Context: an optimization exercise on an open-source flow, tuned for small area, a short achievable clock period and few clock cycles. The choices shown serve that exercise and are no tape-out recipe. At most, simulation tests tie the RTL to the original design; equivalence was not proved. Not every run is shown, and edits may drop behaviour that the tests do not exercise. The RTL of runs 1 and 3 to 9 was laid out without a check of its function.

### Metal 2, run 1

Scale bar: 200 um.
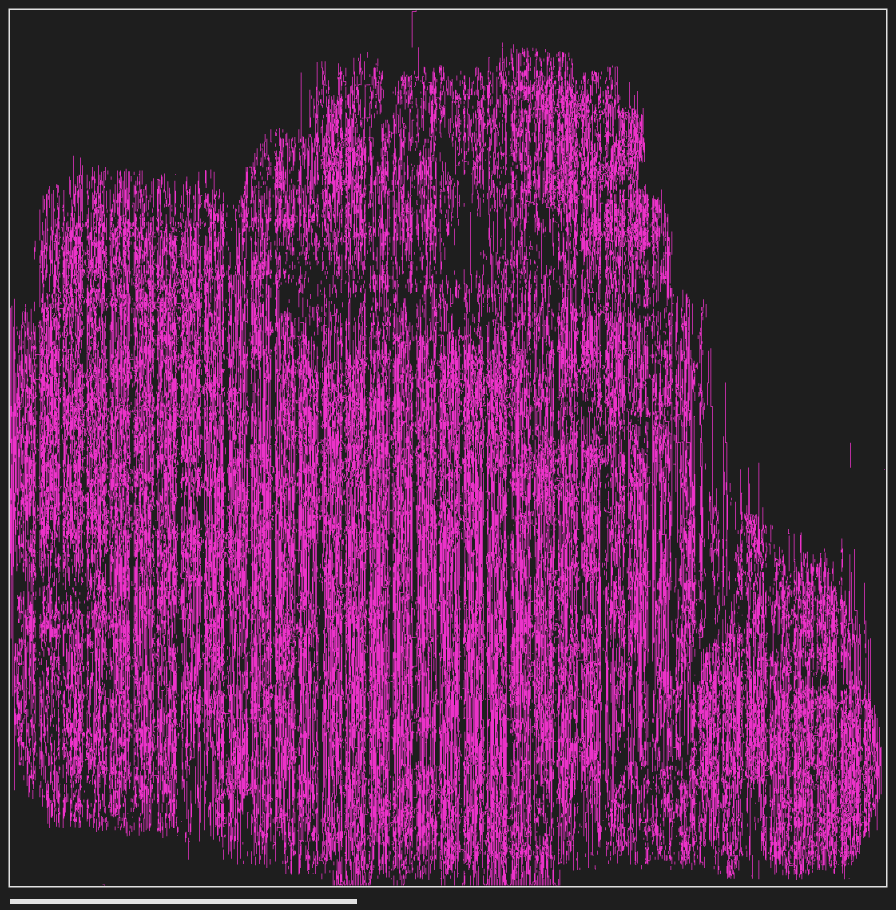
### Clock tree branches, run 1

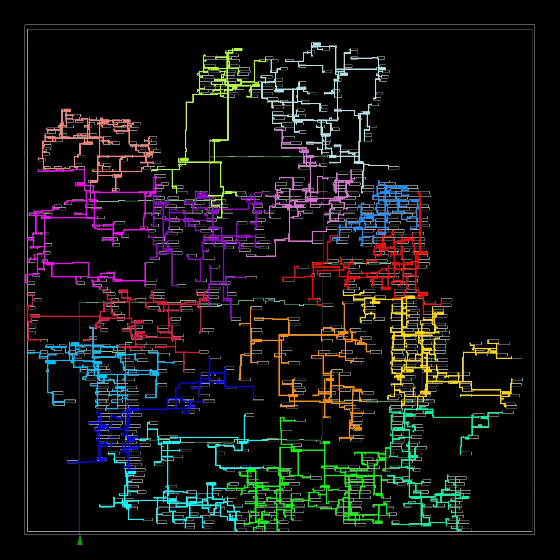
### Wiring heat map, run 1

The die is cut into 25 by 25 equal tiles; dark purple is low, yellow is high, scaled to the fullest tile. Values are wire area over tile area, all layers added.
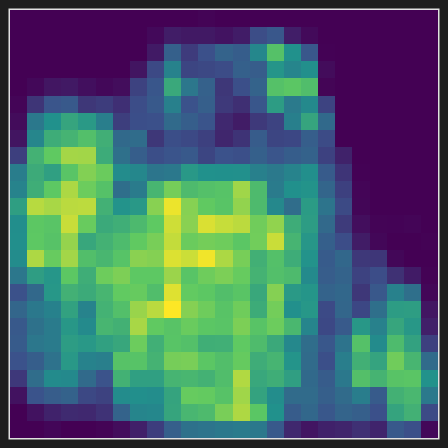
### Clock network drawn from the DEF, run 1

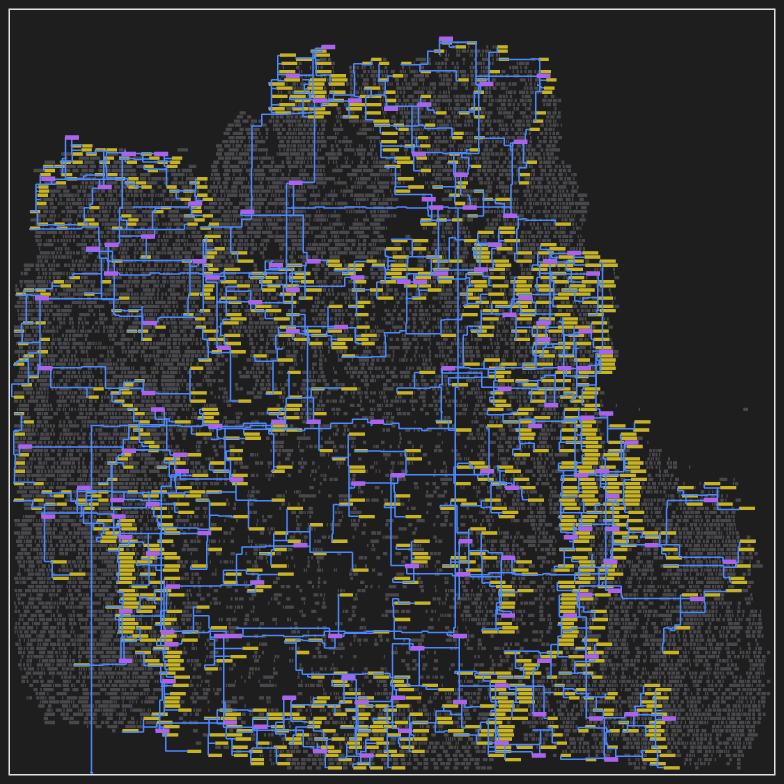
$ cat flow/constraint.sdc
create_clock -name core_clock -period 11.0 [get_ports {clk}]
set_input_delay 2.2000 -clock core_clock [delete_from_list [all_inputs] [get_ports {clk}]]
set_output_delay 2.2000 -clock core_clock [all_outputs]
set_load 0.01 [all_outputs]
$ cat flow/design.v
module RFC_CORDIC_exp(
    input  wire        clk,
    input  wire        rst_n,
    input  wire        start,        
    input  wire        op_leak,      
    input  wire [1:0]  op_tag,
    input  wire signed [20:0] x_init,
    input  wire        abort,        
    output wire        ready,
    output wire        cond,         
    output wire        la,           
    output wire        idone,        
    output wire [1:0]  itag,
    output wire [22:0] ires,
    output wire        ishort        
    );
    reg               fb;
    reg signed [17:0] x, y, z;
    reg        [17:0] s;            
    reg        [4:0]  it;
    reg        [4:0]  idx;          
    reg               xs;
    reg        [3:0]  ei;
    reg               lk;
    reg        [1:0]  tg;
    wire [16:1] rank;
    assign rank[16] = (z >= $signed(18'sd26369)) | (z <= -$signed(18'sd26369));
    assign rank[15] = (z >= $signed(18'sd12487)) | (z <= -$signed(18'sd12487));
    assign rank[14] = (z >= $signed(18'sd6168)) | (z <= -$signed(18'sd6168));
    assign rank[13] = (z >= $signed(18'sd3075)) | (z <= -$signed(18'sd3075));
    assign rank[12] = (z >= $signed(18'sd1537)) | (z <= -$signed(18'sd1537));
    assign rank[11] = (z >= $signed(18'sd768)) | (z <= -$signed(18'sd768));
    assign rank[10] = (z >= $signed(18'sd384)) | (z <= -$signed(18'sd384));
    assign rank[9] = (z >= $signed(18'sd192)) | (z <= -$signed(18'sd192));
    assign rank[8] = (z >= $signed(18'sd96)) | (z <= -$signed(18'sd96));
    assign rank[7] = (z >= $signed(18'sd48)) | (z <= -$signed(18'sd48));
    assign rank[6] = (z >= $signed(18'sd24)) | (z <= -$signed(18'sd24));
    assign rank[5] = (z >= $signed(18'sd12)) | (z <= -$signed(18'sd12));
    assign rank[4] = (z >= $signed(18'sd6)) | (z <= -$signed(18'sd6));
    assign rank[3] = (z >= $signed(18'sd3)) | (z <= -$signed(18'sd3));
    assign rank[2] = (z >= $signed(18'sd1)) | (z <= -$signed(18'sd1));
    assign rank[1] = 1'b1;
    wire [16:1] oh;    
    assign oh[1] = rank[16];
    assign oh[2] = rank[15] & ~rank[16];
    assign oh[3] = rank[14] & ~rank[15];
    assign oh[4] = rank[13] & ~rank[14];
    assign oh[5] = rank[12] & ~rank[13];
    assign oh[6] = rank[11] & ~rank[12];
    assign oh[7] = rank[10] & ~rank[11];
    assign oh[8] = rank[9] & ~rank[10];
    assign oh[9] = rank[8] & ~rank[9];
    assign oh[10] = rank[7] & ~rank[8];
    assign oh[11] = rank[6] & ~rank[7];
    assign oh[12] = rank[5] & ~rank[6];
    assign oh[13] = rank[4] & ~rank[5];
    assign oh[14] = rank[3] & ~rank[4];
    assign oh[15] = rank[2] & ~rank[3];
    assign oh[16] = rank[1] & ~rank[2];
    wire flag = z[20];
    assign cond = fb & ((z == 18'sd0) | (z == 18'sd1) | (it == 5'd31));
    wire signed [17:0] xs1 = x >>> 1;
    wire signed [17:0] xs2 = x >>> 2;
    wire signed [17:0] xs3 = x >>> 3;
    wire signed [17:0] xs4 = x >>> 4;
    wire signed [17:0] xs5 = x >>> 5;
    wire signed [17:0] xs6 = x >>> 6;
    wire signed [17:0] xs7 = x >>> 7;
    wire signed [17:0] xs8 = x >>> 8;
    wire signed [17:0] xs9 = x >>> 9;
    wire signed [17:0] xs10 = x >>> 10;
    wire signed [17:0] xs11 = x >>> 11;
    wire signed [17:0] xs12 = x >>> 12;
    wire signed [17:0] xs13 = x >>> 13;
    wire signed [17:0] xs14 = x >>> 14;
    wire signed [17:0] xs15 = x >>> 15;
    wire signed [17:0] xs16 = x >>> 16;
    wire signed [17:0] ys1 = y >>> 1;
    wire signed [17:0] ys2 = y >>> 2;
    wire signed [17:0] ys3 = y >>> 3;
    wire signed [17:0] ys4 = y >>> 4;
    wire signed [17:0] ys5 = y >>> 5;
    wire signed [17:0] ys6 = y >>> 6;
    wire signed [17:0] ys7 = y >>> 7;
    wire signed [17:0] ys8 = y >>> 8;
    wire signed [17:0] ys9 = y >>> 9;
    wire signed [17:0] ys10 = y >>> 10;
    wire signed [17:0] ys11 = y >>> 11;
    wire signed [17:0] ys12 = y >>> 12;
    wire signed [17:0] ys13 = y >>> 13;
    wire signed [17:0] ys14 = y >>> 14;
    wire signed [17:0] ys15 = y >>> 15;
    wire signed [17:0] ys16 = y >>> 16;
    wire signed [17:0] xsh = ({18{oh[1]}} & xs1) | ({18{oh[2]}} & xs2) | ({18{oh[3]}} & xs3) | ({18{oh[4]}} & xs4) | ({18{oh[5]}} & xs5) | ({18{oh[6]}} & xs6) | ({18{oh[7]}} & xs7) | ({18{oh[8]}} & xs8) | ({18{oh[9]}} & xs9) | ({18{oh[10]}} & xs10) | ({18{oh[11]}} & xs11) | ({18{oh[12]}} & xs12) | ({18{oh[13]}} & xs13) | ({18{oh[14]}} & xs14) | ({18{oh[15]}} & xs15) | ({18{oh[16]}} & xs16);
    wire signed [17:0] ysh = ({18{oh[1]}} & ys1) | ({18{oh[2]}} & ys2) | ({18{oh[3]}} & ys3) | ({18{oh[4]}} & ys4) | ({18{oh[5]}} & ys5) | ({18{oh[6]}} & ys6) | ({18{oh[7]}} & ys7) | ({18{oh[8]}} & ys8) | ({18{oh[9]}} & ys9) | ({18{oh[10]}} & ys10) | ({18{oh[11]}} & ys11) | ({18{oh[12]}} & ys12) | ({18{oh[13]}} & ys13) | ({18{oh[14]}} & ys14) | ({18{oh[15]}} & ys15) | ({18{oh[16]}} & ys16);
    wire signed [17:0] angle = ({18{oh[1]}} & 18'd35999) | ({18{oh[2]}} & 18'd16738) | ({18{oh[3]}} & 18'd8235) | ({18{oh[4]}} & 18'd4101) | ({18{oh[5]}} & 18'd2048) | ({18{oh[6]}} & 18'd1024) | ({18{oh[7]}} & 18'd512) | ({18{oh[8]}} & 18'd256) | ({18{oh[9]}} & 18'd128) | ({18{oh[10]}} & 18'd64) | ({18{oh[11]}} & 18'd32) | ({18{oh[12]}} & 18'd16) | ({18{oh[13]}} & 18'd8) | ({18{oh[14]}} & 18'd4) | ({18{oh[15]}} & 18'd2) | ({18{oh[16]}} & 18'd1);
    wire [20:0] su0 = {~ss[20], ss[19:0]};
    wire [18:0] su2 = {~ss[20], ss[19:2]};
    wire gp2 = sidx_oh[10];
    wire [18:0] sw2 = gp2 ? su2 : 19'd0;
    wire [17:0] su3 = {~ss[20], ss[19:3]};
    wire gp3 = sidx_oh[1] | sidx_oh[5] | sidx_oh[9] | sidx_oh[13] | sidx_oh[17] | sidx_oh[21] | sidx_oh[25];
    wire [17:0] sw3 = gp3 ? su3 : 18'd0;
    wire [16:0] su4 = {~ss[20], ss[19:4]};
    wire gp4 = sidx_oh[5] | sidx_oh[10] | sidx_oh[13] | sidx_oh[21];
    wire [16:0] sw4 = gp4 ? su4 : 17'd0;
    wire [15:0] su5 = {~ss[20], ss[19:5]};
    wire gp5 = sidx_oh[1] | sidx_oh[4] | sidx_oh[9] | sidx_oh[10] | sidx_oh[12] | sidx_oh[17] | sidx_oh[20] | sidx_oh[25];
    wire [15:0] sw5 = gp5 ? su5 : 16'd0;
    wire [14:0] su6 = {~ss[20], ss[19:6]};
    wire gp6 = sidx_oh[13];
    wire [14:0] sw6 = gp6 ? su6 : 15'd0;
    wire [13:0] su7 = {~ss[20], ss[19:7]};
    wire gp7 = sidx_oh[8] | sidx_oh[9] | sidx_oh[12] | sidx_oh[21] | sidx_oh[24] | sidx_oh[25];
    wire [13:0] sw7 = gp7 ? su7 : 14'd0;
    wire [12:0] su8 = {~ss[20], ss[19:8]};
    wire gp8 = sidx_oh[5] | sidx_oh[20];
    wire [12:0] sw8 = gp8 ? su8 : 13'd0;
    wire [11:0] su9 = {~ss[20], ss[19:9]};
    wire gp9 = sidx_oh[12] | sidx_oh[16] | sidx_oh[24] | sidx_oh[25];
    wire gn9 = sidx_oh[1] | sidx_oh[13];
    wire [11:0] sw9 = gp9 ? su9 : gn9 ? ~su9 : 12'd0;
    wire [10:0] su10 = {~ss[20], ss[19:10]};
    wire gp10 = sidx_oh[4] | sidx_oh[5];
    wire [10:0] sw10 = gp10 ? su10 : 11'd0;
    wire [9:0] su11 = {~ss[20], ss[19:11]};
    wire gp11 = sidx_oh[4] | sidx_oh[13] | sidx_oh[17];
    wire gn11 = sidx_oh[20] | sidx_oh[21];
    wire [9:0] sw11 = gp11 ? su11 : gn11 ? ~su11 : 10'd0;
    wire [8:0] su12 = {~ss[20], ss[19:12]};
    wire gp12 = sidx_oh[1] | sidx_oh[13] | sidx_oh[17];
    wire gn12 = sidx_oh[9];
    wire [8:0] sw12 = gp12 ? su12 : gn12 ? ~su12 : 9'd0;
    wire [7:0] su13 = {~ss[20], ss[19:13]};
    wire gp13 = sidx_oh[1] | sidx_oh[5] | sidx_oh[10] | sidx_oh[20] | sidx_oh[24];
    wire [7:0] sw13 = gp13 ? su13 : 8'd0;
    wire [6:0] su14 = {~ss[20], ss[19:14]};
    wire gp14 = sidx_oh[4] | sidx_oh[8] | sidx_oh[21] | sidx_oh[25];
    wire gn14 = sidx_oh[12] | sidx_oh[17];
    wire [6:0] sw14 = gp14 ? su14 : gn14 ? ~su14 : 7'd0;
    wire [5:0] su15 = {~ss[20], ss[19:15]};
    wire gp15 = sidx_oh[1] | sidx_oh[5] | sidx_oh[8];
    wire [5:0] sw15 = gp15 ? su15 : 6'd0;
    wire [4:0] su16 = {~ss[20], ss[19:16]};
    wire gp16 = sidx_oh[4] | sidx_oh[5] | sidx_oh[20] | sidx_oh[25];
    wire gn16 = sidx_oh[24];
    wire [4:0] sw16 = gp16 ? su16 : gn16 ? ~su16 : 5'd0;
    wire [20:0] sc = ({21{sidx_oh[1]}} & 21'd882273) | ({21{sidx_oh[4]}} & 21'd1014192) | ({21{sidx_oh[5]}} & 21'd846672) | ({21{sidx_oh[8]}} & 21'd1040288) | ({21{sidx_oh[9]}} & 21'd876289) | ({21{sidx_oh[10]}} & 21'd688000) | ({21{sidx_oh[12]}} & 21'd1005505) | ({21{sidx_oh[13]}} & 21'd832769) | ({21{sidx_oh[16]}} & 21'd1046528) | ({21{sidx_oh[17]}} & 21'd883905) | ({21{sidx_oh[20]}} & 21'd1011057) | ({21{sidx_oh[21]}} & 21'd843201) | ({21{sidx_oh[24]}} & 21'd1038193) | ({21{sidx_oh[25]}} & 21'd874416) | ({21{|{sidx_oh[0], sidx_oh[2], sidx_oh[3], sidx_oh[6], sidx_oh[7], sidx_oh[11], sidx_oh[14], sidx_oh[15], sidx_oh[18], sidx_oh[19], sidx_oh[22], sidx_oh[23], sidx_oh[26], sidx_oh[27], sidx_oh[28], sidx_oh[29], sidx_oh[30], sidx_oh[31]}}} & 21'd1048576);
    wire [20:0] out = su0 + sw2 + sw3 + sw4 + sw5 + sw6 + sw7 + sw8 + sw9 + sw10 + sw11 + sw12 + sw13 + sw14 + sw15 + sw16 + sc;
    wire [21:0] eo_e_t1 = {~eo[22], eo[21:1]};
    wire [19:0] eo_e_t3 = {~eo[22], eo[21:3]};
    wire [18:0] eo_e_t4 = {~eo[22], eo[21:4]};
    wire [17:0] eo_e_t5 = {~eo[22], eo[21:5]};
    wire [11:0] eo_e_t11_u = {~eo[22], eo[21:11]};
    wire [11:0] eo_e_t11 = ~eo_e_t11_u;
    wire [6:0] eo_e_t16 = {~eo[22], eo[21:16]};
    wire [4:0] eo_e_t18 = {~eo[22], eo[21:18]};
    wire [2:0] eo_e_t20 = {~eo[22], eo[21:20]};
    wire [22:0] eo_e = {eo[21:0], 1'b0} + eo_e_t1 + eo_e_t3 + eo_e_t4 + eo_e_t5 + eo_e_t11 + eo_e_t16 + eo_e_t18 + eo_e_t20 + 23'd5371821;
    wire [20:0] eo_ie_t2 = {~eo[22], eo[21:2]};
    wire [19:0] eo_ie_t3 = {~eo[22], eo[21:3]};
    wire [15:0] eo_ie_t7_u = {~eo[22], eo[21:7]};
    wire [15:0] eo_ie_t7 = ~eo_ie_t7_u;
    wire [11:0] eo_ie_t11 = {~eo[22], eo[21:11]};
    wire [9:0] eo_ie_t13 = {~eo[22], eo[21:13]};
    wire [6:0] eo_ie_t16 = {~eo[22], eo[21:16]};
    wire [4:0] eo_ie_t18 = {~eo[22], eo[21:18]};
    wire [2:0] eo_ie_t20 = {~eo[22], eo[21:20]};
    wire [1:0] eo_ie_t21 = {~eo[22], eo[21:21]};
    wire [22:0] eo_ie = eo_ie_t2 + eo_ie_t3 + eo_ie_t7 + eo_ie_t11 + eo_ie_t13 + eo_ie_t16 + eo_ie_t18 + eo_ie_t20 + eo_ie_t21 + 23'd6780331;
    wire signed [17:0] x_n = flag ? x - ysh : x + ysh;
    wire signed [17:0] y_n = flag ? y - xsh : y + xsh;
    wire        [17:0] s_n = flag ? s - xsh - ysh : s + xsh + ysh;
    wire signed [17:0] z_n = flag ? z + angle : z - angle;
    wire        [4:0]  idx_n = idx + {oh[4], oh[3], oh[2], 1'b0, oh[1]};
    wire        [4:0]  it_n = it + 5'd1;
    assign la = fb & ~cond & ((z_n == 18'sd0) | (z_n == 18'sd1) | (it_n == 5'd31));
    reg               ib;
    reg               isc;          
    reg        [17:0] ssr;          
    reg        [31:0] sidx_oh;      
    wire signed [20:0] ss = {3'b000, ssr};
    reg signed [22:0] eo;
    reg        [3:0]  eic;
    reg               isg;
    reg        [1:0]  itg;
    reg               ish;
    wire ilast = ib & ~isc & (eic == 4'd0);
    wire ifree = ~ib | ilast;
    reg  hand;                      
    wire lah   = la & ifree;        
    wire fin   = cond & (hand | ifree);
    assign ready = ~fb | fin;
    assign idone = ilast;
    assign itag  = itg;
    assign ires  = eo;
    assign ishort = ish;
    wire        [17:0] s_h  = cond ? s : s_n;
    wire        [4:0]  idx_h = cond ? idx : idx_n;
    wire        [4:0]  it_h = cond ? it : it_n;
    always @(posedge clk or negedge rst_n) begin
        if (!rst_n)         hand <= 1'b0;
        else if (start)     hand <= 1'b0;
        else if (lah & ~abort) hand <= 1'b1;
    end
    wire        [3:0]  ei_load = lk ? (ei - it_h[3:0]) : ei;
    always @(posedge clk or negedge rst_n) begin
        if (!rst_n)                 fb <= 1'b0;
        else if (start)             fb <= 1'b1;
        else if (abort)             fb <= 1'b0;
        else if (fin)               fb <= 1'b0;
    end
    always @(posedge clk) begin
        if (start) begin
            lk <= op_leak;
            tg <= op_tag;
            it <= 5'd0;
            idx <= 5'd0;
            xs <= x_init[20];
            ei <= x_init[20] ? ~x_init[19:16] : x_init[19:16];
            x <= 18'sd65536;
            y <= 18'sd0;
            s <= 18'd65536;
            z <= {{2{x_init[20]}}, x_init[15:0]};
        end
        else if (fb & ~cond) begin
            x <= x_n;
            y <= y_n;
            s <= s_n;
            z <= z_n;
            it <= it_n;
            idx <= idx_n;
        end
    end
    wire iload = (lah | (cond & ~hand & ifree)) & ~abort;
    always @(posedge clk or negedge rst_n) begin
        if (!rst_n)                 ib <= 1'b0;
        else if (abort)             ib <= 1'b0;
        else if (iload)             ib <= 1'b1;
        else if (ilast)             ib <= 1'b0;
    end
    always @(posedge clk) begin
        if (iload) begin
            isc <= 1'b1;
            ssr <= s_h;
            sidx_oh <= 32'd1 << idx_h;
            eic <= ei_load;
            isg <= xs;
            itg <= tg;
            ish <= (it_h == 5'd0 && ei <= 4'd1) || (it_h == 5'd1 && ei == 4'd0);
        end
        else if (ib & isc) begin
            eo  <= {2'b00, out};
            isc <= 1'b0;
        end
        else if (ib & ~ilast) begin
            eo <= isg ? eo_ie : eo_e;    
            eic <= eic - 4'd1;
        end
    end
endmodule
module RFC_CORDIC_div(
    input  wire        clk,
    input  wire        rst_n,
    input  wire        start,        
    input  wire [1:0]  op_tag,
    input  wire signed [20:0] x_init,
    input  wire signed [20:0] y_init,
    output wire        ready,
    output wire        fdone,        
    output wire [1:0]  ftag,
    output wire [22:0] fres
    );
    reg               fb;
    reg signed [20:0] x;            
    reg signed [20:0] y;            
    reg               ysg;          
    reg signed [20:0] z;
    reg signed [21:0] x_tmp;        
    reg        [4:0]  it;
    reg               xs, ys;
    reg        [1:0]  tg;
    wire signed [37:0] x_tmp_extend = {3'b000, {13{x_tmp[21]}}, x_tmp};    
    function ge21;
        input [20:0] a, b;
        reg [31:0] g, l;
        integer k, w;
        begin
            g = 32'd0; l = 32'd0;
            for (k = 0; k < 21; k = k + 1) begin
                g[k] = a[k] & ~b[k];
                l[k] = ~a[k] & b[k];
            end
            for (w = 1; w < 32; w = w * 2)
                for (k = 0; k + w < 32; k = k + 2 * w) begin
                    g[k] = g[k + w] | (~l[k + w] & g[k]);
                    l[k] = l[k + w] | (~g[k + w] & l[k]);
                end
            ge21 = ~l[0];
        end
    endfunction
    wire [16:0] rk;
    assign rk[16] = ge21(y, x_tmp_extend[22:2]);
    assign rk[15] = ge21(y, x_tmp_extend[23:3]);
    assign rk[14] = ge21(y, x_tmp_extend[24:4]);
    assign rk[13] = ge21(y, x_tmp_extend[25:5]);
    assign rk[12] = ge21(y, x_tmp_extend[26:6]);
    assign rk[11] = ge21(y, x_tmp_extend[27:7]);
    assign rk[10] = ge21(y, x_tmp_extend[28:8]);
    assign rk[9] = ge21(y, x_tmp_extend[29:9]);
    assign rk[8] = ge21(y, x_tmp_extend[30:10]);
    assign rk[7] = ge21(y, x_tmp_extend[31:11]);
    assign rk[6] = ge21(y, x_tmp_extend[32:12]);
    assign rk[5] = ge21(y, x_tmp_extend[33:13]);
    assign rk[4] = ge21(y, x_tmp_extend[34:14]);
    assign rk[3] = ge21(y, x_tmp_extend[35:15]);
    assign rk[2] = ge21(y, x_tmp_extend[36:16]);
    assign rk[1] = ge21(y, x_tmp_extend[37:17]);
    assign rk[0] = ~ge21(y, x_tmp_extend[37:17]);
    wire [16:0] rank = (it == 5'd0) ? 17'h10000 : rk;
    wire [17:1] oh;
    assign oh[1] = rank[16];
    assign oh[2] = rank[15] & ~(|rank[16:16]);
    assign oh[3] = rank[14] & ~(|rank[16:15]);
    assign oh[4] = rank[13] & ~(|rank[16:14]);
    assign oh[5] = rank[12] & ~(|rank[16:13]);
    assign oh[6] = rank[11] & ~(|rank[16:12]);
    assign oh[7] = rank[10] & ~(|rank[16:11]);
    assign oh[8] = rank[9] & ~(|rank[16:10]);
    assign oh[9] = rank[8] & ~(|rank[16:9]);
    assign oh[10] = rank[7] & ~(|rank[16:8]);
    assign oh[11] = rank[6] & ~(|rank[16:7]);
    assign oh[12] = rank[5] & ~(|rank[16:6]);
    assign oh[13] = rank[4] & ~(|rank[16:5]);
    assign oh[14] = rank[3] & ~(|rank[16:4]);
    assign oh[15] = rank[2] & ~(|rank[16:3]);
    assign oh[16] = rank[1] & ~(|rank[16:2]);
    assign oh[17] = rank[0] & ~(|rank[16:1]);
    wire flag = ~ysg;
    assign cond = fb & (oh[16] | oh[17] | (~ysg & (y <= 'd1)) | (it == 5'd31));
    wire signed [20:0] xs1 = x >>> 1;
    wire signed [20:0] xs2 = x >>> 2;
    wire signed [20:0] xs3 = x >>> 3;
    wire signed [20:0] xs4 = x >>> 4;
    wire signed [20:0] xs5 = x >>> 5;
    wire signed [20:0] xs6 = x >>> 6;
    wire signed [20:0] xs7 = x >>> 7;
    wire signed [20:0] xs8 = x >>> 8;
    wire signed [20:0] xs9 = x >>> 9;
    wire signed [20:0] xs10 = x >>> 10;
    wire signed [20:0] xs11 = x >>> 11;
    wire signed [20:0] xs12 = x >>> 12;
    wire signed [20:0] xs13 = x >>> 13;
    wire signed [20:0] xs14 = x >>> 14;
    wire signed [20:0] xs15 = x >>> 15;
    wire signed [20:0] xs16 = x >>> 16;
    wire signed [20:0] xs17 = x >>> 17;
    wire signed [20:0] xsh = ({21{oh[1]}} & xs1) | ({21{oh[2]}} & xs2) | ({21{oh[3]}} & xs3) | ({21{oh[4]}} & xs4) | ({21{oh[5]}} & xs5) | ({21{oh[6]}} & xs6) | ({21{oh[7]}} & xs7) | ({21{oh[8]}} & xs8) | ({21{oh[9]}} & xs9) | ({21{oh[10]}} & xs10) | ({21{oh[11]}} & xs11) | ({21{oh[12]}} & xs12) | ({21{oh[13]}} & xs13) | ({21{oh[14]}} & xs14) | ({21{oh[15]}} & xs15) | ({21{oh[16]}} & xs16) | ({21{oh[17]}} & xs17);
    wire [20:0] angle = ({21{oh[1]}} & 21'd32768) | ({21{oh[2]}} & 21'd16384) | ({21{oh[3]}} & 21'd8192) | ({21{oh[4]}} & 21'd4096) | ({21{oh[5]}} & 21'd2048) | ({21{oh[6]}} & 21'd1024) | ({21{oh[7]}} & 21'd512) | ({21{oh[8]}} & 21'd256) | ({21{oh[9]}} & 21'd128) | ({21{oh[10]}} & 21'd64) | ({21{oh[11]}} & 21'd32) | ({21{oh[12]}} & 21'd16) | ({21{oh[13]}} & 21'd8) | ({21{oh[14]}} & 21'd4) | ({21{oh[15]}} & 21'd2) | ({21{oh[16]}} & 21'd1) | ({21{oh[17]}} & 21'd1);
    wire signed [20:0] yd = y - xsh;         
    wire signed [20:0] ye = xsh - y;         
    wire cond_w = cond;
    assign ready = ~fb | cond_w;
    assign fdone = cond_w;
    assign ftag  = tg;
    assign fres  = (xs ^ ys) ? (23'd0 - {3'b0, z[19:0]}) : {3'b0, z[19:0]};
    wire signed [20:0] ax = x_init[20] ? ~x_init + 21'sd1 : x_init;    
    wire signed [20:0] ay = y_init[20] ? ~y_init + 21'sd1 : y_init;    
    always @(posedge clk or negedge rst_n) begin
        if (!rst_n)                 fb <= 1'b0;
        else if (start)             fb <= 1'b1;
        else if (cond_w)            fb <= 1'b0;
    end
    always @(posedge clk) begin
        if (start) begin
            tg <= op_tag;
            it <= 5'd0;
            xs <= x_init[20];
            ys <= y_init[20];
            x <= ay;
            y <= ax;
            ysg <= ax[20];
            z <= 21'sd0;
        end
        else if (fb & ~cond_w) begin
            y <= yd[20] ? ye : yd;                  
            ysg <= ysg ? ye[20] : yd[20];           
            z <= flag ? z + $signed(angle) : z - $signed(angle);
            x_tmp <= x + (x >>> 1);
            it <= it + 5'd1;
        end
    end
endmodule
module Dual_mode_neuron (
    input wire clk,
    input wire rstn,
    input wire mode,     
    input wire signed [26 : 0] i_in,    
    output wire signed [26 : 0] v,
    output reg signed [26:0] h_0,
    output reg done
);
function [26:0] ext;     
    input [22:0] c;
    ext = {{2{c[22]}}, c[21:0], {3{c[22]}}};
endfunction
reg  signed [26:0] V, m_0, n_0;      
reg  signed [26:0] ACC;              
reg         [20:0] TAH;              
reg                aflag;            
reg                pflag;            
reg                vflag;            
reg                bflag;            
reg  signed [26:0] ma, mb;
reg         [2:0]  mtag;             
reg         [44:0] pr0, pr1, pr2, pr3;
reg                psg;
reg         [2:0]  tag1;
reg  signed [26:0] MO_X, MO_M, MO_N;
reg                mvM, mvN;
wire [44:0] pr0_n, pr1_n, pr2_n, pr3_n;
mul27_cs4 mul (.a(ma), .b(mb), .r0(pr0_n), .r1(pr1_n), .r2(pr2_n), .r3(pr3_n));
wire [44:0] psum = pr0 + pr1 + pr2 + pr3;
wire signed [26:0] mres = {psg, psum[44:19]};
always @(posedge clk) begin
    pr0 <= pr0_n;
    pr1 <= pr1_n;
    pr2 <= pr2_n;
    pr3 <= pr3_n;
    psg <= (ma != 27'sd0) & (mb != 27'sd0) & (ma[26] ^ mb[26]);
    if (tag1 == 3'd1) MO_X <= mres;
    if (tag1 == 3'd2) MO_M <= mres;
    if (tag1 == 3'd4) MO_N <= mres;
end
always @(posedge clk or negedge rstn) begin
    if (!rstn) tag1 <= 3'd0;
    else       tag1 <= mtag;
end
reg  signed [26:0] aa, ab;
reg                asub;
wire signed [26:0] asum = aa + (asub ? ~ab : ab) + {26'd0, asub};
reg  signed [26:0] AO_X, AO_M, AO_N;
reg  [20:0] SX1, SX2, SX3, SX4;
reg  [3:0]  sxv;                 
reg  [1:0]  xp;                  
reg  [20:0] SD1x, SD1y, SD2x, SD2y, SD3y;
reg         sd1xv, sd1yv, sd2xv, sd2yv, sd3yv;
reg  [1:0]  dp;                  
reg  [22:0] R1, R2, R3, R4, RD1, RD2, RD3;
reg  [3:0]  rxv;                 
reg  [2:0]  rdv;                 
reg         e4s;                 
wire        x_ready, x_cond, x_la, x_idone, x_ishort;
wire [1:0]  x_itag;
wire [22:0] x_ires;
wire        d_ready, d_fdone;
wire [1:0]  d_ftag;
wire [22:0] d_fres;
reg         ad_start;            
reg  [20:0] ad_x;
reg         ad_leak;
reg         ad_abort;
wire [1:0]  xtag = (xp == 2'd0) ? 2'd0 : (xp == 2'd1) ? 2'd3 : (xp == 2'd2) ? 2'd2 : 2'd1;
wire [20:0] xslot = (xtag == 2'd0) ? SX1 : (xtag == 2'd1) ? SX2 : (xtag == 2'd2) ? SX3 : SX4;
wire        hx_start = mode & sxv[xtag] & ~rxv[xtag] & x_ready;
wire [1:0]  dtag = dp;
wire        dslot_ok = (dtag == 2'd0) ? (sd1xv & sd1yv) : (dtag == 2'd1) ? (sd2xv & sd2yv) : sd3yv;
wire [20:0] dx = (dtag == 2'd0) ? SD1x : (dtag == 2'd1) ? SD2x : 21'd16384;
wire [20:0] dy = (dtag == 2'd0) ? SD1y : (dtag == 2'd1) ? SD2y : SD3y;
wire        hd_start = mode & dslot_ok & ~rdv[dtag] & d_ready;
wire        xgo;                 
RFC_CORDIC_exp uexp (
    .clk(clk), .rst_n(rstn),
    .start(hx_start | (ad_start & xgo)), .op_leak(mode ? 1'b0 : ad_leak),
    .op_tag(mode ? xtag : 2'd0),
    .x_init(mode ? xslot : ad_x), .abort(ad_abort & xgo),
    .ready(x_ready), .cond(x_cond), .la(x_la),
    .idone(x_idone), .itag(x_itag), .ires(x_ires), .ishort(x_ishort)
);
RFC_CORDIC_div udiv (
    .clk(clk), .rst_n(rstn),
    .start(hd_start), .op_tag(dtag),
    .x_init(dx), .y_init(dy),
    .ready(d_ready), .fdone(d_fdone), .ftag(d_ftag), .fres(d_fres)
);
always @(posedge clk or negedge rstn) begin
    if (!rstn) begin
        xp <= 2'd0;
        dp <= 2'd0;
    end
    else begin
        if (hx_start) xp <= xp + 2'd1;
        if (hd_start) dp <= (dp == 2'd2) ? 2'd0 : dp + 2'd1;
    end
end
always @(posedge clk) begin
    if (x_idone) begin
        case (x_itag)
            2'd0: R1 <= x_ires;
            2'd1: R2 <= x_ires;
            2'd2: R3 <= e4s ? R4 : x_ires;       
            default: begin R4 <= x_ires; e4s <= x_ishort; end
        endcase
    end
    if (d_fdone) begin
        case (d_ftag)
            2'd0: RD1 <= d_fres;
            2'd1: RD2 <= d_fres;
            default: RD3 <= d_fres;
        endcase
    end
end
wire        r1_now = x_idone & (x_itag == 2'd0);
wire        r1_ok  = rxv[0] | r1_now;
wire [22:0] r1_val = r1_now ? x_ires : R1;
wire signed [26:0] r1  = ext(r1_val);
wire signed [26:0] r2  = ext(R2);
wire signed [26:0] r3  = ext(R3);
wire signed [26:0] r4  = ext(R4);
wire signed [26:0] rd1 = ext(RD1);
wire signed [26:0] rd2 = ext(RD2);
wire signed [26:0] rd3 = ext(RD3);
wire [23:0] t2b = {r2[26], r2[22:0]};
wire [20:0] t3b = {r3[26], r3[19:0]};
wire [23:0] t2c = {r4[26], r4[22:0]};
wire signed [26:0] beta_n = { {6{t3b[20]}} , t3b} >>> 3;
wire signed [26:0] beta_m = { {3{t2c[23]}} , t2c} <<< 2;
wire signed [26:0] ah_ext = { {6{TAH[20]}} , TAH};
wire [20:0] sl_n   = ~{MO_X[26], MO_X[22:3]};                        
wire [20:0] ou_x1  = sl_n + 21'd1 - 21'd196608;                     
wire [20:0] ou_x23 = sl_n + 21'd1;                                  
wire signed [26:0] mneg = -MO_X;
wire [20:0] ou_x4  = {mneg[26], mneg[22:3]};                        
localparam [4:0]
    XT0 = 5'd0,  XT1 = 5'd1,  XT2 = 5'd2,  XT3 = 5'd3,                 
    XT4 = 5'd4,  XT5 = 5'd5,  XT6 = 5'd6,  XT7 = 5'd7,                 
    XH0 = 5'd8,  XH1 = 5'd9,  XH2 = 5'd10, XH3 = 5'd11, XH4 = 5'd12, XH5 = 5'd13, XH6 = 5'd14,  
    XV1 = 5'd15, XV3 = 5'd16, XV5 = 5'd17,                             
    XP0 = 5'd18, XQ0 = 5'd19,                                          
    H0 = 5'd20, H1 = 5'd21, H2 = 5'd22, H3 = 5'd23, H4 = 5'd24, H5 = 5'd25, H6 = 5'd26, H7 = 5'd27,
    AX = 5'd28, AXS = 5'd29, S1 = 5'd30, S2 = 5'd31;
localparam [3:0]
    YA0 = 4'd0,  YA1 = 4'd1,                                           
    YM0 = 4'd2,  YM1 = 4'd3,  YM2 = 4'd4,  YM3 = 4'd5,  YM4 = 4'd6,  YM5 = 4'd7,  YM6 = 4'd8,
    YP0 = 4'd9;                                                        
localparam [3:0]
    YN0 = 4'd0,  YN1 = 4'd1,  YN2 = 4'd2,  YN3 = 4'd3,  YN4 = 4'd4,
    YK0 = 4'd5,  YK1 = 4'd6,  YK2 = 4'd7,  YK3 = 4'd8,  YK4 = 4'd9;
localparam [1:0]
    Z0  = 2'd0, Z1  = 2'd1, Z2  = 2'd2;                                
reg [4:0] pcX;
reg [3:0] pcM;
reg [3:0] pcN;
reg [1:0] pcZ;
reg       xfirst;        
reg       nfirst;        
reg       tah_v;         
reg       mvX;
reg               okX, umX, uaX;  reg signed [26:0] maX, mbX, aaX, abX; reg asX;
reg               okM, umM, uaM;  reg signed [26:0] maM, mbM, aaM, abM; reg asM;
reg               okN, umN, uaN;  reg signed [26:0] maN, mbN, aaN, abN; reg asN;
reg               okZ, umZ, uaZ;  reg signed [26:0] maZ, mbZ, aaZ, abZ; reg asZ;
reg       sp_c1, sp_c2, sp_e0;
wire signed [26:0] tb_p   = (pcX == AX) ? 27'sd0 : r1;
wire signed [26:0] tb_q   = (pcX == AX) ? V : AO_X;
wire signed [26:0] tb_n   = tb_p + tb_q + $signed(27'd26214400);
wire        [20:0] x_new  = {ACC[26], ACC[23:4]} - $signed(21'd452706);
wire               esp    = ACC >= $signed('d10485760);
wire signed [26:0] a0_vr  = $signed(-27'b0_0111010_0000000000000000000) + $signed(27'd26214400);
wire        [20:0] x_vr   = {a0_vr[26], a0_vr[23:4]} - $signed(21'd452706);
wire        [3:0]  ei_new = x_new[20] ? ~x_new[19:16] : x_new[19:16];
wire               vneg   = AO_X[26];
always @(*) begin
    okX = 1'b1; umX = 1'b0; uaX = 1'b0;
    maX = 27'sd0; mbX = 27'sd0; aaX = 27'sd0; abX = 27'sd0; asX = 1'b0;
    ad_start = 1'b0; ad_x = x_new; ad_leak = 1'b0; ad_abort = 1'b0;
    case (pcX)
    XP0: begin uaX = mode; aaX = V; end
    XT0: begin okX = ~(|sxv) & ~sd1xv & ~sd2xv;
               umX = 1'b1; maX = $signed(27'd52429); mbX = AO_X;
               uaX = 1'b1; aaX = AO_X; abX = $signed(27'd31457280); end
    XT1: begin okX = mvX; umX = 1'b1; maX = AO_X; mbX = $signed(27'd29127); end
    XT2: begin okX = mvX; umX = 1'b1; maX = AO_X; mbX = $signed(27'd6554); end
    XT3: begin okX = mvX; umX = 1'b1; maX = AO_X; mbX = $signed(27'd26215);
               uaX = 1'b1; aaX = V; abX = $signed(27'd26214400); end
    XT4: begin okX = mvX; umX = 1'b1; maX = AO_X; mbX = $signed(27'd5243);
               uaX = 1'b1; aaX = V; abX = $signed(27'd18350080); end
    XT5: begin okX = mvX; umX = 1'b1; maX = AO_X; mbX = $signed(27'd52429);
               uaX = 1'b1; aaX = $signed(-27'd25910313); abX = V; asX = 1'b1; end
    XT6: begin okX = mvX; umX = 1'b1; maX = $signed(27'd157286); mbX = AO_X >>> 7; end
    XT7: begin okX = mvX & ~bflag; uaX = 1'b1; aaX = V; abX = { {6{MO_X[26]}}, MO_X[26], MO_X[19:0]}; end
    XQ0: begin okX = pflag; umX = 1'b1; maX = MO_M; mbX = h_0; end
    XH0: begin okX = rdv[2] & tah_v; uaX = 1'b1; aaX = ah_ext; abX = rd3; end
    XH1: begin umX = 1'b1; maX = AO_X; mbX = h_0; end
    XH2: ;
    XH3: begin okX = mvX; uaX = 1'b1; aaX = ah_ext; abX = MO_X; asX = 1'b1; end
    XH4: begin uaX = 1'b1; aaX = AO_X >>> 7; abX = h_0; end
    XH5: ;
    XH6: begin okX = pflag; umX = 1'b1; maX = MO_M; mbX = h_0; end
    XV1: begin okX = mvX; umX = 1'b1; maX = MO_X; mbX = $signed(27'd62914560);
               uaX = 1'b1; aaX = $signed(27'd28898755); abX = V; asX = 1'b1; end
    XV3: begin okX = mvX & aflag; umX = 1'b1; maX = MO_X; mbX = AO_X >>> 7;
               uaX = 1'b1; aaX = ACC; abX = i_in; end
    XV5: begin okX = mvX; uaX = 1'b1; aaX = AO_X; abX = MO_X; end
    H0: begin umX = 1'b1; maX = $signed(27'd349); mbX = V; end
    H1: begin umX = 1'b1; maX = $signed(27'd524113); mbX = m_0; end
    H2: begin umX = 1'b1; maX = $signed(27'd524025); mbX = V; uaX = 1'b1; aaX = MO_X; abX = $signed(27'd24466); end
    H3: begin umX = 1'b1; maX = $signed(-27'd53); mbX = m_0; uaX = 1'b1; aaX = MO_X; abX = AO_X; end
    H4: begin uaX = 1'b1; aaX = MO_X; abX = i_in; end
    H5: begin uaX = 1'b1; aaX = MO_X >>> 1; abX = AO_X; end
    H6: begin okX = r1_ok; uaX = 1'b1; aaX = r1; abX = AO_X; end
    H7: begin ad_start = 1'b1; ad_x = vneg ? x_new : x_vr; end
    AX: ;
    AXS: begin ad_start = 1'b1; ad_x = x_new; end
    S1: ;
    S2: begin ad_abort = ~(sp_c1 & sp_e0);
              ad_start = ~(sp_c1 & sp_e0); ad_x = x_vr;
              ad_leak = sp_c1 | sp_c2; end
    default: ;
    endcase
end
always @(*) begin
    okM = 1'b1; umM = 1'b0; uaM = 1'b0;
    maM = 27'sd0; mbM = 27'sd0; aaM = 27'sd0; abM = 27'sd0; asM = 1'b0;
    case (pcM)
    YP0: begin umM = 1'b1; maM = m_0; mbM = m_0; end
    YA0: begin okM = rxv[1] & ~tah_v & ~pflag; umM = 1'b1; maM = { {3{t2b[23]}} , t2b}; mbM = $signed(27'd36700); end
    YA1: begin okM = mvM; end
    YM0: begin okM = rdv[1] & rxv[3]; uaM = 1'b1; aaM = rd2; abM = beta_m; end
    YM1: begin umM = 1'b1; maM = AO_M; mbM = m_0; end
    YM2: begin okM = mvM; uaM = 1'b1; aaM = rd2; abM = MO_M; asM = 1'b1; end
    YM3: begin uaM = 1'b1; aaM = AO_M >>> 7; abM = m_0; end
    YM4: begin umM = 1'b1; maM = AO_M; mbM = AO_M; end
    YM5: begin okM = mvM; umM = 1'b1; maM = MO_M; mbM = m_0; end
    YM6: begin okM = mvM; end
    default: ;
    endcase
end
always @(*) begin
    okN = 1'b1; umN = 1'b0; uaN = 1'b0;
    maN = 27'sd0; mbN = 27'sd0; aaN = 27'sd0; abN = 27'sd0; asN = 1'b0;
    case (pcN)
    YN0: begin okN = rdv[0] & rxv[2]; uaN = 1'b1; aaN = rd1; abN = beta_n; end
    YN1: begin umN = 1'b1; maN = AO_N; mbN = n_0; end
    YN2: begin okN = mvN; uaN = 1'b1; aaN = rd1; abN = MO_N; asN = 1'b1; end
    YN3: begin uaN = 1'b1; aaN = AO_N >>> 7; abN = n_0; end
    YN4: begin umN = 1'b1; maN = nfirst ? n_0 : AO_N; mbN = nfirst ? n_0 : AO_N; end
    YK0: begin okN = vflag | nfirst; uaN = 1'b1; aaN = $signed(-27'd37822136); abN = V; asN = 1'b1; end
    YK1: begin okN = mvN; umN = 1'b1; maN = MO_N; mbN = MO_N; end
    YK2: begin okN = mvN; umN = 1'b1; maN = MO_N; mbN = $signed(27'd18874368); end
    YK3: begin okN = mvN; umN = 1'b1; maN = MO_N; mbN = AO_N >>> 7; end
    YK4: begin okN = mvN & bflag & ~aflag;
               uaN = 1'b1; aaN = ACC; abN = { {4{MO_N[26]}}, MO_N[26], MO_N[21:0]}; end
    default: ;
    endcase
end
always @(*) begin
    okZ = 1'b1; umZ = 1'b0; uaZ = 1'b0;
    maZ = 27'sd0; mbZ = 27'sd0; aaZ = 27'sd0; abZ = 27'sd0; asZ = 1'b0;
    case (pcZ)
    Z0: begin okZ = r1_ok & ~sd2yv & ~sd1yv & ~sd3yv;
              umZ = 1'b1; maZ = r1; mbZ = $signed(27'd70955);
              uaZ = 1'b1; aaZ = $signed(27'd524288); abZ = r1; end
    Z1: begin umZ = 1'b1; maZ = ext(R1); mbZ = $signed(27'd317997);
              uaZ = 1'b1; aaZ = $signed(27'd524288); abZ = mres; asZ = 1'b1; end
    Z2: begin uaZ = 1'b1; aaZ = $signed(27'd524288); abZ = mres; asZ = 1'b1; end
    default: ;
    endcase
end
wire hh = mode;
wire rZ = hh & okZ, rX = okX, rM = hh & okM, rN = hh & okN;
wire sMZ = rZ & umZ;
wire sMX = rX & umX & ~sMZ;
wire sMM = rM & umM & ~sMZ & ~(rX & umX);
wire sMN = rN & umN & ~sMZ & ~(rX & umX) & ~(rM & umM);
wire sAZ = rZ & uaZ;
wire sAX = rX & uaX & ~sAZ;
wire sAM = rM & uaM & ~sAZ & ~(rX & uaX);
wire sAN = rN & uaN & ~sAZ & ~(rX & uaX) & ~(rM & uaM);
wire gZ = rZ & (~umZ | sMZ) & (~uaZ | sAZ);
wire gX = rX & (~umX | sMX) & (~uaX | sAX);
wire gM = rM & (~umM | sMM) & (~uaM | sAM);
wire gN = rN & (~umN | sMN) & (~uaN | sAN);
assign xgo = gX;
always @(*) begin
    ma = sMZ ? maZ : sMX ? maX : sMM ? maM : maN;
    mb = sMZ ? mbZ : sMX ? mbX : sMM ? mbM : mbN;
    mtag = (sMZ & gZ) ? 3'd3 : (sMX & gX) ? 3'd1 : (sMM & gM) ? 3'd2 : (sMN & gN) ? 3'd4 : 3'd0;
    aa = sAZ ? aaZ : sAX ? aaX : sAM ? aaM : aaN;
    ab = sAZ ? abZ : sAX ? abX : sAM ? abM : abN;
    asub = sAZ ? asZ : sAX ? asX : sAM ? asM : asN;
end
always @(posedge clk or negedge rstn) begin
    if (!rstn) begin
        mvX <= 1'b0; mvM <= 1'b0; mvN <= 1'b0;
    end
    else begin
        if (gX & umX) mvX <= 1'b0; else if (tag1 == 3'd1) mvX <= 1'b1;
        if (gM & umM) mvM <= 1'b0; else if (tag1 == 3'd2) mvM <= 1'b1;
        if (gN & umN) mvN <= 1'b0; else if (tag1 == 3'd4) mvN <= 1'b1;
    end
end
always @(posedge clk) begin
    if (gX & uaX) AO_X <= asum;
    if (gM & uaM) AO_M <= asum;
    if (gN & uaN) AO_N <= asum;
end
always @(posedge clk or negedge rstn) begin
    if (!rstn) begin
        pcX <= XP0;
        pcM <= YP0;
        pcN <= YN4;
        pcZ <= Z0;
        xfirst <= 1'b1;
        nfirst <= 1'b1;
    end
    else begin
        if (gX) begin
            case (pcX)
                XP0:  pcX <= mode ? XT0 : AX;
                XT7:  pcX <= xfirst ? XQ0 : XH0;
                XQ0:  begin pcX <= XV1; xfirst <= 1'b0; end
                XH5:  pcX <= XH6;
                XH6:  pcX <= XV1;
                XV1:  pcX <= XV3;
                XV3:  pcX <= XV5;
                XV5:  pcX <= XT0;
                H7:   pcX <= (vneg & esp) ? S1 : H0;
                AXS:  pcX <= esp ? S1 : H0;
                S2:   pcX <= H0;
                default: pcX <= pcX + 5'd1;
            endcase
        end
        if (gM) begin
            case (pcM)
                YP0:  pcM <= YM5;
                YA1:  pcM <= YM0;
                YM6:  pcM <= YA0;
                default: pcM <= pcM + 4'd1;
            endcase
        end
        if (gN) begin
            case (pcN)
                YK4:  begin pcN <= YN0; nfirst <= 1'b0; end
                default: pcN <= pcN + 4'd1;
            endcase
        end
        if (gZ) pcZ <= (pcZ == Z2) ? Z0 : pcZ + 2'd1;
    end
end
always @(posedge clk) begin
    if (gX) case (pcX)
        XT1: SX1 <= ou_x1;
        XT2: SX4 <= ou_x4;
        XT3: SX3 <= ou_x23;
        XT4: SX2 <= ou_x23;
        XT5: SD1x <= { {6{MO_X[26]}}, MO_X[19:5]};
        XT6: SD2x <= { {3{MO_X[26]}}, MO_X[22:5]};
        XT7: ACC <= asum;
        H6:  ACC <= tb_n;
        AX:  ACC <= tb_n;
        default: ;
    endcase
    if (gM && pcM == YA1) TAH <= {MO_M[26], MO_M[19:0]};
    if (gN && pcN == YK4) ACC <= asum;
    if (gZ) case (pcZ)
        Z0:  SD3y <= {asum[26], asum[24:5]};
        Z1:  SD1y <= {asum[26], asum[24:5]};     
        Z2:  SD2y <= {asum[26], asum[24:5]};     
        default: ;
    endcase
end
wire [3:0] sx_set = (gX && pcX == XT1) ? 4'b0001 : (gX && pcX == XT2) ? 4'b1000 :
                    (gX && pcX == XT3) ? 4'b0100 : (gX && pcX == XT4) ? 4'b0010 : 4'b0000;
wire [3:0] rx_clr = {(gM && pcM == YM0), (gN && pcN == YN0), (gM && pcM == YA0), (gZ && pcZ == Z1) | (gX && pcX == H6)};
wire [2:0] rd_clr = {(gX && pcX == XH0), (gM && pcM == YM2), (gN && pcN == YN2)};
always @(posedge clk or negedge rstn) begin
    if (!rstn) begin
        sxv <= 4'd0;
        sd1xv <= 1'b0; sd1yv <= 1'b0; sd2xv <= 1'b0; sd2yv <= 1'b0; sd3yv <= 1'b0;
        rxv <= 4'd0; rdv <= 3'd0;
        aflag <= 1'b0; pflag <= 1'b0; vflag <= 1'b0; bflag <= 1'b0; tah_v <= 1'b0;
    end
    else begin
        sxv <= (sxv & ~(hx_start ? (4'd1 << xtag) : 4'd0)) | sx_set;
        if (hd_start && dtag == 2'd0) begin sd1xv <= 1'b0; sd1yv <= 1'b0; end
        else begin
            if (gX && pcX == XT5) sd1xv <= 1'b1;
            if (gZ && pcZ == Z1)  sd1yv <= 1'b1;
        end
        if (hd_start && dtag == 2'd1) begin sd2xv <= 1'b0; sd2yv <= 1'b0; end
        else begin
            if (gX && pcX == XT6) sd2xv <= 1'b1;
            if (gZ && pcZ == Z2)  sd2yv <= 1'b1;
        end
        if (hd_start && dtag == 2'd2) sd3yv <= 1'b0;
        else if (gZ && pcZ == Z0)     sd3yv <= 1'b1;
        rxv <= (rxv | (x_idone ? (4'd1 << x_itag) : 4'd0)) & ~rx_clr;
        rdv <= (rdv | (d_fdone ? (3'd1 << d_ftag) : 3'd0)) & ~rd_clr;
        if (gN && pcN == YK4) aflag <= 1'b1;
        else if (gX && pcX == XV3) aflag <= 1'b0;
        if (gM && pcM == YM6) pflag <= 1'b1;
        else if (gX && (pcX == XH6 || pcX == XQ0)) pflag <= 1'b0;
        if (gX && pcX == XT0 && !xfirst) vflag <= 1'b1;
        else if (gN && pcN == YK0 && !nfirst) vflag <= 1'b0;
        if (gX && pcX == XT7) bflag <= 1'b1;
        else if (gN && pcN == YK4) bflag <= 1'b0;
        if (gM && pcM == YA1) tah_v <= 1'b1;
        else if (gX && pcX == XH3) tah_v <= 1'b0;
    end
end
always @(posedge clk) begin
    if (pcX == H7 || pcX == AXS) sp_e0 <= (ei_new == 4'd0);
    if (pcX == S1) begin sp_c1 <= x_cond; sp_c2 <= x_la; end    
end
always @(posedge clk or negedge rstn) begin
    if (!rstn) begin
        V    <= 0;
        m_0  <= 27'b0_0000000_0000110110001010111;
        n_0  <= 27'b0_0000000_0101000101010100110;
        h_0  <= 27'b0_0000000_1001100010011010000;
        done <= 1'b0;
    end
    else begin
        done <= 1'b0;
        if (gX) case (pcX)
            XP0: if (!mode) m_0 <= 0;
            XH5: begin h_0 <= AO_X; done <= 1'b1; end
            XT0: V <= AO_X;
            H4:  m_0 <= AO_X;
            H6:  done <= 1'b1;                   
            H7:  V <= vneg ? AO_X : $signed(-27'b0_0111010_0000000000000000000);
            S1:  done <= 1'b1;
            S2:  V <= $signed(-27'b0_0111010_0000000000000000000);
            default: ;
        endcase
        if (gM && pcM == YM4) m_0 <= AO_M;
        if (gN && pcN == YN4 && !nfirst) n_0 <= AO_N;
    end
end
assign v = V;
endmodule
module mul27_cs4(input wire [26:0] a, input wire [26:0] b, output wire [44:0] r0, output wire [44:0] r1, output wire [44:0] r2, output wire [44:0] r3);
    wire [27:0] ax = {a[26], a};
    wire [28:0] bx = {b[26], b, 1'b0};    
    wire one0 = bx[1] ^ bx[0];
    wire two0 = (bx[2] ^ bx[1]) & ~(bx[1] ^ bx[0]);
    wire neg0 = bx[2];
    wire pp0_0 = (one0 & ax[0]) ^ neg0;
    wire pp0_1 = ((one0 & ax[1]) | (two0 & ax[0])) ^ neg0;
    wire pp0_2 = ((one0 & ax[2]) | (two0 & ax[1])) ^ neg0;
    wire pp0_3 = ((one0 & ax[3]) | (two0 & ax[2])) ^ neg0;
    wire pp0_4 = ((one0 & ax[4]) | (two0 & ax[3])) ^ neg0;
    wire pp0_5 = ((one0 & ax[5]) | (two0 & ax[4])) ^ neg0;
    wire pp0_6 = ((one0 & ax[6]) | (two0 & ax[5])) ^ neg0;
    wire pp0_7 = ((one0 & ax[7]) | (two0 & ax[6])) ^ neg0;
    wire pp0_8 = ((one0 & ax[8]) | (two0 & ax[7])) ^ neg0;
    wire pp0_9 = ((one0 & ax[9]) | (two0 & ax[8])) ^ neg0;
    wire pp0_10 = ((one0 & ax[10]) | (two0 & ax[9])) ^ neg0;
    wire pp0_11 = ((one0 & ax[11]) | (two0 & ax[10])) ^ neg0;
    wire pp0_12 = ((one0 & ax[12]) | (two0 & ax[11])) ^ neg0;
    wire pp0_13 = ((one0 & ax[13]) | (two0 & ax[12])) ^ neg0;
    wire pp0_14 = ((one0 & ax[14]) | (two0 & ax[13])) ^ neg0;
    wire pp0_15 = ((one0 & ax[15]) | (two0 & ax[14])) ^ neg0;
    wire pp0_16 = ((one0 & ax[16]) | (two0 & ax[15])) ^ neg0;
    wire pp0_17 = ((one0 & ax[17]) | (two0 & ax[16])) ^ neg0;
    wire pp0_18 = ((one0 & ax[18]) | (two0 & ax[17])) ^ neg0;
    wire pp0_19 = ((one0 & ax[19]) | (two0 & ax[18])) ^ neg0;
    wire pp0_20 = ((one0 & ax[20]) | (two0 & ax[19])) ^ neg0;
    wire pp0_21 = ((one0 & ax[21]) | (two0 & ax[20])) ^ neg0;
    wire pp0_22 = ((one0 & ax[22]) | (two0 & ax[21])) ^ neg0;
    wire pp0_23 = ((one0 & ax[23]) | (two0 & ax[22])) ^ neg0;
    wire pp0_24 = ((one0 & ax[24]) | (two0 & ax[23])) ^ neg0;
    wire pp0_25 = ((one0 & ax[25]) | (two0 & ax[24])) ^ neg0;
    wire pp0_26 = ((one0 & ax[26]) | (two0 & ax[25])) ^ neg0;
    wire pp0_27 = ~(((one0 & ax[27]) | (two0 & ax[26])) ^ neg0);
    wire one1 = bx[3] ^ bx[2];
    wire two1 = (bx[4] ^ bx[3]) & ~(bx[3] ^ bx[2]);
    wire neg1 = bx[4];
    wire pp1_0 = (one1 & ax[0]) ^ neg1;
    wire pp1_1 = ((one1 & ax[1]) | (two1 & ax[0])) ^ neg1;
    wire pp1_2 = ((one1 & ax[2]) | (two1 & ax[1])) ^ neg1;
    wire pp1_3 = ((one1 & ax[3]) | (two1 & ax[2])) ^ neg1;
    wire pp1_4 = ((one1 & ax[4]) | (two1 & ax[3])) ^ neg1;
    wire pp1_5 = ((one1 & ax[5]) | (two1 & ax[4])) ^ neg1;
    wire pp1_6 = ((one1 & ax[6]) | (two1 & ax[5])) ^ neg1;
    wire pp1_7 = ((one1 & ax[7]) | (two1 & ax[6])) ^ neg1;
    wire pp1_8 = ((one1 & ax[8]) | (two1 & ax[7])) ^ neg1;
    wire pp1_9 = ((one1 & ax[9]) | (two1 & ax[8])) ^ neg1;
    wire pp1_10 = ((one1 & ax[10]) | (two1 & ax[9])) ^ neg1;
    wire pp1_11 = ((one1 & ax[11]) | (two1 & ax[10])) ^ neg1;
    wire pp1_12 = ((one1 & ax[12]) | (two1 & ax[11])) ^ neg1;
    wire pp1_13 = ((one1 & ax[13]) | (two1 & ax[12])) ^ neg1;
    wire pp1_14 = ((one1 & ax[14]) | (two1 & ax[13])) ^ neg1;
    wire pp1_15 = ((one1 & ax[15]) | (two1 & ax[14])) ^ neg1;
    wire pp1_16 = ((one1 & ax[16]) | (two1 & ax[15])) ^ neg1;
    wire pp1_17 = ((one1 & ax[17]) | (two1 & ax[16])) ^ neg1;
    wire pp1_18 = ((one1 & ax[18]) | (two1 & ax[17])) ^ neg1;
    wire pp1_19 = ((one1 & ax[19]) | (two1 & ax[18])) ^ neg1;
    wire pp1_20 = ((one1 & ax[20]) | (two1 & ax[19])) ^ neg1;
    wire pp1_21 = ((one1 & ax[21]) | (two1 & ax[20])) ^ neg1;
    wire pp1_22 = ((one1 & ax[22]) | (two1 & ax[21])) ^ neg1;
    wire pp1_23 = ((one1 & ax[23]) | (two1 & ax[22])) ^ neg1;
    wire pp1_24 = ((one1 & ax[24]) | (two1 & ax[23])) ^ neg1;
    wire pp1_25 = ((one1 & ax[25]) | (two1 & ax[24])) ^ neg1;
    wire pp1_26 = ((one1 & ax[26]) | (two1 & ax[25])) ^ neg1;
    wire pp1_27 = ~(((one1 & ax[27]) | (two1 & ax[26])) ^ neg1);
    wire one2 = bx[5] ^ bx[4];
    wire two2 = (bx[6] ^ bx[5]) & ~(bx[5] ^ bx[4]);
    wire neg2 = bx[6];
    wire pp2_0 = (one2 & ax[0]) ^ neg2;
    wire pp2_1 = ((one2 & ax[1]) | (two2 & ax[0])) ^ neg2;
    wire pp2_2 = ((one2 & ax[2]) | (two2 & ax[1])) ^ neg2;
    wire pp2_3 = ((one2 & ax[3]) | (two2 & ax[2])) ^ neg2;
    wire pp2_4 = ((one2 & ax[4]) | (two2 & ax[3])) ^ neg2;
    wire pp2_5 = ((one2 & ax[5]) | (two2 & ax[4])) ^ neg2;
    wire pp2_6 = ((one2 & ax[6]) | (two2 & ax[5])) ^ neg2;
    wire pp2_7 = ((one2 & ax[7]) | (two2 & ax[6])) ^ neg2;
    wire pp2_8 = ((one2 & ax[8]) | (two2 & ax[7])) ^ neg2;
    wire pp2_9 = ((one2 & ax[9]) | (two2 & ax[8])) ^ neg2;
    wire pp2_10 = ((one2 & ax[10]) | (two2 & ax[9])) ^ neg2;
    wire pp2_11 = ((one2 & ax[11]) | (two2 & ax[10])) ^ neg2;
    wire pp2_12 = ((one2 & ax[12]) | (two2 & ax[11])) ^ neg2;
    wire pp2_13 = ((one2 & ax[13]) | (two2 & ax[12])) ^ neg2;
    wire pp2_14 = ((one2 & ax[14]) | (two2 & ax[13])) ^ neg2;
    wire pp2_15 = ((one2 & ax[15]) | (two2 & ax[14])) ^ neg2;
    wire pp2_16 = ((one2 & ax[16]) | (two2 & ax[15])) ^ neg2;
    wire pp2_17 = ((one2 & ax[17]) | (two2 & ax[16])) ^ neg2;
    wire pp2_18 = ((one2 & ax[18]) | (two2 & ax[17])) ^ neg2;
    wire pp2_19 = ((one2 & ax[19]) | (two2 & ax[18])) ^ neg2;
    wire pp2_20 = ((one2 & ax[20]) | (two2 & ax[19])) ^ neg2;
    wire pp2_21 = ((one2 & ax[21]) | (two2 & ax[20])) ^ neg2;
    wire pp2_22 = ((one2 & ax[22]) | (two2 & ax[21])) ^ neg2;
    wire pp2_23 = ((one2 & ax[23]) | (two2 & ax[22])) ^ neg2;
    wire pp2_24 = ((one2 & ax[24]) | (two2 & ax[23])) ^ neg2;
    wire pp2_25 = ((one2 & ax[25]) | (two2 & ax[24])) ^ neg2;
    wire pp2_26 = ((one2 & ax[26]) | (two2 & ax[25])) ^ neg2;
    wire pp2_27 = ~(((one2 & ax[27]) | (two2 & ax[26])) ^ neg2);
    wire one3 = bx[7] ^ bx[6];
    wire two3 = (bx[8] ^ bx[7]) & ~(bx[7] ^ bx[6]);
    wire neg3 = bx[8];
    wire pp3_0 = (one3 & ax[0]) ^ neg3;
    wire pp3_1 = ((one3 & ax[1]) | (two3 & ax[0])) ^ neg3;
    wire pp3_2 = ((one3 & ax[2]) | (two3 & ax[1])) ^ neg3;
    wire pp3_3 = ((one3 & ax[3]) | (two3 & ax[2])) ^ neg3;
    wire pp3_4 = ((one3 & ax[4]) | (two3 & ax[3])) ^ neg3;
    wire pp3_5 = ((one3 & ax[5]) | (two3 & ax[4])) ^ neg3;
    wire pp3_6 = ((one3 & ax[6]) | (two3 & ax[5])) ^ neg3;
    wire pp3_7 = ((one3 & ax[7]) | (two3 & ax[6])) ^ neg3;
    wire pp3_8 = ((one3 & ax[8]) | (two3 & ax[7])) ^ neg3;
    wire pp3_9 = ((one3 & ax[9]) | (two3 & ax[8])) ^ neg3;
    wire pp3_10 = ((one3 & ax[10]) | (two3 & ax[9])) ^ neg3;
    wire pp3_11 = ((one3 & ax[11]) | (two3 & ax[10])) ^ neg3;
    wire pp3_12 = ((one3 & ax[12]) | (two3 & ax[11])) ^ neg3;
    wire pp3_13 = ((one3 & ax[13]) | (two3 & ax[12])) ^ neg3;
    wire pp3_14 = ((one3 & ax[14]) | (two3 & ax[13])) ^ neg3;
    wire pp3_15 = ((one3 & ax[15]) | (two3 & ax[14])) ^ neg3;
    wire pp3_16 = ((one3 & ax[16]) | (two3 & ax[15])) ^ neg3;
    wire pp3_17 = ((one3 & ax[17]) | (two3 & ax[16])) ^ neg3;
    wire pp3_18 = ((one3 & ax[18]) | (two3 & ax[17])) ^ neg3;
    wire pp3_19 = ((one3 & ax[19]) | (two3 & ax[18])) ^ neg3;
    wire pp3_20 = ((one3 & ax[20]) | (two3 & ax[19])) ^ neg3;
    wire pp3_21 = ((one3 & ax[21]) | (two3 & ax[20])) ^ neg3;
    wire pp3_22 = ((one3 & ax[22]) | (two3 & ax[21])) ^ neg3;
    wire pp3_23 = ((one3 & ax[23]) | (two3 & ax[22])) ^ neg3;
    wire pp3_24 = ((one3 & ax[24]) | (two3 & ax[23])) ^ neg3;
    wire pp3_25 = ((one3 & ax[25]) | (two3 & ax[24])) ^ neg3;
    wire pp3_26 = ((one3 & ax[26]) | (two3 & ax[25])) ^ neg3;
    wire pp3_27 = ~(((one3 & ax[27]) | (two3 & ax[26])) ^ neg3);
    wire one4 = bx[9] ^ bx[8];
    wire two4 = (bx[10] ^ bx[9]) & ~(bx[9] ^ bx[8]);
    wire neg4 = bx[10];
    wire pp4_0 = (one4 & ax[0]) ^ neg4;
    wire pp4_1 = ((one4 & ax[1]) | (two4 & ax[0])) ^ neg4;
    wire pp4_2 = ((one4 & ax[2]) | (two4 & ax[1])) ^ neg4;
    wire pp4_3 = ((one4 & ax[3]) | (two4 & ax[2])) ^ neg4;
    wire pp4_4 = ((one4 & ax[4]) | (two4 & ax[3])) ^ neg4;
    wire pp4_5 = ((one4 & ax[5]) | (two4 & ax[4])) ^ neg4;
    wire pp4_6 = ((one4 & ax[6]) | (two4 & ax[5])) ^ neg4;
    wire pp4_7 = ((one4 & ax[7]) | (two4 & ax[6])) ^ neg4;
    wire pp4_8 = ((one4 & ax[8]) | (two4 & ax[7])) ^ neg4;
    wire pp4_9 = ((one4 & ax[9]) | (two4 & ax[8])) ^ neg4;
    wire pp4_10 = ((one4 & ax[10]) | (two4 & ax[9])) ^ neg4;
    wire pp4_11 = ((one4 & ax[11]) | (two4 & ax[10])) ^ neg4;
    wire pp4_12 = ((one4 & ax[12]) | (two4 & ax[11])) ^ neg4;
    wire pp4_13 = ((one4 & ax[13]) | (two4 & ax[12])) ^ neg4;
    wire pp4_14 = ((one4 & ax[14]) | (two4 & ax[13])) ^ neg4;
    wire pp4_15 = ((one4 & ax[15]) | (two4 & ax[14])) ^ neg4;
    wire pp4_16 = ((one4 & ax[16]) | (two4 & ax[15])) ^ neg4;
    wire pp4_17 = ((one4 & ax[17]) | (two4 & ax[16])) ^ neg4;
    wire pp4_18 = ((one4 & ax[18]) | (two4 & ax[17])) ^ neg4;
    wire pp4_19 = ((one4 & ax[19]) | (two4 & ax[18])) ^ neg4;
    wire pp4_20 = ((one4 & ax[20]) | (two4 & ax[19])) ^ neg4;
    wire pp4_21 = ((one4 & ax[21]) | (two4 & ax[20])) ^ neg4;
    wire pp4_22 = ((one4 & ax[22]) | (two4 & ax[21])) ^ neg4;
    wire pp4_23 = ((one4 & ax[23]) | (two4 & ax[22])) ^ neg4;
    wire pp4_24 = ((one4 & ax[24]) | (two4 & ax[23])) ^ neg4;
    wire pp4_25 = ((one4 & ax[25]) | (two4 & ax[24])) ^ neg4;
    wire pp4_26 = ((one4 & ax[26]) | (two4 & ax[25])) ^ neg4;
    wire pp4_27 = ~(((one4 & ax[27]) | (two4 & ax[26])) ^ neg4);
    wire one5 = bx[11] ^ bx[10];
    wire two5 = (bx[12] ^ bx[11]) & ~(bx[11] ^ bx[10]);
    wire neg5 = bx[12];
    wire pp5_0 = (one5 & ax[0]) ^ neg5;
    wire pp5_1 = ((one5 & ax[1]) | (two5 & ax[0])) ^ neg5;
    wire pp5_2 = ((one5 & ax[2]) | (two5 & ax[1])) ^ neg5;
    wire pp5_3 = ((one5 & ax[3]) | (two5 & ax[2])) ^ neg5;
    wire pp5_4 = ((one5 & ax[4]) | (two5 & ax[3])) ^ neg5;
    wire pp5_5 = ((one5 & ax[5]) | (two5 & ax[4])) ^ neg5;
    wire pp5_6 = ((one5 & ax[6]) | (two5 & ax[5])) ^ neg5;
    wire pp5_7 = ((one5 & ax[7]) | (two5 & ax[6])) ^ neg5;
    wire pp5_8 = ((one5 & ax[8]) | (two5 & ax[7])) ^ neg5;
    wire pp5_9 = ((one5 & ax[9]) | (two5 & ax[8])) ^ neg5;
    wire pp5_10 = ((one5 & ax[10]) | (two5 & ax[9])) ^ neg5;
    wire pp5_11 = ((one5 & ax[11]) | (two5 & ax[10])) ^ neg5;
    wire pp5_12 = ((one5 & ax[12]) | (two5 & ax[11])) ^ neg5;
    wire pp5_13 = ((one5 & ax[13]) | (two5 & ax[12])) ^ neg5;
    wire pp5_14 = ((one5 & ax[14]) | (two5 & ax[13])) ^ neg5;
    wire pp5_15 = ((one5 & ax[15]) | (two5 & ax[14])) ^ neg5;
    wire pp5_16 = ((one5 & ax[16]) | (two5 & ax[15])) ^ neg5;
    wire pp5_17 = ((one5 & ax[17]) | (two5 & ax[16])) ^ neg5;
    wire pp5_18 = ((one5 & ax[18]) | (two5 & ax[17])) ^ neg5;
    wire pp5_19 = ((one5 & ax[19]) | (two5 & ax[18])) ^ neg5;
    wire pp5_20 = ((one5 & ax[20]) | (two5 & ax[19])) ^ neg5;
    wire pp5_21 = ((one5 & ax[21]) | (two5 & ax[20])) ^ neg5;
    wire pp5_22 = ((one5 & ax[22]) | (two5 & ax[21])) ^ neg5;
    wire pp5_23 = ((one5 & ax[23]) | (two5 & ax[22])) ^ neg5;
    wire pp5_24 = ((one5 & ax[24]) | (two5 & ax[23])) ^ neg5;
    wire pp5_25 = ((one5 & ax[25]) | (two5 & ax[24])) ^ neg5;
    wire pp5_26 = ((one5 & ax[26]) | (two5 & ax[25])) ^ neg5;
    wire pp5_27 = ~(((one5 & ax[27]) | (two5 & ax[26])) ^ neg5);
    wire one6 = bx[13] ^ bx[12];
    wire two6 = (bx[14] ^ bx[13]) & ~(bx[13] ^ bx[12]);
    wire neg6 = bx[14];
    wire pp6_0 = (one6 & ax[0]) ^ neg6;
    wire pp6_1 = ((one6 & ax[1]) | (two6 & ax[0])) ^ neg6;
    wire pp6_2 = ((one6 & ax[2]) | (two6 & ax[1])) ^ neg6;
    wire pp6_3 = ((one6 & ax[3]) | (two6 & ax[2])) ^ neg6;
    wire pp6_4 = ((one6 & ax[4]) | (two6 & ax[3])) ^ neg6;
    wire pp6_5 = ((one6 & ax[5]) | (two6 & ax[4])) ^ neg6;
    wire pp6_6 = ((one6 & ax[6]) | (two6 & ax[5])) ^ neg6;
    wire pp6_7 = ((one6 & ax[7]) | (two6 & ax[6])) ^ neg6;
    wire pp6_8 = ((one6 & ax[8]) | (two6 & ax[7])) ^ neg6;
    wire pp6_9 = ((one6 & ax[9]) | (two6 & ax[8])) ^ neg6;
    wire pp6_10 = ((one6 & ax[10]) | (two6 & ax[9])) ^ neg6;
    wire pp6_11 = ((one6 & ax[11]) | (two6 & ax[10])) ^ neg6;
    wire pp6_12 = ((one6 & ax[12]) | (two6 & ax[11])) ^ neg6;
    wire pp6_13 = ((one6 & ax[13]) | (two6 & ax[12])) ^ neg6;
    wire pp6_14 = ((one6 & ax[14]) | (two6 & ax[13])) ^ neg6;
    wire pp6_15 = ((one6 & ax[15]) | (two6 & ax[14])) ^ neg6;
    wire pp6_16 = ((one6 & ax[16]) | (two6 & ax[15])) ^ neg6;
    wire pp6_17 = ((one6 & ax[17]) | (two6 & ax[16])) ^ neg6;
    wire pp6_18 = ((one6 & ax[18]) | (two6 & ax[17])) ^ neg6;
    wire pp6_19 = ((one6 & ax[19]) | (two6 & ax[18])) ^ neg6;
    wire pp6_20 = ((one6 & ax[20]) | (two6 & ax[19])) ^ neg6;
    wire pp6_21 = ((one6 & ax[21]) | (two6 & ax[20])) ^ neg6;
    wire pp6_22 = ((one6 & ax[22]) | (two6 & ax[21])) ^ neg6;
    wire pp6_23 = ((one6 & ax[23]) | (two6 & ax[22])) ^ neg6;
    wire pp6_24 = ((one6 & ax[24]) | (two6 & ax[23])) ^ neg6;
    wire pp6_25 = ((one6 & ax[25]) | (two6 & ax[24])) ^ neg6;
    wire pp6_26 = ((one6 & ax[26]) | (two6 & ax[25])) ^ neg6;
    wire pp6_27 = ~(((one6 & ax[27]) | (two6 & ax[26])) ^ neg6);
    wire one7 = bx[15] ^ bx[14];
    wire two7 = (bx[16] ^ bx[15]) & ~(bx[15] ^ bx[14]);
    wire neg7 = bx[16];
    wire pp7_0 = (one7 & ax[0]) ^ neg7;
    wire pp7_1 = ((one7 & ax[1]) | (two7 & ax[0])) ^ neg7;
    wire pp7_2 = ((one7 & ax[2]) | (two7 & ax[1])) ^ neg7;
    wire pp7_3 = ((one7 & ax[3]) | (two7 & ax[2])) ^ neg7;
    wire pp7_4 = ((one7 & ax[4]) | (two7 & ax[3])) ^ neg7;
    wire pp7_5 = ((one7 & ax[5]) | (two7 & ax[4])) ^ neg7;
    wire pp7_6 = ((one7 & ax[6]) | (two7 & ax[5])) ^ neg7;
    wire pp7_7 = ((one7 & ax[7]) | (two7 & ax[6])) ^ neg7;
    wire pp7_8 = ((one7 & ax[8]) | (two7 & ax[7])) ^ neg7;
    wire pp7_9 = ((one7 & ax[9]) | (two7 & ax[8])) ^ neg7;
    wire pp7_10 = ((one7 & ax[10]) | (two7 & ax[9])) ^ neg7;
    wire pp7_11 = ((one7 & ax[11]) | (two7 & ax[10])) ^ neg7;
    wire pp7_12 = ((one7 & ax[12]) | (two7 & ax[11])) ^ neg7;
    wire pp7_13 = ((one7 & ax[13]) | (two7 & ax[12])) ^ neg7;
    wire pp7_14 = ((one7 & ax[14]) | (two7 & ax[13])) ^ neg7;
    wire pp7_15 = ((one7 & ax[15]) | (two7 & ax[14])) ^ neg7;
    wire pp7_16 = ((one7 & ax[16]) | (two7 & ax[15])) ^ neg7;
    wire pp7_17 = ((one7 & ax[17]) | (two7 & ax[16])) ^ neg7;
    wire pp7_18 = ((one7 & ax[18]) | (two7 & ax[17])) ^ neg7;
    wire pp7_19 = ((one7 & ax[19]) | (two7 & ax[18])) ^ neg7;
    wire pp7_20 = ((one7 & ax[20]) | (two7 & ax[19])) ^ neg7;
    wire pp7_21 = ((one7 & ax[21]) | (two7 & ax[20])) ^ neg7;
    wire pp7_22 = ((one7 & ax[22]) | (two7 & ax[21])) ^ neg7;
    wire pp7_23 = ((one7 & ax[23]) | (two7 & ax[22])) ^ neg7;
    wire pp7_24 = ((one7 & ax[24]) | (two7 & ax[23])) ^ neg7;
    wire pp7_25 = ((one7 & ax[25]) | (two7 & ax[24])) ^ neg7;
    wire pp7_26 = ((one7 & ax[26]) | (two7 & ax[25])) ^ neg7;
    wire pp7_27 = ~(((one7 & ax[27]) | (two7 & ax[26])) ^ neg7);
    wire one8 = bx[17] ^ bx[16];
    wire two8 = (bx[18] ^ bx[17]) & ~(bx[17] ^ bx[16]);
    wire neg8 = bx[18];
    wire pp8_0 = (one8 & ax[0]) ^ neg8;
    wire pp8_1 = ((one8 & ax[1]) | (two8 & ax[0])) ^ neg8;
    wire pp8_2 = ((one8 & ax[2]) | (two8 & ax[1])) ^ neg8;
    wire pp8_3 = ((one8 & ax[3]) | (two8 & ax[2])) ^ neg8;
    wire pp8_4 = ((one8 & ax[4]) | (two8 & ax[3])) ^ neg8;
    wire pp8_5 = ((one8 & ax[5]) | (two8 & ax[4])) ^ neg8;
    wire pp8_6 = ((one8 & ax[6]) | (two8 & ax[5])) ^ neg8;
    wire pp8_7 = ((one8 & ax[7]) | (two8 & ax[6])) ^ neg8;
    wire pp8_8 = ((one8 & ax[8]) | (two8 & ax[7])) ^ neg8;
    wire pp8_9 = ((one8 & ax[9]) | (two8 & ax[8])) ^ neg8;
    wire pp8_10 = ((one8 & ax[10]) | (two8 & ax[9])) ^ neg8;
    wire pp8_11 = ((one8 & ax[11]) | (two8 & ax[10])) ^ neg8;
    wire pp8_12 = ((one8 & ax[12]) | (two8 & ax[11])) ^ neg8;
    wire pp8_13 = ((one8 & ax[13]) | (two8 & ax[12])) ^ neg8;
    wire pp8_14 = ((one8 & ax[14]) | (two8 & ax[13])) ^ neg8;
    wire pp8_15 = ((one8 & ax[15]) | (two8 & ax[14])) ^ neg8;
    wire pp8_16 = ((one8 & ax[16]) | (two8 & ax[15])) ^ neg8;
    wire pp8_17 = ((one8 & ax[17]) | (two8 & ax[16])) ^ neg8;
    wire pp8_18 = ((one8 & ax[18]) | (two8 & ax[17])) ^ neg8;
    wire pp8_19 = ((one8 & ax[19]) | (two8 & ax[18])) ^ neg8;
    wire pp8_20 = ((one8 & ax[20]) | (two8 & ax[19])) ^ neg8;
    wire pp8_21 = ((one8 & ax[21]) | (two8 & ax[20])) ^ neg8;
    wire pp8_22 = ((one8 & ax[22]) | (two8 & ax[21])) ^ neg8;
    wire pp8_23 = ((one8 & ax[23]) | (two8 & ax[22])) ^ neg8;
    wire pp8_24 = ((one8 & ax[24]) | (two8 & ax[23])) ^ neg8;
    wire pp8_25 = ((one8 & ax[25]) | (two8 & ax[24])) ^ neg8;
    wire pp8_26 = ((one8 & ax[26]) | (two8 & ax[25])) ^ neg8;
    wire pp8_27 = ~(((one8 & ax[27]) | (two8 & ax[26])) ^ neg8);
    wire one9 = bx[19] ^ bx[18];
    wire two9 = (bx[20] ^ bx[19]) & ~(bx[19] ^ bx[18]);
    wire neg9 = bx[20];
    wire pp9_0 = (one9 & ax[0]) ^ neg9;
    wire pp9_1 = ((one9 & ax[1]) | (two9 & ax[0])) ^ neg9;
    wire pp9_2 = ((one9 & ax[2]) | (two9 & ax[1])) ^ neg9;
    wire pp9_3 = ((one9 & ax[3]) | (two9 & ax[2])) ^ neg9;
    wire pp9_4 = ((one9 & ax[4]) | (two9 & ax[3])) ^ neg9;
    wire pp9_5 = ((one9 & ax[5]) | (two9 & ax[4])) ^ neg9;
    wire pp9_6 = ((one9 & ax[6]) | (two9 & ax[5])) ^ neg9;
    wire pp9_7 = ((one9 & ax[7]) | (two9 & ax[6])) ^ neg9;
    wire pp9_8 = ((one9 & ax[8]) | (two9 & ax[7])) ^ neg9;
    wire pp9_9 = ((one9 & ax[9]) | (two9 & ax[8])) ^ neg9;
    wire pp9_10 = ((one9 & ax[10]) | (two9 & ax[9])) ^ neg9;
    wire pp9_11 = ((one9 & ax[11]) | (two9 & ax[10])) ^ neg9;
    wire pp9_12 = ((one9 & ax[12]) | (two9 & ax[11])) ^ neg9;
    wire pp9_13 = ((one9 & ax[13]) | (two9 & ax[12])) ^ neg9;
    wire pp9_14 = ((one9 & ax[14]) | (two9 & ax[13])) ^ neg9;
    wire pp9_15 = ((one9 & ax[15]) | (two9 & ax[14])) ^ neg9;
    wire pp9_16 = ((one9 & ax[16]) | (two9 & ax[15])) ^ neg9;
    wire pp9_17 = ((one9 & ax[17]) | (two9 & ax[16])) ^ neg9;
    wire pp9_18 = ((one9 & ax[18]) | (two9 & ax[17])) ^ neg9;
    wire pp9_19 = ((one9 & ax[19]) | (two9 & ax[18])) ^ neg9;
    wire pp9_20 = ((one9 & ax[20]) | (two9 & ax[19])) ^ neg9;
    wire pp9_21 = ((one9 & ax[21]) | (two9 & ax[20])) ^ neg9;
    wire pp9_22 = ((one9 & ax[22]) | (two9 & ax[21])) ^ neg9;
    wire pp9_23 = ((one9 & ax[23]) | (two9 & ax[22])) ^ neg9;
    wire pp9_24 = ((one9 & ax[24]) | (two9 & ax[23])) ^ neg9;
    wire pp9_25 = ((one9 & ax[25]) | (two9 & ax[24])) ^ neg9;
    wire pp9_26 = ((one9 & ax[26]) | (two9 & ax[25])) ^ neg9;
    wire one10 = bx[21] ^ bx[20];
    wire two10 = (bx[22] ^ bx[21]) & ~(bx[21] ^ bx[20]);
    wire neg10 = bx[22];
    wire pp10_0 = (one10 & ax[0]) ^ neg10;
    wire pp10_1 = ((one10 & ax[1]) | (two10 & ax[0])) ^ neg10;
    wire pp10_2 = ((one10 & ax[2]) | (two10 & ax[1])) ^ neg10;
    wire pp10_3 = ((one10 & ax[3]) | (two10 & ax[2])) ^ neg10;
    wire pp10_4 = ((one10 & ax[4]) | (two10 & ax[3])) ^ neg10;
    wire pp10_5 = ((one10 & ax[5]) | (two10 & ax[4])) ^ neg10;
    wire pp10_6 = ((one10 & ax[6]) | (two10 & ax[5])) ^ neg10;
    wire pp10_7 = ((one10 & ax[7]) | (two10 & ax[6])) ^ neg10;
    wire pp10_8 = ((one10 & ax[8]) | (two10 & ax[7])) ^ neg10;
    wire pp10_9 = ((one10 & ax[9]) | (two10 & ax[8])) ^ neg10;
    wire pp10_10 = ((one10 & ax[10]) | (two10 & ax[9])) ^ neg10;
    wire pp10_11 = ((one10 & ax[11]) | (two10 & ax[10])) ^ neg10;
    wire pp10_12 = ((one10 & ax[12]) | (two10 & ax[11])) ^ neg10;
    wire pp10_13 = ((one10 & ax[13]) | (two10 & ax[12])) ^ neg10;
    wire pp10_14 = ((one10 & ax[14]) | (two10 & ax[13])) ^ neg10;
    wire pp10_15 = ((one10 & ax[15]) | (two10 & ax[14])) ^ neg10;
    wire pp10_16 = ((one10 & ax[16]) | (two10 & ax[15])) ^ neg10;
    wire pp10_17 = ((one10 & ax[17]) | (two10 & ax[16])) ^ neg10;
    wire pp10_18 = ((one10 & ax[18]) | (two10 & ax[17])) ^ neg10;
    wire pp10_19 = ((one10 & ax[19]) | (two10 & ax[18])) ^ neg10;
    wire pp10_20 = ((one10 & ax[20]) | (two10 & ax[19])) ^ neg10;
    wire pp10_21 = ((one10 & ax[21]) | (two10 & ax[20])) ^ neg10;
    wire pp10_22 = ((one10 & ax[22]) | (two10 & ax[21])) ^ neg10;
    wire pp10_23 = ((one10 & ax[23]) | (two10 & ax[22])) ^ neg10;
    wire pp10_24 = ((one10 & ax[24]) | (two10 & ax[23])) ^ neg10;
    wire one11 = bx[23] ^ bx[22];
    wire two11 = (bx[24] ^ bx[23]) & ~(bx[23] ^ bx[22]);
    wire neg11 = bx[24];
    wire pp11_0 = (one11 & ax[0]) ^ neg11;
    wire pp11_1 = ((one11 & ax[1]) | (two11 & ax[0])) ^ neg11;
    wire pp11_2 = ((one11 & ax[2]) | (two11 & ax[1])) ^ neg11;
    wire pp11_3 = ((one11 & ax[3]) | (two11 & ax[2])) ^ neg11;
    wire pp11_4 = ((one11 & ax[4]) | (two11 & ax[3])) ^ neg11;
    wire pp11_5 = ((one11 & ax[5]) | (two11 & ax[4])) ^ neg11;
    wire pp11_6 = ((one11 & ax[6]) | (two11 & ax[5])) ^ neg11;
    wire pp11_7 = ((one11 & ax[7]) | (two11 & ax[6])) ^ neg11;
    wire pp11_8 = ((one11 & ax[8]) | (two11 & ax[7])) ^ neg11;
    wire pp11_9 = ((one11 & ax[9]) | (two11 & ax[8])) ^ neg11;
    wire pp11_10 = ((one11 & ax[10]) | (two11 & ax[9])) ^ neg11;
    wire pp11_11 = ((one11 & ax[11]) | (two11 & ax[10])) ^ neg11;
    wire pp11_12 = ((one11 & ax[12]) | (two11 & ax[11])) ^ neg11;
    wire pp11_13 = ((one11 & ax[13]) | (two11 & ax[12])) ^ neg11;
    wire pp11_14 = ((one11 & ax[14]) | (two11 & ax[13])) ^ neg11;
    wire pp11_15 = ((one11 & ax[15]) | (two11 & ax[14])) ^ neg11;
    wire pp11_16 = ((one11 & ax[16]) | (two11 & ax[15])) ^ neg11;
    wire pp11_17 = ((one11 & ax[17]) | (two11 & ax[16])) ^ neg11;
    wire pp11_18 = ((one11 & ax[18]) | (two11 & ax[17])) ^ neg11;
    wire pp11_19 = ((one11 & ax[19]) | (two11 & ax[18])) ^ neg11;
    wire pp11_20 = ((one11 & ax[20]) | (two11 & ax[19])) ^ neg11;
    wire pp11_21 = ((one11 & ax[21]) | (two11 & ax[20])) ^ neg11;
    wire pp11_22 = ((one11 & ax[22]) | (two11 & ax[21])) ^ neg11;
    wire one12 = bx[25] ^ bx[24];
    wire two12 = (bx[26] ^ bx[25]) & ~(bx[25] ^ bx[24]);
    wire neg12 = bx[26];
    wire pp12_0 = (one12 & ax[0]) ^ neg12;
    wire pp12_1 = ((one12 & ax[1]) | (two12 & ax[0])) ^ neg12;
    wire pp12_2 = ((one12 & ax[2]) | (two12 & ax[1])) ^ neg12;
    wire pp12_3 = ((one12 & ax[3]) | (two12 & ax[2])) ^ neg12;
    wire pp12_4 = ((one12 & ax[4]) | (two12 & ax[3])) ^ neg12;
    wire pp12_5 = ((one12 & ax[5]) | (two12 & ax[4])) ^ neg12;
    wire pp12_6 = ((one12 & ax[6]) | (two12 & ax[5])) ^ neg12;
    wire pp12_7 = ((one12 & ax[7]) | (two12 & ax[6])) ^ neg12;
    wire pp12_8 = ((one12 & ax[8]) | (two12 & ax[7])) ^ neg12;
    wire pp12_9 = ((one12 & ax[9]) | (two12 & ax[8])) ^ neg12;
    wire pp12_10 = ((one12 & ax[10]) | (two12 & ax[9])) ^ neg12;
    wire pp12_11 = ((one12 & ax[11]) | (two12 & ax[10])) ^ neg12;
    wire pp12_12 = ((one12 & ax[12]) | (two12 & ax[11])) ^ neg12;
    wire pp12_13 = ((one12 & ax[13]) | (two12 & ax[12])) ^ neg12;
    wire pp12_14 = ((one12 & ax[14]) | (two12 & ax[13])) ^ neg12;
    wire pp12_15 = ((one12 & ax[15]) | (two12 & ax[14])) ^ neg12;
    wire pp12_16 = ((one12 & ax[16]) | (two12 & ax[15])) ^ neg12;
    wire pp12_17 = ((one12 & ax[17]) | (two12 & ax[16])) ^ neg12;
    wire pp12_18 = ((one12 & ax[18]) | (two12 & ax[17])) ^ neg12;
    wire pp12_19 = ((one12 & ax[19]) | (two12 & ax[18])) ^ neg12;
    wire pp12_20 = ((one12 & ax[20]) | (two12 & ax[19])) ^ neg12;
    wire one13 = bx[27] ^ bx[26];
    wire two13 = (bx[28] ^ bx[27]) & ~(bx[27] ^ bx[26]);
    wire neg13 = bx[28];
    wire pp13_0 = (one13 & ax[0]) ^ neg13;
    wire pp13_1 = ((one13 & ax[1]) | (two13 & ax[0])) ^ neg13;
    wire pp13_2 = ((one13 & ax[2]) | (two13 & ax[1])) ^ neg13;
    wire pp13_3 = ((one13 & ax[3]) | (two13 & ax[2])) ^ neg13;
    wire pp13_4 = ((one13 & ax[4]) | (two13 & ax[3])) ^ neg13;
    wire pp13_5 = ((one13 & ax[5]) | (two13 & ax[4])) ^ neg13;
    wire pp13_6 = ((one13 & ax[6]) | (two13 & ax[5])) ^ neg13;
    wire pp13_7 = ((one13 & ax[7]) | (two13 & ax[6])) ^ neg13;
    wire pp13_8 = ((one13 & ax[8]) | (two13 & ax[7])) ^ neg13;
    wire pp13_9 = ((one13 & ax[9]) | (two13 & ax[8])) ^ neg13;
    wire pp13_10 = ((one13 & ax[10]) | (two13 & ax[9])) ^ neg13;
    wire pp13_11 = ((one13 & ax[11]) | (two13 & ax[10])) ^ neg13;
    wire pp13_12 = ((one13 & ax[12]) | (two13 & ax[11])) ^ neg13;
    wire pp13_13 = ((one13 & ax[13]) | (two13 & ax[12])) ^ neg13;
    wire pp13_14 = ((one13 & ax[14]) | (two13 & ax[13])) ^ neg13;
    wire pp13_15 = ((one13 & ax[15]) | (two13 & ax[14])) ^ neg13;
    wire pp13_16 = ((one13 & ax[16]) | (two13 & ax[15])) ^ neg13;
    wire pp13_17 = ((one13 & ax[17]) | (two13 & ax[16])) ^ neg13;
    wire pp13_18 = ((one13 & ax[18]) | (two13 & ax[17])) ^ neg13;
    wire hs1 = pp0_24 ^ pp1_22;
    wire hc2 = pp0_24 & pp1_22;
    wire hs3 = pp0_25 ^ pp1_23;
    wire hc4 = pp0_25 & pp1_23;
    wire fs5 = pp0_26 ^ pp1_24 ^ pp2_22;
    wire fc6 = (pp0_26 & pp1_24) | (pp0_26 & pp2_22) | (pp1_24 & pp2_22);
    wire hs7 = pp3_20 ^ pp4_18;
    wire hc8 = pp3_20 & pp4_18;
    wire fs9 = pp0_27 ^ pp1_25 ^ pp2_23;
    wire fc10 = (pp0_27 & pp1_25) | (pp0_27 & pp2_23) | (pp1_25 & pp2_23);
    wire fs11 = pp3_21 ^ pp4_19 ^ pp5_17;
    wire fc12 = (pp3_21 & pp4_19) | (pp3_21 & pp5_17) | (pp4_19 & pp5_17);
    wire fs13 = pp1_26 ^ pp2_24 ^ pp3_22;
    wire fc14 = (pp1_26 & pp2_24) | (pp1_26 & pp3_22) | (pp2_24 & pp3_22);
    wire hs15 = pp4_20 ^ pp5_18;
    wire hc16 = pp4_20 & pp5_18;
    wire fs17 = pp1_27 ^ pp2_25 ^ pp3_23;
    wire fc18 = (pp1_27 & pp2_25) | (pp1_27 & pp3_23) | (pp2_25 & pp3_23);
    wire hs19 = pp2_26 ^ pp3_24;
    wire hc20 = pp2_26 & pp3_24;
    wire hs21 = pp0_16 ^ pp1_14;
    wire hc22 = pp0_16 & pp1_14;
    wire hs23 = pp0_17 ^ pp1_15;
    wire hc24 = pp0_17 & pp1_15;
    wire fs25 = pp0_18 ^ pp1_16 ^ pp2_14;
    wire fc26 = (pp0_18 & pp1_16) | (pp0_18 & pp2_14) | (pp1_16 & pp2_14);
    wire hs27 = pp3_12 ^ pp4_10;
    wire hc28 = pp3_12 & pp4_10;
    wire fs29 = pp0_19 ^ pp1_17 ^ pp2_15;
    wire fc30 = (pp0_19 & pp1_17) | (pp0_19 & pp2_15) | (pp1_17 & pp2_15);
    wire hs31 = pp3_13 ^ pp4_11;
    wire hc32 = pp3_13 & pp4_11;
    wire fs33 = pp0_20 ^ pp1_18 ^ pp2_16;
    wire fc34 = (pp0_20 & pp1_18) | (pp0_20 & pp2_16) | (pp1_18 & pp2_16);
    wire fs35 = pp3_14 ^ pp4_12 ^ pp5_10;
    wire fc36 = (pp3_14 & pp4_12) | (pp3_14 & pp5_10) | (pp4_12 & pp5_10);
    wire hs37 = pp6_8 ^ pp7_6;
    wire hc38 = pp6_8 & pp7_6;
    wire fs39 = pp0_21 ^ pp1_19 ^ pp2_17;
    wire fc40 = (pp0_21 & pp1_19) | (pp0_21 & pp2_17) | (pp1_19 & pp2_17);
    wire fs41 = pp3_15 ^ pp4_13 ^ pp5_11;
    wire fc42 = (pp3_15 & pp4_13) | (pp3_15 & pp5_11) | (pp4_13 & pp5_11);
    wire hs43 = pp6_9 ^ pp7_7;
    wire hc44 = pp6_9 & pp7_7;
    wire fs45 = pp0_22 ^ pp1_20 ^ pp2_18;
    wire fc46 = (pp0_22 & pp1_20) | (pp0_22 & pp2_18) | (pp1_20 & pp2_18);
    wire fs47 = pp3_16 ^ pp4_14 ^ pp5_12;
    wire fc48 = (pp3_16 & pp4_14) | (pp3_16 & pp5_12) | (pp4_14 & pp5_12);
    wire fs49 = pp6_10 ^ pp7_8 ^ pp8_6;
    wire fc50 = (pp6_10 & pp7_8) | (pp6_10 & pp8_6) | (pp7_8 & pp8_6);
    wire hs51 = pp9_4 ^ pp10_2;
    wire hc52 = pp9_4 & pp10_2;
    wire fs53 = pp0_23 ^ pp1_21 ^ pp2_19;
    wire fc54 = (pp0_23 & pp1_21) | (pp0_23 & pp2_19) | (pp1_21 & pp2_19);
    wire fs55 = pp3_17 ^ pp4_15 ^ pp5_13;
    wire fc56 = (pp3_17 & pp4_15) | (pp3_17 & pp5_13) | (pp4_15 & pp5_13);
    wire fs57 = pp6_11 ^ pp7_9 ^ pp8_7;
    wire fc58 = (pp6_11 & pp7_9) | (pp6_11 & pp8_7) | (pp7_9 & pp8_7);
    wire hs59 = pp9_5 ^ pp10_3;
    wire hc60 = pp9_5 & pp10_3;
    wire fs61 = pp2_20 ^ pp3_18 ^ pp4_16;
    wire fc62 = (pp2_20 & pp3_18) | (pp2_20 & pp4_16) | (pp3_18 & pp4_16);
    wire fs63 = pp5_14 ^ pp6_12 ^ pp7_10;
    wire fc64 = (pp5_14 & pp6_12) | (pp5_14 & pp7_10) | (pp6_12 & pp7_10);
    wire fs65 = pp8_8 ^ pp9_6 ^ pp10_4;
    wire fc66 = (pp8_8 & pp9_6) | (pp8_8 & pp10_4) | (pp9_6 & pp10_4);
    wire fs67 = pp11_2 ^ pp12_0 ^ neg12;
    wire fc68 = (pp11_2 & pp12_0) | (pp11_2 & neg12) | (pp12_0 & neg12);
    wire fs69 = pp2_21 ^ pp3_19 ^ pp4_17;
    wire fc70 = (pp2_21 & pp3_19) | (pp2_21 & pp4_17) | (pp3_19 & pp4_17);
    wire fs71 = pp5_15 ^ pp6_13 ^ pp7_11;
    wire fc72 = (pp5_15 & pp6_13) | (pp5_15 & pp7_11) | (pp6_13 & pp7_11);
    wire fs73 = pp8_9 ^ pp9_7 ^ pp10_5;
    wire fc74 = (pp8_9 & pp9_7) | (pp8_9 & pp10_5) | (pp9_7 & pp10_5);
    wire fs75 = pp11_3 ^ pp12_1 ^ hs3;
    wire fc76 = (pp11_3 & pp12_1) | (pp11_3 & hs3) | (pp12_1 & hs3);
    wire fs77 = pp5_16 ^ pp6_14 ^ pp7_12;
    wire fc78 = (pp5_16 & pp6_14) | (pp5_16 & pp7_12) | (pp6_14 & pp7_12);
    wire fs79 = pp8_10 ^ pp9_8 ^ pp10_6;
    wire fc80 = (pp8_10 & pp9_8) | (pp8_10 & pp10_6) | (pp9_8 & pp10_6);
    wire fs81 = pp11_4 ^ pp12_2 ^ pp13_0;
    wire fc82 = (pp11_4 & pp12_2) | (pp11_4 & pp13_0) | (pp12_2 & pp13_0);
    wire fs83 = neg13 ^ fs5 ^ hs7;
    wire fc84 = (neg13 & fs5) | (neg13 & hs7) | (fs5 & hs7);
    wire fs85 = pp6_15 ^ pp7_13 ^ pp8_11;
    wire fc86 = (pp6_15 & pp7_13) | (pp6_15 & pp8_11) | (pp7_13 & pp8_11);
    wire fs87 = pp9_9 ^ pp10_7 ^ pp11_5;
    wire fc88 = (pp9_9 & pp10_7) | (pp9_9 & pp11_5) | (pp10_7 & pp11_5);
    wire fs89 = pp12_3 ^ pp13_1 ^ 1'b1;
    wire fc90 = (pp12_3 & pp13_1) | (pp12_3 & 1'b1) | (pp13_1 & 1'b1);
    wire fs91 = fs9 ^ fs11 ^ fc6;
    wire fc92 = (fs9 & fs11) | (fs9 & fc6) | (fs11 & fc6);
    wire fs93 = pp6_16 ^ pp7_14 ^ pp8_12;
    wire fc94 = (pp6_16 & pp7_14) | (pp6_16 & pp8_12) | (pp7_14 & pp8_12);
    wire fs95 = pp9_10 ^ pp10_8 ^ pp11_6;
    wire fc96 = (pp9_10 & pp10_8) | (pp9_10 & pp11_6) | (pp10_8 & pp11_6);
    wire fs97 = pp12_4 ^ pp13_2 ^ 1'b1;
    wire fc98 = (pp12_4 & pp13_2) | (pp12_4 & 1'b1) | (pp13_2 & 1'b1);
    wire fs99 = fs13 ^ hs15 ^ fc10;
    wire fc100 = (fs13 & hs15) | (fs13 & fc10) | (hs15 & fc10);
    wire fs101 = pp4_21 ^ pp5_19 ^ pp6_17;
    wire fc102 = (pp4_21 & pp5_19) | (pp4_21 & pp6_17) | (pp5_19 & pp6_17);
    wire fs103 = pp7_15 ^ pp8_13 ^ pp9_11;
    wire fc104 = (pp7_15 & pp8_13) | (pp7_15 & pp9_11) | (pp8_13 & pp9_11);
    wire fs105 = pp10_9 ^ pp11_7 ^ pp12_5;
    wire fc106 = (pp10_9 & pp11_7) | (pp10_9 & pp12_5) | (pp11_7 & pp12_5);
    wire fs107 = pp13_3 ^ fs17 ^ fc14;
    wire fc108 = (pp13_3 & fs17) | (pp13_3 & fc14) | (fs17 & fc14);
    wire fs109 = pp4_22 ^ pp5_20 ^ pp6_18;
    wire fc110 = (pp4_22 & pp5_20) | (pp4_22 & pp6_18) | (pp5_20 & pp6_18);
    wire fs111 = pp7_16 ^ pp8_14 ^ pp9_12;
    wire fc112 = (pp7_16 & pp8_14) | (pp7_16 & pp9_12) | (pp8_14 & pp9_12);
    wire fs113 = pp10_10 ^ pp11_8 ^ pp12_6;
    wire fc114 = (pp10_10 & pp11_8) | (pp10_10 & pp12_6) | (pp11_8 & pp12_6);
    wire fs115 = pp13_4 ^ 1'b1 ^ hs19;
    wire fc116 = (pp13_4 & 1'b1) | (pp13_4 & hs19) | (1'b1 & hs19);
    wire fs117 = pp2_27 ^ pp3_25 ^ pp4_23;
    wire fc118 = (pp2_27 & pp3_25) | (pp2_27 & pp4_23) | (pp3_25 & pp4_23);
    wire fs119 = pp5_21 ^ pp6_19 ^ pp7_17;
    wire fc120 = (pp5_21 & pp6_19) | (pp5_21 & pp7_17) | (pp6_19 & pp7_17);
    wire fs121 = pp8_15 ^ pp9_13 ^ pp10_11;
    wire fc122 = (pp8_15 & pp9_13) | (pp8_15 & pp10_11) | (pp9_13 & pp10_11);
    wire fs123 = pp11_9 ^ pp12_7 ^ pp13_5;
    wire fc124 = (pp11_9 & pp12_7) | (pp11_9 & pp13_5) | (pp12_7 & pp13_5);
    wire fs125 = pp3_26 ^ pp4_24 ^ pp5_22;
    wire fc126 = (pp3_26 & pp4_24) | (pp3_26 & pp5_22) | (pp4_24 & pp5_22);
    wire fs127 = pp6_20 ^ pp7_18 ^ pp8_16;
    wire fc128 = (pp6_20 & pp7_18) | (pp6_20 & pp8_16) | (pp7_18 & pp8_16);
    wire fs129 = pp9_14 ^ pp10_12 ^ pp11_10;
    wire fc130 = (pp9_14 & pp10_12) | (pp9_14 & pp11_10) | (pp10_12 & pp11_10);
    wire hs131 = pp12_8 ^ pp13_6;
    wire hc132 = pp12_8 & pp13_6;
    wire fs133 = pp3_27 ^ pp4_25 ^ pp5_23;
    wire fc134 = (pp3_27 & pp4_25) | (pp3_27 & pp5_23) | (pp4_25 & pp5_23);
    wire fs135 = pp6_21 ^ pp7_19 ^ pp8_17;
    wire fc136 = (pp6_21 & pp7_19) | (pp6_21 & pp8_17) | (pp7_19 & pp8_17);
    wire fs137 = pp9_15 ^ pp10_13 ^ pp11_11;
    wire fc138 = (pp9_15 & pp10_13) | (pp9_15 & pp11_11) | (pp10_13 & pp11_11);
    wire fs139 = pp4_26 ^ pp5_24 ^ pp6_22;
    wire fc140 = (pp4_26 & pp5_24) | (pp4_26 & pp6_22) | (pp5_24 & pp6_22);
    wire fs141 = pp7_20 ^ pp8_18 ^ pp9_16;
    wire fc142 = (pp7_20 & pp8_18) | (pp7_20 & pp9_16) | (pp8_18 & pp9_16);
    wire hs143 = pp10_14 ^ pp11_12;
    wire hc144 = pp10_14 & pp11_12;
    wire fs145 = pp4_27 ^ pp5_25 ^ pp6_23;
    wire fc146 = (pp4_27 & pp5_25) | (pp4_27 & pp6_23) | (pp5_25 & pp6_23);
    wire fs147 = pp7_21 ^ pp8_19 ^ pp9_17;
    wire fc148 = (pp7_21 & pp8_19) | (pp7_21 & pp9_17) | (pp8_19 & pp9_17);
    wire fs149 = pp5_26 ^ pp6_24 ^ pp7_22;
    wire fc150 = (pp5_26 & pp6_24) | (pp5_26 & pp7_22) | (pp6_24 & pp7_22);
    wire hs151 = pp8_20 ^ pp9_18;
    wire hc152 = pp8_20 & pp9_18;
    wire fs153 = pp5_27 ^ pp6_25 ^ pp7_23;
    wire fc154 = (pp5_27 & pp6_25) | (pp5_27 & pp7_23) | (pp6_25 & pp7_23);
    wire hs155 = pp6_26 ^ pp7_24;
    wire hc156 = pp6_26 & pp7_24;
    wire hs157 = pp0_10 ^ pp1_8;
    wire hc158 = pp0_10 & pp1_8;
    wire hs159 = pp0_11 ^ pp1_9;
    wire hc160 = pp0_11 & pp1_9;
    wire fs161 = pp0_12 ^ pp1_10 ^ pp2_8;
    wire fc162 = (pp0_12 & pp1_10) | (pp0_12 & pp2_8) | (pp1_10 & pp2_8);
    wire hs163 = pp3_6 ^ pp4_4;
    wire hc164 = pp3_6 & pp4_4;
    wire fs165 = pp0_13 ^ pp1_11 ^ pp2_9;
    wire fc166 = (pp0_13 & pp1_11) | (pp0_13 & pp2_9) | (pp1_11 & pp2_9);
    wire hs167 = pp3_7 ^ pp4_5;
    wire hc168 = pp3_7 & pp4_5;
    wire fs169 = pp0_14 ^ pp1_12 ^ pp2_10;
    wire fc170 = (pp0_14 & pp1_12) | (pp0_14 & pp2_10) | (pp1_12 & pp2_10);
    wire fs171 = pp3_8 ^ pp4_6 ^ pp5_4;
    wire fc172 = (pp3_8 & pp4_6) | (pp3_8 & pp5_4) | (pp4_6 & pp5_4);
    wire hs173 = pp6_2 ^ pp7_0;
    wire hc174 = pp6_2 & pp7_0;
    wire fs175 = pp0_15 ^ pp1_13 ^ pp2_11;
    wire fc176 = (pp0_15 & pp1_13) | (pp0_15 & pp2_11) | (pp1_13 & pp2_11);
    wire fs177 = pp3_9 ^ pp4_7 ^ pp5_5;
    wire fc178 = (pp3_9 & pp4_7) | (pp3_9 & pp5_5) | (pp4_7 & pp5_5);
    wire hs179 = pp6_3 ^ pp7_1;
    wire hc180 = pp6_3 & pp7_1;
    wire fs181 = pp2_12 ^ pp3_10 ^ pp4_8;
    wire fc182 = (pp2_12 & pp3_10) | (pp2_12 & pp4_8) | (pp3_10 & pp4_8);
    wire fs183 = pp5_6 ^ pp6_4 ^ pp7_2;
    wire fc184 = (pp5_6 & pp6_4) | (pp5_6 & pp7_2) | (pp6_4 & pp7_2);
    wire fs185 = pp8_0 ^ neg8 ^ hs21;
    wire fc186 = (pp8_0 & neg8) | (pp8_0 & hs21) | (neg8 & hs21);
    wire fs187 = pp2_13 ^ pp3_11 ^ pp4_9;
    wire fc188 = (pp2_13 & pp3_11) | (pp2_13 & pp4_9) | (pp3_11 & pp4_9);
    wire fs189 = pp5_7 ^ pp6_5 ^ pp7_3;
    wire fc190 = (pp5_7 & pp6_5) | (pp5_7 & pp7_3) | (pp6_5 & pp7_3);
    wire fs191 = pp8_1 ^ hs23 ^ hc22;
    wire fc192 = (pp8_1 & hs23) | (pp8_1 & hc22) | (hs23 & hc22);
    wire fs193 = pp5_8 ^ pp6_6 ^ pp7_4;
    wire fc194 = (pp5_8 & pp6_6) | (pp5_8 & pp7_4) | (pp6_6 & pp7_4);
    wire fs195 = pp8_2 ^ pp9_0 ^ neg9;
    wire fc196 = (pp8_2 & pp9_0) | (pp8_2 & neg9) | (pp9_0 & neg9);
    wire fs197 = fs25 ^ hs27 ^ hc24;
    wire fc198 = (fs25 & hs27) | (fs25 & hc24) | (hs27 & hc24);
    wire fs199 = pp5_9 ^ pp6_7 ^ pp7_5;
    wire fc200 = (pp5_9 & pp6_7) | (pp5_9 & pp7_5) | (pp6_7 & pp7_5);
    wire fs201 = pp8_3 ^ pp9_1 ^ fs29;
    wire fc202 = (pp8_3 & pp9_1) | (pp8_3 & fs29) | (pp9_1 & fs29);
    wire fs203 = hs31 ^ fc26 ^ hc28;
    wire fc204 = (hs31 & fc26) | (hs31 & hc28) | (fc26 & hc28);
    wire fs205 = pp8_4 ^ pp9_2 ^ pp10_0;
    wire fc206 = (pp8_4 & pp9_2) | (pp8_4 & pp10_0) | (pp9_2 & pp10_0);
    wire fs207 = neg10 ^ fs33 ^ fs35;
    wire fc208 = (neg10 & fs33) | (neg10 & fs35) | (fs33 & fs35);
    wire fs209 = hs37 ^ fc30 ^ hc32;
    wire fc210 = (hs37 & fc30) | (hs37 & hc32) | (fc30 & hc32);
    wire fs211 = pp8_5 ^ pp9_3 ^ pp10_1;
    wire fc212 = (pp8_5 & pp9_3) | (pp8_5 & pp10_1) | (pp9_3 & pp10_1);
    wire fs213 = fs39 ^ fs41 ^ hs43;
    wire fc214 = (fs39 & fs41) | (fs39 & hs43) | (fs41 & hs43);
    wire fs215 = fc34 ^ fc36 ^ hc38;
    wire fc216 = (fc34 & fc36) | (fc34 & hc38) | (fc36 & hc38);
    wire fs217 = pp11_0 ^ neg11 ^ fs45;
    wire fc218 = (pp11_0 & neg11) | (pp11_0 & fs45) | (neg11 & fs45);
    wire fs219 = fs47 ^ fs49 ^ hs51;
    wire fc220 = (fs47 & fs49) | (fs47 & hs51) | (fs49 & hs51);
    wire fs221 = fc40 ^ fc42 ^ hc44;
    wire fc222 = (fc40 & fc42) | (fc40 & hc44) | (fc42 & hc44);
    wire fs223 = pp11_1 ^ fs53 ^ fs55;
    wire fc224 = (pp11_1 & fs53) | (pp11_1 & fs55) | (fs53 & fs55);
    wire fs225 = fs57 ^ hs59 ^ fc46;
    wire fc226 = (fs57 & hs59) | (fs57 & fc46) | (hs59 & fc46);
    wire fs227 = fc48 ^ fc50 ^ hc52;
    wire fc228 = (fc48 & fc50) | (fc48 & hc52) | (fc50 & hc52);
    wire fs229 = hs1 ^ fs61 ^ fs63;
    wire fc230 = (hs1 & fs61) | (hs1 & fs63) | (fs61 & fs63);
    wire fs231 = fs65 ^ fs67 ^ fc54;
    wire fc232 = (fs65 & fs67) | (fs65 & fc54) | (fs67 & fc54);
    wire fs233 = fc56 ^ fc58 ^ hc60;
    wire fc234 = (fc56 & fc58) | (fc56 & hc60) | (fc58 & hc60);
    wire fs235 = hc2 ^ fs69 ^ fs71;
    wire fc236 = (hc2 & fs69) | (hc2 & fs71) | (fs69 & fs71);
    wire fs237 = fs73 ^ fs75 ^ fc62;
    wire fc238 = (fs73 & fs75) | (fs73 & fc62) | (fs75 & fc62);
    wire fs239 = fc64 ^ fc66 ^ fc68;
    wire fc240 = (fc64 & fc66) | (fc64 & fc68) | (fc66 & fc68);
    wire fs241 = hc4 ^ fs77 ^ fs79;
    wire fc242 = (hc4 & fs77) | (hc4 & fs79) | (fs77 & fs79);
    wire fs243 = fs81 ^ fs83 ^ fc70;
    wire fc244 = (fs81 & fs83) | (fs81 & fc70) | (fs83 & fc70);
    wire fs245 = fc72 ^ fc74 ^ fc76;
    wire fc246 = (fc72 & fc74) | (fc72 & fc76) | (fc74 & fc76);
    wire fs247 = hc8 ^ fs85 ^ fs87;
    wire fc248 = (hc8 & fs85) | (hc8 & fs87) | (fs85 & fs87);
    wire fs249 = fs89 ^ fs91 ^ fc78;
    wire fc250 = (fs89 & fs91) | (fs89 & fc78) | (fs91 & fc78);
    wire fs251 = fc80 ^ fc82 ^ fc84;
    wire fc252 = (fc80 & fc82) | (fc80 & fc84) | (fc82 & fc84);
    wire fs253 = fc12 ^ fs93 ^ fs95;
    wire fc254 = (fc12 & fs93) | (fc12 & fs95) | (fs93 & fs95);
    wire fs255 = fs97 ^ fs99 ^ fc86;
    wire fc256 = (fs97 & fs99) | (fs97 & fc86) | (fs99 & fc86);
    wire fs257 = fc88 ^ fc90 ^ fc92;
    wire fc258 = (fc88 & fc90) | (fc88 & fc92) | (fc90 & fc92);
    wire fs259 = hc16 ^ fs101 ^ fs103;
    wire fc260 = (hc16 & fs101) | (hc16 & fs103) | (fs101 & fs103);
    wire fs261 = fs105 ^ fs107 ^ fc94;
    wire fc262 = (fs105 & fs107) | (fs105 & fc94) | (fs107 & fc94);
    wire fs263 = fc96 ^ fc98 ^ fc100;
    wire fc264 = (fc96 & fc98) | (fc96 & fc100) | (fc98 & fc100);
    wire fs265 = fc18 ^ fs109 ^ fs111;
    wire fc266 = (fc18 & fs109) | (fc18 & fs111) | (fs109 & fs111);
    wire fs267 = fs113 ^ fs115 ^ fc102;
    wire fc268 = (fs113 & fs115) | (fs113 & fc102) | (fs115 & fc102);
    wire fs269 = fc104 ^ fc106 ^ fc108;
    wire fc270 = (fc104 & fc106) | (fc104 & fc108) | (fc106 & fc108);
    wire fs271 = hc20 ^ fs117 ^ fs119;
    wire fc272 = (hc20 & fs117) | (hc20 & fs119) | (fs117 & fs119);
    wire fs273 = fs121 ^ fs123 ^ fc110;
    wire fc274 = (fs121 & fs123) | (fs121 & fc110) | (fs123 & fc110);
    wire fs275 = fc112 ^ fc114 ^ fc116;
    wire fc276 = (fc112 & fc114) | (fc112 & fc116) | (fc114 & fc116);
    wire fs277 = 1'b1 ^ fs125 ^ fs127;
    wire fc278 = (1'b1 & fs125) | (1'b1 & fs127) | (fs125 & fs127);
    wire fs279 = fs129 ^ hs131 ^ fc118;
    wire fc280 = (fs129 & hs131) | (fs129 & fc118) | (hs131 & fc118);
    wire fs281 = fc120 ^ fc122 ^ fc124;
    wire fc282 = (fc120 & fc122) | (fc120 & fc124) | (fc122 & fc124);
    wire fs283 = pp12_9 ^ pp13_7 ^ fs133;
    wire fc284 = (pp12_9 & pp13_7) | (pp12_9 & fs133) | (pp13_7 & fs133);
    wire fs285 = fs135 ^ fs137 ^ fc126;
    wire fc286 = (fs135 & fs137) | (fs135 & fc126) | (fs137 & fc126);
    wire fs287 = fc128 ^ fc130 ^ hc132;
    wire fc288 = (fc128 & fc130) | (fc128 & hc132) | (fc130 & hc132);
    wire fs289 = pp12_10 ^ pp13_8 ^ 1'b1;
    wire fc290 = (pp12_10 & pp13_8) | (pp12_10 & 1'b1) | (pp13_8 & 1'b1);
    wire fs291 = fs139 ^ fs141 ^ hs143;
    wire fc292 = (fs139 & fs141) | (fs139 & hs143) | (fs141 & hs143);
    wire fs293 = fc134 ^ fc136 ^ fc138;
    wire fc294 = (fc134 & fc136) | (fc134 & fc138) | (fc136 & fc138);
    wire fs295 = pp10_15 ^ pp11_13 ^ pp12_11;
    wire fc296 = (pp10_15 & pp11_13) | (pp10_15 & pp12_11) | (pp11_13 & pp12_11);
    wire fs297 = pp13_9 ^ fs145 ^ fs147;
    wire fc298 = (pp13_9 & fs145) | (pp13_9 & fs147) | (fs145 & fs147);
    wire fs299 = fc140 ^ fc142 ^ hc144;
    wire fc300 = (fc140 & fc142) | (fc140 & hc144) | (fc142 & hc144);
    wire fs301 = pp10_16 ^ pp11_14 ^ pp12_12;
    wire fc302 = (pp10_16 & pp11_14) | (pp10_16 & pp12_12) | (pp11_14 & pp12_12);
    wire fs303 = pp13_10 ^ 1'b1 ^ fs149;
    wire fc304 = (pp13_10 & 1'b1) | (pp13_10 & fs149) | (1'b1 & fs149);
    wire fs305 = hs151 ^ fc146 ^ fc148;
    wire fc306 = (hs151 & fc146) | (hs151 & fc148) | (fc146 & fc148);
    wire fs307 = pp8_21 ^ pp9_19 ^ pp10_17;
    wire fc308 = (pp8_21 & pp9_19) | (pp8_21 & pp10_17) | (pp9_19 & pp10_17);
    wire fs309 = pp11_15 ^ pp12_13 ^ pp13_11;
    wire fc310 = (pp11_15 & pp12_13) | (pp11_15 & pp13_11) | (pp12_13 & pp13_11);
    wire fs311 = fs153 ^ fc150 ^ hc152;
    wire fc312 = (fs153 & fc150) | (fs153 & hc152) | (fc150 & hc152);
    wire fs313 = pp8_22 ^ pp9_20 ^ pp10_18;
    wire fc314 = (pp8_22 & pp9_20) | (pp8_22 & pp10_18) | (pp9_20 & pp10_18);
    wire fs315 = pp11_16 ^ pp12_14 ^ pp13_12;
    wire fc316 = (pp11_16 & pp12_14) | (pp11_16 & pp13_12) | (pp12_14 & pp13_12);
    wire fs317 = 1'b1 ^ hs155 ^ fc154;
    wire fc318 = (1'b1 & hs155) | (1'b1 & fc154) | (hs155 & fc154);
    wire fs319 = pp6_27 ^ pp7_25 ^ pp8_23;
    wire fc320 = (pp6_27 & pp7_25) | (pp6_27 & pp8_23) | (pp7_25 & pp8_23);
    wire fs321 = pp9_21 ^ pp10_19 ^ pp11_17;
    wire fc322 = (pp9_21 & pp10_19) | (pp9_21 & pp11_17) | (pp10_19 & pp11_17);
    wire fs323 = pp12_15 ^ pp13_13 ^ hc156;
    wire fc324 = (pp12_15 & pp13_13) | (pp12_15 & hc156) | (pp13_13 & hc156);
    wire fs325 = pp7_26 ^ pp8_24 ^ pp9_22;
    wire fc326 = (pp7_26 & pp8_24) | (pp7_26 & pp9_22) | (pp8_24 & pp9_22);
    wire fs327 = pp10_20 ^ pp11_18 ^ pp12_16;
    wire fc328 = (pp10_20 & pp11_18) | (pp10_20 & pp12_16) | (pp11_18 & pp12_16);
    wire hs329 = pp13_14 ^ 1'b1;
    wire hc330 = pp13_14 & 1'b1;
    wire fs331 = pp7_27 ^ pp8_25 ^ pp9_23;
    wire fc332 = (pp7_27 & pp8_25) | (pp7_27 & pp9_23) | (pp8_25 & pp9_23);
    wire fs333 = pp10_21 ^ pp11_19 ^ pp12_17;
    wire fc334 = (pp10_21 & pp11_19) | (pp10_21 & pp12_17) | (pp11_19 & pp12_17);
    wire fs335 = pp8_26 ^ pp9_24 ^ pp10_22;
    wire fc336 = (pp8_26 & pp9_24) | (pp8_26 & pp10_22) | (pp9_24 & pp10_22);
    wire hs337 = pp11_20 ^ pp12_18;
    wire hc338 = pp11_20 & pp12_18;
    wire fs339 = pp8_27 ^ pp9_25 ^ pp10_23;
    wire fc340 = (pp8_27 & pp9_25) | (pp8_27 & pp10_23) | (pp9_25 & pp10_23);
    wire hs341 = pp9_26 ^ pp10_24;
    wire hc342 = pp9_26 & pp10_24;
    wire hs343 = pp0_6 ^ pp1_4;
    wire hc344 = pp0_6 & pp1_4;
    wire hs345 = pp0_7 ^ pp1_5;
    wire hc346 = pp0_7 & pp1_5;
    wire fs347 = pp0_8 ^ pp1_6 ^ pp2_4;
    wire fc348 = (pp0_8 & pp1_6) | (pp0_8 & pp2_4) | (pp1_6 & pp2_4);
    wire hs349 = pp3_2 ^ pp4_0;
    wire hc350 = pp3_2 & pp4_0;
    wire fs351 = pp0_9 ^ pp1_7 ^ pp2_5;
    wire fc352 = (pp0_9 & pp1_7) | (pp0_9 & pp2_5) | (pp1_7 & pp2_5);
    wire hs353 = pp3_3 ^ pp4_1;
    wire hc354 = pp3_3 & pp4_1;
    wire fs355 = pp2_6 ^ pp3_4 ^ pp4_2;
    wire fc356 = (pp2_6 & pp3_4) | (pp2_6 & pp4_2) | (pp3_4 & pp4_2);
    wire fs357 = pp5_0 ^ neg5 ^ hs157;
    wire fc358 = (pp5_0 & neg5) | (pp5_0 & hs157) | (neg5 & hs157);
    wire fs359 = pp2_7 ^ pp3_5 ^ pp4_3;
    wire fc360 = (pp2_7 & pp3_5) | (pp2_7 & pp4_3) | (pp3_5 & pp4_3);
    wire fs361 = pp5_1 ^ hs159 ^ hc158;
    wire fc362 = (pp5_1 & hs159) | (pp5_1 & hc158) | (hs159 & hc158);
    wire fs363 = pp5_2 ^ pp6_0 ^ neg6;
    wire fc364 = (pp5_2 & pp6_0) | (pp5_2 & neg6) | (pp6_0 & neg6);
    wire fs365 = fs161 ^ hs163 ^ hc160;
    wire fc366 = (fs161 & hs163) | (fs161 & hc160) | (hs163 & hc160);
    wire fs367 = pp5_3 ^ pp6_1 ^ fs165;
    wire fc368 = (pp5_3 & pp6_1) | (pp5_3 & fs165) | (pp6_1 & fs165);
    wire fs369 = hs167 ^ fc162 ^ hc164;
    wire fc370 = (hs167 & fc162) | (hs167 & hc164) | (fc162 & hc164);
    wire fs371 = neg7 ^ fs169 ^ fs171;
    wire fc372 = (neg7 & fs169) | (neg7 & fs171) | (fs169 & fs171);
    wire fs373 = hs173 ^ fc166 ^ hc168;
    wire fc374 = (hs173 & fc166) | (hs173 & hc168) | (fc166 & hc168);
    wire fs375 = fs175 ^ fs177 ^ hs179;
    wire fc376 = (fs175 & fs177) | (fs175 & hs179) | (fs177 & hs179);
    wire fs377 = fc170 ^ fc172 ^ hc174;
    wire fc378 = (fc170 & fc172) | (fc170 & hc174) | (fc172 & hc174);
    wire fs379 = fs181 ^ fs183 ^ fs185;
    wire fc380 = (fs181 & fs183) | (fs181 & fs185) | (fs183 & fs185);
    wire fs381 = fc176 ^ fc178 ^ hc180;
    wire fc382 = (fc176 & fc178) | (fc176 & hc180) | (fc178 & hc180);
    wire fs383 = fs187 ^ fs189 ^ fs191;
    wire fc384 = (fs187 & fs189) | (fs187 & fs191) | (fs189 & fs191);
    wire fs385 = fc182 ^ fc184 ^ fc186;
    wire fc386 = (fc182 & fc184) | (fc182 & fc186) | (fc184 & fc186);
    wire fs387 = fs193 ^ fs195 ^ fs197;
    wire fc388 = (fs193 & fs195) | (fs193 & fs197) | (fs195 & fs197);
    wire fs389 = fc188 ^ fc190 ^ fc192;
    wire fc390 = (fc188 & fc190) | (fc188 & fc192) | (fc190 & fc192);
    wire fs391 = fs199 ^ fs201 ^ fs203;
    wire fc392 = (fs199 & fs201) | (fs199 & fs203) | (fs201 & fs203);
    wire fs393 = fc194 ^ fc196 ^ fc198;
    wire fc394 = (fc194 & fc196) | (fc194 & fc198) | (fc196 & fc198);
    wire fs395 = fs205 ^ fs207 ^ fs209;
    wire fc396 = (fs205 & fs207) | (fs205 & fs209) | (fs207 & fs209);
    wire fs397 = fc200 ^ fc202 ^ fc204;
    wire fc398 = (fc200 & fc202) | (fc200 & fc204) | (fc202 & fc204);
    wire fs399 = fs211 ^ fs213 ^ fs215;
    wire fc400 = (fs211 & fs213) | (fs211 & fs215) | (fs213 & fs215);
    wire fs401 = fc206 ^ fc208 ^ fc210;
    wire fc402 = (fc206 & fc208) | (fc206 & fc210) | (fc208 & fc210);
    wire fs403 = fs217 ^ fs219 ^ fs221;
    wire fc404 = (fs217 & fs219) | (fs217 & fs221) | (fs219 & fs221);
    wire fs405 = fc212 ^ fc214 ^ fc216;
    wire fc406 = (fc212 & fc214) | (fc212 & fc216) | (fc214 & fc216);
    wire fs407 = fs223 ^ fs225 ^ fs227;
    wire fc408 = (fs223 & fs225) | (fs223 & fs227) | (fs225 & fs227);
    wire fs409 = fc218 ^ fc220 ^ fc222;
    wire fc410 = (fc218 & fc220) | (fc218 & fc222) | (fc220 & fc222);
    wire fs411 = fs229 ^ fs231 ^ fs233;
    wire fc412 = (fs229 & fs231) | (fs229 & fs233) | (fs231 & fs233);
    wire fs413 = fc224 ^ fc226 ^ fc228;
    wire fc414 = (fc224 & fc226) | (fc224 & fc228) | (fc226 & fc228);
    wire fs415 = fs235 ^ fs237 ^ fs239;
    wire fc416 = (fs235 & fs237) | (fs235 & fs239) | (fs237 & fs239);
    wire fs417 = fc230 ^ fc232 ^ fc234;
    wire fc418 = (fc230 & fc232) | (fc230 & fc234) | (fc232 & fc234);
    wire fs419 = fs241 ^ fs243 ^ fs245;
    wire fc420 = (fs241 & fs243) | (fs241 & fs245) | (fs243 & fs245);
    wire fs421 = fc236 ^ fc238 ^ fc240;
    wire fc422 = (fc236 & fc238) | (fc236 & fc240) | (fc238 & fc240);
    wire fs423 = fs247 ^ fs249 ^ fs251;
    wire fc424 = (fs247 & fs249) | (fs247 & fs251) | (fs249 & fs251);
    wire fs425 = fc242 ^ fc244 ^ fc246;
    wire fc426 = (fc242 & fc244) | (fc242 & fc246) | (fc244 & fc246);
    wire fs427 = fs253 ^ fs255 ^ fs257;
    wire fc428 = (fs253 & fs255) | (fs253 & fs257) | (fs255 & fs257);
    wire fs429 = fc248 ^ fc250 ^ fc252;
    wire fc430 = (fc248 & fc250) | (fc248 & fc252) | (fc250 & fc252);
    wire fs431 = fs259 ^ fs261 ^ fs263;
    wire fc432 = (fs259 & fs261) | (fs259 & fs263) | (fs261 & fs263);
    wire fs433 = fc254 ^ fc256 ^ fc258;
    wire fc434 = (fc254 & fc256) | (fc254 & fc258) | (fc256 & fc258);
    wire fs435 = fs265 ^ fs267 ^ fs269;
    wire fc436 = (fs265 & fs267) | (fs265 & fs269) | (fs267 & fs269);
    wire fs437 = fc260 ^ fc262 ^ fc264;
    wire fc438 = (fc260 & fc262) | (fc260 & fc264) | (fc262 & fc264);
    wire fs439 = fs271 ^ fs273 ^ fs275;
    wire fc440 = (fs271 & fs273) | (fs271 & fs275) | (fs273 & fs275);
    wire fs441 = fc266 ^ fc268 ^ fc270;
    wire fc442 = (fc266 & fc268) | (fc266 & fc270) | (fc268 & fc270);
    wire fs443 = fs277 ^ fs279 ^ fs281;
    wire fc444 = (fs277 & fs279) | (fs277 & fs281) | (fs279 & fs281);
    wire fs445 = fc272 ^ fc274 ^ fc276;
    wire fc446 = (fc272 & fc274) | (fc272 & fc276) | (fc274 & fc276);
    wire fs447 = fs283 ^ fs285 ^ fs287;
    wire fc448 = (fs283 & fs285) | (fs283 & fs287) | (fs285 & fs287);
    wire fs449 = fc278 ^ fc280 ^ fc282;
    wire fc450 = (fc278 & fc280) | (fc278 & fc282) | (fc280 & fc282);
    wire fs451 = fs289 ^ fs291 ^ fs293;
    wire fc452 = (fs289 & fs291) | (fs289 & fs293) | (fs291 & fs293);
    wire fs453 = fc284 ^ fc286 ^ fc288;
    wire fc454 = (fc284 & fc286) | (fc284 & fc288) | (fc286 & fc288);
    wire fs455 = fs295 ^ fs297 ^ fs299;
    wire fc456 = (fs295 & fs297) | (fs295 & fs299) | (fs297 & fs299);
    wire fs457 = fc290 ^ fc292 ^ fc294;
    wire fc458 = (fc290 & fc292) | (fc290 & fc294) | (fc292 & fc294);
    wire fs459 = fs301 ^ fs303 ^ fs305;
    wire fc460 = (fs301 & fs303) | (fs301 & fs305) | (fs303 & fs305);
    wire fs461 = fc296 ^ fc298 ^ fc300;
    wire fc462 = (fc296 & fc298) | (fc296 & fc300) | (fc298 & fc300);
    wire fs463 = fs307 ^ fs309 ^ fs311;
    wire fc464 = (fs307 & fs309) | (fs307 & fs311) | (fs309 & fs311);
    wire fs465 = fc302 ^ fc304 ^ fc306;
    wire fc466 = (fc302 & fc304) | (fc302 & fc306) | (fc304 & fc306);
    wire fs467 = fs313 ^ fs315 ^ fs317;
    wire fc468 = (fs313 & fs315) | (fs313 & fs317) | (fs315 & fs317);
    wire fs469 = fc308 ^ fc310 ^ fc312;
    wire fc470 = (fc308 & fc310) | (fc308 & fc312) | (fc310 & fc312);
    wire fs471 = fs319 ^ fs321 ^ fs323;
    wire fc472 = (fs319 & fs321) | (fs319 & fs323) | (fs321 & fs323);
    wire fs473 = fc314 ^ fc316 ^ fc318;
    wire fc474 = (fc314 & fc316) | (fc314 & fc318) | (fc316 & fc318);
    wire fs475 = fs325 ^ fs327 ^ hs329;
    wire fc476 = (fs325 & fs327) | (fs325 & hs329) | (fs327 & hs329);
    wire fs477 = fc320 ^ fc322 ^ fc324;
    wire fc478 = (fc320 & fc322) | (fc320 & fc324) | (fc322 & fc324);
    wire fs479 = pp13_15 ^ fs331 ^ fs333;
    wire fc480 = (pp13_15 & fs331) | (pp13_15 & fs333) | (fs331 & fs333);
    wire fs481 = fc326 ^ fc328 ^ hc330;
    wire fc482 = (fc326 & fc328) | (fc326 & hc330) | (fc328 & hc330);
    wire fs483 = pp13_16 ^ 1'b1 ^ fs335;
    wire fc484 = (pp13_16 & 1'b1) | (pp13_16 & fs335) | (1'b1 & fs335);
    wire fs485 = hs337 ^ fc332 ^ fc334;
    wire fc486 = (hs337 & fc332) | (hs337 & fc334) | (fc332 & fc334);
    wire fs487 = pp11_21 ^ pp12_19 ^ pp13_17;
    wire fc488 = (pp11_21 & pp12_19) | (pp11_21 & pp13_17) | (pp12_19 & pp13_17);
    wire fs489 = fs339 ^ fc336 ^ hc338;
    wire fc490 = (fs339 & fc336) | (fs339 & hc338) | (fc336 & hc338);
    wire fs491 = pp11_22 ^ pp12_20 ^ pp13_18;
    wire fc492 = (pp11_22 & pp12_20) | (pp11_22 & pp13_18) | (pp12_20 & pp13_18);
    wire fs493 = 1'b1 ^ hs341 ^ fc340;
    wire fc494 = (1'b1 & hs341) | (1'b1 & fc340) | (hs341 & fc340);
    assign r0 = {fs491, fs487, fs483, fs479, fs475, fs471, fs467, fs463, fs459, fs455, fs451, fs447, fs443, fs439, fs435, fs431, fs427, fs423, fs419, fs415, fs411, fs407, fs403, fs399, fs395, fs391, fs387, fs383, fs379, fs375, fs371, fs367, fs363, fs359, fs355, fs351, neg4, pp2_3, pp2_2, pp0_5, pp0_4, pp0_3, pp0_2, pp0_1, pp0_0};
    assign r1 = {fs493, fs489, fs485, fs481, fs477, fs473, fs469, fs465, fs461, fs457, fs453, fs449, fs445, fs441, fs437, fs433, fs429, fs425, fs421, fs417, fs413, fs409, fs405, fs401, fs397, fs393, fs389, fs385, fs381, fs377, fs373, fs369, fs365, fs361, fs357, hs353, fs347, pp3_1, pp3_0, pp1_3, pp1_2, pp1_1, pp1_0, 1'b0, neg0};
    assign r2 = {fc488, fc484, fc480, fc476, fc472, fc468, fc464, fc460, fc456, fc452, fc448, fc444, fc440, fc436, fc432, fc428, fc424, fc420, fc416, fc412, fc408, fc404, fc400, fc396, fc392, fc388, fc384, fc380, fc376, fc372, fc368, fc364, fc360, fc356, fc352, fc348, hs349, hs345, neg3, pp2_1, pp2_0, 1'b0, neg1, 1'b0, 1'b0};
    assign r3 = {fc490, fc486, fc482, fc478, fc474, fc470, fc466, fc462, fc458, fc454, fc450, fc446, fc442, fc438, fc434, fc430, fc426, fc422, fc418, fc414, fc410, fc406, fc402, fc398, fc394, fc390, fc386, fc382, fc378, fc374, fc370, fc366, fc362, fc358, hc354, hc350, hc346, hc344, hs343, 1'b0, neg2, 1'b0, 1'b0, 1'b0, 1'b0};
endmodule
$ cat flow/run.sh
#!/bin/bash
# synth_recipe.tcl (not shown) runs the flow's synth.tcl, then flattens the netlist and writes it again
# the make line also repeats each setting of config.mk as NAME=value (left out here)
make -C /OpenROAD-flow-scripts/flow DESIGN_CONFIG=/design/flow/config.mk WORK_HOME=/design/flow/orfs CLKGATE_MAP_FILE= SYNTH_SCRIPT=/design/flow/synth_recipe.tcl finish
$ cat flow/config.mk
export PLATFORM = sky130hd
export DESIGN_NAME = Dual_mode_neuron
export DESIGN_NICKNAME = Dual_mode_neuron
export VERILOG_FILES = /design/flow/design.v
export SDC_FILE = /design/flow/constraint.sdc
export NUM_CORES = 8
export LEC_CHECK = 0
export CAP_MARGIN = 20
export CORE_MARGIN = 2
export CORE_UTILIZATION = 40
export PLACE_DENSITY = 0.75
export SETUP_SLACK_MARGIN = 4
export SLEW_MARGIN = 20
==> summary.md, run 1 <==
| Metric | Value |
|---|---|
| Die Width | between 500 and 600 um |
| PortBufs | 84 |
| Placer Congestion | ~1.1 |
| Core ar. | 249000 sq um |
| Post-Place Setup Slack | between 1.5 and 2 ns |
| Distinct cells, synth | around 110 |
| CP startpoint | uexp.sidx_oh[24] |
| Endpoints failing setup | 0 |
| CTS root buffer | clkbuf_16 |
| CP endpoint | uexp.eo[10] |
| Seq. cell area | roughly 30000 sq um |
| Number of max-cap violations | 0 |
| Syn_nets | between 10000 and 15000 |
| Worst slew pin tran | approximately 1.3 ns |
| # IOs | 85 |
| Run status | finished clean |
| Synth Flop Type | edfxtp_1 |
| Fin worst setup slack | between 3 and 4 ns |
| Starting density of the core | 0.403 |
| FF-to-FF path depth | 21 |
| CP Class | flop to flop |
| Largest net degree at the start of global routing | 83 |
| Count leader, synth | nand2_1 |
| DR iter-0 viols | roughly 16000 |
| Number of routed nets with antenna violations | 0 |
| Post-CTS Hold Buffers | 0 |
| Hold Path Depth | 0 |
| Reg2reg setup slack | ~3.7 ns |
| Ranking of synthesized cells by area | edfxtp_1 (21%), fa_1 (12%), ha_1 (7.2%) |
| Fin. Hold Viols | 0 |
| Grt ovf | 0 |
| R2R Path End | uexp.eo[10] |
| Crit Reg-Reg Startpoint | uexp.sidx_oh[24] |
| Max Buffers Root-to-Sink | 3 |
| Die area | between 200000 and 300000 sq um |
| Vias in the first global route | slightly above 90000 |
| CTS tree | built |
| Cells after DPL | around 14000 |
| Site row count | about 180 |
| Mapped Cells | 11100 |
| Layout fillers | around 23000 |
| Worst Hold Class | flop to flop |
| Final non-filler cell total | ~15000 |
| Asr flop ratio synth | 0.141 |
| 1st-pass router iterations | 13 |
| Slew Limit Fails | 0 |
| Post-synthesis sequential area ratio | 0.308 |
| Post-layout min period | just over 7 ns |
| Avg Vias per Cell | ~6.6 |
| First-pass GRT wire length | about 670000 um |
| EDFF count, synth | 716 |
| Synthesized flop and latch total | about 1100 |
| Area delta synth->final | 15.8% |
| Crit share post-route | 0.659 |
| Most instantiated cells after synthesis | nand2_1 (1271), o21ai_0 (762), inv_1 (720), edfxtp_1 (716), nor2_1 (697) |
| CTS clock-pin slew for the worst setup and hold paths | about 0.06 ns |
| Fraction of layout cells with a size suffix above 1 | 0.146 |
| Worst hold start | uexp.tg[1] |
| Crit end category | flop |
| Synth warn | 5 |
| Worst Path Arrival | between 7 and 8 ns |
| Average size of a mapped cell | approximately 9 sq um |
| Crit Path Max Fanout | 6 |
| Footprint of the multi-input gates | about 66000 sq um |
| Final nets | 12400 |
| Die Height | 504 um |
| RSZ-0062 raised after global routing | true |
| Startpoint class of the critical path | flop |
| Largest area contributor in the synthesized netlist | edfxtp_1 |
| Share of the synthesized area in the top cell type | 0.215 |
About 'Metal 2':
The layer holds 41% of the routed length. The longest straight run is 177 um. 10200 nets have wire on it. The layer carries 197 mm of wire.
vias: 97400
met2 GRT Util: 0.520
Routed WL: 485000 um

About 'Clock tree branches':
total CTS buffers: 140
CTS H-Tree Depth: 4

About 'Wiring heat map':
The emptiest ninth of the die: upper right. 37% of the tiles are over half the peak. The fullest tile reaches 0.94. The mean over all tiles is 0.35.
GR Util All Layers: 0.364
Avg WL per Cell: 32.9 um

About 'Clock network drawn from the DEF':
Purple marks clock drivers, count 140. Blue marks clock wires, length 18200 um. Yellow marks flip-flops, count 1139.
Position of the flops: spread over the die. There are 141 routed clock nets.
Setup Skew: 0.0727 ns
clock latency (worst-skew pair): 0.88 ns

-- run 1: worst min path at each step --
stage,endpoint,slack (ns)
CTS,uexp.itg[1],0.47
floorplan,e4s,0.40
finish,uexp.itg[1],0.47
global placement,uexp.itg[0],0.45
detailed placement,uexp.itg[1],0.43
global route,uexp.itg[1],0.48
-- run 1: cells by family after synthesis --
kind of cell,synth area share
flip-flops,0.308
AND/OR/NAND/NOR,0.151
adder cells (fa/ha/maj),0.194
AO/OA/AOI/OAI,0.199
multiplexers,0.0240
buffers and inverters,0.0609
XOR/XNOR,0.0643
-- run 1: what timing repair did --
action,4_1_cts,5_1_grt
resized for setup,304,352
setup endpoints to repair,365,307
buffers inserted,167,153
pin swaps,84,127
gates cloned,5,8
-- run 1: per-stage QoR --
step	hold WS (ns)	instance area, sq um	utilization
detailed placement	0.431	106000	0.424
global route	0.482	116000	0.466
finish	0.466	116000	0.466
floorplan	0.400	100000	-
global placement	0.449	106000	0.424
CTS	0.473	113000	0.454
-- run 1: metal layers --
layer / part of all wire / global-route usage / vias up
li1: - / - / 40300
met1: 0.35 / 0.432 / 46900
met2: 0.41 / 0.520 / 7901
met3: 0.14 / 0.147 / 2334
met4: 0.10 / 0.289 / 32
met5: 0.00060 / 0.000563 / -
-- run 1: layout make-up --
type,count,area share
Clock inverter,76,0.00785
Multi-Input combinational cell,8425,0.573
Inverter,740,0.0249
Timing Repair Buffer,805,0.0596
Timing Repair inverter,1,0.0000431
Clock buffer,184,0.0329
Antenna cell,26,0.000561
Tap cell,3330,0.0359
Sequential cell,1139,0.266
-- run 1: cells in the final DEF (no fill, tap or decap), types with 110 or more instances in the layout --
cell type / n
nand2_1: 1249
edfxtp_1: 716
o21ai_0: 704
inv_1: 687
nor2_1: 642
buf_4: 636
fa_1: 573
a21oi_1: 548
ha_1: 546
xnor2_1: 514
nand3_1: 460
dfxtp_1: 259
a221oi_1: 189
a22oi_1: 185
xor2_1: 180
nor3_1: 159
a222oi_1: 158
clkbuf_16: 148
mux2i_1: 144
dfrtp_1: 124
a31oi_1: 110
-- run 1: sequential cells by signal, indices dropped and copies added (netlist names), 23 cells and up --
signal        cells
pr0              45
pr1              44
pr2              42
pr3              40
uexp.sidx_oh     32
ACC              27
AO_M             27
AO_N             27
AO_X             27
MO_M             27
MO_N             27
MO_X             27
V                27
h_0              27
m_0              27
n_0              27
R1               23
uexp.eo          23
-- run 1: critical path, cell delays in order (launching register included) --
cell and delay [ns]:
edfxtp_1 0.48, nor2_1 0.27, nand2_1 0.12, or2_4 0.29
and2_1 0.19, fa_1 0.57, fa_1 0.44, fa_1 0.55
fa_1 0.52, fa_1 0.51, fa_1 0.58, inv_1 0.07
fa_2 0.41, nor2b_4 0.14, o21ai_4 0.06, a21boi_2 0.17
o21ai_2 0.09, a21boi_2 0.19, o21ai_2 0.09, nand2_1 0.07
nor2_1 0.05, o31ai_2 1.00
--- run 2 (diff from run 1) ---
--- a/flow/design.v
+++ b/flow/design.v
@@ -57,7 +57,7 @@
     assign oh[14] = rank[3] & ~rank[4];
     assign oh[15] = rank[2] & ~rank[3];
     assign oh[16] = rank[1] & ~rank[2];
-    wire flag = z[20];
+    wire flag = z[17];
     assign cond = fb & ((z == 18'sd0) | (z == 18'sd1) | (it == 5'd31));
     wire signed [17:0] xs1 = x >>> 1;
     wire signed [17:0] xs2 = x >>> 2;
@@ -96,57 +96,36 @@
     wire signed [17:0] angle = ({18{oh[1]}} & 18'd35999) | ({18{oh[2]}} & 18'd16738) | ({18{oh[3]}} & 18'd8235) | ({18{oh[4]}} & 18'd4101) | ({18{oh[5]}} & 18'd2048) | ({18{oh[6]}} & 18'd1024) | ({18{oh[7]}} & 18'd512) | ({18{oh[8]}} & 18'd256) | ({18{oh[9]}} & 18'd128) | ({18{oh[10]}} & 18'd64) | ({18{oh[11]}} & 18'd32) | ({18{oh[12]}} & 18'd16) | ({18{oh[13]}} & 18'd8) | ({18{oh[14]}} & 18'd4) | ({18{oh[15]}} & 18'd2) | ({18{oh[16]}} & 18'd1);
     wire [20:0] su0 = {~ss[20], ss[19:0]};
     wire [18:0] su2 = {~ss[20], ss[19:2]};
-    wire gp2 = sidx_oh[10];
-    wire [18:0] sw2 = gp2 ? su2 : 19'd0;
+    wire [18:0] sw2 = sgates[19] ? su2 : 19'd0;
     wire [17:0] su3 = {~ss[20], ss[19:3]};
-    wire gp3 = sidx_oh[1] | sidx_oh[5] | sidx_oh[9] | sidx_oh[13] | sidx_oh[17] | sidx_oh[21] | sidx_oh[25];
-    wire [17:0] sw3 = gp3 ? su3 : 18'd0;
+    wire [17:0] sw3 = sgates[18] ? su3 : 18'd0;
     wire [16:0] su4 = {~ss[20], ss[19:4]};
-    wire gp4 = sidx_oh[5] | sidx_oh[10] | sidx_oh[13] | sidx_oh[21];
-    wire [16:0] sw4 = gp4 ? su4 : 17'd0;
+    wire [16:0] sw4 = sgates[17] ? su4 : 17'd0;
     wire [15:0] su5 = {~ss[20], ss[19:5]};
-    wire gp5 = sidx_oh[1] | sidx_oh[4] | sidx_oh[9] | sidx_oh[10] | sidx_oh[12] | sidx_oh[17] | sidx_oh[20] | sidx_oh[25];
-    wire [15:0] sw5 = gp5 ? su5 : 16'd0;
+    wire [15:0] sw5 = sgates[16] ? su5 : 16'd0;
     wire [14:0] su6 = {~ss[20], ss[19:6]};
-    wire gp6 = sidx_oh[13];
-    wire [14:0] sw6 = gp6 ? su6 : 15'd0;
+    wire [14:0] sw6 = sgates[15] ? su6 : 15'd0;
     wire [13:0] su7 = {~ss[20], ss[19:7]};
-    wire gp7 = sidx_oh[8] | sidx_oh[9] | sidx_oh[12] | sidx_oh[21] | sidx_oh[24] | sidx_oh[25];
-    wire [13:0] sw7 = gp7 ? su7 : 14'd0;
+    wire [13:0] sw7 = sgates[14] ? su7 : 14'd0;
     wire [12:0] su8 = {~ss[20], ss[19:8]};
-    wire gp8 = sidx_oh[5] | sidx_oh[20];
-    wire [12:0] sw8 = gp8 ? su8 : 13'd0;
+    wire [12:0] sw8 = sgates[13] ? su8 : 13'd0;
     wire [11:0] su9 = {~ss[20], ss[19:9]};
-    wire gp9 = sidx_oh[12] | sidx_oh[16] | sidx_oh[24] | sidx_oh[25];
-    wire gn9 = sidx_oh[1] | sidx_oh[13];
-    wire [11:0] sw9 = gp9 ? su9 : gn9 ? ~su9 : 12'd0;
+    wire [11:0] sw9 = sgates[12] ? su9 : sgates[11] ? ~su9 : 12'd0;
     wire [10:0] su10 = {~ss[20], ss[19:10]};
-    wire gp10 = sidx_oh[4] | sidx_oh[5];
-    wire [10:0] sw10 = gp10 ? su10 : 11'd0;
+    wire [10:0] sw10 = sgates[10] ? su10 : 11'd0;
     wire [9:0] su11 = {~ss[20], ss[19:11]};
-    wire gp11 = sidx_oh[4] | sidx_oh[13] | sidx_oh[17];
-    wire gn11 = sidx_oh[20] | sidx_oh[21];
-    wire [9:0] sw11 = gp11 ? su11 : gn11 ? ~su11 : 10'd0;
+    wire [9:0] sw11 = sgates[9] ? su11 : sgates[8] ? ~su11 : 10'd0;
     wire [8:0] su12 = {~ss[20], ss[19:12]};
-    wire gp12 = sidx_oh[1] | sidx_oh[13] | sidx_oh[17];
-    wire gn12 = sidx_oh[9];
-    wire [8:0] sw12 = gp12 ? su12 : gn12 ? ~su12 : 9'd0;
+    wire [8:0] sw12 = sgates[7] ? su12 : sgates[6] ? ~su12 : 9'd0;
     wire [7:0] su13 = {~ss[20], ss[19:13]};
-    wire gp13 = sidx_oh[1] | sidx_oh[5] | sidx_oh[10] | sidx_oh[20] | sidx_oh[24];
-    wire [7:0] sw13 = gp13 ? su13 : 8'd0;
+    wire [7:0] sw13 = sgates[5] ? su13 : 8'd0;
     wire [6:0] su14 = {~ss[20], ss[19:14]};
-    wire gp14 = sidx_oh[4] | sidx_oh[8] | sidx_oh[21] | sidx_oh[25];
-    wire gn14 = sidx_oh[12] | sidx_oh[17];
-    wire [6:0] sw14 = gp14 ? su14 : gn14 ? ~su14 : 7'd0;
+    wire [6:0] sw14 = sgates[4] ? su14 : sgates[3] ? ~su14 : 7'd0;
     wire [5:0] su15 = {~ss[20], ss[19:15]};
-    wire gp15 = sidx_oh[1] | sidx_oh[5] | sidx_oh[8];
-    wire [5:0] sw15 = gp15 ? su15 : 6'd0;
+    wire [5:0] sw15 = sgates[2] ? su15 : 6'd0;
     wire [4:0] su16 = {~ss[20], ss[19:16]};
-    wire gp16 = sidx_oh[4] | sidx_oh[5] | sidx_oh[20] | sidx_oh[25];
-    wire gn16 = sidx_oh[24];
-    wire [4:0] sw16 = gp16 ? su16 : gn16 ? ~su16 : 5'd0;
-    wire [20:0] sc = ({21{sidx_oh[1]}} & 21'd882273) | ({21{sidx_oh[4]}} & 21'd1014192) | ({21{sidx_oh[5]}} & 21'd846672) | ({21{sidx_oh[8]}} & 21'd1040288) | ({21{sidx_oh[9]}} & 21'd876289) | ({21{sidx_oh[10]}} & 21'd688000) | ({21{sidx_oh[12]}} & 21'd1005505) | ({21{sidx_oh[13]}} & 21'd832769) | ({21{sidx_oh[16]}} & 21'd1046528) | ({21{sidx_oh[17]}} & 21'd883905) | ({21{sidx_oh[20]}} & 21'd1011057) | ({21{sidx_oh[21]}} & 21'd843201) | ({21{sidx_oh[24]}} & 21'd1038193) | ({21{sidx_oh[25]}} & 21'd874416) | ({21{|{sidx_oh[0], sidx_oh[2], sidx_oh[3], sidx_oh[6], sidx_oh[7], sidx_oh[11], sidx_oh[14], sidx_oh[15], sidx_oh[18], sidx_oh[19], sidx_oh[22], sidx_oh[23], sidx_oh[26], sidx_oh[27], sidx_oh[28], sidx_oh[29], sidx_oh[30], sidx_oh[31]}}} & 21'd1048576);
-    wire [20:0] out = su0 + sw2 + sw3 + sw4 + sw5 + sw6 + sw7 + sw8 + sw9 + sw10 + sw11 + sw12 + sw13 + sw14 + sw15 + sw16 + sc;
+    wire [4:0] sw16 = sgates[1] ? su16 : sgates[0] ? ~su16 : 5'd0;
+    wire [20:0] out = su0 + sw2 + sw3 + sw4 + sw5 + sw6 + sw7 + sw8 + sw9 + sw10 + sw11 + sw12 + sw13 + sw14 + sw15 + sw16 + ssc;
     wire [21:0] eo_e_t1 = {~eo[22], eo[21:1]};
     wire [19:0] eo_e_t3 = {~eo[22], eo[21:3]};
     wire [18:0] eo_e_t4 = {~eo[22], eo[21:4]};
@@ -178,7 +157,8 @@
     reg               ib;
     reg               isc;          
     reg        [17:0] ssr;          
-    reg        [31:0] sidx_oh;      
+    reg        [19:0] sgates;       
+    reg        [20:0] ssc;          
     wire signed [20:0] ss = {3'b000, ssr};
     reg signed [22:0] eo;
     reg        [3:0]  eic;
@@ -198,6 +178,47 @@
     wire        [17:0] s_h  = cond ? s : s_n;
     wire        [4:0]  idx_h = cond ? idx : idx_n;
     wire        [4:0]  it_h = cond ? it : it_n;
+    wire hgp2 = (idx_h == 5'd10);
+    wire hgp3 = (idx_h == 5'd1) | (idx_h == 5'd5) | (idx_h == 5'd9) | (idx_h == 5'd13) | (idx_h == 5'd17) | (idx_h == 5'd21) | (idx_h == 5'd25);
+    wire hgp4 = (idx_h == 5'd5) | (idx_h == 5'd10) | (idx_h == 5'd13) | (idx_h == 5'd21);
+    wire hgp5 = (idx_h == 5'd1) | (idx_h == 5'd4) | (idx_h == 5'd9) | (idx_h == 5'd10) | (idx_h == 5'd12) | (idx_h == 5'd17) | (idx_h == 5'd20) | (idx_h == 5'd25);
+    wire hgp6 = (idx_h == 5'd13);
+    wire hgp7 = (idx_h == 5'd8) | (idx_h == 5'd9) | (idx_h == 5'd12) | (idx_h == 5'd21) | (idx_h == 5'd24) | (idx_h == 5'd25);
+    wire hgp8 = (idx_h == 5'd5) | (idx_h == 5'd20);
+    wire hgp9 = (idx_h == 5'd12) | (idx_h == 5'd16) | (idx_h == 5'd24) | (idx_h == 5'd25);
+    wire hgn9 = (idx_h == 5'd1) | (idx_h == 5'd13);
+    wire hgp10 = (idx_h == 5'd4) | (idx_h == 5'd5);
+    wire hgp11 = (idx_h == 5'd4) | (idx_h == 5'd13) | (idx_h == 5'd17);
+    wire hgn11 = (idx_h == 5'd20) | (idx_h == 5'd21);
+    wire hgp12 = (idx_h == 5'd1) | (idx_h == 5'd13) | (idx_h == 5'd17);
+    wire hgn12 = (idx_h == 5'd9);
+    wire hgp13 = (idx_h == 5'd1) | (idx_h == 5'd5) | (idx_h == 5'd10) | (idx_h == 5'd20) | (idx_h == 5'd24);
+    wire hgp14 = (idx_h == 5'd4) | (idx_h == 5'd8) | (idx_h == 5'd21) | (idx_h == 5'd25);
+    wire hgn14 = (idx_h == 5'd12) | (idx_h == 5'd17);
+    wire hgp15 = (idx_h == 5'd1) | (idx_h == 5'd5) | (idx_h == 5'd8);
+    wire hgp16 = (idx_h == 5'd4) | (idx_h == 5'd5) | (idx_h == 5'd20) | (idx_h == 5'd25);
+    wire hgn16 = (idx_h == 5'd24);
+    reg [20:0] hsc;
+    always @(*) begin
+        case (idx_h)
+            5'd1: hsc = 21'd882273;
+            5'd4: hsc = 21'd1014192;
+            5'd5: hsc = 21'd846672;
+            5'd8: hsc = 21'd1040288;
+            5'd9: hsc = 21'd876289;
+            5'd10: hsc = 21'd688000;
+            5'd12: hsc = 21'd1005505;
+            5'd13: hsc = 21'd832769;
+            5'd16: hsc = 21'd1046528;
+            5'd17: hsc = 21'd883905;
+            5'd20: hsc = 21'd1011057;
+            5'd21: hsc = 21'd843201;
+            5'd24: hsc = 21'd1038193;
+            5'd25: hsc = 21'd874416;
+            default: hsc = 21'd1048576;
+        endcase
+    end
+    wire [19:0] hgates = {hgp2, hgp3, hgp4, hgp5, hgp6, hgp7, hgp8, hgp9, hgn9, hgp10, hgp11, hgn11, hgp12, hgn12, hgp13, hgp14, hgn14, hgp15, hgp16, hgn16};
     always @(posedge clk or negedge rst_n) begin
         if (!rst_n)         hand <= 1'b0;
         else if (start)     hand <= 1'b0;
@@ -243,7 +264,8 @@
         if (iload) begin
             isc <= 1'b1;
             ssr <= s_h;
-            sidx_oh <= 32'd1 << idx_h;
+            sgates <= hgates;
+            ssc <= hsc;
             eic <= ei_load;
             isg <= xs;
             itg <= tg;
@@ -336,6 +358,7 @@
     assign oh[15] = rank[2] & ~(|rank[16:3]);
     assign oh[16] = rank[1] & ~(|rank[16:2]);
     assign oh[17] = rank[0] & ~(|rank[16:1]);
+    wire cond;
     wire flag = ~ysg;
     assign cond = fb & (oh[16] | oh[17] | (~ysg & (y <= 'd1)) | (it == 5'd31));
     wire signed [20:0] xs1 = x >>> 1;
@@ -404,7 +427,7 @@
     input [22:0] c;
     ext = {{2{c[22]}}, c[21:0], {3{c[22]}}};
 endfunction
-reg  signed [26:0] V, m_0, n_0;      
+reg  signed [26:0] Vm, m_0, n_0;      
 reg  signed [26:0] ACC;              
 reg         [20:0] TAH;              
 reg                aflag;            
@@ -419,7 +442,7 @@
 reg  signed [26:0] MO_X, MO_M, MO_N;
 reg                mvM, mvN;
 wire [44:0] pr0_n, pr1_n, pr2_n, pr3_n;
-mul27_cs4 mul (.a(ma), .b(mb), .r0(pr0_n), .r1(pr1_n), .r2(pr2_n), .r3(pr3_n));
+mul27_cs4 mul (.a(ma), .b(mb), .r0(pr0_n), .e1r(pr1_n), .e2r(pr2_n), .e3r(pr3_n));
 wire [44:0] psum = pr0 + pr1 + pr2 + pr3;
 wire signed [26:0] mres = {psg, psum[44:19]};
 always @(posedge clk) begin
@@ -513,16 +536,16 @@
 wire        r1_now = x_idone & (x_itag == 2'd0);
 wire        r1_ok  = rxv[0] | r1_now;
 wire [22:0] r1_val = r1_now ? x_ires : R1;
-wire signed [26:0] r1  = ext(r1_val);
-wire signed [26:0] r2  = ext(R2);
-wire signed [26:0] r3  = ext(R3);
-wire signed [26:0] r4  = ext(R4);
-wire signed [26:0] rd1 = ext(RD1);
-wire signed [26:0] rd2 = ext(RD2);
-wire signed [26:0] rd3 = ext(RD3);
-wire [23:0] t2b = {r2[26], r2[22:0]};
-wire [20:0] t3b = {r3[26], r3[19:0]};
-wire [23:0] t2c = {r4[26], r4[22:0]};
+wire signed [26:0] e1r  = ext(r1_val);
+wire signed [26:0] e2r  = ext(R2);
+wire signed [26:0] e3r  = ext(R3);
+wire signed [26:0] e4r  = ext(R4);
+wire signed [26:0] d1r = ext(RD1);
+wire signed [26:0] d2r = ext(RD2);
+wire signed [26:0] d3r = ext(RD3);
+wire [23:0] t2b = {e2r[26], e2r[22:0]};
+wire [20:0] t3b = {e3r[26], e3r[19:0]};
+wire [23:0] t2c = {e4r[26], e4r[22:0]};
 wire signed [26:0] beta_n = { {6{t3b[20]}} , t3b} >>> 3;
 wire signed [26:0] beta_m = { {3{t2c[23]}} , t2c} <<< 2;
 wire signed [26:0] ah_ext = { {6{TAH[20]}} , TAH};
@@ -561,8 +584,8 @@
 reg               okN, umN, uaN;  reg signed [26:0] maN, mbN, aaN, abN; reg asN;
 reg               okZ, umZ, uaZ;  reg signed [26:0] maZ, mbZ, aaZ, abZ; reg asZ;
 reg       sp_c1, sp_c2, sp_e0;
-wire signed [26:0] tb_p   = (pcX == AX) ? 27'sd0 : r1;
-wire signed [26:0] tb_q   = (pcX == AX) ? V : AO_X;
+wire signed [26:0] tb_p   = (pcX == AX) ? 27'sd0 : e1r;
+wire signed [26:0] tb_q   = (pcX == AX) ? Vm : AO_X;
 wire signed [26:0] tb_n   = tb_p + tb_q + $signed(27'd26214400);
 wire        [20:0] x_new  = {ACC[26], ACC[23:4]} - $signed(21'd452706);
 wire               esp    = ACC >= $signed('d10485760);
@@ -575,22 +598,22 @@
     maX = 27'sd0; mbX = 27'sd0; aaX = 27'sd0; abX = 27'sd0; asX = 1'b0;
     ad_start = 1'b0; ad_x = x_new; ad_leak = 1'b0; ad_abort = 1'b0;
     case (pcX)
-    XP0: begin uaX = mode; aaX = V; end
+    XP0: begin uaX = mode; aaX = Vm; end
     XT0: begin okX = ~(|sxv) & ~sd1xv & ~sd2xv;
                umX = 1'b1; maX = $signed(27'd52429); mbX = AO_X;
                uaX = 1'b1; aaX = AO_X; abX = $signed(27'd31457280); end
     XT1: begin okX = mvX; umX = 1'b1; maX = AO_X; mbX = $signed(27'd29127); end
     XT2: begin okX = mvX; umX = 1'b1; maX = AO_X; mbX = $signed(27'd6554); end
     XT3: begin okX = mvX; umX = 1'b1; maX = AO_X; mbX = $signed(27'd26215);
-               uaX = 1'b1; aaX = V; abX = $signed(27'd26214400); end
+               uaX = 1'b1; aaX = Vm; abX = $signed(27'd26214400); end
     XT4: begin okX = mvX; umX = 1'b1; maX = AO_X; mbX = $signed(27'd5243);
-               uaX = 1'b1; aaX = V; abX = $signed(27'd18350080); end
+               uaX = 1'b1; aaX = Vm; abX = $signed(27'd18350080); end
     XT5: begin okX = mvX; umX = 1'b1; maX = AO_X; mbX = $signed(27'd52429);
-               uaX = 1'b1; aaX = $signed(-27'd25910313); abX = V; asX = 1'b1; end
+               uaX = 1'b1; aaX = $signed(-27'd25910313); abX = Vm; asX = 1'b1; end
     XT6: begin okX = mvX; umX = 1'b1; maX = $signed(27'd157286); mbX = AO_X >>> 7; end
-    XT7: begin okX = mvX & ~bflag; uaX = 1'b1; aaX = V; abX = { {6{MO_X[26]}}, MO_X[26], MO_X[19:0]}; end
+    XT7: begin okX = mvX & ~bflag; uaX = 1'b1; aaX = Vm; abX = { {6{MO_X[26]}}, MO_X[26], MO_X[19:0]}; end
     XQ0: begin okX = pflag; umX = 1'b1; maX = MO_M; mbX = h_0; end
-    XH0: begin okX = rdv[2] & tah_v; uaX = 1'b1; aaX = ah_ext; abX = rd3; end
+    XH0: begin okX = rdv[2] & tah_v; uaX = 1'b1; aaX = ah_ext; abX = d3r; end
     XH1: begin umX = 1'b1; maX = AO_X; mbX = h_0; end
     XH2: ;
     XH3: begin okX = mvX; uaX = 1'b1; aaX = ah_ext; abX = MO_X; asX = 1'b1; end
@@ -598,17 +621,17 @@
     XH5: ;
     XH6: begin okX = pflag; umX = 1'b1; maX = MO_M; mbX = h_0; end
     XV1: begin okX = mvX; umX = 1'b1; maX = MO_X; mbX = $signed(27'd62914560);
-               uaX = 1'b1; aaX = $signed(27'd28898755); abX = V; asX = 1'b1; end
+               uaX = 1'b1; aaX = $signed(27'd28898755); abX = Vm; asX = 1'b1; end
     XV3: begin okX = mvX & aflag; umX = 1'b1; maX = MO_X; mbX = AO_X >>> 7;
                uaX = 1'b1; aaX = ACC; abX = i_in; end
     XV5: begin okX = mvX; uaX = 1'b1; aaX = AO_X; abX = MO_X; end
-    H0: begin umX = 1'b1; maX = $signed(27'd349); mbX = V; end
+    H0: begin umX = 1'b1; maX = $signed(27'd349); mbX = Vm; end
     H1: begin umX = 1'b1; maX = $signed(27'd524113); mbX = m_0; end
-    H2: begin umX = 1'b1; maX = $signed(27'd524025); mbX = V; uaX = 1'b1; aaX = MO_X; abX = $signed(27'd24466); end
+    H2: begin umX = 1'b1; maX = $signed(27'd524025); mbX = Vm; uaX = 1'b1; aaX = MO_X; abX = $signed(27'd24466); end
     H3: begin umX = 1'b1; maX = $signed(-27'd53); mbX = m_0; uaX = 1'b1; aaX = MO_X; abX = AO_X; end
     H4: begin uaX = 1'b1; aaX = MO_X; abX = i_in; end
     H5: begin uaX = 1'b1; aaX = MO_X >>> 1; abX = AO_X; end
-    H6: begin okX = r1_ok; uaX = 1'b1; aaX = r1; abX = AO_X; end
+    H6: begin okX = r1_ok; uaX = 1'b1; aaX = e1r; abX = AO_X; end
     H7: begin ad_start = 1'b1; ad_x = vneg ? x_new : x_vr; end
     AX: ;
     AXS: begin ad_start = 1'b1; ad_x = x_new; end
@@ -626,9 +649,9 @@
     YP0: begin umM = 1'b1; maM = m_0; mbM = m_0; end
     YA0: begin okM = rxv[1] & ~tah_v & ~pflag; umM = 1'b1; maM = { {3{t2b[23]}} , t2b}; mbM = $signed(27'd36700); end
     YA1: begin okM = mvM; end
-    YM0: begin okM = rdv[1] & rxv[3]; uaM = 1'b1; aaM = rd2; abM = beta_m; end
+    YM0: begin okM = rdv[1] & rxv[3]; uaM = 1'b1; aaM = d2r; abM = beta_m; end
     YM1: begin umM = 1'b1; maM = AO_M; mbM = m_0; end
-    YM2: begin okM = mvM; uaM = 1'b1; aaM = rd2; abM = MO_M; asM = 1'b1; end
+    YM2: begin okM = mvM; uaM = 1'b1; aaM = d2r; abM = MO_M; asM = 1'b1; end
     YM3: begin uaM = 1'b1; aaM = AO_M >>> 7; abM = m_0; end
     YM4: begin umM = 1'b1; maM = AO_M; mbM = AO_M; end
     YM5: begin okM = mvM; umM = 1'b1; maM = MO_M; mbM = m_0; end
@@ -640,12 +663,12 @@
     okN = 1'b1; umN = 1'b0; uaN = 1'b0;
     maN = 27'sd0; mbN = 27'sd0; aaN = 27'sd0; abN = 27'sd0; asN = 1'b0;
     case (pcN)
-    YN0: begin okN = rdv[0] & rxv[2]; uaN = 1'b1; aaN = rd1; abN = beta_n; end
+    YN0: begin okN = rdv[0] & rxv[2]; uaN = 1'b1; aaN = d1r; abN = beta_n; end
     YN1: begin umN = 1'b1; maN = AO_N; mbN = n_0; end
-    YN2: begin okN = mvN; uaN = 1'b1; aaN = rd1; abN = MO_N; asN = 1'b1; end
+    YN2: begin okN = mvN; uaN = 1'b1; aaN = d1r; abN = MO_N; asN = 1'b1; end
     YN3: begin uaN = 1'b1; aaN = AO_N >>> 7; abN = n_0; end
     YN4: begin umN = 1'b1; maN = nfirst ? n_0 : AO_N; mbN = nfirst ? n_0 : AO_N; end
-    YK0: begin okN = vflag | nfirst; uaN = 1'b1; aaN = $signed(-27'd37822136); abN = V; asN = 1'b1; end
+    YK0: begin okN = vflag | nfirst; uaN = 1'b1; aaN = $signed(-27'd37822136); abN = Vm; asN = 1'b1; end
     YK1: begin okN = mvN; umN = 1'b1; maN = MO_N; mbN = MO_N; end
     YK2: begin okN = mvN; umN = 1'b1; maN = MO_N; mbN = $signed(27'd18874368); end
     YK3: begin okN = mvN; umN = 1'b1; maN = MO_N; mbN = AO_N >>> 7; end
@@ -659,8 +682,8 @@
     maZ = 27'sd0; mbZ = 27'sd0; aaZ = 27'sd0; abZ = 27'sd0; asZ = 1'b0;
     case (pcZ)
     Z0: begin okZ = r1_ok & ~sd2yv & ~sd1yv & ~sd3yv;
-              umZ = 1'b1; maZ = r1; mbZ = $signed(27'd70955);
-              uaZ = 1'b1; aaZ = $signed(27'd524288); abZ = r1; end
+              umZ = 1'b1; maZ = e1r; mbZ = $signed(27'd70955);
+              uaZ = 1'b1; aaZ = $signed(27'd524288); abZ = e1r; end
     Z1: begin umZ = 1'b1; maZ = ext(R1); mbZ = $signed(27'd317997);
               uaZ = 1'b1; aaZ = $signed(27'd524288); abZ = mres; asZ = 1'b1; end
     Z2: begin uaZ = 1'b1; aaZ = $signed(27'd524288); abZ = mres; asZ = 1'b1; end
@@ -815,7 +838,7 @@
 end
 always @(posedge clk or negedge rstn) begin
     if (!rstn) begin
-        V    <= 0;
+        Vm    <= 0;
         m_0  <= 27'b0_0000000_0000110110001010111;
         n_0  <= 27'b0_0000000_0101000101010100110;
         h_0  <= 27'b0_0000000_1001100010011010000;
@@ -826,21 +849,21 @@
         if (gX) case (pcX)
             XP0: if (!mode) m_0 <= 0;
             XH5: begin h_0 <= AO_X; done <= 1'b1; end
-            XT0: V <= AO_X;
+            XT0: Vm <= AO_X;
             H4:  m_0 <= AO_X;
             H6:  done <= 1'b1;                   
-            H7:  V <= vneg ? AO_X : $signed(-27'b0_0111010_0000000000000000000);
+            H7:  Vm <= vneg ? AO_X : $signed(-27'b0_0111010_0000000000000000000);
             S1:  done <= 1'b1;
-            S2:  V <= $signed(-27'b0_0111010_0000000000000000000);
+            S2:  Vm <= $signed(-27'b0_0111010_0000000000000000000);
             default: ;
         endcase
         if (gM && pcM == YM4) m_0 <= AO_M;
         if (gN && pcN == YN4 && !nfirst) n_0 <= AO_N;
     end
 end
-assign v = V;
+assign v = Vm;
 endmodule
-module mul27_cs4(input wire [26:0] a, input wire [26:0] b, output wire [44:0] r0, output wire [44:0] r1, output wire [44:0] r2, output wire [44:0] r3);
+module mul27_cs4(input wire [26:0] a, input wire [26:0] b, output wire [44:0] r0, output wire [44:0] e1r, output wire [44:0] e2r, output wire [44:0] e3r);
     wire [27:0] ax = {a[26], a};
     wire [28:0] bx = {b[26], b, 1'b0};    
     wire one0 = bx[1] ^ bx[0];
@@ -1747,7 +1770,7 @@
     wire fs493 = 1'b1 ^ hs341 ^ fc340;
     wire fc494 = (1'b1 & hs341) | (1'b1 & fc340) | (hs341 & fc340);
     assign r0 = {fs491, fs487, fs483, fs479, fs475, fs471, fs467, fs463, fs459, fs455, fs451, fs447, fs443, fs439, fs435, fs431, fs427, fs423, fs419, fs415, fs411, fs407, fs403, fs399, fs395, fs391, fs387, fs383, fs379, fs375, fs371, fs367, fs363, fs359, fs355, fs351, neg4, pp2_3, pp2_2, pp0_5, pp0_4, pp0_3, pp0_2, pp0_1, pp0_0};
-    assign r1 = {fs493, fs489, fs485, fs481, fs477, fs473, fs469, fs465, fs461, fs457, fs453, fs449, fs445, fs441, fs437, fs433, fs429, fs425, fs421, fs417, fs413, fs409, fs405, fs401, fs397, fs393, fs389, fs385, fs381, fs377, fs373, fs369, fs365, fs361, fs357, hs353, fs347, pp3_1, pp3_0, pp1_3, pp1_2, pp1_1, pp1_0, 1'b0, neg0};
-    assign r2 = {fc488, fc484, fc480, fc476, fc472, fc468, fc464, fc460, fc456, fc452, fc448, fc444, fc440, fc436, fc432, fc428, fc424, fc420, fc416, fc412, fc408, fc404, fc400, fc396, fc392, fc388, fc384, fc380, fc376, fc372, fc368, fc364, fc360, fc356, fc352, fc348, hs349, hs345, neg3, pp2_1, pp2_0, 1'b0, neg1, 1'b0, 1'b0};
-    assign r3 = {fc490, fc486, fc482, fc478, fc474, fc470, fc466, fc462, fc458, fc454, fc450, fc446, fc442, fc438, fc434, fc430, fc426, fc422, fc418, fc414, fc410, fc406, fc402, fc398, fc394, fc390, fc386, fc382, fc378, fc374, fc370, fc366, fc362, fc358, hc354, hc350, hc346, hc344, hs343, 1'b0, neg2, 1'b0, 1'b0, 1'b0, 1'b0};
+    assign e1r = {fs493, fs489, fs485, fs481, fs477, fs473, fs469, fs465, fs461, fs457, fs453, fs449, fs445, fs441, fs437, fs433, fs429, fs425, fs421, fs417, fs413, fs409, fs405, fs401, fs397, fs393, fs389, fs385, fs381, fs377, fs373, fs369, fs365, fs361, fs357, hs353, fs347, pp3_1, pp3_0, pp1_3, pp1_2, pp1_1, pp1_0, 1'b0, neg0};
+    assign e2r = {fc488, fc484, fc480, fc476, fc472, fc468, fc464, fc460, fc456, fc452, fc448, fc444, fc440, fc436, fc432, fc428, fc424, fc420, fc416, fc412, fc408, fc404, fc400, fc396, fc392, fc388, fc384, fc380, fc376, fc372, fc368, fc364, fc360, fc356, fc352, fc348, hs349, hs345, neg3, pp2_1, pp2_0, 1'b0, neg1, 1'b0, 1'b0};
+    assign e3r = {fc490, fc486, fc482, fc478, fc474, fc470, fc466, fc462, fc458, fc454, fc450, fc446, fc442, fc438, fc434, fc430, fc426, fc422, fc418, fc414, fc410, fc406, fc402, fc398, fc394, fc390, fc386, fc382, fc378, fc374, fc370, fc366, fc362, fc358, hc354, hc350, hc346, hc344, hs343, 1'b0, neg2, 1'b0, 1'b0, 1'b0, 1'b0};
 endmodule
### Layout detail, run 2

Scale bar: 10 um. Region (115, 115) to (140, 140) um. Cells in grey, sequential cells in the stronger grey; small squares are vias.
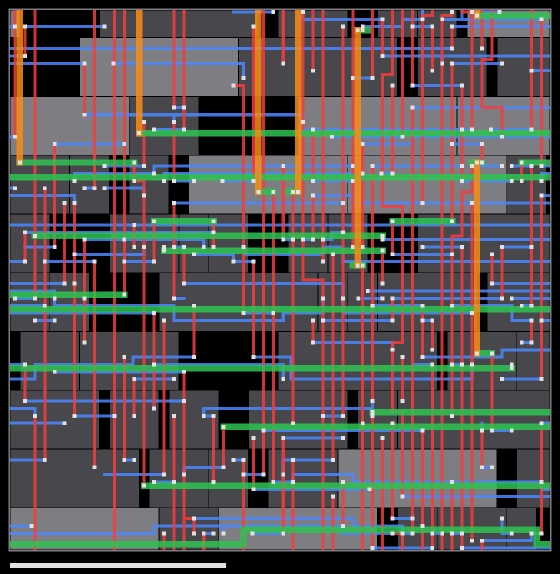
Green marks metal 3. Orange marks metal 4. Blue marks metal 1. Red marks metal 2.
Sequential cells in the window: 9. Most frequent: dfxtp_1 (9), xnor2_1 (5), fa_1 (5). Netlist names of flops here include pr0 (3), pr2 (2), pr3 (2). 48 logic cells have their middle in the window.

### Clock tree branches, run 2

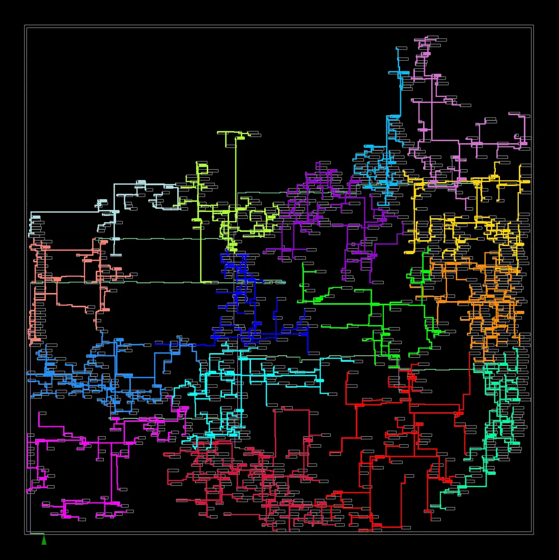
total CTS buffers: 142
CTS root buffer: clkbuf_16
clock sink total: 1145
Seq Cell Count: 1145

==> summary.md, run 2 <==
| Metric | Value |
|---|---|
| Run status | finished clean |
| DR iter-0 viols | 18200 |
| CTS tree | built |
| 1st-pass router iterations | 14 |
| GR Util All Layers | 0.377 |
| Routed WL | 510000 um |
| Number of routed nets with antenna violations | 0 |
| Crit end category | flop |
| Layout fillers | ~23000 |
| Syn Std Cell Area | just over 100000 sq um |
| Average size of a mapped cell | between 9 and 10 sq um |
| Most common cell after layout, fill and taps aside | nand2_1 |
| Worst slew pin tran | around 1.4 ns |
| Grt ovf | 0 |
| CTS clock-pin slew for the worst setup and hold paths | about 0.070 ns |
| Max Buffers Root-to-Sink | 3 |
| EDFF count, synth | just over 700 |
| Mapped Cells | between 10000 and 15000 |
| Worst Path Arrival | 8.20 ns |
| PortBufs | 84 |
| Most instantiated cells after synthesis | nand2_1 (1035), nor2_1 (806), a21oi_1 (765), inv_1 (744), o21ai_0 (723) |
| Largest net degree at the start of global routing | between 70 and 80 |
| Starting density of the core | 0.402 |
| Vias in the first global route | between 90000 and 100k |
| Number of flip-flops in the largest register | between 40 and 50 |
| Site row count | around 190 |
| # IOs | 85 |
| Clock latency (worst-skew pair) | 0.90 ns |
| Worst Hold Class | flop to flop |
| Die area | 259000 sq um |
| Cells after DPL | about 14000 |
| RSZ-0062 raised after global routing | true |
| Ranking of synthesized cells by area | edfxtp_1 (21%), fa_1 (12%), ha_1 (7.4%) |
| CTS H-Tree Depth | 4 |
| Regs by FF count | pr0 x45, pr1 x44, pr2 x42 |
| Most used cell, CP | a21o_1 |
| Post-synthesis sequential area ratio | 0.304 |
| Seq. cell area | approximately 31000 sq um |
| Synth Flop Type | edfxtp_1 |
| Share of the synthesized area in the top cell type | 0.213 |
| Slowest stage cell, crit path | xor2_1 |
| Final non-filler cell total | between 15000 and 20000 |
| Endpoints failing setup | 0 |
| Largest area contributor in the synthesized netlist | edfxtp_1 |
| Slew Limit Fails | 0 |
| Distinct cells, synth | between 100 and 150 |
| Die Height | a little over 500 um |
| Setup Skew | about 0.10 ns |
| Number of max-cap violations | 0 |
| Avg Vias per Cell | 6.71 |
| Startpoint class of the critical path | flop |
| Post-layout min period | 7.57 ns |
| Worst path max stage delay | 0.71 ns |
| First-pass GRT wire length | about 700000 um |
| Area delta synth->final | 19.2% |
| Placer Congestion | about 1.1 |
| Avg WL per Cell | 33.6 um |
| CP Class | flop to flop |
| Synthesized flop and latch total | between 1000 and 1500 |
| Largest register by flop count | pr0 |
| F_max | ~0.13 GHz |
| Commonest cells after routing, fill and taps aside | nand2_1 (1016), buf_4 (797), nor2_1 (740) |
| Crit share post-route | 0.688 |
| Final nets | 12900 |
| Die Width | 509 um |
| Fraction of layout cells with a size suffix above 1 | 0.177 |
| Post-CTS Hold Buffers | 0 |
| Crit Path Max Fanout | 5 |
| Syn_nets | about 13000 |
Testbench counts for the RTL of run 2, summed over its fixed seeds: cycles 571,752.
## run 2: final cells by class
type,instances,share of cell area
repair buffers,1036,0.0749
clock inverters,90,0.0110
inverters,769,0.0245
diodes,48,0.000989
multi-input cells,8578,0.567
clock buffers,173,0.0314
repair inverters,1,0.0000618
well taps,3366,0.0347
flip-flops and latches,1145,0.255
## run 2: cells by family (layout without fill, tap and decap cells)
group	count (synthesis)	after routing	synth area share
fa+ha+maj	1257	1257	0.197
simple gates	3182	3188	0.145
flops	1145	1145	0.304
buf+inv	1602	2069	0.0601
xor+xnor	800	801	0.0688
compound gates	3140	3140	0.205
mux	192	192	0.0199
other cells	0	48	0
## run 2: final timing paths
kind,from,end,slack [ns],depth (start not counted)
setup reg to reg,pr2[16],ACC[26],3.43,25
hold / removal,uexp.ish,e4s,0.43,0
min in group asynchronous,rstn,uexp.hand,1.30,1
max in group asynchronous,rstn,pcX[3],7.25,3
setup / recovery,pr2[16],ACC[26],3.43,25
hold reg to reg,uexp.ish,e4s,0.43,0
## run 2: per-stage QoR
stage                     hold WS [ns]  setup WS [ns]  instance area (sq um)  utilization
after floorplan                  0.400           3.82                 102000            -
after global placement           0.405           2.41                 108000        0.425
after detailed placement         0.406           2.32                 108000        0.425
after CTS                        0.425           3.63                 117000        0.462
after global routing             0.438           3.35                 121000        0.478
final                            0.429           3.43                 121000        0.479
## run 2: routing by layer
metal	wire length [um]	GRT usage	vias to the layer above
met5	295	0.00778	-
met2	207000	0.535	8589
met3	74500	0.158	2507
met1	181000	0.458	49200
li1	-	-	41600
met4	47500	0.263	24
## run 2: timing repair
item	in CTS	in global routing
pin swaps	203	279
setup endpoints to repair	395	330
gates cloned	8	13
buffers inserted	289	229
resized for setup	462	507
## run 2: worst max-delay path: cells and delay by family, from the launching register on
family                   cells  cell delay (ns)
AND/OR/NAND/NOR              1             0.25
XOR/XNOR                     2             0.82
buffers and inverters        2             0.31
flip-flops                   1             0.32
adder cells (fa/ha/maj)      4             1.80
multiplexers                 1             0.27
AO/OA/AOI/OAI               15             3.52
--- run 3 (diff from run 2) ---
--- a/flow/design.v
+++ b/flow/design.v
@@ -728,6 +728,68 @@
     if (gM & uaM) AO_M <= asum;
     if (gN & uaN) AO_N <= asum;
 end
+function [4:0] succX;
+    input [4:0] p;
+    begin
+        case (p)
+            5'd0: succX = 5'd1;
+            5'd1: succX = 5'd2;
+            5'd2: succX = 5'd3;
+            5'd3: succX = 5'd4;
+            5'd4: succX = 5'd5;
+            5'd5: succX = 5'd6;
+            5'd6: succX = 5'd7;
+            5'd7: succX = 5'd8;
+            5'd8: succX = 5'd9;
+            5'd9: succX = 5'd10;
+            5'd10: succX = 5'd11;
+            5'd11: succX = 5'd12;
+            5'd12: succX = 5'd13;
+            5'd13: succX = 5'd14;
+            5'd14: succX = 5'd15;
+            5'd15: succX = 5'd16;
+            5'd16: succX = 5'd17;
+            5'd17: succX = 5'd18;
+            5'd18: succX = 5'd19;
+            5'd19: succX = 5'd20;
+            5'd20: succX = 5'd21;
+            5'd21: succX = 5'd22;
+            5'd22: succX = 5'd23;
+            5'd23: succX = 5'd24;
+            5'd24: succX = 5'd25;
+            5'd25: succX = 5'd26;
+            5'd26: succX = 5'd27;
+            5'd27: succX = 5'd28;
+            5'd28: succX = 5'd29;
+            5'd29: succX = 5'd30;
+            5'd30: succX = 5'd31;
+            default: succX = 5'd0;
+        endcase
+    end
+endfunction
+function [3:0] succ4;
+    input [3:0] p;
+    begin
+        case (p)
+            4'd0: succ4 = 4'd1;
+            4'd1: succ4 = 4'd2;
+            4'd2: succ4 = 4'd3;
+            4'd3: succ4 = 4'd4;
+            4'd4: succ4 = 4'd5;
+            4'd5: succ4 = 4'd6;
+            4'd6: succ4 = 4'd7;
+            4'd7: succ4 = 4'd8;
+            4'd8: succ4 = 4'd9;
+            4'd9: succ4 = 4'd10;
+            4'd10: succ4 = 4'd11;
+            4'd11: succ4 = 4'd12;
+            4'd12: succ4 = 4'd13;
+            4'd13: succ4 = 4'd14;
+            4'd14: succ4 = 4'd15;
+            default: succ4 = 4'd0;
+        endcase
+    end
+endfunction
 always @(posedge clk or negedge rstn) begin
     if (!rstn) begin
         pcX <= XP0;
@@ -751,7 +813,7 @@
                 H7:   pcX <= (vneg & esp) ? S1 : H0;
                 AXS:  pcX <= esp ? S1 : H0;
                 S2:   pcX <= H0;
-                default: pcX <= pcX + 5'd1;
+                default: pcX <= succX(pcX);
             endcase
         end
         if (gM) begin
@@ -759,16 +821,16 @@
                 YP0:  pcM <= YM5;
                 YA1:  pcM <= YM0;
                 YM6:  pcM <= YA0;
-                default: pcM <= pcM + 4'd1;
+                default: pcM <= succ4(pcM);
             endcase
         end
         if (gN) begin
             case (pcN)
                 YK4:  begin pcN <= YN0; nfirst <= 1'b0; end
-                default: pcN <= pcN + 4'd1;
+                default: pcN <= succ4(pcN);
             endcase
         end
-        if (gZ) pcZ <= (pcZ == Z2) ? Z0 : pcZ + 2'd1;
+        if (gZ) pcZ <= (pcZ == Z0) ? Z1 : (pcZ == Z1) ? Z2 : Z0;
     end
 end
 always @(posedge clk) begin
### Clock tree branches, run 3

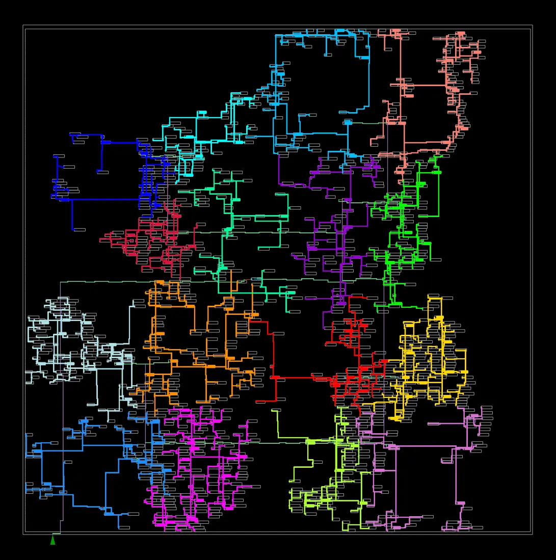
total CTS buffers: 138

### Wiring heat map, run 3

The die is cut into 25 by 25 equal tiles; dark purple is low, yellow is high, scaled to the fullest tile. Values are wire area over tile area, all layers added.
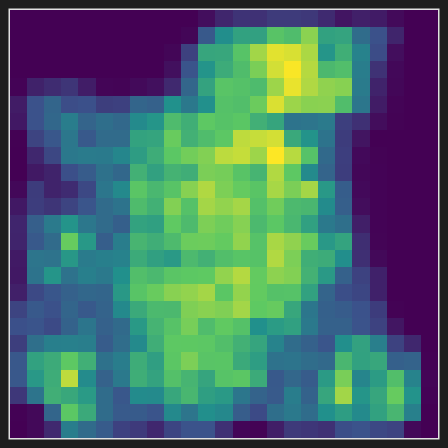
The emptiest ninth of the die: upper left. 39% of the tiles are over half the peak. The mean over all tiles is 0.37.
Avg WL per Cell: 33.8 um
GR Util All Layers: 0.380

==> summary.md, run 3 <==
| Metric | Value |
|---|---|
| Run status | finished clean |
| CP delay by family, top | compound AO/OA/AOI/OAI gates |
| Area delta synth->final | 19.4% |
| Util after Layout | 0.480 |
| Startpoint class of the critical path | flop |
| F_max | approximately 0.13 GHz |
| Number of max-cap violations | 0 |
| CTS H-Tree Depth | 4 |
| Endpoints failing setup | 0 |
| Die Height | between 500 and 600 um |
| Site row count | between 150 and 200 |
| Regs by FF count | pr0 x45, pr1 x44, pr2 x42 |
| Crit end category | flop |
| Worst Hold Class | flop to flop |
| Worst Path Arrival | between 8 and 9 ns |
| Routed WL | just over 500000 um |
| Average size of a mapped cell | around 9 sq um |
| Crit share post-route | 0.726 |
| RSZ-0062 raised after global routing | true |
| CP Class | flop to flop |
| Hpwl dp | about 350000 um |
| CTS root buffer | clkbuf_16 |
| Final nets | approximately 13000 |
| Crit path buf inv count | 4 |
| Vias in the first global route | about 93000 |
| # IOs | 85 |
| CTS tree | built |
| Share of the synthesized area in the top cell type | 0.214 |
| Fraction of layout cells with a size suffix above 1 | 0.176 |
| DR iter-0 viols | approximately 18000 |
| Post-synthesis sequential area ratio | 0.306 |
| EDFF count, synth | about 720 |
| Clock sink total | between 1000 and 1500 |
| Final setup TNS | 0 ns |
| Clock latency (worst-skew pair) | roughly 0.89 ns |
| Max-Slew Margin vs Limit | 0.107 |
| Largest net degree at the start of global routing | 71 |
| Grt ovf | 0 |
| Most used cell, CP | a21o_1 |
| Commonest cells after routing, fill and taps aside | nand2_1 (1107), buf_4 (759), inv_1 (735) |
| PortBufs | 84 |
| Vias | about 100k |
| Worst slew pin tran | around 1.3 ns |
| Starting density of the core | 0.402 |
| Mapped Cells | ~11000 |
| Syn_nets | ~12000 |
| Count leader, synth | nand2_1 |
| Number of routed nets with antenna violations | 0 |
| Slew Limit Fails | 0 |
| Fin. Hold Viols | 0 |
| Die area | between 200000 and 300000 sq um |
| Most common cell after layout, fill and taps aside | nand2_1 |
| Final hold slack | between 0.4 and 0.5 ns |
| Synth warn | 3 |
| First-pass GRT wire length | between 700000 and 800000 um |
| Distinct cells, synth | 115 |
| Crit Path Max Fanout | 14 |
| Initial antenna violation count | 52 |
| Synthesized flop and latch total | around 1100 |
| Req. time, crit path | between 10 and 15 ns |
| Asr flop ratio synth | 0.141 |
| Avg Vias per Cell | approximately 6.7 |
| Largest area contributor in the synthesized netlist | edfxtp_1 |
| Placer Congestion | 1.15 |
| Ranking of synthesized cells by area | edfxtp_1 (21%), fa_1 (12%), ha_1 (7.5%) |
| Most instantiated cells after synthesis | nand2_1 (1128), inv_1 (767), a21oi_1 (729), o21ai_0 (726), edfxtp_1 (722) |
| 1st-pass router iterations | 17 |
| CTS clock-pin slew for the worst setup and hold paths | 0.06 ns |
| Syn Std Cell Area | about 100000 sq um |
| DRC | 0 |
| Worst path max stage delay | ~0.45 ns |
| Slowest stage cell, crit path | a2111o_1 |
| Max Buffers Root-to-Sink | 3 |
| Setup Skew | about 0.059 ns |
| Post-layout min period | around 8.0 ns |
| Synth Flop Type | edfxtp_1 |
| Number of flip-flops in the largest register | 45 |
| Core ar. | 252000 sq um |
| Die Width | between 500 and 600 um |
| Largest register by flop count | pr0 |
run 3: changes by cell type after synthesis, moves of 41 or more:
| cell | previous run | this run |
|---|---|---|
| o21ai_1 | 34 | 139 |
| buf_2 | 44 | 94 |
| clkbuf_1 | 680 | 633 |
| nand2_1 | 1035 | 1128 |
| nor2_1 | 806 | 686 |
| nor3_1 | 191 | 150 |
| a222oi_1 | 164 | 210 |
| xnor2_1 | 647 | 580 |
run 3: metrics by stage:
stage | setup slack, ns | instance area, sq um | std cells
6_report | 3.02 | 121000 | 15100
5_1_grt | 2.86 | 121000 | 15000
4_1_cts | 3.21 | 117000 | 14800
3_5_place_dp | 1.55 | 107000 | 14200
3_3_place_gp | 1.46 | 107000 | 14200
2_1_floorplan | 3.64 | 102000 | 11200
run 3: worst paths after layout:
check | startpoint | end | slack (ns) | depth (start not counted)
setup / recovery | udiv.y[0] | udiv.y[17] | 3.02 | 33
hold / removal | uexp.it[4] | uexp.it[4] | 0.48 | 2
setup reg to reg | udiv.y[0] | udiv.y[17] | 3.02 | 33
hold reg to reg | uexp.it[4] | uexp.it[4] | 0.48 | 2
max in group asynchronous | rstn | n_0[10] | 7.32 | 3
min in group asynchronous | rstn | h_0[17] | 1.37 | 1
run 3: kinds of logic after synthesis:
logic type,synth area share
AOI/OAI and AO/OA,0.204
buffers and inverters,0.0618
muxes,0.0213
xor gates and xnor gates,0.0682
adders and majority gates,0.199
and+or+nand+nor,0.140
DFF,0.306
run 3: layout make-up:
cell class,count,area (sq um)
Clock buffer,178,3750
Inverter,789,3060
Fill cell,22900,131000
Timing Repair Buffer,1020,9250
Clock inverter,79,1140
Timing Repair inverter,5,37.5
Antenna cell,42,105
Tap cell,3348,4190
Multi-Input combinational cell,8449,68400
Sequential cell,1145,31000
run 3: tightest hold or removal path, cell delays in order, from the launching register on:
cell and delay (ns):
dfxtp_1 0.32, nand2_1 0.06, a21oi_1 0.05
run 3: per-layer routing:
layer  routed length, um  GRT usage  vias up
met3               73100      0.155     2463
met4               53000      0.301       23
met1              176000      0.450    48300
li1                    -          -    41100
met5                 321    0.00519        -
met2              207000      0.543     8365
run 3: repair_timing:
action,in CTS,in global routing
gates resized for setup,451,418
endpoints found under the setup margin,495,326
pin swaps,178,259
cloned,20,19
buffers inserted,313,186
hold buffers,0,0
--- run 4: outline of the changes from run 3 ---
flow/design.v: 1838 -> 1888 lines; modules unchanged: 2
  RFC_CORDIC_exp: edited, 283 -> 284 lines
  Dual_mode_neuron: edited, 511 -> 560 lines
==> module RFC_CORDIC_exp as of run 4 <==
module RFC_CORDIC_exp(
    input  wire        clk,
    input  wire        rst_n,
    input  wire        start,        
    input  wire        op_leak,      
    input  wire [1:0]  op_tag,
    input  wire signed [20:0] x_init,
    input  wire        abort,        
    output wire        ready,
    output wire        cond,         
    output wire        la,           
    output wire        idone,        
    output wire [1:0]  itag,
    output wire [22:0] ires,
    output wire        ishort        
    );
    reg               fb;
    reg signed [17:0] x, y, z;
    reg        [17:0] s;            
    reg        [4:0]  it;
    reg        [4:0]  idx;          
    reg               xs;
    reg        [3:0]  ei;
    reg               lk;
    reg        [1:0]  tg;
    wire [16:1] rank;
    assign rank[16] = (z >= $signed(18'sd26369)) | (z <= -$signed(18'sd26369));
    assign rank[15] = (z >= $signed(18'sd12487)) | (z <= -$signed(18'sd12487));
    assign rank[14] = (z >= $signed(18'sd6168)) | (z <= -$signed(18'sd6168));
    assign rank[13] = (z >= $signed(18'sd3075)) | (z <= -$signed(18'sd3075));
    assign rank[12] = (z >= $signed(18'sd1537)) | (z <= -$signed(18'sd1537));
    assign rank[11] = (z >= $signed(18'sd768)) | (z <= -$signed(18'sd768));
    assign rank[10] = (z >= $signed(18'sd384)) | (z <= -$signed(18'sd384));
    assign rank[9] = (z >= $signed(18'sd192)) | (z <= -$signed(18'sd192));
    assign rank[8] = (z >= $signed(18'sd96)) | (z <= -$signed(18'sd96));
    assign rank[7] = (z >= $signed(18'sd48)) | (z <= -$signed(18'sd48));
    assign rank[6] = (z >= $signed(18'sd24)) | (z <= -$signed(18'sd24));
    assign rank[5] = (z >= $signed(18'sd12)) | (z <= -$signed(18'sd12));
    assign rank[4] = (z >= $signed(18'sd6)) | (z <= -$signed(18'sd6));
    assign rank[3] = (z >= $signed(18'sd3)) | (z <= -$signed(18'sd3));
    assign rank[2] = (z >= $signed(18'sd1)) | (z <= -$signed(18'sd1));
    assign rank[1] = 1'b1;
    wire [16:1] oh;    
    assign oh[1] = rank[16];
    assign oh[2] = rank[15] & ~rank[16];
    assign oh[3] = rank[14] & ~rank[15];
    assign oh[4] = rank[13] & ~rank[14];
    assign oh[5] = rank[12] & ~rank[13];
    assign oh[6] = rank[11] & ~rank[12];
    assign oh[7] = rank[10] & ~rank[11];
    assign oh[8] = rank[9] & ~rank[10];
    assign oh[9] = rank[8] & ~rank[9];
    assign oh[10] = rank[7] & ~rank[8];
    assign oh[11] = rank[6] & ~rank[7];
    assign oh[12] = rank[5] & ~rank[6];
    assign oh[13] = rank[4] & ~rank[5];
    assign oh[14] = rank[3] & ~rank[4];
    assign oh[15] = rank[2] & ~rank[3];
    assign oh[16] = rank[1] & ~rank[2];
    wire flag = z[17];
    assign cond = fb & ((z == 18'sd0) | (z == 18'sd1) | (it == 5'd31));
    wire signed [17:0] xs1 = x >>> 1;
    wire signed [17:0] xs2 = x >>> 2;
    wire signed [17:0] xs3 = x >>> 3;
    wire signed [17:0] xs4 = x >>> 4;
    wire signed [17:0] xs5 = x >>> 5;
    wire signed [17:0] xs6 = x >>> 6;
    wire signed [17:0] xs7 = x >>> 7;
    wire signed [17:0] xs8 = x >>> 8;
    wire signed [17:0] xs9 = x >>> 9;
    wire signed [17:0] xs10 = x >>> 10;
    wire signed [17:0] xs11 = x >>> 11;
    wire signed [17:0] xs12 = x >>> 12;
    wire signed [17:0] xs13 = x >>> 13;
    wire signed [17:0] xs14 = x >>> 14;
    wire signed [17:0] xs15 = x >>> 15;
    wire signed [17:0] xs16 = x >>> 16;
    wire signed [17:0] ys1 = y >>> 1;
    wire signed [17:0] ys2 = y >>> 2;
    wire signed [17:0] ys3 = y >>> 3;
    wire signed [17:0] ys4 = y >>> 4;
    wire signed [17:0] ys5 = y >>> 5;
    wire signed [17:0] ys6 = y >>> 6;
    wire signed [17:0] ys7 = y >>> 7;
    wire signed [17:0] ys8 = y >>> 8;
    wire signed [17:0] ys9 = y >>> 9;
    wire signed [17:0] ys10 = y >>> 10;
    wire signed [17:0] ys11 = y >>> 11;
    wire signed [17:0] ys12 = y >>> 12;
    wire signed [17:0] ys13 = y >>> 13;
    wire signed [17:0] ys14 = y >>> 14;
    wire signed [17:0] ys15 = y >>> 15;
    wire signed [17:0] ys16 = y >>> 16;
    wire signed [17:0] xsh = ({18{oh[1]}} & xs1) | ({18{oh[2]}} & xs2) | ({18{oh[3]}} & xs3) | ({18{oh[4]}} & xs4) | ({18{oh[5]}} & xs5) | ({18{oh[6]}} & xs6) | ({18{oh[7]}} & xs7) | ({18{oh[8]}} & xs8) | ({18{oh[9]}} & xs9) | ({18{oh[10]}} & xs10) | ({18{oh[11]}} & xs11) | ({18{oh[12]}} & xs12) | ({18{oh[13]}} & xs13) | ({18{oh[14]}} & xs14) | ({18{oh[15]}} & xs15) | ({18{oh[16]}} & xs16);
    wire signed [17:0] ysh = ({18{oh[1]}} & ys1) | ({18{oh[2]}} & ys2) | ({18{oh[3]}} & ys3) | ({18{oh[4]}} & ys4) | ({18{oh[5]}} & ys5) | ({18{oh[6]}} & ys6) | ({18{oh[7]}} & ys7) | ({18{oh[8]}} & ys8) | ({18{oh[9]}} & ys9) | ({18{oh[10]}} & ys10) | ({18{oh[11]}} & ys11) | ({18{oh[12]}} & ys12) | ({18{oh[13]}} & ys13) | ({18{oh[14]}} & ys14) | ({18{oh[15]}} & ys15) | ({18{oh[16]}} & ys16);
    wire signed [17:0] angle = ({18{oh[1]}} & 18'd35999) | ({18{oh[2]}} & 18'd16738) | ({18{oh[3]}} & 18'd8235) | ({18{oh[4]}} & 18'd4101) | ({18{oh[5]}} & 18'd2048) | ({18{oh[6]}} & 18'd1024) | ({18{oh[7]}} & 18'd512) | ({18{oh[8]}} & 18'd256) | ({18{oh[9]}} & 18'd128) | ({18{oh[10]}} & 18'd64) | ({18{oh[11]}} & 18'd32) | ({18{oh[12]}} & 18'd16) | ({18{oh[13]}} & 18'd8) | ({18{oh[14]}} & 18'd4) | ({18{oh[15]}} & 18'd2) | ({18{oh[16]}} & 18'd1);
    wire [20:0] su0 = {~ss[20], ss[19:0]};
    wire [18:0] su2 = {~ss[20], ss[19:2]};
    wire [18:0] sw2 = sgates[19] ? su2 : 19'd0;
    wire [17:0] su3 = {~ss[20], ss[19:3]};
    wire [17:0] sw3 = sgates[18] ? su3 : 18'd0;
    wire [16:0] su4 = {~ss[20], ss[19:4]};
    wire [16:0] sw4 = sgates[17] ? su4 : 17'd0;
    wire [15:0] su5 = {~ss[20], ss[19:5]};
    wire [15:0] sw5 = sgates[16] ? su5 : 16'd0;
    wire [14:0] su6 = {~ss[20], ss[19:6]};
    wire [14:0] sw6 = sgates[15] ? su6 : 15'd0;
    wire [13:0] su7 = {~ss[20], ss[19:7]};
    wire [13:0] sw7 = sgates[14] ? su7 : 14'd0;
    wire [12:0] su8 = {~ss[20], ss[19:8]};
    wire [12:0] sw8 = sgates[13] ? su8 : 13'd0;
    wire [11:0] su9 = {~ss[20], ss[19:9]};
    wire [11:0] sw9 = sgates[12] ? su9 : sgates[11] ? ~su9 : 12'd0;
    wire [10:0] su10 = {~ss[20], ss[19:10]};
    wire [10:0] sw10 = sgates[10] ? su10 : 11'd0;
    wire [9:0] su11 = {~ss[20], ss[19:11]};
    wire [9:0] sw11 = sgates[9] ? su11 : sgates[8] ? ~su11 : 10'd0;
    wire [8:0] su12 = {~ss[20], ss[19:12]};
    wire [8:0] sw12 = sgates[7] ? su12 : sgates[6] ? ~su12 : 9'd0;
    wire [7:0] su13 = {~ss[20], ss[19:13]};
    wire [7:0] sw13 = sgates[5] ? su13 : 8'd0;
    wire [6:0] su14 = {~ss[20], ss[19:14]};
    wire [6:0] sw14 = sgates[4] ? su14 : sgates[3] ? ~su14 : 7'd0;
    wire [5:0] su15 = {~ss[20], ss[19:15]};
    wire [5:0] sw15 = sgates[2] ? su15 : 6'd0;
    wire [4:0] su16 = {~ss[20], ss[19:16]};
    wire [4:0] sw16 = sgates[1] ? su16 : sgates[0] ? ~su16 : 5'd0;
    wire [20:0] out = su0 + sw2 + sw3 + sw4 + sw5 + sw6 + sw7 + sw8 + sw9 + sw10 + sw11 + sw12 + sw13 + sw14 + sw15 + sw16 + ssc;
    wire [21:0] eo_e_t1 = {~eo[22], eo[21:1]};
    wire [19:0] eo_e_t3 = {~eo[22], eo[21:3]};
    wire [18:0] eo_e_t4 = {~eo[22], eo[21:4]};
    wire [17:0] eo_e_t5 = {~eo[22], eo[21:5]};
    wire [11:0] eo_e_t11_u = {~eo[22], eo[21:11]};
    wire [11:0] eo_e_t11 = ~eo_e_t11_u;
    wire [6:0] eo_e_t16 = {~eo[22], eo[21:16]};
    wire [4:0] eo_e_t18 = {~eo[22], eo[21:18]};
    wire [2:0] eo_e_t20 = {~eo[22], eo[21:20]};
    wire [22:0] eo_e = {eo[21:0], 1'b0} + eo_e_t1 + eo_e_t3 + eo_e_t4 + eo_e_t5 + eo_e_t11 + eo_e_t16 + eo_e_t18 + eo_e_t20 + 23'd5371821;
    wire [20:0] eo_ie_t2 = {~eo[22], eo[21:2]};
    wire [19:0] eo_ie_t3 = {~eo[22], eo[21:3]};
    wire [15:0] eo_ie_t7_u = {~eo[22], eo[21:7]};
    wire [15:0] eo_ie_t7 = ~eo_ie_t7_u;
    wire [11:0] eo_ie_t11 = {~eo[22], eo[21:11]};
    wire [9:0] eo_ie_t13 = {~eo[22], eo[21:13]};
    wire [6:0] eo_ie_t16 = {~eo[22], eo[21:16]};
    wire [4:0] eo_ie_t18 = {~eo[22], eo[21:18]};
    wire [2:0] eo_ie_t20 = {~eo[22], eo[21:20]};
    wire [1:0] eo_ie_t21 = {~eo[22], eo[21:21]};
    wire [22:0] eo_ie = eo_ie_t2 + eo_ie_t3 + eo_ie_t7 + eo_ie_t11 + eo_ie_t13 + eo_ie_t16 + eo_ie_t18 + eo_ie_t20 + eo_ie_t21 + 23'd6780331;
    wire signed [17:0] x_n = flag ? x - ysh : x + ysh;
    wire signed [17:0] y_n = flag ? y - xsh : y + xsh;
    wire        [17:0] s_n = flag ? s - xsh - ysh : s + xsh + ysh;
    wire signed [17:0] z_n = flag ? z + angle : z - angle;
    wire        [4:0]  idx_n = idx + {oh[4], oh[3], oh[2], 1'b0, oh[1]};
    wire        [4:0]  it_n = it + 5'd1;
    wire z_last = (z == -18'sd35999) | (z == -18'sd35998) | (z == -18'sd16738) | (z == -18'sd16737) | (z == -18'sd8235) | (z == -18'sd8234) | (z == -18'sd4101) | (z == -18'sd4100) | (z == -18'sd2048) | (z == -18'sd2047) | (z == -18'sd1024) | (z == -18'sd1023) | (z == -18'sd512) | (z == -18'sd511) | (z == -18'sd256) | (z == -18'sd255) | (z == -18'sd128) | (z == -18'sd127) | (z == -18'sd64) | (z == -18'sd63) | (z == -18'sd32) | (z == -18'sd31) | (z == -18'sd16) | (z == -18'sd15) | (z == -18'sd8) | (z == -18'sd7) | (z == -18'sd4) | (z == -18'sd3) | (z == -18'sd2) | (z == -18'sd1) | (z == 18'sd2) | (z == 18'sd4) | (z == 18'sd5) | (z == 18'sd8) | (z == 18'sd9) | (z == 18'sd16) | (z == 18'sd17) | (z == 18'sd32) | (z == 18'sd33) | (z == 18'sd64) | (z == 18'sd65) | (z == 18'sd128) | (z == 18'sd129) | (z == 18'sd256) | (z == 18'sd257) | (z == 18'sd512) | (z == 18'sd513) | (z == 18'sd1024) | (z == 18'sd1025) | (z == 18'sd2048) | (z == 18'sd2049) | (z == 18'sd4101) | (z == 18'sd4102) | (z == 18'sd8235) | (z == 18'sd8236) | (z == 18'sd16738) | (z == 18'sd16739) | (z == 18'sd35999) | (z == 18'sd36000);    
    assign la = fb & ~cond & (z_last | (it == 5'd30));
    reg               ib;
    reg               isc;          
    reg        [17:0] ssr;          
    reg        [19:0] sgates;       
    reg        [20:0] ssc;          
    wire signed [20:0] ss = {3'b000, ssr};
    reg signed [22:0] eo;
    reg        [3:0]  eic;
    reg               isg;
    reg        [1:0]  itg;
    reg               ish;
    wire ilast = ib & ~isc & (eic == 4'd0);
    wire ifree = ~ib | ilast;
    reg  hand;                      
    wire lah   = la & ifree;        
    wire fin   = cond & (hand | ifree);
    assign ready = ~fb | fin | lah;    
    assign idone = ilast;
    assign itag  = itg;
    assign ires  = eo;
    assign ishort = ish;
    wire        [17:0] s_h  = cond ? s : s_n;
    wire        [4:0]  idx_h = cond ? idx : idx_n;
    wire        [4:0]  it_h = cond ? it : it_n;
    wire hgp2 = (idx_h == 5'd10);
    wire hgp3 = (idx_h == 5'd1) | (idx_h == 5'd5) | (idx_h == 5'd9) | (idx_h == 5'd13) | (idx_h == 5'd17) | (idx_h == 5'd21) | (idx_h == 5'd25);
    wire hgp4 = (idx_h == 5'd5) | (idx_h == 5'd10) | (idx_h == 5'd13) | (idx_h == 5'd21);
    wire hgp5 = (idx_h == 5'd1) | (idx_h == 5'd4) | (idx_h == 5'd9) | (idx_h == 5'd10) | (idx_h == 5'd12) | (idx_h == 5'd17) | (idx_h == 5'd20) | (idx_h == 5'd25);
    wire hgp6 = (idx_h == 5'd13);
    wire hgp7 = (idx_h == 5'd8) | (idx_h == 5'd9) | (idx_h == 5'd12) | (idx_h == 5'd21) | (idx_h == 5'd24) | (idx_h == 5'd25);
    wire hgp8 = (idx_h == 5'd5) | (idx_h == 5'd20);
    wire hgp9 = (idx_h == 5'd12) | (idx_h == 5'd16) | (idx_h == 5'd24) | (idx_h == 5'd25);
    wire hgn9 = (idx_h == 5'd1) | (idx_h == 5'd13);
    wire hgp10 = (idx_h == 5'd4) | (idx_h == 5'd5);
    wire hgp11 = (idx_h == 5'd4) | (idx_h == 5'd13) | (idx_h == 5'd17);
    wire hgn11 = (idx_h == 5'd20) | (idx_h == 5'd21);
    wire hgp12 = (idx_h == 5'd1) | (idx_h == 5'd13) | (idx_h == 5'd17);
    wire hgn12 = (idx_h == 5'd9);
    wire hgp13 = (idx_h == 5'd1) | (idx_h == 5'd5) | (idx_h == 5'd10) | (idx_h == 5'd20) | (idx_h == 5'd24);
    wire hgp14 = (idx_h == 5'd4) | (idx_h == 5'd8) | (idx_h == 5'd21) | (idx_h == 5'd25);
    wire hgn14 = (idx_h == 5'd12) | (idx_h == 5'd17);
    wire hgp15 = (idx_h == 5'd1) | (idx_h == 5'd5) | (idx_h == 5'd8);
    wire hgp16 = (idx_h == 5'd4) | (idx_h == 5'd5) | (idx_h == 5'd20) | (idx_h == 5'd25);
    wire hgn16 = (idx_h == 5'd24);
    reg [20:0] hsc;
    always @(*) begin
        case (idx_h)
            5'd1: hsc = 21'd882273;
            5'd4: hsc = 21'd1014192;
            5'd5: hsc = 21'd846672;
            5'd8: hsc = 21'd1040288;
            5'd9: hsc = 21'd876289;
            5'd10: hsc = 21'd688000;
            5'd12: hsc = 21'd1005505;
            5'd13: hsc = 21'd832769;
            5'd16: hsc = 21'd1046528;
            5'd17: hsc = 21'd883905;
            5'd20: hsc = 21'd1011057;
            5'd21: hsc = 21'd843201;
            5'd24: hsc = 21'd1038193;
            5'd25: hsc = 21'd874416;
            default: hsc = 21'd1048576;
        endcase
    end
    wire [19:0] hgates = {hgp2, hgp3, hgp4, hgp5, hgp6, hgp7, hgp8, hgp9, hgn9, hgp10, hgp11, hgn11, hgp12, hgn12, hgp13, hgp14, hgn14, hgp15, hgp16, hgn16};
    always @(posedge clk or negedge rst_n) begin
        if (!rst_n)         hand <= 1'b0;
        else if (start)     hand <= 1'b0;
        else if (lah & ~abort) hand <= 1'b1;
    end
    wire        [3:0]  ei_load = lk ? (ei - it_h[3:0]) : ei;
    always @(posedge clk or negedge rst_n) begin
        if (!rst_n)                 fb <= 1'b0;
        else if (start)             fb <= 1'b1;
        else if (abort)             fb <= 1'b0;
        else if (fin)               fb <= 1'b0;
    end
    always @(posedge clk) begin
        if (start) begin
            lk <= op_leak;
            tg <= op_tag;
            it <= 5'd0;
            idx <= 5'd0;
            xs <= x_init[20];
            ei <= x_init[20] ? ~x_init[19:16] : x_init[19:16];
            x <= 18'sd65536;
            y <= 18'sd0;
            s <= 18'd65536;
            z <= {{2{x_init[20]}}, x_init[15:0]};
        end
        else if (fb & ~cond) begin
            x <= x_n;
            y <= y_n;
            s <= s_n;
            z <= z_n;
            it <= it_n;
            idx <= idx_n;
        end
    end
    wire iload = (lah | (cond & ~hand & ifree)) & ~abort;
    always @(posedge clk or negedge rst_n) begin
        if (!rst_n)                 ib <= 1'b0;
        else if (abort)             ib <= 1'b0;
        else if (iload)             ib <= 1'b1;
        else if (ilast)             ib <= 1'b0;
    end
    always @(posedge clk) begin
        if (iload) begin
            isc <= 1'b1;
            ssr <= s_h;
            sgates <= hgates;
            ssc <= hsc;
            eic <= ei_load;
            isg <= xs;
            itg <= tg;
            ish <= (it_h == 5'd0 && ei <= 4'd1) || (it_h == 5'd1 && ei == 4'd0);
        end
        else if (ib & isc) begin
            eo  <= {2'b00, out};
            isc <= 1'b0;
        end
        else if (ib & ~ilast) begin
            eo <= isg ? eo_ie : eo_e;    
            eic <= eic - 4'd1;
        end
    end
endmodule
--- a/flow/config.mk
+++ b/flow/config.mk
@@ -10,4 +10,4 @@
 export CORE_UTILIZATION = 40
 export PLACE_DENSITY = 0.75
-export SETUP_SLACK_MARGIN = 4
+export SETUP_SLACK_MARGIN = 3.5
 export SLEW_MARGIN = 20
### Wiring heat map, run 4

The die is cut into 26 by 26 equal tiles; dark purple is low, yellow is high, scaled to the fullest tile. Values are wire area over tile area, all layers added.
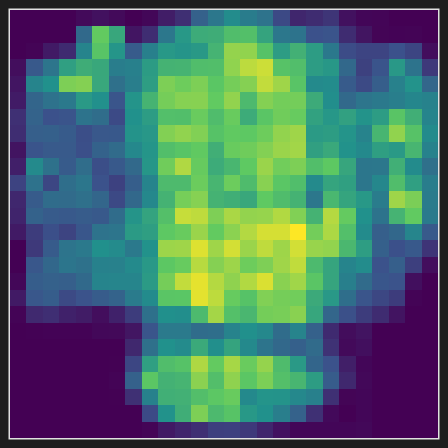
42% of the tiles are over half the peak. The densest ninth of the die: centre. The fullest tile reaches 0.91. The mean over all tiles is 0.38. The emptiest ninth of the die: lower left.
Routed WL: 561000 um
GR Util All Layers: 0.391
vias: 108000

### Metal 2, run 4

Scale bar: 200 um.
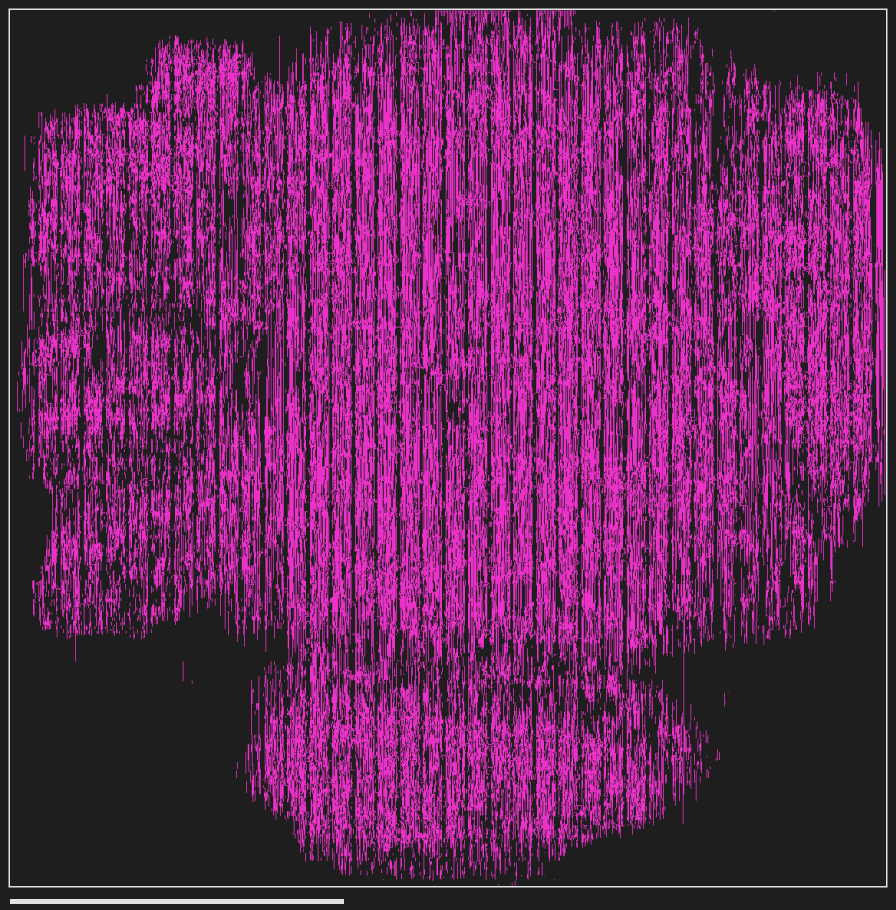
The layer holds 40% of the routed length. The layer carries 227 mm of wire. 11305 nets have wire on it. The wires run mostly vertical.
met2 GRT Util: 0.555

==> summary.md, run 4 <==
| Metric | Value |
|---|---|
| Run status | finished clean |
| Fin worst setup slack | between 3 and 4 ns |
| Regs by FF count | pr0 x45, pr1 x44, pr2 x42 |
| Die Width | roughly 530 um |
| Synth warn | 3 |
| Max-Slew Margin vs Limit | 0.0774 |
| Clock latency (worst-skew pair) | around 0.94 ns |
| DRC | 0 |
| Most common cell after layout, fill and taps aside | nand2_1 |
| F_max | 0.130 GHz |
| Max Buffers Root-to-Sink | 4 |
| Number of flip-flops in the largest register | 45 |
| Avg WL per Cell | about 35 um |
| Area delta synth->final | 15.3% |
| Crit path buf inv count | 3 |
| CP delay by family, top | simple AND/OR/NAND/NOR gates |
| Vias in the first global route | about 100k |
| CTS H-Tree Depth | 4 |
| Hpwl dp | 408000 um |
| First-pass GRT wire length | 774000 um |
| Worst path depth | 18 |
| Most used cell, CP | fa_1 |
| DR iter-0 viols | 18700 |
| Largest area contributor in the synthesized netlist | edfxtp_1 |
| Mapped Cells | between 10000 and 15000 |
| Synthesized flop and latch total | approximately 1200 |
| Slew Limit Fails | 0 |
| FF-to-FF path depth | 18 |
| Fin. Hold Viols | 0 |
| Crit Path Max Fanout | 31 |
| CP startpoint | pcM[3] |
| CTS tree | built |
| Core ar. | around 270000 sq um |
| Final nets | ~14000 |
| Syn_nets | about 14000 |
| # IOs | between 80 and 90 |
| Asr flop ratio synth | 0.140 |
| Number of routed nets with antenna violations | 0 |
| CTS clock-pin slew for the worst setup and hold paths | about 0.06 ns |
| Distinct cells, synth | ~130 |
| Die Height | about 530 um |
| Setup Skew | approximately 0.10 ns |
| Reg2reg setup slack | between 3 and 4 ns |
| Post-Place Setup Slack | around 1.4 ns |
| Worst path max stage delay | 0.92 ns |
| Final setup TNS | 0 ns |
| Share of the synthesized area in the top cell type | 0.185 |
| Fraction of layout cells with a size suffix above 1 | 0.140 |
| Die area | around 280000 sq um |
| Post-synthesis sequential area ratio | 0.292 |
| Crit end category | flop |
| 1st-pass router iterations | 17 |
| Number of max-cap violations | 0 |
| Post-layout min period | ~7.7 ns |
-- run 4: changes by cell type after synthesis, sizes merged, moves of 54 or more --
cell and change:
nor2 +256, a31oi +105, nand2 +200, a21oi +200, nand3 -135, xnor2 +98
edfxtp -54, dfxtp +109
-- run 4: layer usage --
metal  wire length [um]  global-route usage
met1             196000               0.459
met5                428             0.00502
met4              59300               0.323
met2             227000               0.555
met3              78600               0.161
-- run 4: logic make-up after synthesis --
| group | share of synthesized area |
|---|---|
| mux | 0.0217 |
| compound gates | 0.217 |
| buf+inv | 0.0615 |
| fa+ha+maj | 0.187 |
| flops | 0.292 |
| xor+xnor | 0.0708 |
| simple gates | 0.149 |
-- run 4: worst min-delay path by stage --
stage                   from   to  slack (ns)  depth (start not counted)
finish              uexp.ish  e4s        0.43                          0
global route        uexp.ish  e4s        0.45                          0
CTS                 uexp.ish  e4s        0.44                          0
detailed placement  uexp.ish  e4s        0.42                          0
global placement    uexp.ish  e4s        0.41                          0
floorplan           uexp.ish  e4s        0.40                          0
-- run 4: repair_timing --
item / in CTS / in global routing
setup endpoints to repair: 291 / 226
setup buffers: 104 / 155
cloned: 3 / 5
gates resized for setup: 243 / 362
pin swaps: 47 / 119
hold buffers: 0 / 0
-- run 4: per-stage QoR --
| stage | hold WS [ns] | instances | area (sq um) | utilization |
|---|---|---|---|---|
| floorplan | 0.400 | 12400 | 109000 | - |
| global placement | 0.412 | 15600 | 115000 | 0.425 |
| detailed placement | 0.417 | 15600 | 115000 | 0.425 |
| CTS | 0.437 | 16000 | 122000 | 0.452 |
| global route | 0.453 | 16200 | 125000 | 0.463 |
| finish | 0.428 | 16200 | 125000 | 0.463 |
-- run 4: worst register-to-register path: stages (launching register included) --
cell and delay (ns):
dfstp_2 0.72, nor2b_1 0.28, and2_1 0.17, buf_6 0.43
or3_1 0.47, nand2_1 0.37, or4_2 0.93, a311oi_1 0.74
nor3_1 0.13, nor3_2 0.22, inv_1 0.35, ha_1 0.81
nand3_1 0.12, o21ai_0 0.18, xnor2_1 0.20, fa_1 0.48
fa_1 0.52, inv_1 0.05, fa_1 0.45
-- run 4: final cells by class --
class                   instances  area (sq um)
fillers                     25500        145000
multi-input cells            9487         73500
flip-flops and latches       1208         31800
repair buffers                831          6870
well taps                    3570          4470
clock buffers                 191          4220
inverters                     809          3100
clock inverters                90          1220
diodes                         62           155
--- run 5 (diff from run 4) ---
--- a/flow/config.mk
+++ b/flow/config.mk
@@ -9,5 +9,5 @@
 export CORE_MARGIN = 2
 export CORE_UTILIZATION = 40
 export PLACE_DENSITY = 0.75
-export SETUP_SLACK_MARGIN = 3.5
+export SETUP_SLACK_MARGIN = 4
 export SLEW_MARGIN = 20
### Metal 2, run 5

Scale bar: 200 um.
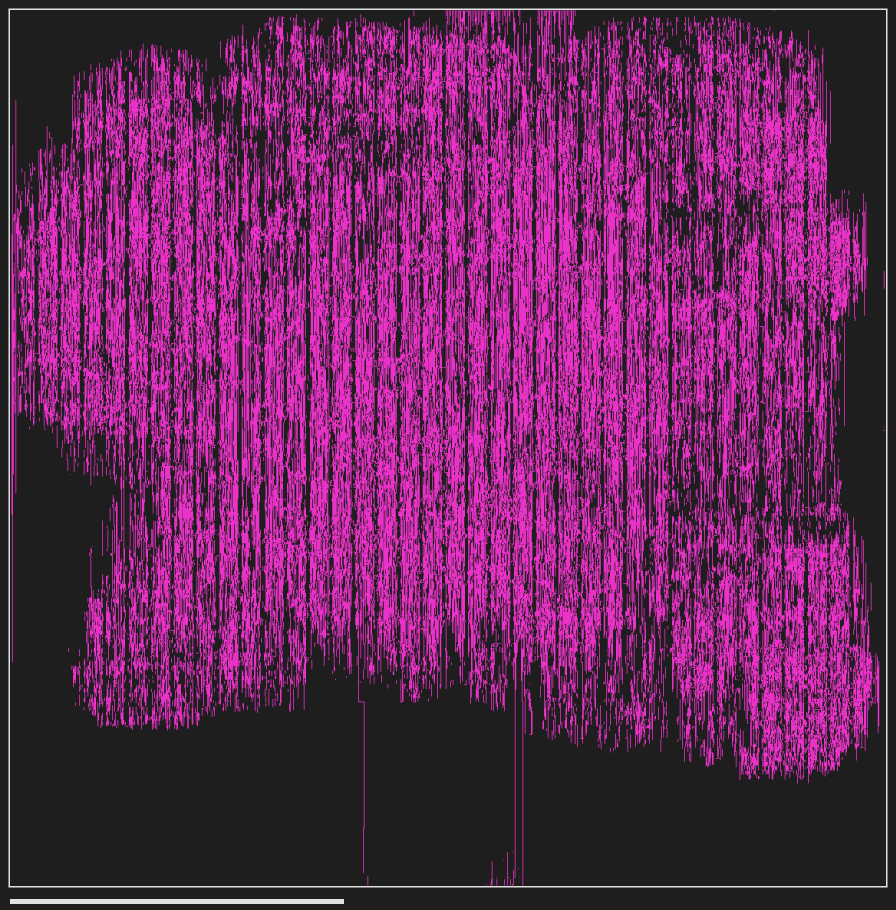
The wires run mostly vertical. The layer carries 222 mm of wire.
met2 GRT Util: 0.533
vias: 112000

### Wiring heat map, run 5

The die is cut into 26 by 26 equal tiles; dark purple is low, yellow is high, scaled to the fullest tile. Values are wire area over tile area, all layers added.
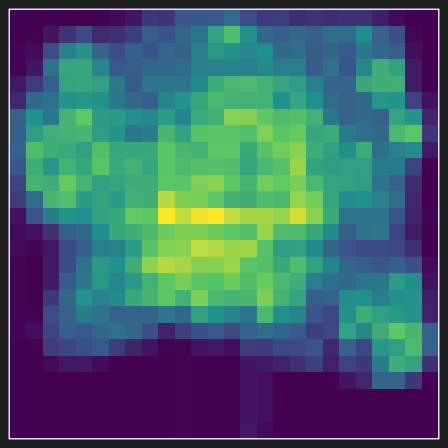
The densest ninth of the die: centre. The fullest tile reaches 1.1. 20% of the tiles are nearly empty. The mean over all tiles is 0.39.
Routed WL: 562000 um
GR Util All Layers: 0.388

==> summary.md, run 5 <==
| Metric | Value |
|---|---|
| Synth warn | 3 |
| Grt ovf | 0 |
| Max Buffers Root-to-Sink | 4 |
| Average size of a mapped cell | 8.77 sq um |
| Most used cell, CP | buf_4 |
| DR iter-0 viols | around 20000 |
| Distinct cells, synth | between 100 and 150 |
| Post-CTS Hold Buffers | 0 |
| Slowest stage cell, crit path | a2111oi_4 |
| Fraction of layout cells with a size suffix above 1 | 0.189 |
| Crit path buf inv count | 5 |
| Number of flip-flops in the largest register | 45 |
| Core ar. | about 270000 sq um |
| Setup Skew | 0.116 ns |
| Endpoints failing setup | 0 |
| Die Height | around 530 um |
| EDFF count, synth | roughly 670 |
| Final setup TNS | 0 ns |
| Final hold slack | about 0.43 ns |
| Regs by FF count | pr0 x45, pr1 x44, pr2 x42 |
| PortBufs | 84 |
| DRC | 0 |
| Max-Slew Margin vs Limit | 0.0989 |
| Asr flop ratio synth | 0.140 |
| Worst path max stage delay | 0.62 ns |
| Starting density of the core | 0.402 |
| Clock latency (worst-skew pair) | 0.98 ns |
| Synthesized flop and latch total | 1208 |
| Initial antenna violation count | 75 |
| CP Class | flop to flop |
| Req. time, crit path | 11.63 ns |
| Startpoint class of the critical path | flop |
| F_max | around 0.13 GHz |
| CTS H-Tree Depth | 4 |
| Avg Vias per Cell | 6.75 |
| Final instance area | about 130000 sq um |
| Syn Std Cell Area | 109000 sq um |
| First-pass GRT wire length | 771000 um |
| Commonest cells after routing, fill and taps aside | nand2_1 (1291), buf_4 (908), nor2_1 (877) |
| Clock sink total | roughly 1200 |
| Die Width | roughly 530 um |
| Final non-filler cell total | ~17000 |
| Area delta synth->final | 20.4% |
| Slew Limit Fails | 0 |
| Count leader, synth | nand2_1 |
| Syn_nets | about 14000 |
| Final nets | 14100 |
| Cells after DPL | between 15000 and 20000 |
| Largest net degree at the start of global routing | 78 |
| # IOs | 85 |
| Crit end category | flop |
| Ranking of synthesized cells by area | edfxtp_1 (18%), fa_1 (11%), ha_1 (7.3%) |
| Fin. Hold Viols | 0 |
| Run status | finished clean |
| RSZ-0062 raised after global routing | true |
| Share of the synthesized area in the top cell type | 0.185 |
| Number of routed nets with antenna violations | 0 |
| Hpwl dp | just under 400000 um |
| Site row count | between 150 and 200 |
| Mapped Cells | 12400 |
| Worst Path Arrival | about 8 ns |
| Die area | around 280000 sq um |
| Avg WL per Cell | approximately 34 um |
| Largest register by flop count | pr0 |
| Largest area contributor in the synthesized netlist | edfxtp_1 |
| Number of max-cap violations | 0 |
| 1st-pass router iterations | 22 |
| Total CTS buffers | between 150 and 200 |
| Most instantiated cells after synthesis | nand2_1 (1326), nor2_1 (945), a21oi_1 (928), inv_1 (791), o21ai_0 (741) |
| Worst Hold Class | flop to flop |
[run 5: cell types whose count changed in the layout (fill, tap and decap cells not counted), sizes merged]
cell / before / now
a21oi: 932 / 933
and2: 95 / 98
and3: 91 / 92
buf: 744 / 1084
bufinv: 23 / 12
clkbuf: 196 / 194
clkinv: 51 / 63
clkinvlp: 28 / 44
diode: 62 / 103
inv: 797 / 779
or4: 19 / 22
xnor2: 688 / 687
xor2: 190 / 191
[run 5: logic make-up after synthesis]
family	count (synthesis)	synth area share
xor gates and xnor gates	874	0.0708
and+or+nand+nor	3539	0.149
AOI/OAI and AO/OA	3569	0.217
buffers and inverters	1699	0.0615
muxes	224	0.0217
DFF	1208	0.292
adders and majority gates	1275	0.187
[run 5: worst paths after layout]
kind	startpoint	end	slack, ns	depth (start not counted)
max in group asynchronous	rstn	m_0[5]	8.02	2
hold / removal	uexp.tg[1]	uexp.itg[1]	0.43	0
setup reg to reg	pr0[20]	uexp.z[10]	3.42	31
setup / recovery	pr0[20]	uexp.z[10]	3.42	31
hold reg to reg	uexp.tg[1]	uexp.itg[1]	0.43	0
min in group asynchronous	rstn	rdv[2]	1.32	1
[run 5: worst register-to-register path: cells and delay by family (launching register included)]
kind                     cells  cell delay (ns)
AND/OR/NAND/NOR              7             1.09
flip-flops                   1             0.32
buffers and inverters        5             0.87
AO/OA/AOI/OAI               12             2.85
adder cells (fa/ha/maj)      4             1.70
XOR/XNOR                     3             0.46
[run 5: layout make-up]
type	instances	area, sq um
Clock buffer	185	4090
Multi-Input combinational cell	9495	75900
Timing Repair Buffer	1175	10300
Fill cell	24700	140000
Timing Repair inverter	4	20.0
Clock inverter	85	835
Inverter	809	3190
Antenna cell	103	258
Sequential cell	1208	31800
Tap cell	3570	4470
[run 5: per-stage QoR]
stage / setup slack (ns) / util
floorplan: 3.51 / -
global placement: 1.62 / 0.423
detailed placement: 1.62 / 0.423
CTS: 3.44 / 0.462
global route: 3.18 / 0.483
finish: 3.42 / 0.484
[run 5: routing by layer]
layer | GRT usage | share of wire | vias up
met2 | 0.533 | 0.39 | 10100
met3 | 0.184 | 0.15 | 3013
li1 | - | - | 45700
met1 | 0.452 | 0.34 | 53500
met4 | 0.316 | 0.11 | 44
met5 | 0.0391 | 0.0016 | -
[run 5: timing repair]
item | 4_1_cts | 5_1_grt
resized for setup | 645 | 591
setup buffers | 347 | 316
endpoints found under the setup margin | 422 | 311
pin swaps | 218 | 344
cloned | 16 | 9
--- run 6 (diff from run 5) ---
--- a/flow/design.v
+++ b/flow/design.v
@@ -125,7 +125,6 @@
     wire [5:0] sw15 = sgates[2] ? su15 : 6'd0;
     wire [4:0] su16 = {~ss[20], ss[19:16]};
     wire [4:0] sw16 = sgates[1] ? su16 : sgates[0] ? ~su16 : 5'd0;
-    wire [20:0] out = su0 + sw2 + sw3 + sw4 + sw5 + sw6 + sw7 + sw8 + sw9 + sw10 + sw11 + sw12 + sw13 + sw14 + sw15 + sw16 + ssc;
     wire [21:0] eo_e_t1 = {~eo[22], eo[21:1]};
     wire [19:0] eo_e_t3 = {~eo[22], eo[21:3]};
     wire [18:0] eo_e_t4 = {~eo[22], eo[21:4]};
@@ -135,7 +134,6 @@
     wire [6:0] eo_e_t16 = {~eo[22], eo[21:16]};
     wire [4:0] eo_e_t18 = {~eo[22], eo[21:18]};
     wire [2:0] eo_e_t20 = {~eo[22], eo[21:20]};
-    wire [22:0] eo_e = {eo[21:0], 1'b0} + eo_e_t1 + eo_e_t3 + eo_e_t4 + eo_e_t5 + eo_e_t11 + eo_e_t16 + eo_e_t18 + eo_e_t20 + 23'd5371821;
     wire [20:0] eo_ie_t2 = {~eo[22], eo[21:2]};
     wire [19:0] eo_ie_t3 = {~eo[22], eo[21:3]};
     wire [15:0] eo_ie_t7_u = {~eo[22], eo[21:7]};
@@ -146,7 +144,17 @@
     wire [4:0] eo_ie_t18 = {~eo[22], eo[21:18]};
     wire [2:0] eo_ie_t20 = {~eo[22], eo[21:20]};
     wire [1:0] eo_ie_t21 = {~eo[22], eo[21:21]};
-    wire [22:0] eo_ie = eo_ie_t2 + eo_ie_t3 + eo_ie_t7 + eo_ie_t11 + eo_ie_t13 + eo_ie_t16 + eo_ie_t18 + eo_ie_t20 + eo_ie_t21 + 23'd6780331;
+    wire [22:0] a0  = isc ? {2'b00, su0} : isg ? {2'b00, eo_ie_t2} : {eo[21:0], 1'b0};
+    wire [22:0] a1  = isc ? {4'd0, sw2} : isg ? {7'd0, eo_ie_t7} : {1'b0, eo_e_t1};
+    wire [22:0] a2  = isc ? {5'd0, sw3} : {3'd0, eo_e_t3};
+    wire [22:0] a3  = isc ? {6'd0, sw4} : isg ? {11'd0, eo_ie_t11} : {4'd0, eo_e_t4};
+    wire [22:0] a4  = isc ? {7'd0, sw5} : isg ? {13'd0, eo_ie_t13} : {5'd0, eo_e_t5};
+    wire [22:0] a5  = isc ? {8'd0, sw6} : isg ? {21'd0, eo_ie_t21} : {11'd0, eo_e_t11};
+    wire [22:0] a6  = isc ? {9'd0, sw7} : {16'd0, eo_e_t16};
+    wire [22:0] a7  = isc ? {10'd0, sw8} : {18'd0, eo_e_t18};
+    wire [22:0] a8  = isc ? {11'd0, sw9} : {20'd0, eo_e_t20};
+    wire [22:0] a16 = isc ? {2'b00, ssc} : isg ? 23'd6780331 : 23'd5371821;
+    wire [22:0] uni = a0 + a1 + a2 + a3 + a4 + a5 + a6 + a7 + a8 + sw10 + sw11 + sw12 + sw13 + sw14 + sw15 + sw16 + a16;
     wire signed [17:0] x_n = flag ? x - ysh : x + ysh;
     wire signed [17:0] y_n = flag ? y - xsh : y + xsh;
     wire        [17:0] s_n = flag ? s - xsh - ysh : s + xsh + ysh;
@@ -273,11 +281,12 @@
             ish <= (it_h == 5'd0 && ei <= 4'd1) || (it_h == 5'd1 && ei == 4'd0);
         end
         else if (ib & isc) begin
-            eo  <= {2'b00, out};
+            eo  <= {2'b00, uni[20:0]};
             isc <= 1'b0;
+            sgates <= 20'd0;
         end
         else if (ib & ~ilast) begin
-            eo <= isg ? eo_ie : eo_e;    
+            eo <= uni;                   
             eic <= eic - 4'd1;
         end
     end
### Wiring heat map, run 6

The die is cut into 26 by 26 equal tiles; dark purple is low, yellow is high, scaled to the fullest tile. Values are wire area over tile area, all layers added.
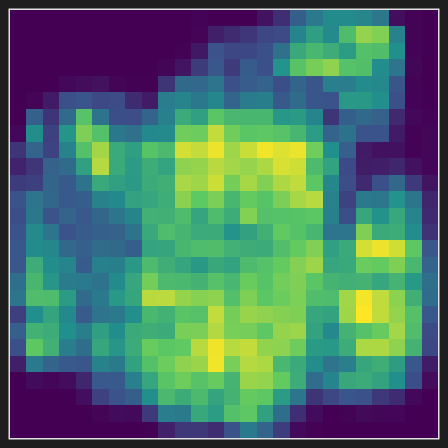
45% of the tiles are over half the peak. The mean over all tiles is 0.41. The emptiest ninth of the die: upper left. 16% of the tiles are nearly empty.
vias: 108000
GR Util All Layers: 0.412

### Layout detail, run 6

Scale bar: 10 um. Region (116, 116) to (141, 141) um. Cells in grey, sequential cells in the stronger grey; small squares are vias.
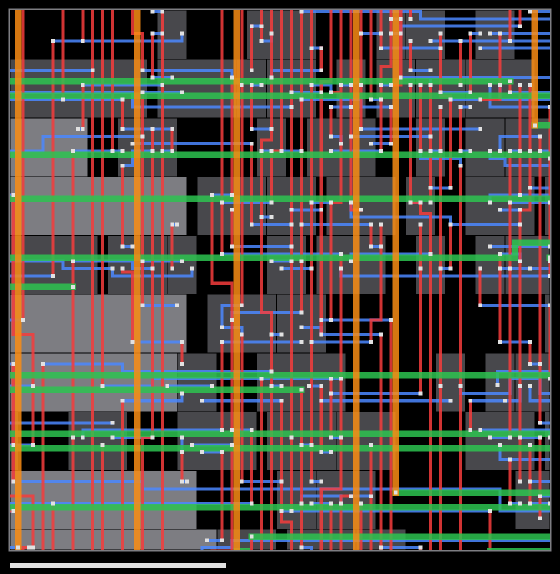
Orange marks metal 4. Blue marks metal 1. Green marks metal 3. Red marks metal 2.
Sequential cells in the window: 4. 51 logic cells have their middle in the window. Most frequent: nand2_1 (9), xor2_1 (6), a21oi_1 (5).

==> summary.md, run 6 <==
| Metric | Value |
|---|---|
| Run status | complete, but fails checks |
| Fail Reasons | capacitance limit, slew limit |
| Fin. Hold Viols | 0 |
| Slowest stage cell, crit path | fa_1 |
| Asr flop ratio synth | 0.140 |
| 1st-pass router iterations | 15 |
| Synth warn | 3 |
| CTS H-Tree Depth | 4 |
| Clock latency (worst-skew pair) | about 0.90 ns |
| Initial antenna violation count | just under 90 |
| Syn_nets | around 13000 |
| F_max | approximately 0.13 GHz |
| Crit Reg-Reg Startpoint | pr0[22] |
| Clock sink total | about 1200 |
| Number of flip-flops in the largest register | 45 |
| Worst path max stage delay | ~0.57 ns |
| Worst Path Arrival | just over 8 ns |
| Crit path buf inv count | 3 |
| Endpoints failing setup | 0 |
| Max Buffers Root-to-Sink | 3 |
| Average size of a mapped cell | between 8 and 9 sq um |
| Met2 GRT Util | 0.572 |
| DR iter-0 viols | between 15000 and 20000 |
| Post-synthesis sequential area ratio | 0.307 |
| Crit end category | flop |
| Largest net degree at the start of global routing | 100 |
| Grt met1 use | 0.478 |
| Hold Path Sink | e4s |
| Die Width | just over 500 um |
| Avg Vias per Cell | between 6 and 7 |
| Worst path depth | 27 |
| Distinct cells, synth | between 100 and 150 |
| EDFF count, synth | between 600 and 700 |
| RSZ-0062 raised after global routing | true |
| CP delay by family, top | compound AO/OA/AOI/OAI gates |
| Fraction of layout cells with a size suffix above 1 | 0.177 |
| FF-to-FF path depth | 27 |
| Req. time, crit path | 11.62 ns |
| Startpoint class of the critical path | flop |
| Largest area contributor in the synthesized netlist | edfxtp_1 |
| Placer Congestion | between 1 and 1.5 |
| Crit share post-route | 0.686 |
| Reg2reg setup slack | approximately 3.5 ns |
| Hold Path Depth | 0 |
| PortBufs | 84 |
| Worst hold start | uexp.ish |
| Crit Path Max Fanout | 7 |
| Post-Place Setup Slack | approximately 1.9 ns |
| Setup Skew | 0.0472 ns |
| Util after Layout | 0.482 |
| Grt ovf | 0 |
| Most common cell after layout, fill and taps aside | nand2_1 |
| Starting density of the core | 0.402 |
| Number of routed nets with antenna violations | 0 |
| Syn Std Cell Area | approximately 100000 sq um |
| Slew Limit Fails | 2 |
| Final setup TNS | 0 ns |
| Synthesized flop and latch total | 1208 |
| DRC | 0 |
| Worst slew pin tran | roughly 1.6 ns |
| First-pass GRT wire length | 770000 um |
| Hpwl dp | between 300000 and 400000 um |
| Count leader, synth | nand2_1 |
| Largest register by flop count | pr0 |
| Core ar. | about 260000 sq um |
| Regs by FF count | pr0 x45, pr1 x44, pr2 x42 |
| Met3 demand-to-capacity share in global routing | 0.190 |
| CTS root buffer | clkbuf_16 |
| Routed WL | roughly 560000 um |
| Ranking of synthesized cells by area | edfxtp_1 (19%), fa_1 (9.7%), dfxtp_1 (7.2%) |
| Die Height | approximately 500 um |
| Fin worst setup slack | 3.45 ns |
| # IOs | 85 |
| Worst Hold Class | flop to flop |
| Site row count | roughly 190 |
| Area delta synth->final | 20.0% |
| Commonest cells after routing, fill and taps aside | nand2_1 (1234), nor2_1 (809), buf_4 (771) |
| Post-CTS Hold Buffers | 0 |
| CP Class | flop to flop |
| Number of max-cap violations | 1 |
| Total CTS buffers | 150 |
| CTS tree | built |
| Mapped Cells | approximately 12000 |
| Most instantiated cells after synthesis | nand2_1 (1266), o21ai_0 (878), nor2_1 (861), a21oi_1 (839), clkbuf_1 (720) |
| Post-layout min period | ~7.5 ns |
-- run 6: changes by cell type after synthesis, moves of 84 or more --
cell	delta
a21oi_1	-89
nand3_1	+142
nor2_1	-84
fa_1	-100
inv_1	-144
xnor2_1	-84
ha_1	-152
o21ai_0	+137
-- run 6: worst reg2reg max path, delay by kind of cell, from the launching register on --
kind            cells  cell delay [ns]
buf+inv             3             0.76
xor+xnor            3             0.44
fa+ha+maj           4             1.82
compound gates      9             2.37
flops               1             0.31
simple gates        8             1.60
-- run 6: how the worst max path moves through the flow --
stage / startpoint / to / slack [ns]
after floorplan: mode / ACC[26] / 3.90
after global placement: mode / pr0[27] / 1.93
after detailed placement: mode / pr0[27] / 1.89
after CTS: pr0[4] / ACC[26] / 3.77
after global routing: udiv.y[0] / udiv.y[9] / 3.37
final: pr0[22] / uexp.ei[2] / 3.45
-- run 6: per-layer routing --
layer	routed length (um)	share of wire
met2	224000	0.40
met1	192000	0.34
met4	61600	0.11
met5	549	0.00098
met3	84400	0.15
-- run 6: final cells by class --
type,instances,area (sq um)
clock inverters,81,1080
well taps,3384,4230
flip-flops and latches,1208,31800
repair inverters,1,5.00
multi-input cells,9105,70700
repair buffers,1017,9090
fillers,23900,133000
inverters,677,2660
clock buffers,199,4150
diodes,91,228
-- run 6: cells by family after synthesis --
| kind of cell | count (synthesis) | synth area share |
|---|---|---|
| AOI/OAI and AO/OA | 3521 | 0.225 |
| and+or+nand+nor | 3489 | 0.156 |
| xor gates and xnor gates | 830 | 0.0707 |
| DFF | 1208 | 0.307 |
| muxes | 230 | 0.0233 |
| adders and majority gates | 1029 | 0.160 |
| buffers and inverters | 1565 | 0.0579 |
-- run 6: stage by stage --
step                      cell area, sq um  hold WS, ns  instances
after floorplan                     104000        0.400      11900
after global placement              109000        0.406      14900
after detailed placement            109000        0.405      14900
after CTS                           120000        0.419      15500
after global routing                124000        0.444      15700
final                               124000        0.417      15800
-- run 6: repair_timing --
| action | in CTS | in global routing |
|---|---|---|
| pin swaps | 186 | 244 |
| endpoints found under the setup margin | 433 | 284 |
| resized for setup | 673 | 497 |
| buffers inserted | 305 | 167 |
| gates cloned | 11 | 6 |
--- run 7 (diff from run 6) ---
--- a/flow/design.v
+++ b/flow/design.v
@@ -578,7 +578,7 @@
     XT4 = 5'd4,  XT5 = 5'd5,  XT6 = 5'd6,  XT7 = 5'd7,                 
     XP0 = 5'd18,                                                       
     H0 = 5'd20, H1 = 5'd21, H2 = 5'd22, H3 = 5'd23, H4 = 5'd24, H5 = 5'd25, H6 = 5'd26, H7 = 5'd27,
-    AX = 5'd28, AXS = 5'd29, S1 = 5'd30, S2 = 5'd31;
+    AX = 5'd28, S1 = 5'd30, S2 = 5'd31;
 localparam [3:0]
     YA0 = 4'd0,  YA1 = 4'd1,                                           
     YM0 = 4'd2,  YM1 = 4'd3,  YM2 = 4'd4,  YM3 = 4'd5,  YM4 = 4'd6,  YM5 = 4'd7,  YM6 = 4'd8,
@@ -613,11 +613,8 @@
 wire signed [26:0] tb_p   = (pcX == AX) ? 27'sd0 : e1r;
 wire signed [26:0] tb_q   = (pcX == AX) ? Vm : AO_X;
 wire signed [26:0] tb_n   = tb_p + tb_q + $signed(27'd26214400);
-wire        [20:0] x_new  = {ACC[26], ACC[23:4]} - $signed(21'd452706);
-wire               esp    = ACC >= $signed('d10485760);
 wire signed [26:0] a0_vr  = $signed(-27'b0_0111010_0000000000000000000) + $signed(27'd26214400);
 wire        [20:0] x_vr   = {a0_vr[26], a0_vr[23:4]} - $signed(21'd452706);
-wire        [3:0]  ei_new = x_new[20] ? ~x_new[19:16] : x_new[19:16];
 wire               vneg   = AO_X[26];
 wire        [20:0] x_newc = {tb_n[26], tb_n[23:4]} - $signed(21'd452706);
 wire               espc   = tb_n >= $signed('d10485760);
@@ -626,7 +623,7 @@
 always @(*) begin
     okX = 1'b1; umX = 1'b0; uaX = 1'b0;
     maX = 27'sd0; mbX = 27'sd0; aaX = 27'sd0; abX = 27'sd0; asX = 1'b0;
-    ad_start = 1'b0; ad_x = x_new; ad_leak = 1'b0; ad_abort = 1'b0;
+    ad_start = 1'b0; ad_x = x_newc; ad_leak = 1'b0; ad_abort = 1'b0;
     case (pcX)
     XP0: begin uaX = mode; aaX = Vm; end
     XT0: begin okX = ~(|sxv) & ~sd1xv & ~sd2xv & (vr | xfirst);
@@ -651,8 +648,7 @@
     H6: begin okX = r1_ok; uaX = 1'b1; aaX = e1r; abX = AO_X;
               ad_start = 1'b1; ad_x = vnegc ? x_newc : x_vr; end
     H7: begin umX = 1'b1; maX = $signed(27'd524113); mbX = m_0; end     
-    AX: ;
-    AXS: begin ad_start = 1'b1; ad_x = x_new; end
+    AX: begin ad_start = 1'b1; ad_x = x_newc; end
     S1: ;
     S2: begin ad_abort = ~(sp_c1 & sp_e0);
               ad_start = ~(sp_c1 & sp_e0); ad_x = x_vr;
@@ -852,7 +848,7 @@
                 XT7:  begin pcX <= XT0; xfirst <= 1'b0; end
                 H6:   pcX <= (vnegc & espc) ? S1 : H7;
                 H7:   pcX <= H1;
-                AXS:  pcX <= esp ? S1 : H0;
+                AX:   pcX <= espc ? S1 : H0;
                 S2:   pcX <= H0;
                 default: pcX <= succX(pcX);
             endcase
@@ -893,8 +889,6 @@
         XT5: SD1x <= { {6{PX[26]}}, PX[19:5]};
         XT6: SD2x <= { {3{PX[26]}}, PX[22:5]};
         XT7: ACC <= bsum;
-        H6:  ACC <= tb_n;
-        AX:  ACC <= tb_n;
         default: ;
     endcase
     if (gZ && pcZ == ZA1) TAH <= {mres[26], mres[19:0]};
@@ -953,8 +947,7 @@
 reg x6;                  
 always @(posedge clk) begin
     x6 <= gX & (pcX == H6);
-    if (pcX == H6) sp_e0 <= (ei_newc == 4'd0);
-    if (pcX == AXS) sp_e0 <= (ei_new == 4'd0);
+    if (pcX == H6 || pcX == AX) sp_e0 <= (ei_newc == 4'd0);
     if (pcX == S1) begin sp_c1 <= x_cond; sp_c2 <= x_la; end    
 end
 always @(posedge clk or negedge rstn) begin
--- a/flow/config.mk
+++ b/flow/config.mk
@@ -9,5 +9,5 @@
 export CORE_MARGIN = 2
 export CORE_UTILIZATION = 40
 export PLACE_DENSITY = 0.75
-export SETUP_SLACK_MARGIN = 4
+export SETUP_SLACK_MARGIN = 3.5
 export SLEW_MARGIN = 20
### Metal 2, run 7

Scale bar: 200 um.
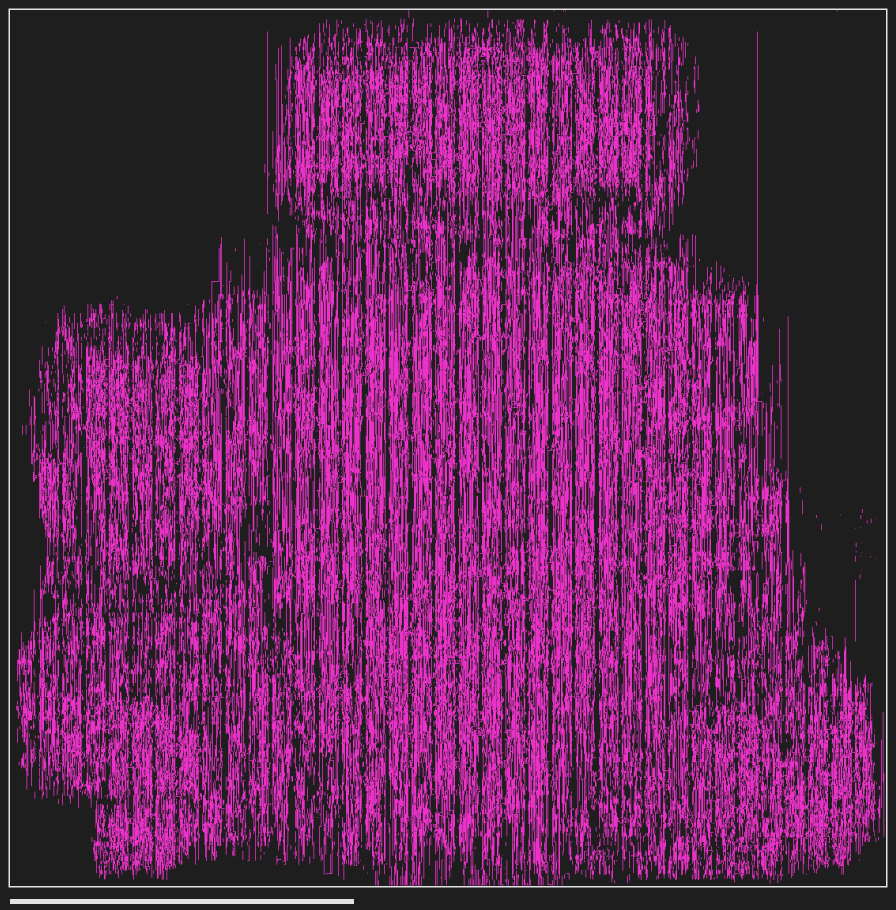
Routed WL: 522000 um
vias: 103000
met2 GRT Util: 0.541

### Layout detail, run 7

Scale bar: 10 um. Region (115, 115) to (140, 140) um. Cells in grey, sequential cells in the stronger grey; small squares are vias.
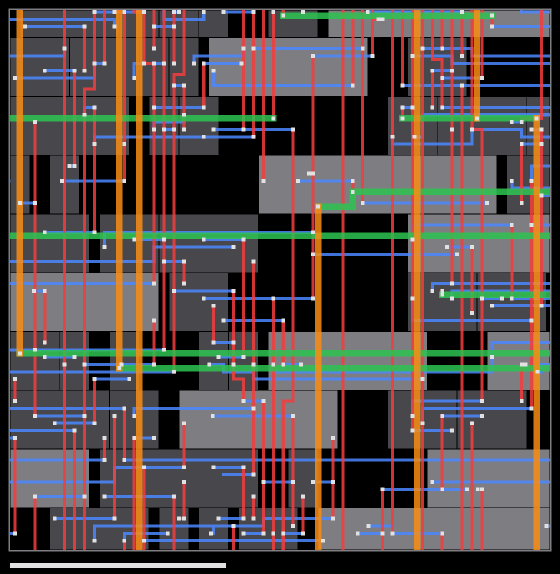
Orange marks metal 4. Blue marks metal 1. Red marks metal 2. Green marks metal 3.
Most frequent: inv_1 (6), nor2_1 (5), dfxtp_1 (5). Sequential cells in the window: 9. 44 logic cells have their middle in the window. Netlist names of flops here include uexp.x (2), uexp.y (2).

==> summary.md, run 7 <==
| Metric | Value |
|---|---|
| Layout fillers | about 24000 |
| First-pass GRT wire length | 722000 um |
| Most used cell, CP | maj3_2 |
| Endpoints failing setup | 0 |
| Post-layout min period | 7.79 ns |
| Largest register by flop count | pr0 |
| Site row count | 185 |
| Max-Slew Margin vs Limit | 0.149 |
| Commonest cells after routing, fill and taps aside | nand2_1 (1188), o21ai_0 (794), a21oi_1 (768) |
| Avg WL per Cell | 34.2 um |
| Distinct cells, synth | around 120 |
| Footprint of the multi-input gates | 67900 sq um |
| DRC | 0 |
| EDFF count, synth | between 600 and 700 |
| Core ar. | ~250000 sq um |
| Hpwl dp | between 300000 and 400000 um |
| Largest net degree at the start of global routing | between 80 and 90 |
| Largest area contributor in the synthesized netlist | edfxtp_1 |
| Die Height | a little over 500 um |
| RSZ-0062 raised after global routing | true |
| Fin. Hold Viols | 0 |
| Starting density of the core | 0.403 |
| CTS tree | built |
| Share of the synthesized area in the top cell type | 0.196 |
| Average size of a mapped cell | between 8 and 9 sq um |
| Area delta synth->final | 16.0% |
| Number of routed nets with antenna violations | 0 |
| CTS clock-pin slew for the worst setup and hold paths | ~0.060 ns |
| Seq. cell area | 31800 sq um |
| Post-synthesis sequential area ratio | 0.310 |
| Worst Path Arrival | ~8.4 ns |
| Total CTS buffers | between 100 and 150 |
| Wire length on met3 | between 70000 and 80000 um |
| CP Class | flop to flop |
| Worst slew pin tran | about 1.3 ns |
| Most instantiated cells after synthesis | nand2_1 (1207), o21ai_0 (879), a21oi_1 (837), nor2_1 (805), clkbuf_1 (686) |
| CTS root buffer | clkbuf_16 |
| Slew Limit Fails | 0 |
| Fin worst setup slack | ~3.2 ns |
| Crit share post-route | 0.708 |
| 1st-pass router iterations | 15 |
| PortBufs | 84 |
| # IOs | between 80 and 90 |
| Number of max-cap violations | 0 |
| Die area | 260000 sq um |
| Req. time, crit path | about 12 ns |
| Met1 Wirelength | about 180000 um |
| Vias in the first global route | between 90000 and 100k |
| Startpoint class of the critical path | flop |
| Count leader, synth | nand2_1 |
| Ranking of synthesized cells by area | edfxtp_1 (20%), fa_1 (9.8%), dfxtp_1 (7.3%) |
| Number of flip-flops in the largest register | 45 |
| Die Width | 510 um |
| Highest routed layer | met5 |
| CTS H-Tree Depth | 4 |
| Final setup TNS | 0 ns |
| Synthesized flop and latch total | between 1000 and 1500 |
| Post-CTS Hold Buffers | 0 |
| F_max | between 0.1 and 0.15 GHz |
| Clock sink total | roughly 1200 |
| Most common cell after layout, fill and taps aside | nand2_1 |
| GR Util All Layers | 0.387 |
| Asr flop ratio synth | 0.140 |
| Placer Congestion | 1.16 |
| Met2 WL | 208000 um |
| Worst Hold Class | flop to flop |
| Clock latency (worst-skew pair) | ~0.9 ns |
| Run status | finished clean |
| Worst path max stage delay | between 0.4 and 0.5 ns |
| Grt ovf | 0 |
| Syn Std Cell Area | 102000 sq um |
| Final nets | about 13000 |
| Crit end category | flop |
| Mapped Cells | between 10000 and 15000 |
| Avg Vias per Cell | approximately 6.8 |
| DR iter-0 viols | roughly 19000 |
| Slowest stage cell, crit path | edfxtp_1 |
| Fraction of layout cells with a size suffix above 1 | 0.145 |
| Synth Flop Type | edfxtp_1 |
| Post-Place Setup Slack | approximately 1.8 ns |
| Regs by FF count | pr0 x45, pr1 x44, pr2 x42 |
| Setup Skew | 0.0758 ns |
| Synth warn | 3 |
| Syn_nets | between 10000 and 15000 |
| Crit Path Max Fanout | 7 |
| Initial antenna violation count | 55 |
| Max Buffers Root-to-Sink | 3 |
==> run 7: cell types whose count changed after synthesis, sizes merged, moves of 29 or more <==
cell / before / now
a31oi: 214 / 148
nand2: 1266 / 1207
nor2: 864 / 805
a211oi: 106 / 163
and3: 78 / 130
nand3: 501 / 452
xor2: 229 / 180
clkbuf: 721 / 687
a222oi: 232 / 199
buf: 167 / 196
==> run 7: critical path: cells and delay by family (launching register included) <==
family,cells,cell delay [ns]
buffers and inverters,4,0.56
DFF,1,0.49
AOI/OAI and AO/OA,13,2.65
muxes,1,0.10
and+or+nand+nor,8,1.87
adders and majority gates,6,1.85
==> run 7: layout make-up <==
class                           instances  area share
Antenna cell                           41    0.000864
Timing Repair inverter                  2    0.000105
Inverter                              664      0.0216
Timing Repair Buffer                  799      0.0600
Multi-Input combinational cell       8918       0.572
Clock inverter                         94     0.00924
Tap cell                             3366      0.0355
Sequential cell                      1208       0.268
Clock buffer                          178      0.0326
==> run 7: routing by layer <==
metal  vias up  GRT usage
met3      2523      0.158
met2      9015      0.541
met1     49400      0.468
met5         -          0
li1      42500          -
met4        40      0.308
==> run 7: path summary, 6_finish.rpt <==
path / start / end / slack, ns / depth (start not counted)
max reg2reg: udiv.y[0] / udiv.y[19] / 3.21 / 32
min reg2reg: uexp.tg[1] / uexp.itg[1] / 0.42 / 0
max in group asynchronous: rstn / n_0[26] / 8.10 / 2
min: uexp.tg[1] / uexp.itg[1] / 0.42 / 0
max: udiv.y[0] / udiv.y[19] / 3.21 / 32
min in group asynchronous: rstn / udiv.fb / 1.38 / 1
==> run 7: metrics by stage <==
step | cells | cell area (sq um) | utilization | hold slack (ns)
4_1_cts | 15100 | 115000 | 0.454 | 0.428
5_1_grt | 15200 | 119000 | 0.467 | 0.437
6_report | 15300 | 119000 | 0.467 | 0.419
3_3_place_gp | 14600 | 108000 | 0.424 | 0.404
2_1_floorplan | 11700 | 102000 | - | 0.400
3_5_place_dp | 14600 | 108000 | 0.424 | 0.407
==> run 7: cells by family (layout without fill, tap and decap cells) <==
group / count (synthesis) / in the layout / share of synthesized area
buffers and inverters: 1547 / 1737 / 0.0582
multiplexers: 239 / 239 / 0.0245
other: 0 / 41 / 0
flip-flops: 1208 / 1208 / 0.310
XOR/XNOR: 791 / 795 / 0.0678
adder cells (fa/ha/maj): 1035 / 1035 / 0.162
AO/OA/AOI/OAI: 3460 / 3460 / 0.222
AND/OR/NAND/NOR: 3389 / 3389 / 0.155
==> run 7: what timing repair did <==
action / CTS / global route
cloned: 10 / 12
resized for setup: 299 / 409
endpoints found under the setup margin: 334 / 249
pin swaps: 84 / 176
setup buffers: 147 / 155
--- run 8 (diff from run 7) ---
--- a/flow/design.v
+++ b/flow/design.v
@@ -135,14 +135,10 @@
     wire [4:0] eo_e_t18 = {~eo[22], eo[21:18]};
     wire [2:0] eo_e_t20 = {~eo[22], eo[21:20]};
     wire [20:0] eo_ie_t2 = {~eo[22], eo[21:2]};
-    wire [19:0] eo_ie_t3 = {~eo[22], eo[21:3]};
     wire [15:0] eo_ie_t7_u = {~eo[22], eo[21:7]};
     wire [15:0] eo_ie_t7 = ~eo_ie_t7_u;
     wire [11:0] eo_ie_t11 = {~eo[22], eo[21:11]};
     wire [9:0] eo_ie_t13 = {~eo[22], eo[21:13]};
-    wire [6:0] eo_ie_t16 = {~eo[22], eo[21:16]};
-    wire [4:0] eo_ie_t18 = {~eo[22], eo[21:18]};
-    wire [2:0] eo_ie_t20 = {~eo[22], eo[21:20]};
     wire [1:0] eo_ie_t21 = {~eo[22], eo[21:21]};
     wire [22:0] a0  = isc ? {2'b00, su0} : isg ? {2'b00, eo_ie_t2} : {eo[21:0], 1'b0};
     wire [22:0] a1  = isc ? {4'd0, sw2} : isg ? {7'd0, eo_ie_t7} : {1'b0, eo_e_t1};
@@ -448,7 +444,7 @@
 reg         [2:0]  mtag;             
 reg         [44:0] pr0, pr1, pr2, pr3;
 reg                psg;
-reg         [2:0]  tag1;
+reg                t1, t2, t4, t5;   
 reg  signed [26:0] MO_X, MO_M, MO_N, MO_H;
 reg                mvM, mvN, mvH;
 wire [44:0] pr0_n, pr1_n, pr2_n, pr3_n;
@@ -461,19 +457,22 @@
     pr2 <= pr2_n;
     pr3 <= pr3_n;
     psg <= (ma != 27'sd0) & (mb != 27'sd0) & (ma[26] ^ mb[26]);
-    if (tag1 == 3'd1) MO_X <= mres;
-    if (tag1 == 3'd2) MO_M <= mres;
-    if (tag1 == 3'd4) MO_N <= mres;
-    if (tag1 == 3'd5) MO_H <= mres;
+    if (t1) MO_X <= mres;
+    if (t2) MO_M <= mres;
+    if (t4) MO_N <= mres;
+    if (t5) MO_H <= mres;
 end
-wire t1 = (tag1 == 3'd1), t2 = (tag1 == 3'd2), t4 = (tag1 == 3'd4), t5 = (tag1 == 3'd5);
 wire signed [26:0] PX = t1 ? mres : MO_X;
 wire signed [26:0] PM = t2 ? mres : MO_M;
 wire signed [26:0] PN = t4 ? mres : MO_N;
 wire signed [26:0] PH = t5 ? mres : MO_H;
 always @(posedge clk or negedge rstn) begin
-    if (!rstn) tag1 <= 3'd0;
-    else       tag1 <= mtag;
+    if (!rstn) begin
+        t1 <= 1'b0; t2 <= 1'b0; t4 <= 1'b0; t5 <= 1'b0;
+    end
+    else begin
+        t1 <= (mtag == 3'd1); t2 <= (mtag == 3'd2); t4 <= (mtag == 3'd4); t5 <= (mtag == 3'd5);
+    end
 end
 reg  signed [26:0] aa, ab;
 reg                asub;
@@ -487,6 +486,7 @@
 reg  [1:0]  xp;                  
 reg  [20:0] SD1x, SD1y, SD2x, SD2y, SD3y;
 reg         sd1xv, sd1yv, sd2xv, sd2yv, sd3yv;
+reg         zfree;               
 reg  [1:0]  dp;                  
 reg  [22:0] R1, R2, R3, R4, RD1, RD2, RD3;
 reg  [3:0]  rxv;                 
@@ -580,7 +580,6 @@
     H0 = 5'd20, H1 = 5'd21, H2 = 5'd22, H3 = 5'd23, H4 = 5'd24, H5 = 5'd25, H6 = 5'd26, H7 = 5'd27,
     AX = 5'd28, S1 = 5'd30, S2 = 5'd31;
 localparam [3:0]
-    YA0 = 4'd0,  YA1 = 4'd1,                                           
     YM0 = 4'd2,  YM1 = 4'd3,  YM2 = 4'd4,  YM3 = 4'd5,  YM4 = 4'd6,  YM5 = 4'd7,  YM6 = 4'd8,
     YP0 = 4'd9;                                                        
 localparam [3:0]
@@ -693,7 +692,7 @@
     okZ = 1'b1; umZ = 1'b0; uaZ = 1'b0;
     maZ = 27'sd0; mbZ = 27'sd0; aaZ = 27'sd0; abZ = 27'sd0; asZ = 1'b0;
     case (pcZ)
-    Z0: begin okZ = r1_ok & ~sd2yv & ~sd1yv & ~sd3yv;
+    Z0: begin okZ = r1_ok & zfree;
               umZ = 1'b1; maZ = e1r; mbZ = $signed(27'd70955);
               uaZ = 1'b1; aaZ = $signed(27'd524288); abZ = e1r; end
     Z1: begin umZ = 1'b1; maZ = ext(R1); mbZ = $signed(27'd317997);
@@ -757,10 +756,10 @@
         mvX <= 1'b0; mvM <= 1'b0; mvN <= 1'b0; mvH <= 1'b0;
     end
     else begin
-        if (gH & umH) mvH <= 1'b0; else if (tag1 == 3'd5) mvH <= 1'b1;
-        if (gX & umX) mvX <= 1'b0; else if (tag1 == 3'd1) mvX <= 1'b1;
-        if (gM & umM) mvM <= 1'b0; else if (tag1 == 3'd2) mvM <= 1'b1;
-        if (gN & umN) mvN <= 1'b0; else if (tag1 == 3'd4) mvN <= 1'b1;
+        if (gH & umH) mvH <= 1'b0; else if (t5) mvH <= 1'b1;
+        if (gX & umX) mvX <= 1'b0; else if (t1) mvX <= 1'b1;
+        if (gM & umM) mvM <= 1'b0; else if (t2) mvM <= 1'b1;
+        if (gN & umN) mvN <= 1'b0; else if (t4) mvN <= 1'b1;
     end
 end
 always @(posedge clk) begin
@@ -908,6 +907,7 @@
     if (!rstn) begin
         sxv <= 4'd0;
         sd1xv <= 1'b0; sd1yv <= 1'b0; sd2xv <= 1'b0; sd2yv <= 1'b0; sd3yv <= 1'b0;
+        zfree <= 1'b1;
         rxv <= 4'd0; rdv <= 3'd0;
         aflag <= 1'b0; pflag <= 1'b0; vflag <= 1'b0; bflag <= 1'b0; tah_v <= 1'b0;
         vr <= 1'b0; xtb <= 1'b0;
@@ -926,6 +926,8 @@
         end
         if (hd_start && dtag == 2'd2) sd3yv <= 1'b0;
         else if (gZ && pcZ == Z0)     sd3yv <= 1'b1;
+        if (gZ && pcZ == Z0)               zfree <= 1'b0;
+        else if (hd_start && dtag == 2'd2) zfree <= 1'b1;
         rxv <= (rxv | (x_idone ? (4'd1 << x_itag) : 4'd0)) & ~rx_clr;
         rdv <= (rdv | (d_fdone ? (3'd1 << d_ftag) : 3'd0)) & ~rd_clr;
         if (gN && pcN == YK4) aflag <= 1'b1;
### Wiring heat map, run 8

The die is cut into 25 by 25 equal tiles; dark purple is low, yellow is high, scaled to the fullest tile. Values are wire area over tile area, all layers added.
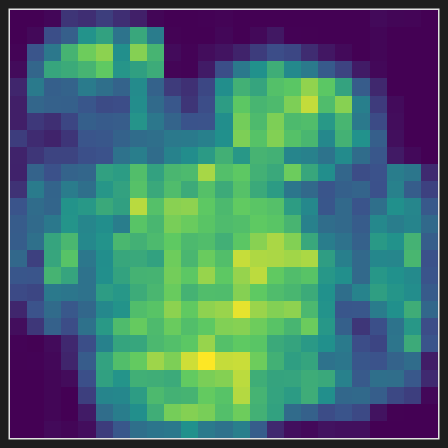
41% of the tiles are over half the peak. The emptiest ninth of the die: upper right. The fullest tile reaches 0.95.
vias: 103000
Avg WL per Cell: 35.8 um
Routed WL: 548000 um

### Layout detail, run 8

Scale bar: 10 um. Region (115, 115) to (140, 140) um. Cells in grey, sequential cells in the stronger grey; small squares are vias.
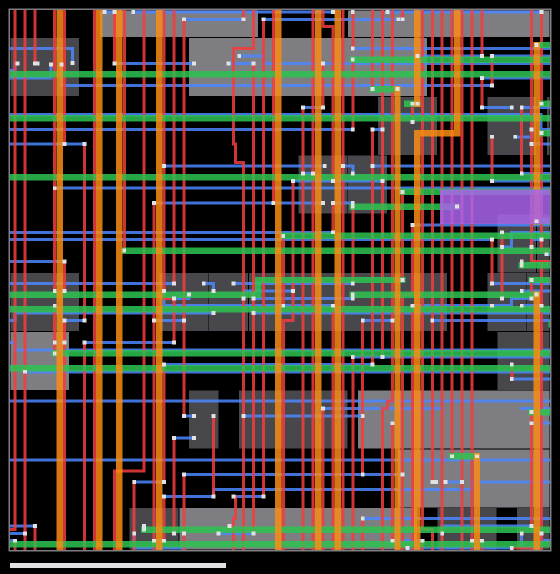

==> summary.md, run 8 <==
| Metric | Value |
|---|---|
| Run status | finished clean |
| Average size of a mapped cell | ~8.8 sq um |
| Mapped Cells | 11500 |
| Die Height | between 500 and 600 um |
| Count leader, synth | nand2_1 |
| Area delta synth->final | 18.5% |
| F_max | 0.126 GHz |
| Number of flip-flops in the largest register | 45 |
| Post-Place Setup Slack | around 1.1 ns |
| Asr flop ratio synth | 0.141 |
| Core ar. | ~250000 sq um |
| Fin. Hold Viols | 0 |
| Most common cell after layout, fill and taps aside | nand2_1 |
| Worst path max stage delay | 1.03 ns |
| CP delay by family, top | compound AO/OA/AOI/OAI gates |
| Largest register by flop count | pr0 |
| Syn Std Cell Area | ~100000 sq um |
| Synth Flop Type | edfxtp_1 |
| Total CTS buffers | 148 |
| DRC | 0 |
| Vias in the first global route | ~96000 |
| Worst path depth | 29 |
| Endpoints failing setup | 0 |
| Ranking of synthesized cells by area | edfxtp_1 (20%), fa_1 (9.8%), dfxtp_1 (7.3%) |
| Post-synthesis sequential area ratio | 0.312 |
| CTS clock-pin slew for the worst setup and hold paths | roughly 0.090 ns |
| 1st-pass router iterations | 15 |
| Seq. cell area | 31800 sq um |
| # IOs | 85 |
| Fin worst setup slack | roughly 3 ns |
| Clock sink total | around 1200 |
| DR iter-0 viols | 17900 |
| Fraction of layout cells with a size suffix above 1 | 0.169 |
| Worst Hold Class | flop to flop |
| Most used cell, CP | a21oi_1 |
| Commonest cells after routing, fill and taps aside | nand2_1 (1045), a21oi_1 (835), nor2_1 (815) |
| Crit end category | flop |
| Avg Vias per Cell | 6.75 |
| Req. time, crit path | ~12 ns |
| RSZ-0062 raised after global routing | true |
| Final setup TNS | 0 ns |
| First-pass GRT wire length | between 700000 and 800000 um |
[run 8: layout make-up]
cell class | count | area share
antenna | 66 | 0.00137
clock buffer | 195 | 0.0339
clock inverter | 83 | 0.00944
inverter | 692 | 0.0222
multi-input combinational | 8781 | 0.569
sequential | 1210 | 0.263
tap | 3366 | 0.0349
timing repair buffer | 899 | 0.0660
timing repair inverter | 1 | 0.0000414
[run 8: cell families after synthesis]
group,after synthesis,synth area share
flops,1210,0.312
fa+ha+maj,1044,0.163
xor+xnor,796,0.0685
simple gates,3137,0.140
compound gates,3483,0.225
mux,313,0.0327
buf+inv,1547,0.0585
[run 8: worst register-to-register path, delay by kind of cell (launching register included)]
kind,cells,cell delay (ns)
AOI/OAI and AO/OA,10,2.82
adders and majority gates,4,1.96
and+or+nand+nor,10,1.50
xor gates and xnor gates,3,0.43
muxes,1,0.43
DFF,1,0.34
buffers and inverters,1,0.16
[run 8: worst min-delay path by stage]
| stage | start | end | depth (start not counted) |
|---|---|---|---|
| final | uexp.tg[0] | uexp.itg[0] | 0 |
| after global routing | uexp.tg[0] | uexp.itg[0] | 0 |
| after CTS | uexp.tg[0] | uexp.itg[0] | 0 |
| after detailed placement | uexp.tg[0] | uexp.itg[0] | 0 |
| after global placement | uexp.tg[0] | uexp.itg[0] | 0 |
| after floorplan | uexp.ish | e4s | 0 |
[run 8: repair_timing]
item / 4_1_cts / 5_1_grt
endpoints found under the hold margin: 0 / 0
gates cloned: 13 / 6
endpoints found under the setup margin: 394 / 279
pin swaps: 94 / 255
setup buffers: 219 / 152
resized for setup: 509 / 465
hold buffers: 0 / 0
[run 8: per-stage QoR]
step / cells / instance area, sq um / util
6_report: 15300 / 121000 / 0.476
5_1_grt: 15200 / 121000 / 0.476
4_1_cts: 15100 / 117000 / 0.462
3_5_place_dp: 14600 / 108000 / 0.424
3_3_place_gp: 14600 / 108000 / 0.424
2_1_floorplan: 11500 / 102000 / -
[run 8: per-layer routing]
layer | global-route usage | wire length [um] | vias up
met5 | 0.00833 | 494 | -
met4 | 0.307 | 51700 | 30
met3 | 0.173 | 77300 | 2305
met2 | 0.585 | 225000 | 8433
met1 | 0.487 | 193000 | 50000
li1 | - | - | 42400
--- run 9 (diff from run 8) ---
--- a/flow/design.v
+++ b/flow/design.v
@@ -461,6 +461,8 @@
     if (t2) MO_M <= mres;
     if (t4) MO_N <= mres;
     if (t5) MO_H <= mres;
+    if (gN && pcN == YK2) MO_N <= {PN[26], asum[25:0]};
+    if (gH && pcH == HV1) MO_H <= {PH[26], bsum[25:0]};
 end
 wire signed [26:0] PX = t1 ? mres : MO_X;
 wire signed [26:0] PM = t2 ? mres : MO_M;
@@ -591,7 +593,8 @@
 localparam [3:0]
     HH0 = 4'd0, HH1 = 4'd1, HH2 = 4'd2, HH3 = 4'd3, HH4 = 4'd4, HH5 = 4'd5,   
     HV1 = 4'd6, HV3 = 4'd7, HV5 = 4'd8,                                 
-    HQ0 = 4'd9;                                                        
+    HQ0 = 4'd9,                                                        
+    HV2 = 4'd10;
 reg [4:0] pcX;
 reg [3:0] pcM;
 reg [3:0] pcN;
@@ -681,7 +684,7 @@
     YN4: begin umN = 1'b1; maN = nfirst ? n_0 : AO_N; mbN = nfirst ? n_0 : AO_N; end
     YK0: begin okN = vflag | nfirst; uaN = 1'b1; aaN = $signed(-27'd37822136); abN = Vm; asN = 1'b1; end
     YK1: begin okN = mvN; umN = 1'b1; maN = MO_N; mbN = MO_N; end
-    YK2: begin okN = mvN; umN = 1'b1; maN = MO_N; mbN = $signed(27'd18874368); end
+    YK2: begin okN = mvN | t4; uaN = 1'b1; aaN = PN <<< 5; abN = PN <<< 2; end      
     YK3: begin okN = mvN; umN = 1'b1; maN = MO_N; mbN = AO_N >>> 7; end
     YK4: begin okN = (mvN | t4) & bflag & ~aflag;
                uaN = 1'b1; aaN = ACC; abN = { {4{PN[26]}}, PN[26], PN[21:0]}; end
@@ -714,8 +717,8 @@
     HH3: begin okH = mvH | t5; uaH = 1'b1; aaH = ah_ext; abH = PH; asH = 1'b1; end
     HH4: begin uaH = 1'b1; aaH = AO_H >>> 7; abH = h_0; end
     HH5: begin okH = pflag; umH = 1'b1; maH = MO_M; mbH = AO_H; end
-    HV1: begin okH = mvH; umH = 1'b1; maH = MO_H; mbH = $signed(27'd62914560);
-               uaH = 1'b1; aaH = $signed(27'd28898755); abH = Vm; asH = 1'b1; end
+    HV1: begin okH = mvH | t5; uaH = 1'b1; aaH = PH <<< 7; abH = PH <<< 3; asH = 1'b1; end    
+    HV2: begin uaH = 1'b1; aaH = $signed(27'd28898755); abH = Vm; asH = 1'b1; end
     HV3: begin okH = mvH & aflag; umH = 1'b1; maH = MO_H; mbH = AO_H >>> 7;
                uaH = 1'b1; aaH = ACC; abH = i_in; end
     HV5: begin okH = (mvH | t5) & ~vr & ~xtb & ~vflag; uaH = 1'b1; aaH = AO_H; abH = PH; end
@@ -756,16 +759,16 @@
         mvX <= 1'b0; mvM <= 1'b0; mvN <= 1'b0; mvH <= 1'b0;
     end
     else begin
-        if (gH & umH) mvH <= 1'b0; else if (t5) mvH <= 1'b1;
+        if (gH & umH) mvH <= 1'b0; else if (t5 | (gH && pcH == HV1)) mvH <= 1'b1;
         if (gX & umX) mvX <= 1'b0; else if (t1) mvX <= 1'b1;
         if (gM & umM) mvM <= 1'b0; else if (t2) mvM <= 1'b1;
-        if (gN & umN) mvN <= 1'b0; else if (t4) mvN <= 1'b1;
+        if (gN & umN) mvN <= 1'b0; else if (t4 | (gN && pcN == YK2)) mvN <= 1'b1;
     end
 end
 always @(posedge clk) begin
     if (gX & uaX) AO_X <= bsum;
     if (gM & uaM) AO_M <= asum;
-    if (gN & uaN) AO_N <= asum;
+    if (gN & uaN & (pcN != YK2)) AO_N <= asum;
     if (gH & uaH) AO_H <= bsum;
 end
 function [4:0] succX;
@@ -871,7 +874,8 @@
                 HQ0:  pcH <= HV1;
                 HH1:  pcH <= HH3;
                 HH5:  pcH <= HV1;
-                HV1:  pcH <= HV3;
+                HV1:  pcH <= HV2;
+                HV2:  pcH <= HV3;
                 HV3:  pcH <= HV5;
                 HV5:  pcH <= HH0;
                 default: pcH <= succ4(pcH);
### Wiring heat map, run 9

The die is cut into 26 by 26 equal tiles; dark purple is low, yellow is high, scaled to the fullest tile. Values are wire area over tile area, all layers added.
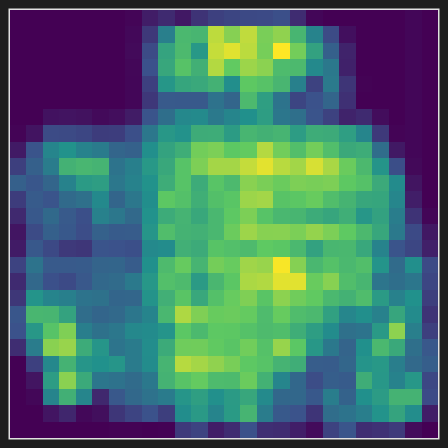
The emptiest ninth of the die: upper left. 42% of the tiles are over half the peak. The mean over all tiles is 0.38. The densest ninth of the die: centre. 16% of the tiles are nearly empty.
Routed WL: 545000 um
GR Util All Layers: 0.397
Avg WL per Cell: 35.3 um
vias: 105000

### Layout detail, run 9

Scale bar: 10 um. Region (116, 116) to (141, 141) um. Cells in grey, sequential cells in the stronger grey; small squares are vias.
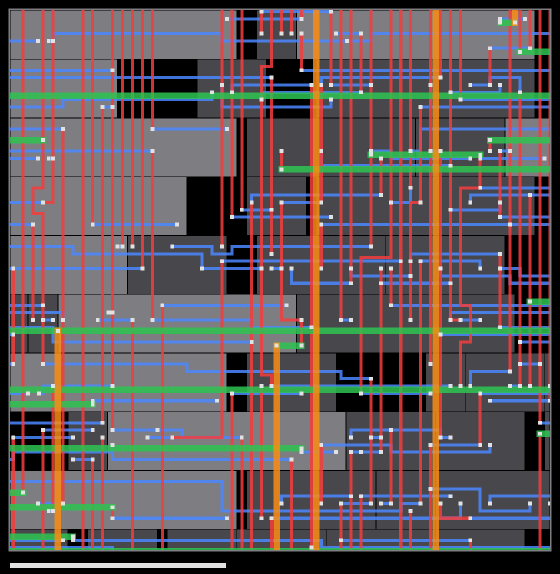

==> summary.md, run 9 <==
| Metric | Value |
|---|---|
| Count leader, synth | nand2_1 |
| Core ar. | about 260000 sq um |
| Asr flop ratio synth | 0.141 |
| Crit end category | flop |
| Run status | finished clean |
| Syn_nets | around 13000 |
| # IOs | 85 |
| Fin worst setup slack | just over 3 ns |
| Placer Congestion | roughly 1.1 |
| DR iter-0 viols | 20100 |
| First-pass GRT wire length | roughly 750000 um |
| Req. time, crit path | approximately 12 ns |
| Share of the synthesized area in the top cell type | 0.193 |
| Final setup TNS | 0 ns |
| Clock sink total | between 1000 and 1500 |
| Synth warn | 3 |
| Die Width | roughly 510 um |
| Starting density of the core | 0.403 |
| Endpoints failing setup | 0 |
| Die Height | 513 um |
| Worst Hold Class | flop to flop |
| Ranking of synthesized cells by area | edfxtp_1 (19%), fa_1 (9.7%), dfxtp_1 (7.2%) |
| Fraction of layout cells with a size suffix above 1 | 0.148 |
| Average size of a mapped cell | ~8.8 sq um |
| Grt ovf | 0 |
| Met3 demand-to-capacity share in global routing | 0.155 |
| Met2 GRT Util | 0.557 |
| DRC | 0 |
| Post-synthesis mux area share | 0.0342 |
| Number of max-cap violations | 0 |
| Slew Limit Fails | 0 |
| Most instantiated cells after synthesis | nand2_1 (1098), nor2_1 (897), o21ai_0 (807), a21oi_1 (795), clkbuf_1 (709) |
| EDFF count, synth | between 600 and 700 |
| Slowest stage cell, crit path | fa_2 |
| Synth Area in Adders | 0.160 |
| Syn Std Cell Area | approximately 100000 sq um |
| Worst slew pin tran | 1.30 ns |
| Avg Vias per Cell | between 6 and 7 |
| Hpwl dp | between 300000 and 400000 um |
| Most common cell after layout, fill and taps aside | nand2_1 |
| Post-synthesis sequential area ratio | 0.307 |
| Site row count | ~190 |
| Number of flip-flops in the largest register | 45 |
| Regs by FF count | pr0 x45, pr1 x44, pr2 x42 |
| Startpoint class of the critical path | flop |
| Mapped Cells | 11800 |
| Worst Path Arrival | ~8.5 ns |
| Area delta synth->final | 15.9% |
| Largest area contributor in the synthesized netlist | edfxtp_1 |
| Total CTS buffers | roughly 150 |
| Largest register by flop count | pr0 |
| Crit share post-route | 0.719 |
| Util after Layout | 0.467 |
| Largest family of logic cells by synthesized area | compound AO/OA/AOI/OAI gates |
| Post-Synth Simple-Gate Area | 0.152 |
| Crit Path Max Fanout | 6 |
| Max Buffers Root-to-Sink | 3 |
| Final nets | 12900 |
| Vias in the first global route | 95700 |
| RSZ-0062 raised after global routing | true |
| Post-Place Setup Slack | 1.32 ns |
| Initial antenna violation count | 70 |
| 1st-pass router iterations | 16 |
| CTS tree | built |
| Post-layout min period | between 7 and 8 ns |
| Grt met1 use | 0.490 |
| Setup Skew | ~0.054 ns |
| PortBufs | 84 |
| Post-synthesis compound-gate area fraction | 0.222 |
| Fin. Hold Viols | 0 |
| Distinct cells, synth | between 100 and 150 |
| F_max | between 0.1 and 0.15 GHz |
| Max-Slew Margin vs Limit | 0.135 |
| CTS H-Tree Depth | 4 |
| Clock latency (worst-skew pair) | 0.88 ns |
| Largest net degree at the start of global routing | 75 |
| Die area | 263000 sq um |
| Commonest cells after routing, fill and taps aside | nand2_1 (1087), nor2_1 (859), a21oi_1 (740) |
| XOR/XNOR share of the synthesized area | 0.0679 |
| Number of routed nets with antenna violations | 0 |
| Synthesized flop and latch total | around 1200 |
| Grt peak-use layer | met2 |
| CTS clock-pin slew for the worst setup and hold paths | 0.06 ns |
| Synth Flop Type | edfxtp_1 |
| CTS root buffer | clkbuf_16 |
| CP Class | flop to flop |
| Worst path max stage delay | approximately 0.67 ns |
==> run 9: cell count changes in the layout (fill, tap and decap cells not counted), sizes merged, moves of 51 or more <==
cell   delta
a21oi   -117
o21ai    -72
buf      -52
o31ai    +52
mux2i    +69
a22o     +51
==> run 9: kinds of logic (layout without fill, tap and decap cells) <==
| group | after synthesis | after routing |
|---|---|---|
| buf+inv | 1567 | 1789 |
| other cells | 0 | 64 |
| simple gates | 3375 | 3377 |
| fa+ha+maj | 1041 | 1041 |
| xor+xnor | 803 | 807 |
| flops | 1210 | 1210 |
| compound gates | 3435 | 3435 |
| mux | 341 | 341 |
==> run 9: worst paths after layout <==
path	cells past startpoint	end	slack, ns	start
setup reg to reg	31	ACC[26]	3.09	pr2[25]
setup / recovery	31	ACC[26]	3.09	pr2[25]
hold reg to reg	0	uexp.itg[1]	0.41	uexp.tg[1]
max in group asynchronous	3	pcX[3]	7.55	rstn
min in group asynchronous	1	udiv.fb	1.35	rstn
hold / removal	0	uexp.itg[1]	0.41	uexp.tg[1]
==> run 9: cell type report <==
type | instances | area (sq um)
Antenna cell | 64 | 160
Clock buffer | 202 | 4190
Clock inverter | 69 | 828
Fill cell | 24200 | 137000
Inverter | 678 | 2620
Multi-Input combinational cell | 9001 | 69400
Sequential cell | 1210 | 31800
Tap cell | 3384 | 4230
Timing Repair Buffer | 840 | 7030
==> run 9: critical path: cells and delay by family (launching register included) <==
| kind | cells | cell delay [ns] |
|---|---|---|
| AOI/OAI and AO/OA | 12 | 3.00 |
| xor gates and xnor gates | 2 | 0.40 |
| adders and majority gates | 4 | 1.81 |
| buffers and inverters | 5 | 0.73 |
| DFF | 1 | 0.33 |
| muxes | 1 | 0.27 |
| and+or+nand+nor | 7 | 1.09 |
==> run 9: through the flow <==
stage,hold WS (ns),std cells,cell area (sq um)
final,0.407,15400,120000
after global routing,0.420,15400,120000
after CTS,0.409,15200,117000
after detailed placement,0.407,14800,109000
after global placement,0.406,14800,109000
after floorplan,0.400,11800,104000
==> run 9: routing by layer <==
metal / vias to the layer above / wire length, um / part of all wire
li1: 43100 / - / -
met1: 50600 / 195000 / 0.36
met2: 8912 / 219000 / 0.40
met3: 2349 / 78600 / 0.14
met4: 36 / 52400 / 0.096
met5: - / 465 / 0.00085
==> run 9: what timing repair did <==
action / CTS / global route
pin swaps: 78 / 172
hold buffers: 0 / 0
hold endpoints to repair: 0 / 0
cloned: 2 / 5
buffers inserted: 157 / 156
endpoints found under the setup margin: 386 / 252
resized for setup: 352 / 370

-- what the ideal ports hide --
The results above use ideal ports. As a check the final layouts listed here were re-extracted and re-timed, cells and wires unchanged. Step 1: set_driving_cell puts a clkbuf_16 on clk and a buf_2 on each other input, an assumption about the parent block. Step 2 times the ports against the registers' clock, not the clock port: input delays grow and output delays shrink by t, the midpoint of the rising clock arrivals with the driver on. Three values: no drivers, after step 1, after step 2; two values: the first two.
run	t, ns	slack for setup (ns)	hold slack, ns	worst setup path after step 2	worst data-port slew with drivers (ns)
run 1	0.951	3.750 / 3.750 / 3.084	0.466 / 0.466 / 0.466	input to register	0.04
run 2	0.976	3.427 / 3.427 / 2.795	0.429 / 0.429 / 0.429	input to register	0.04
run 3	0.968	3.016 / 3.016 / 2.566	0.479 / 0.479 / 0.479	input to register	0.05
run 4	0.992	3.299 / 3.299 / 2.396	0.428 / 0.428 / 0.428	input to register	0.43
run 5	1.036	3.422 / 3.422 / 2.703	0.427 / 0.427 / 0.427	input to register	0.32
run 6	0.971	3.451 / 3.451 / 2.970	0.417 / 0.417 / 0.417	input to register	0.06
run 7	0.971	3.212 / 3.212 / 2.524	0.419 / 0.419 / 0.419	input to register	0.11
run 8	0.974	3.081 / 3.081 / 2.330	0.419 / 0.419 / 0.419	input to register	0.11
run 9	0.961	3.093 / 3.093 / 2.691	0.407 / 0.407 / 0.407	input to register	0.05
The setup slack of run 4, which loses most, moves by 0.000 ns with the drivers and by -0.903 ns with both steps.
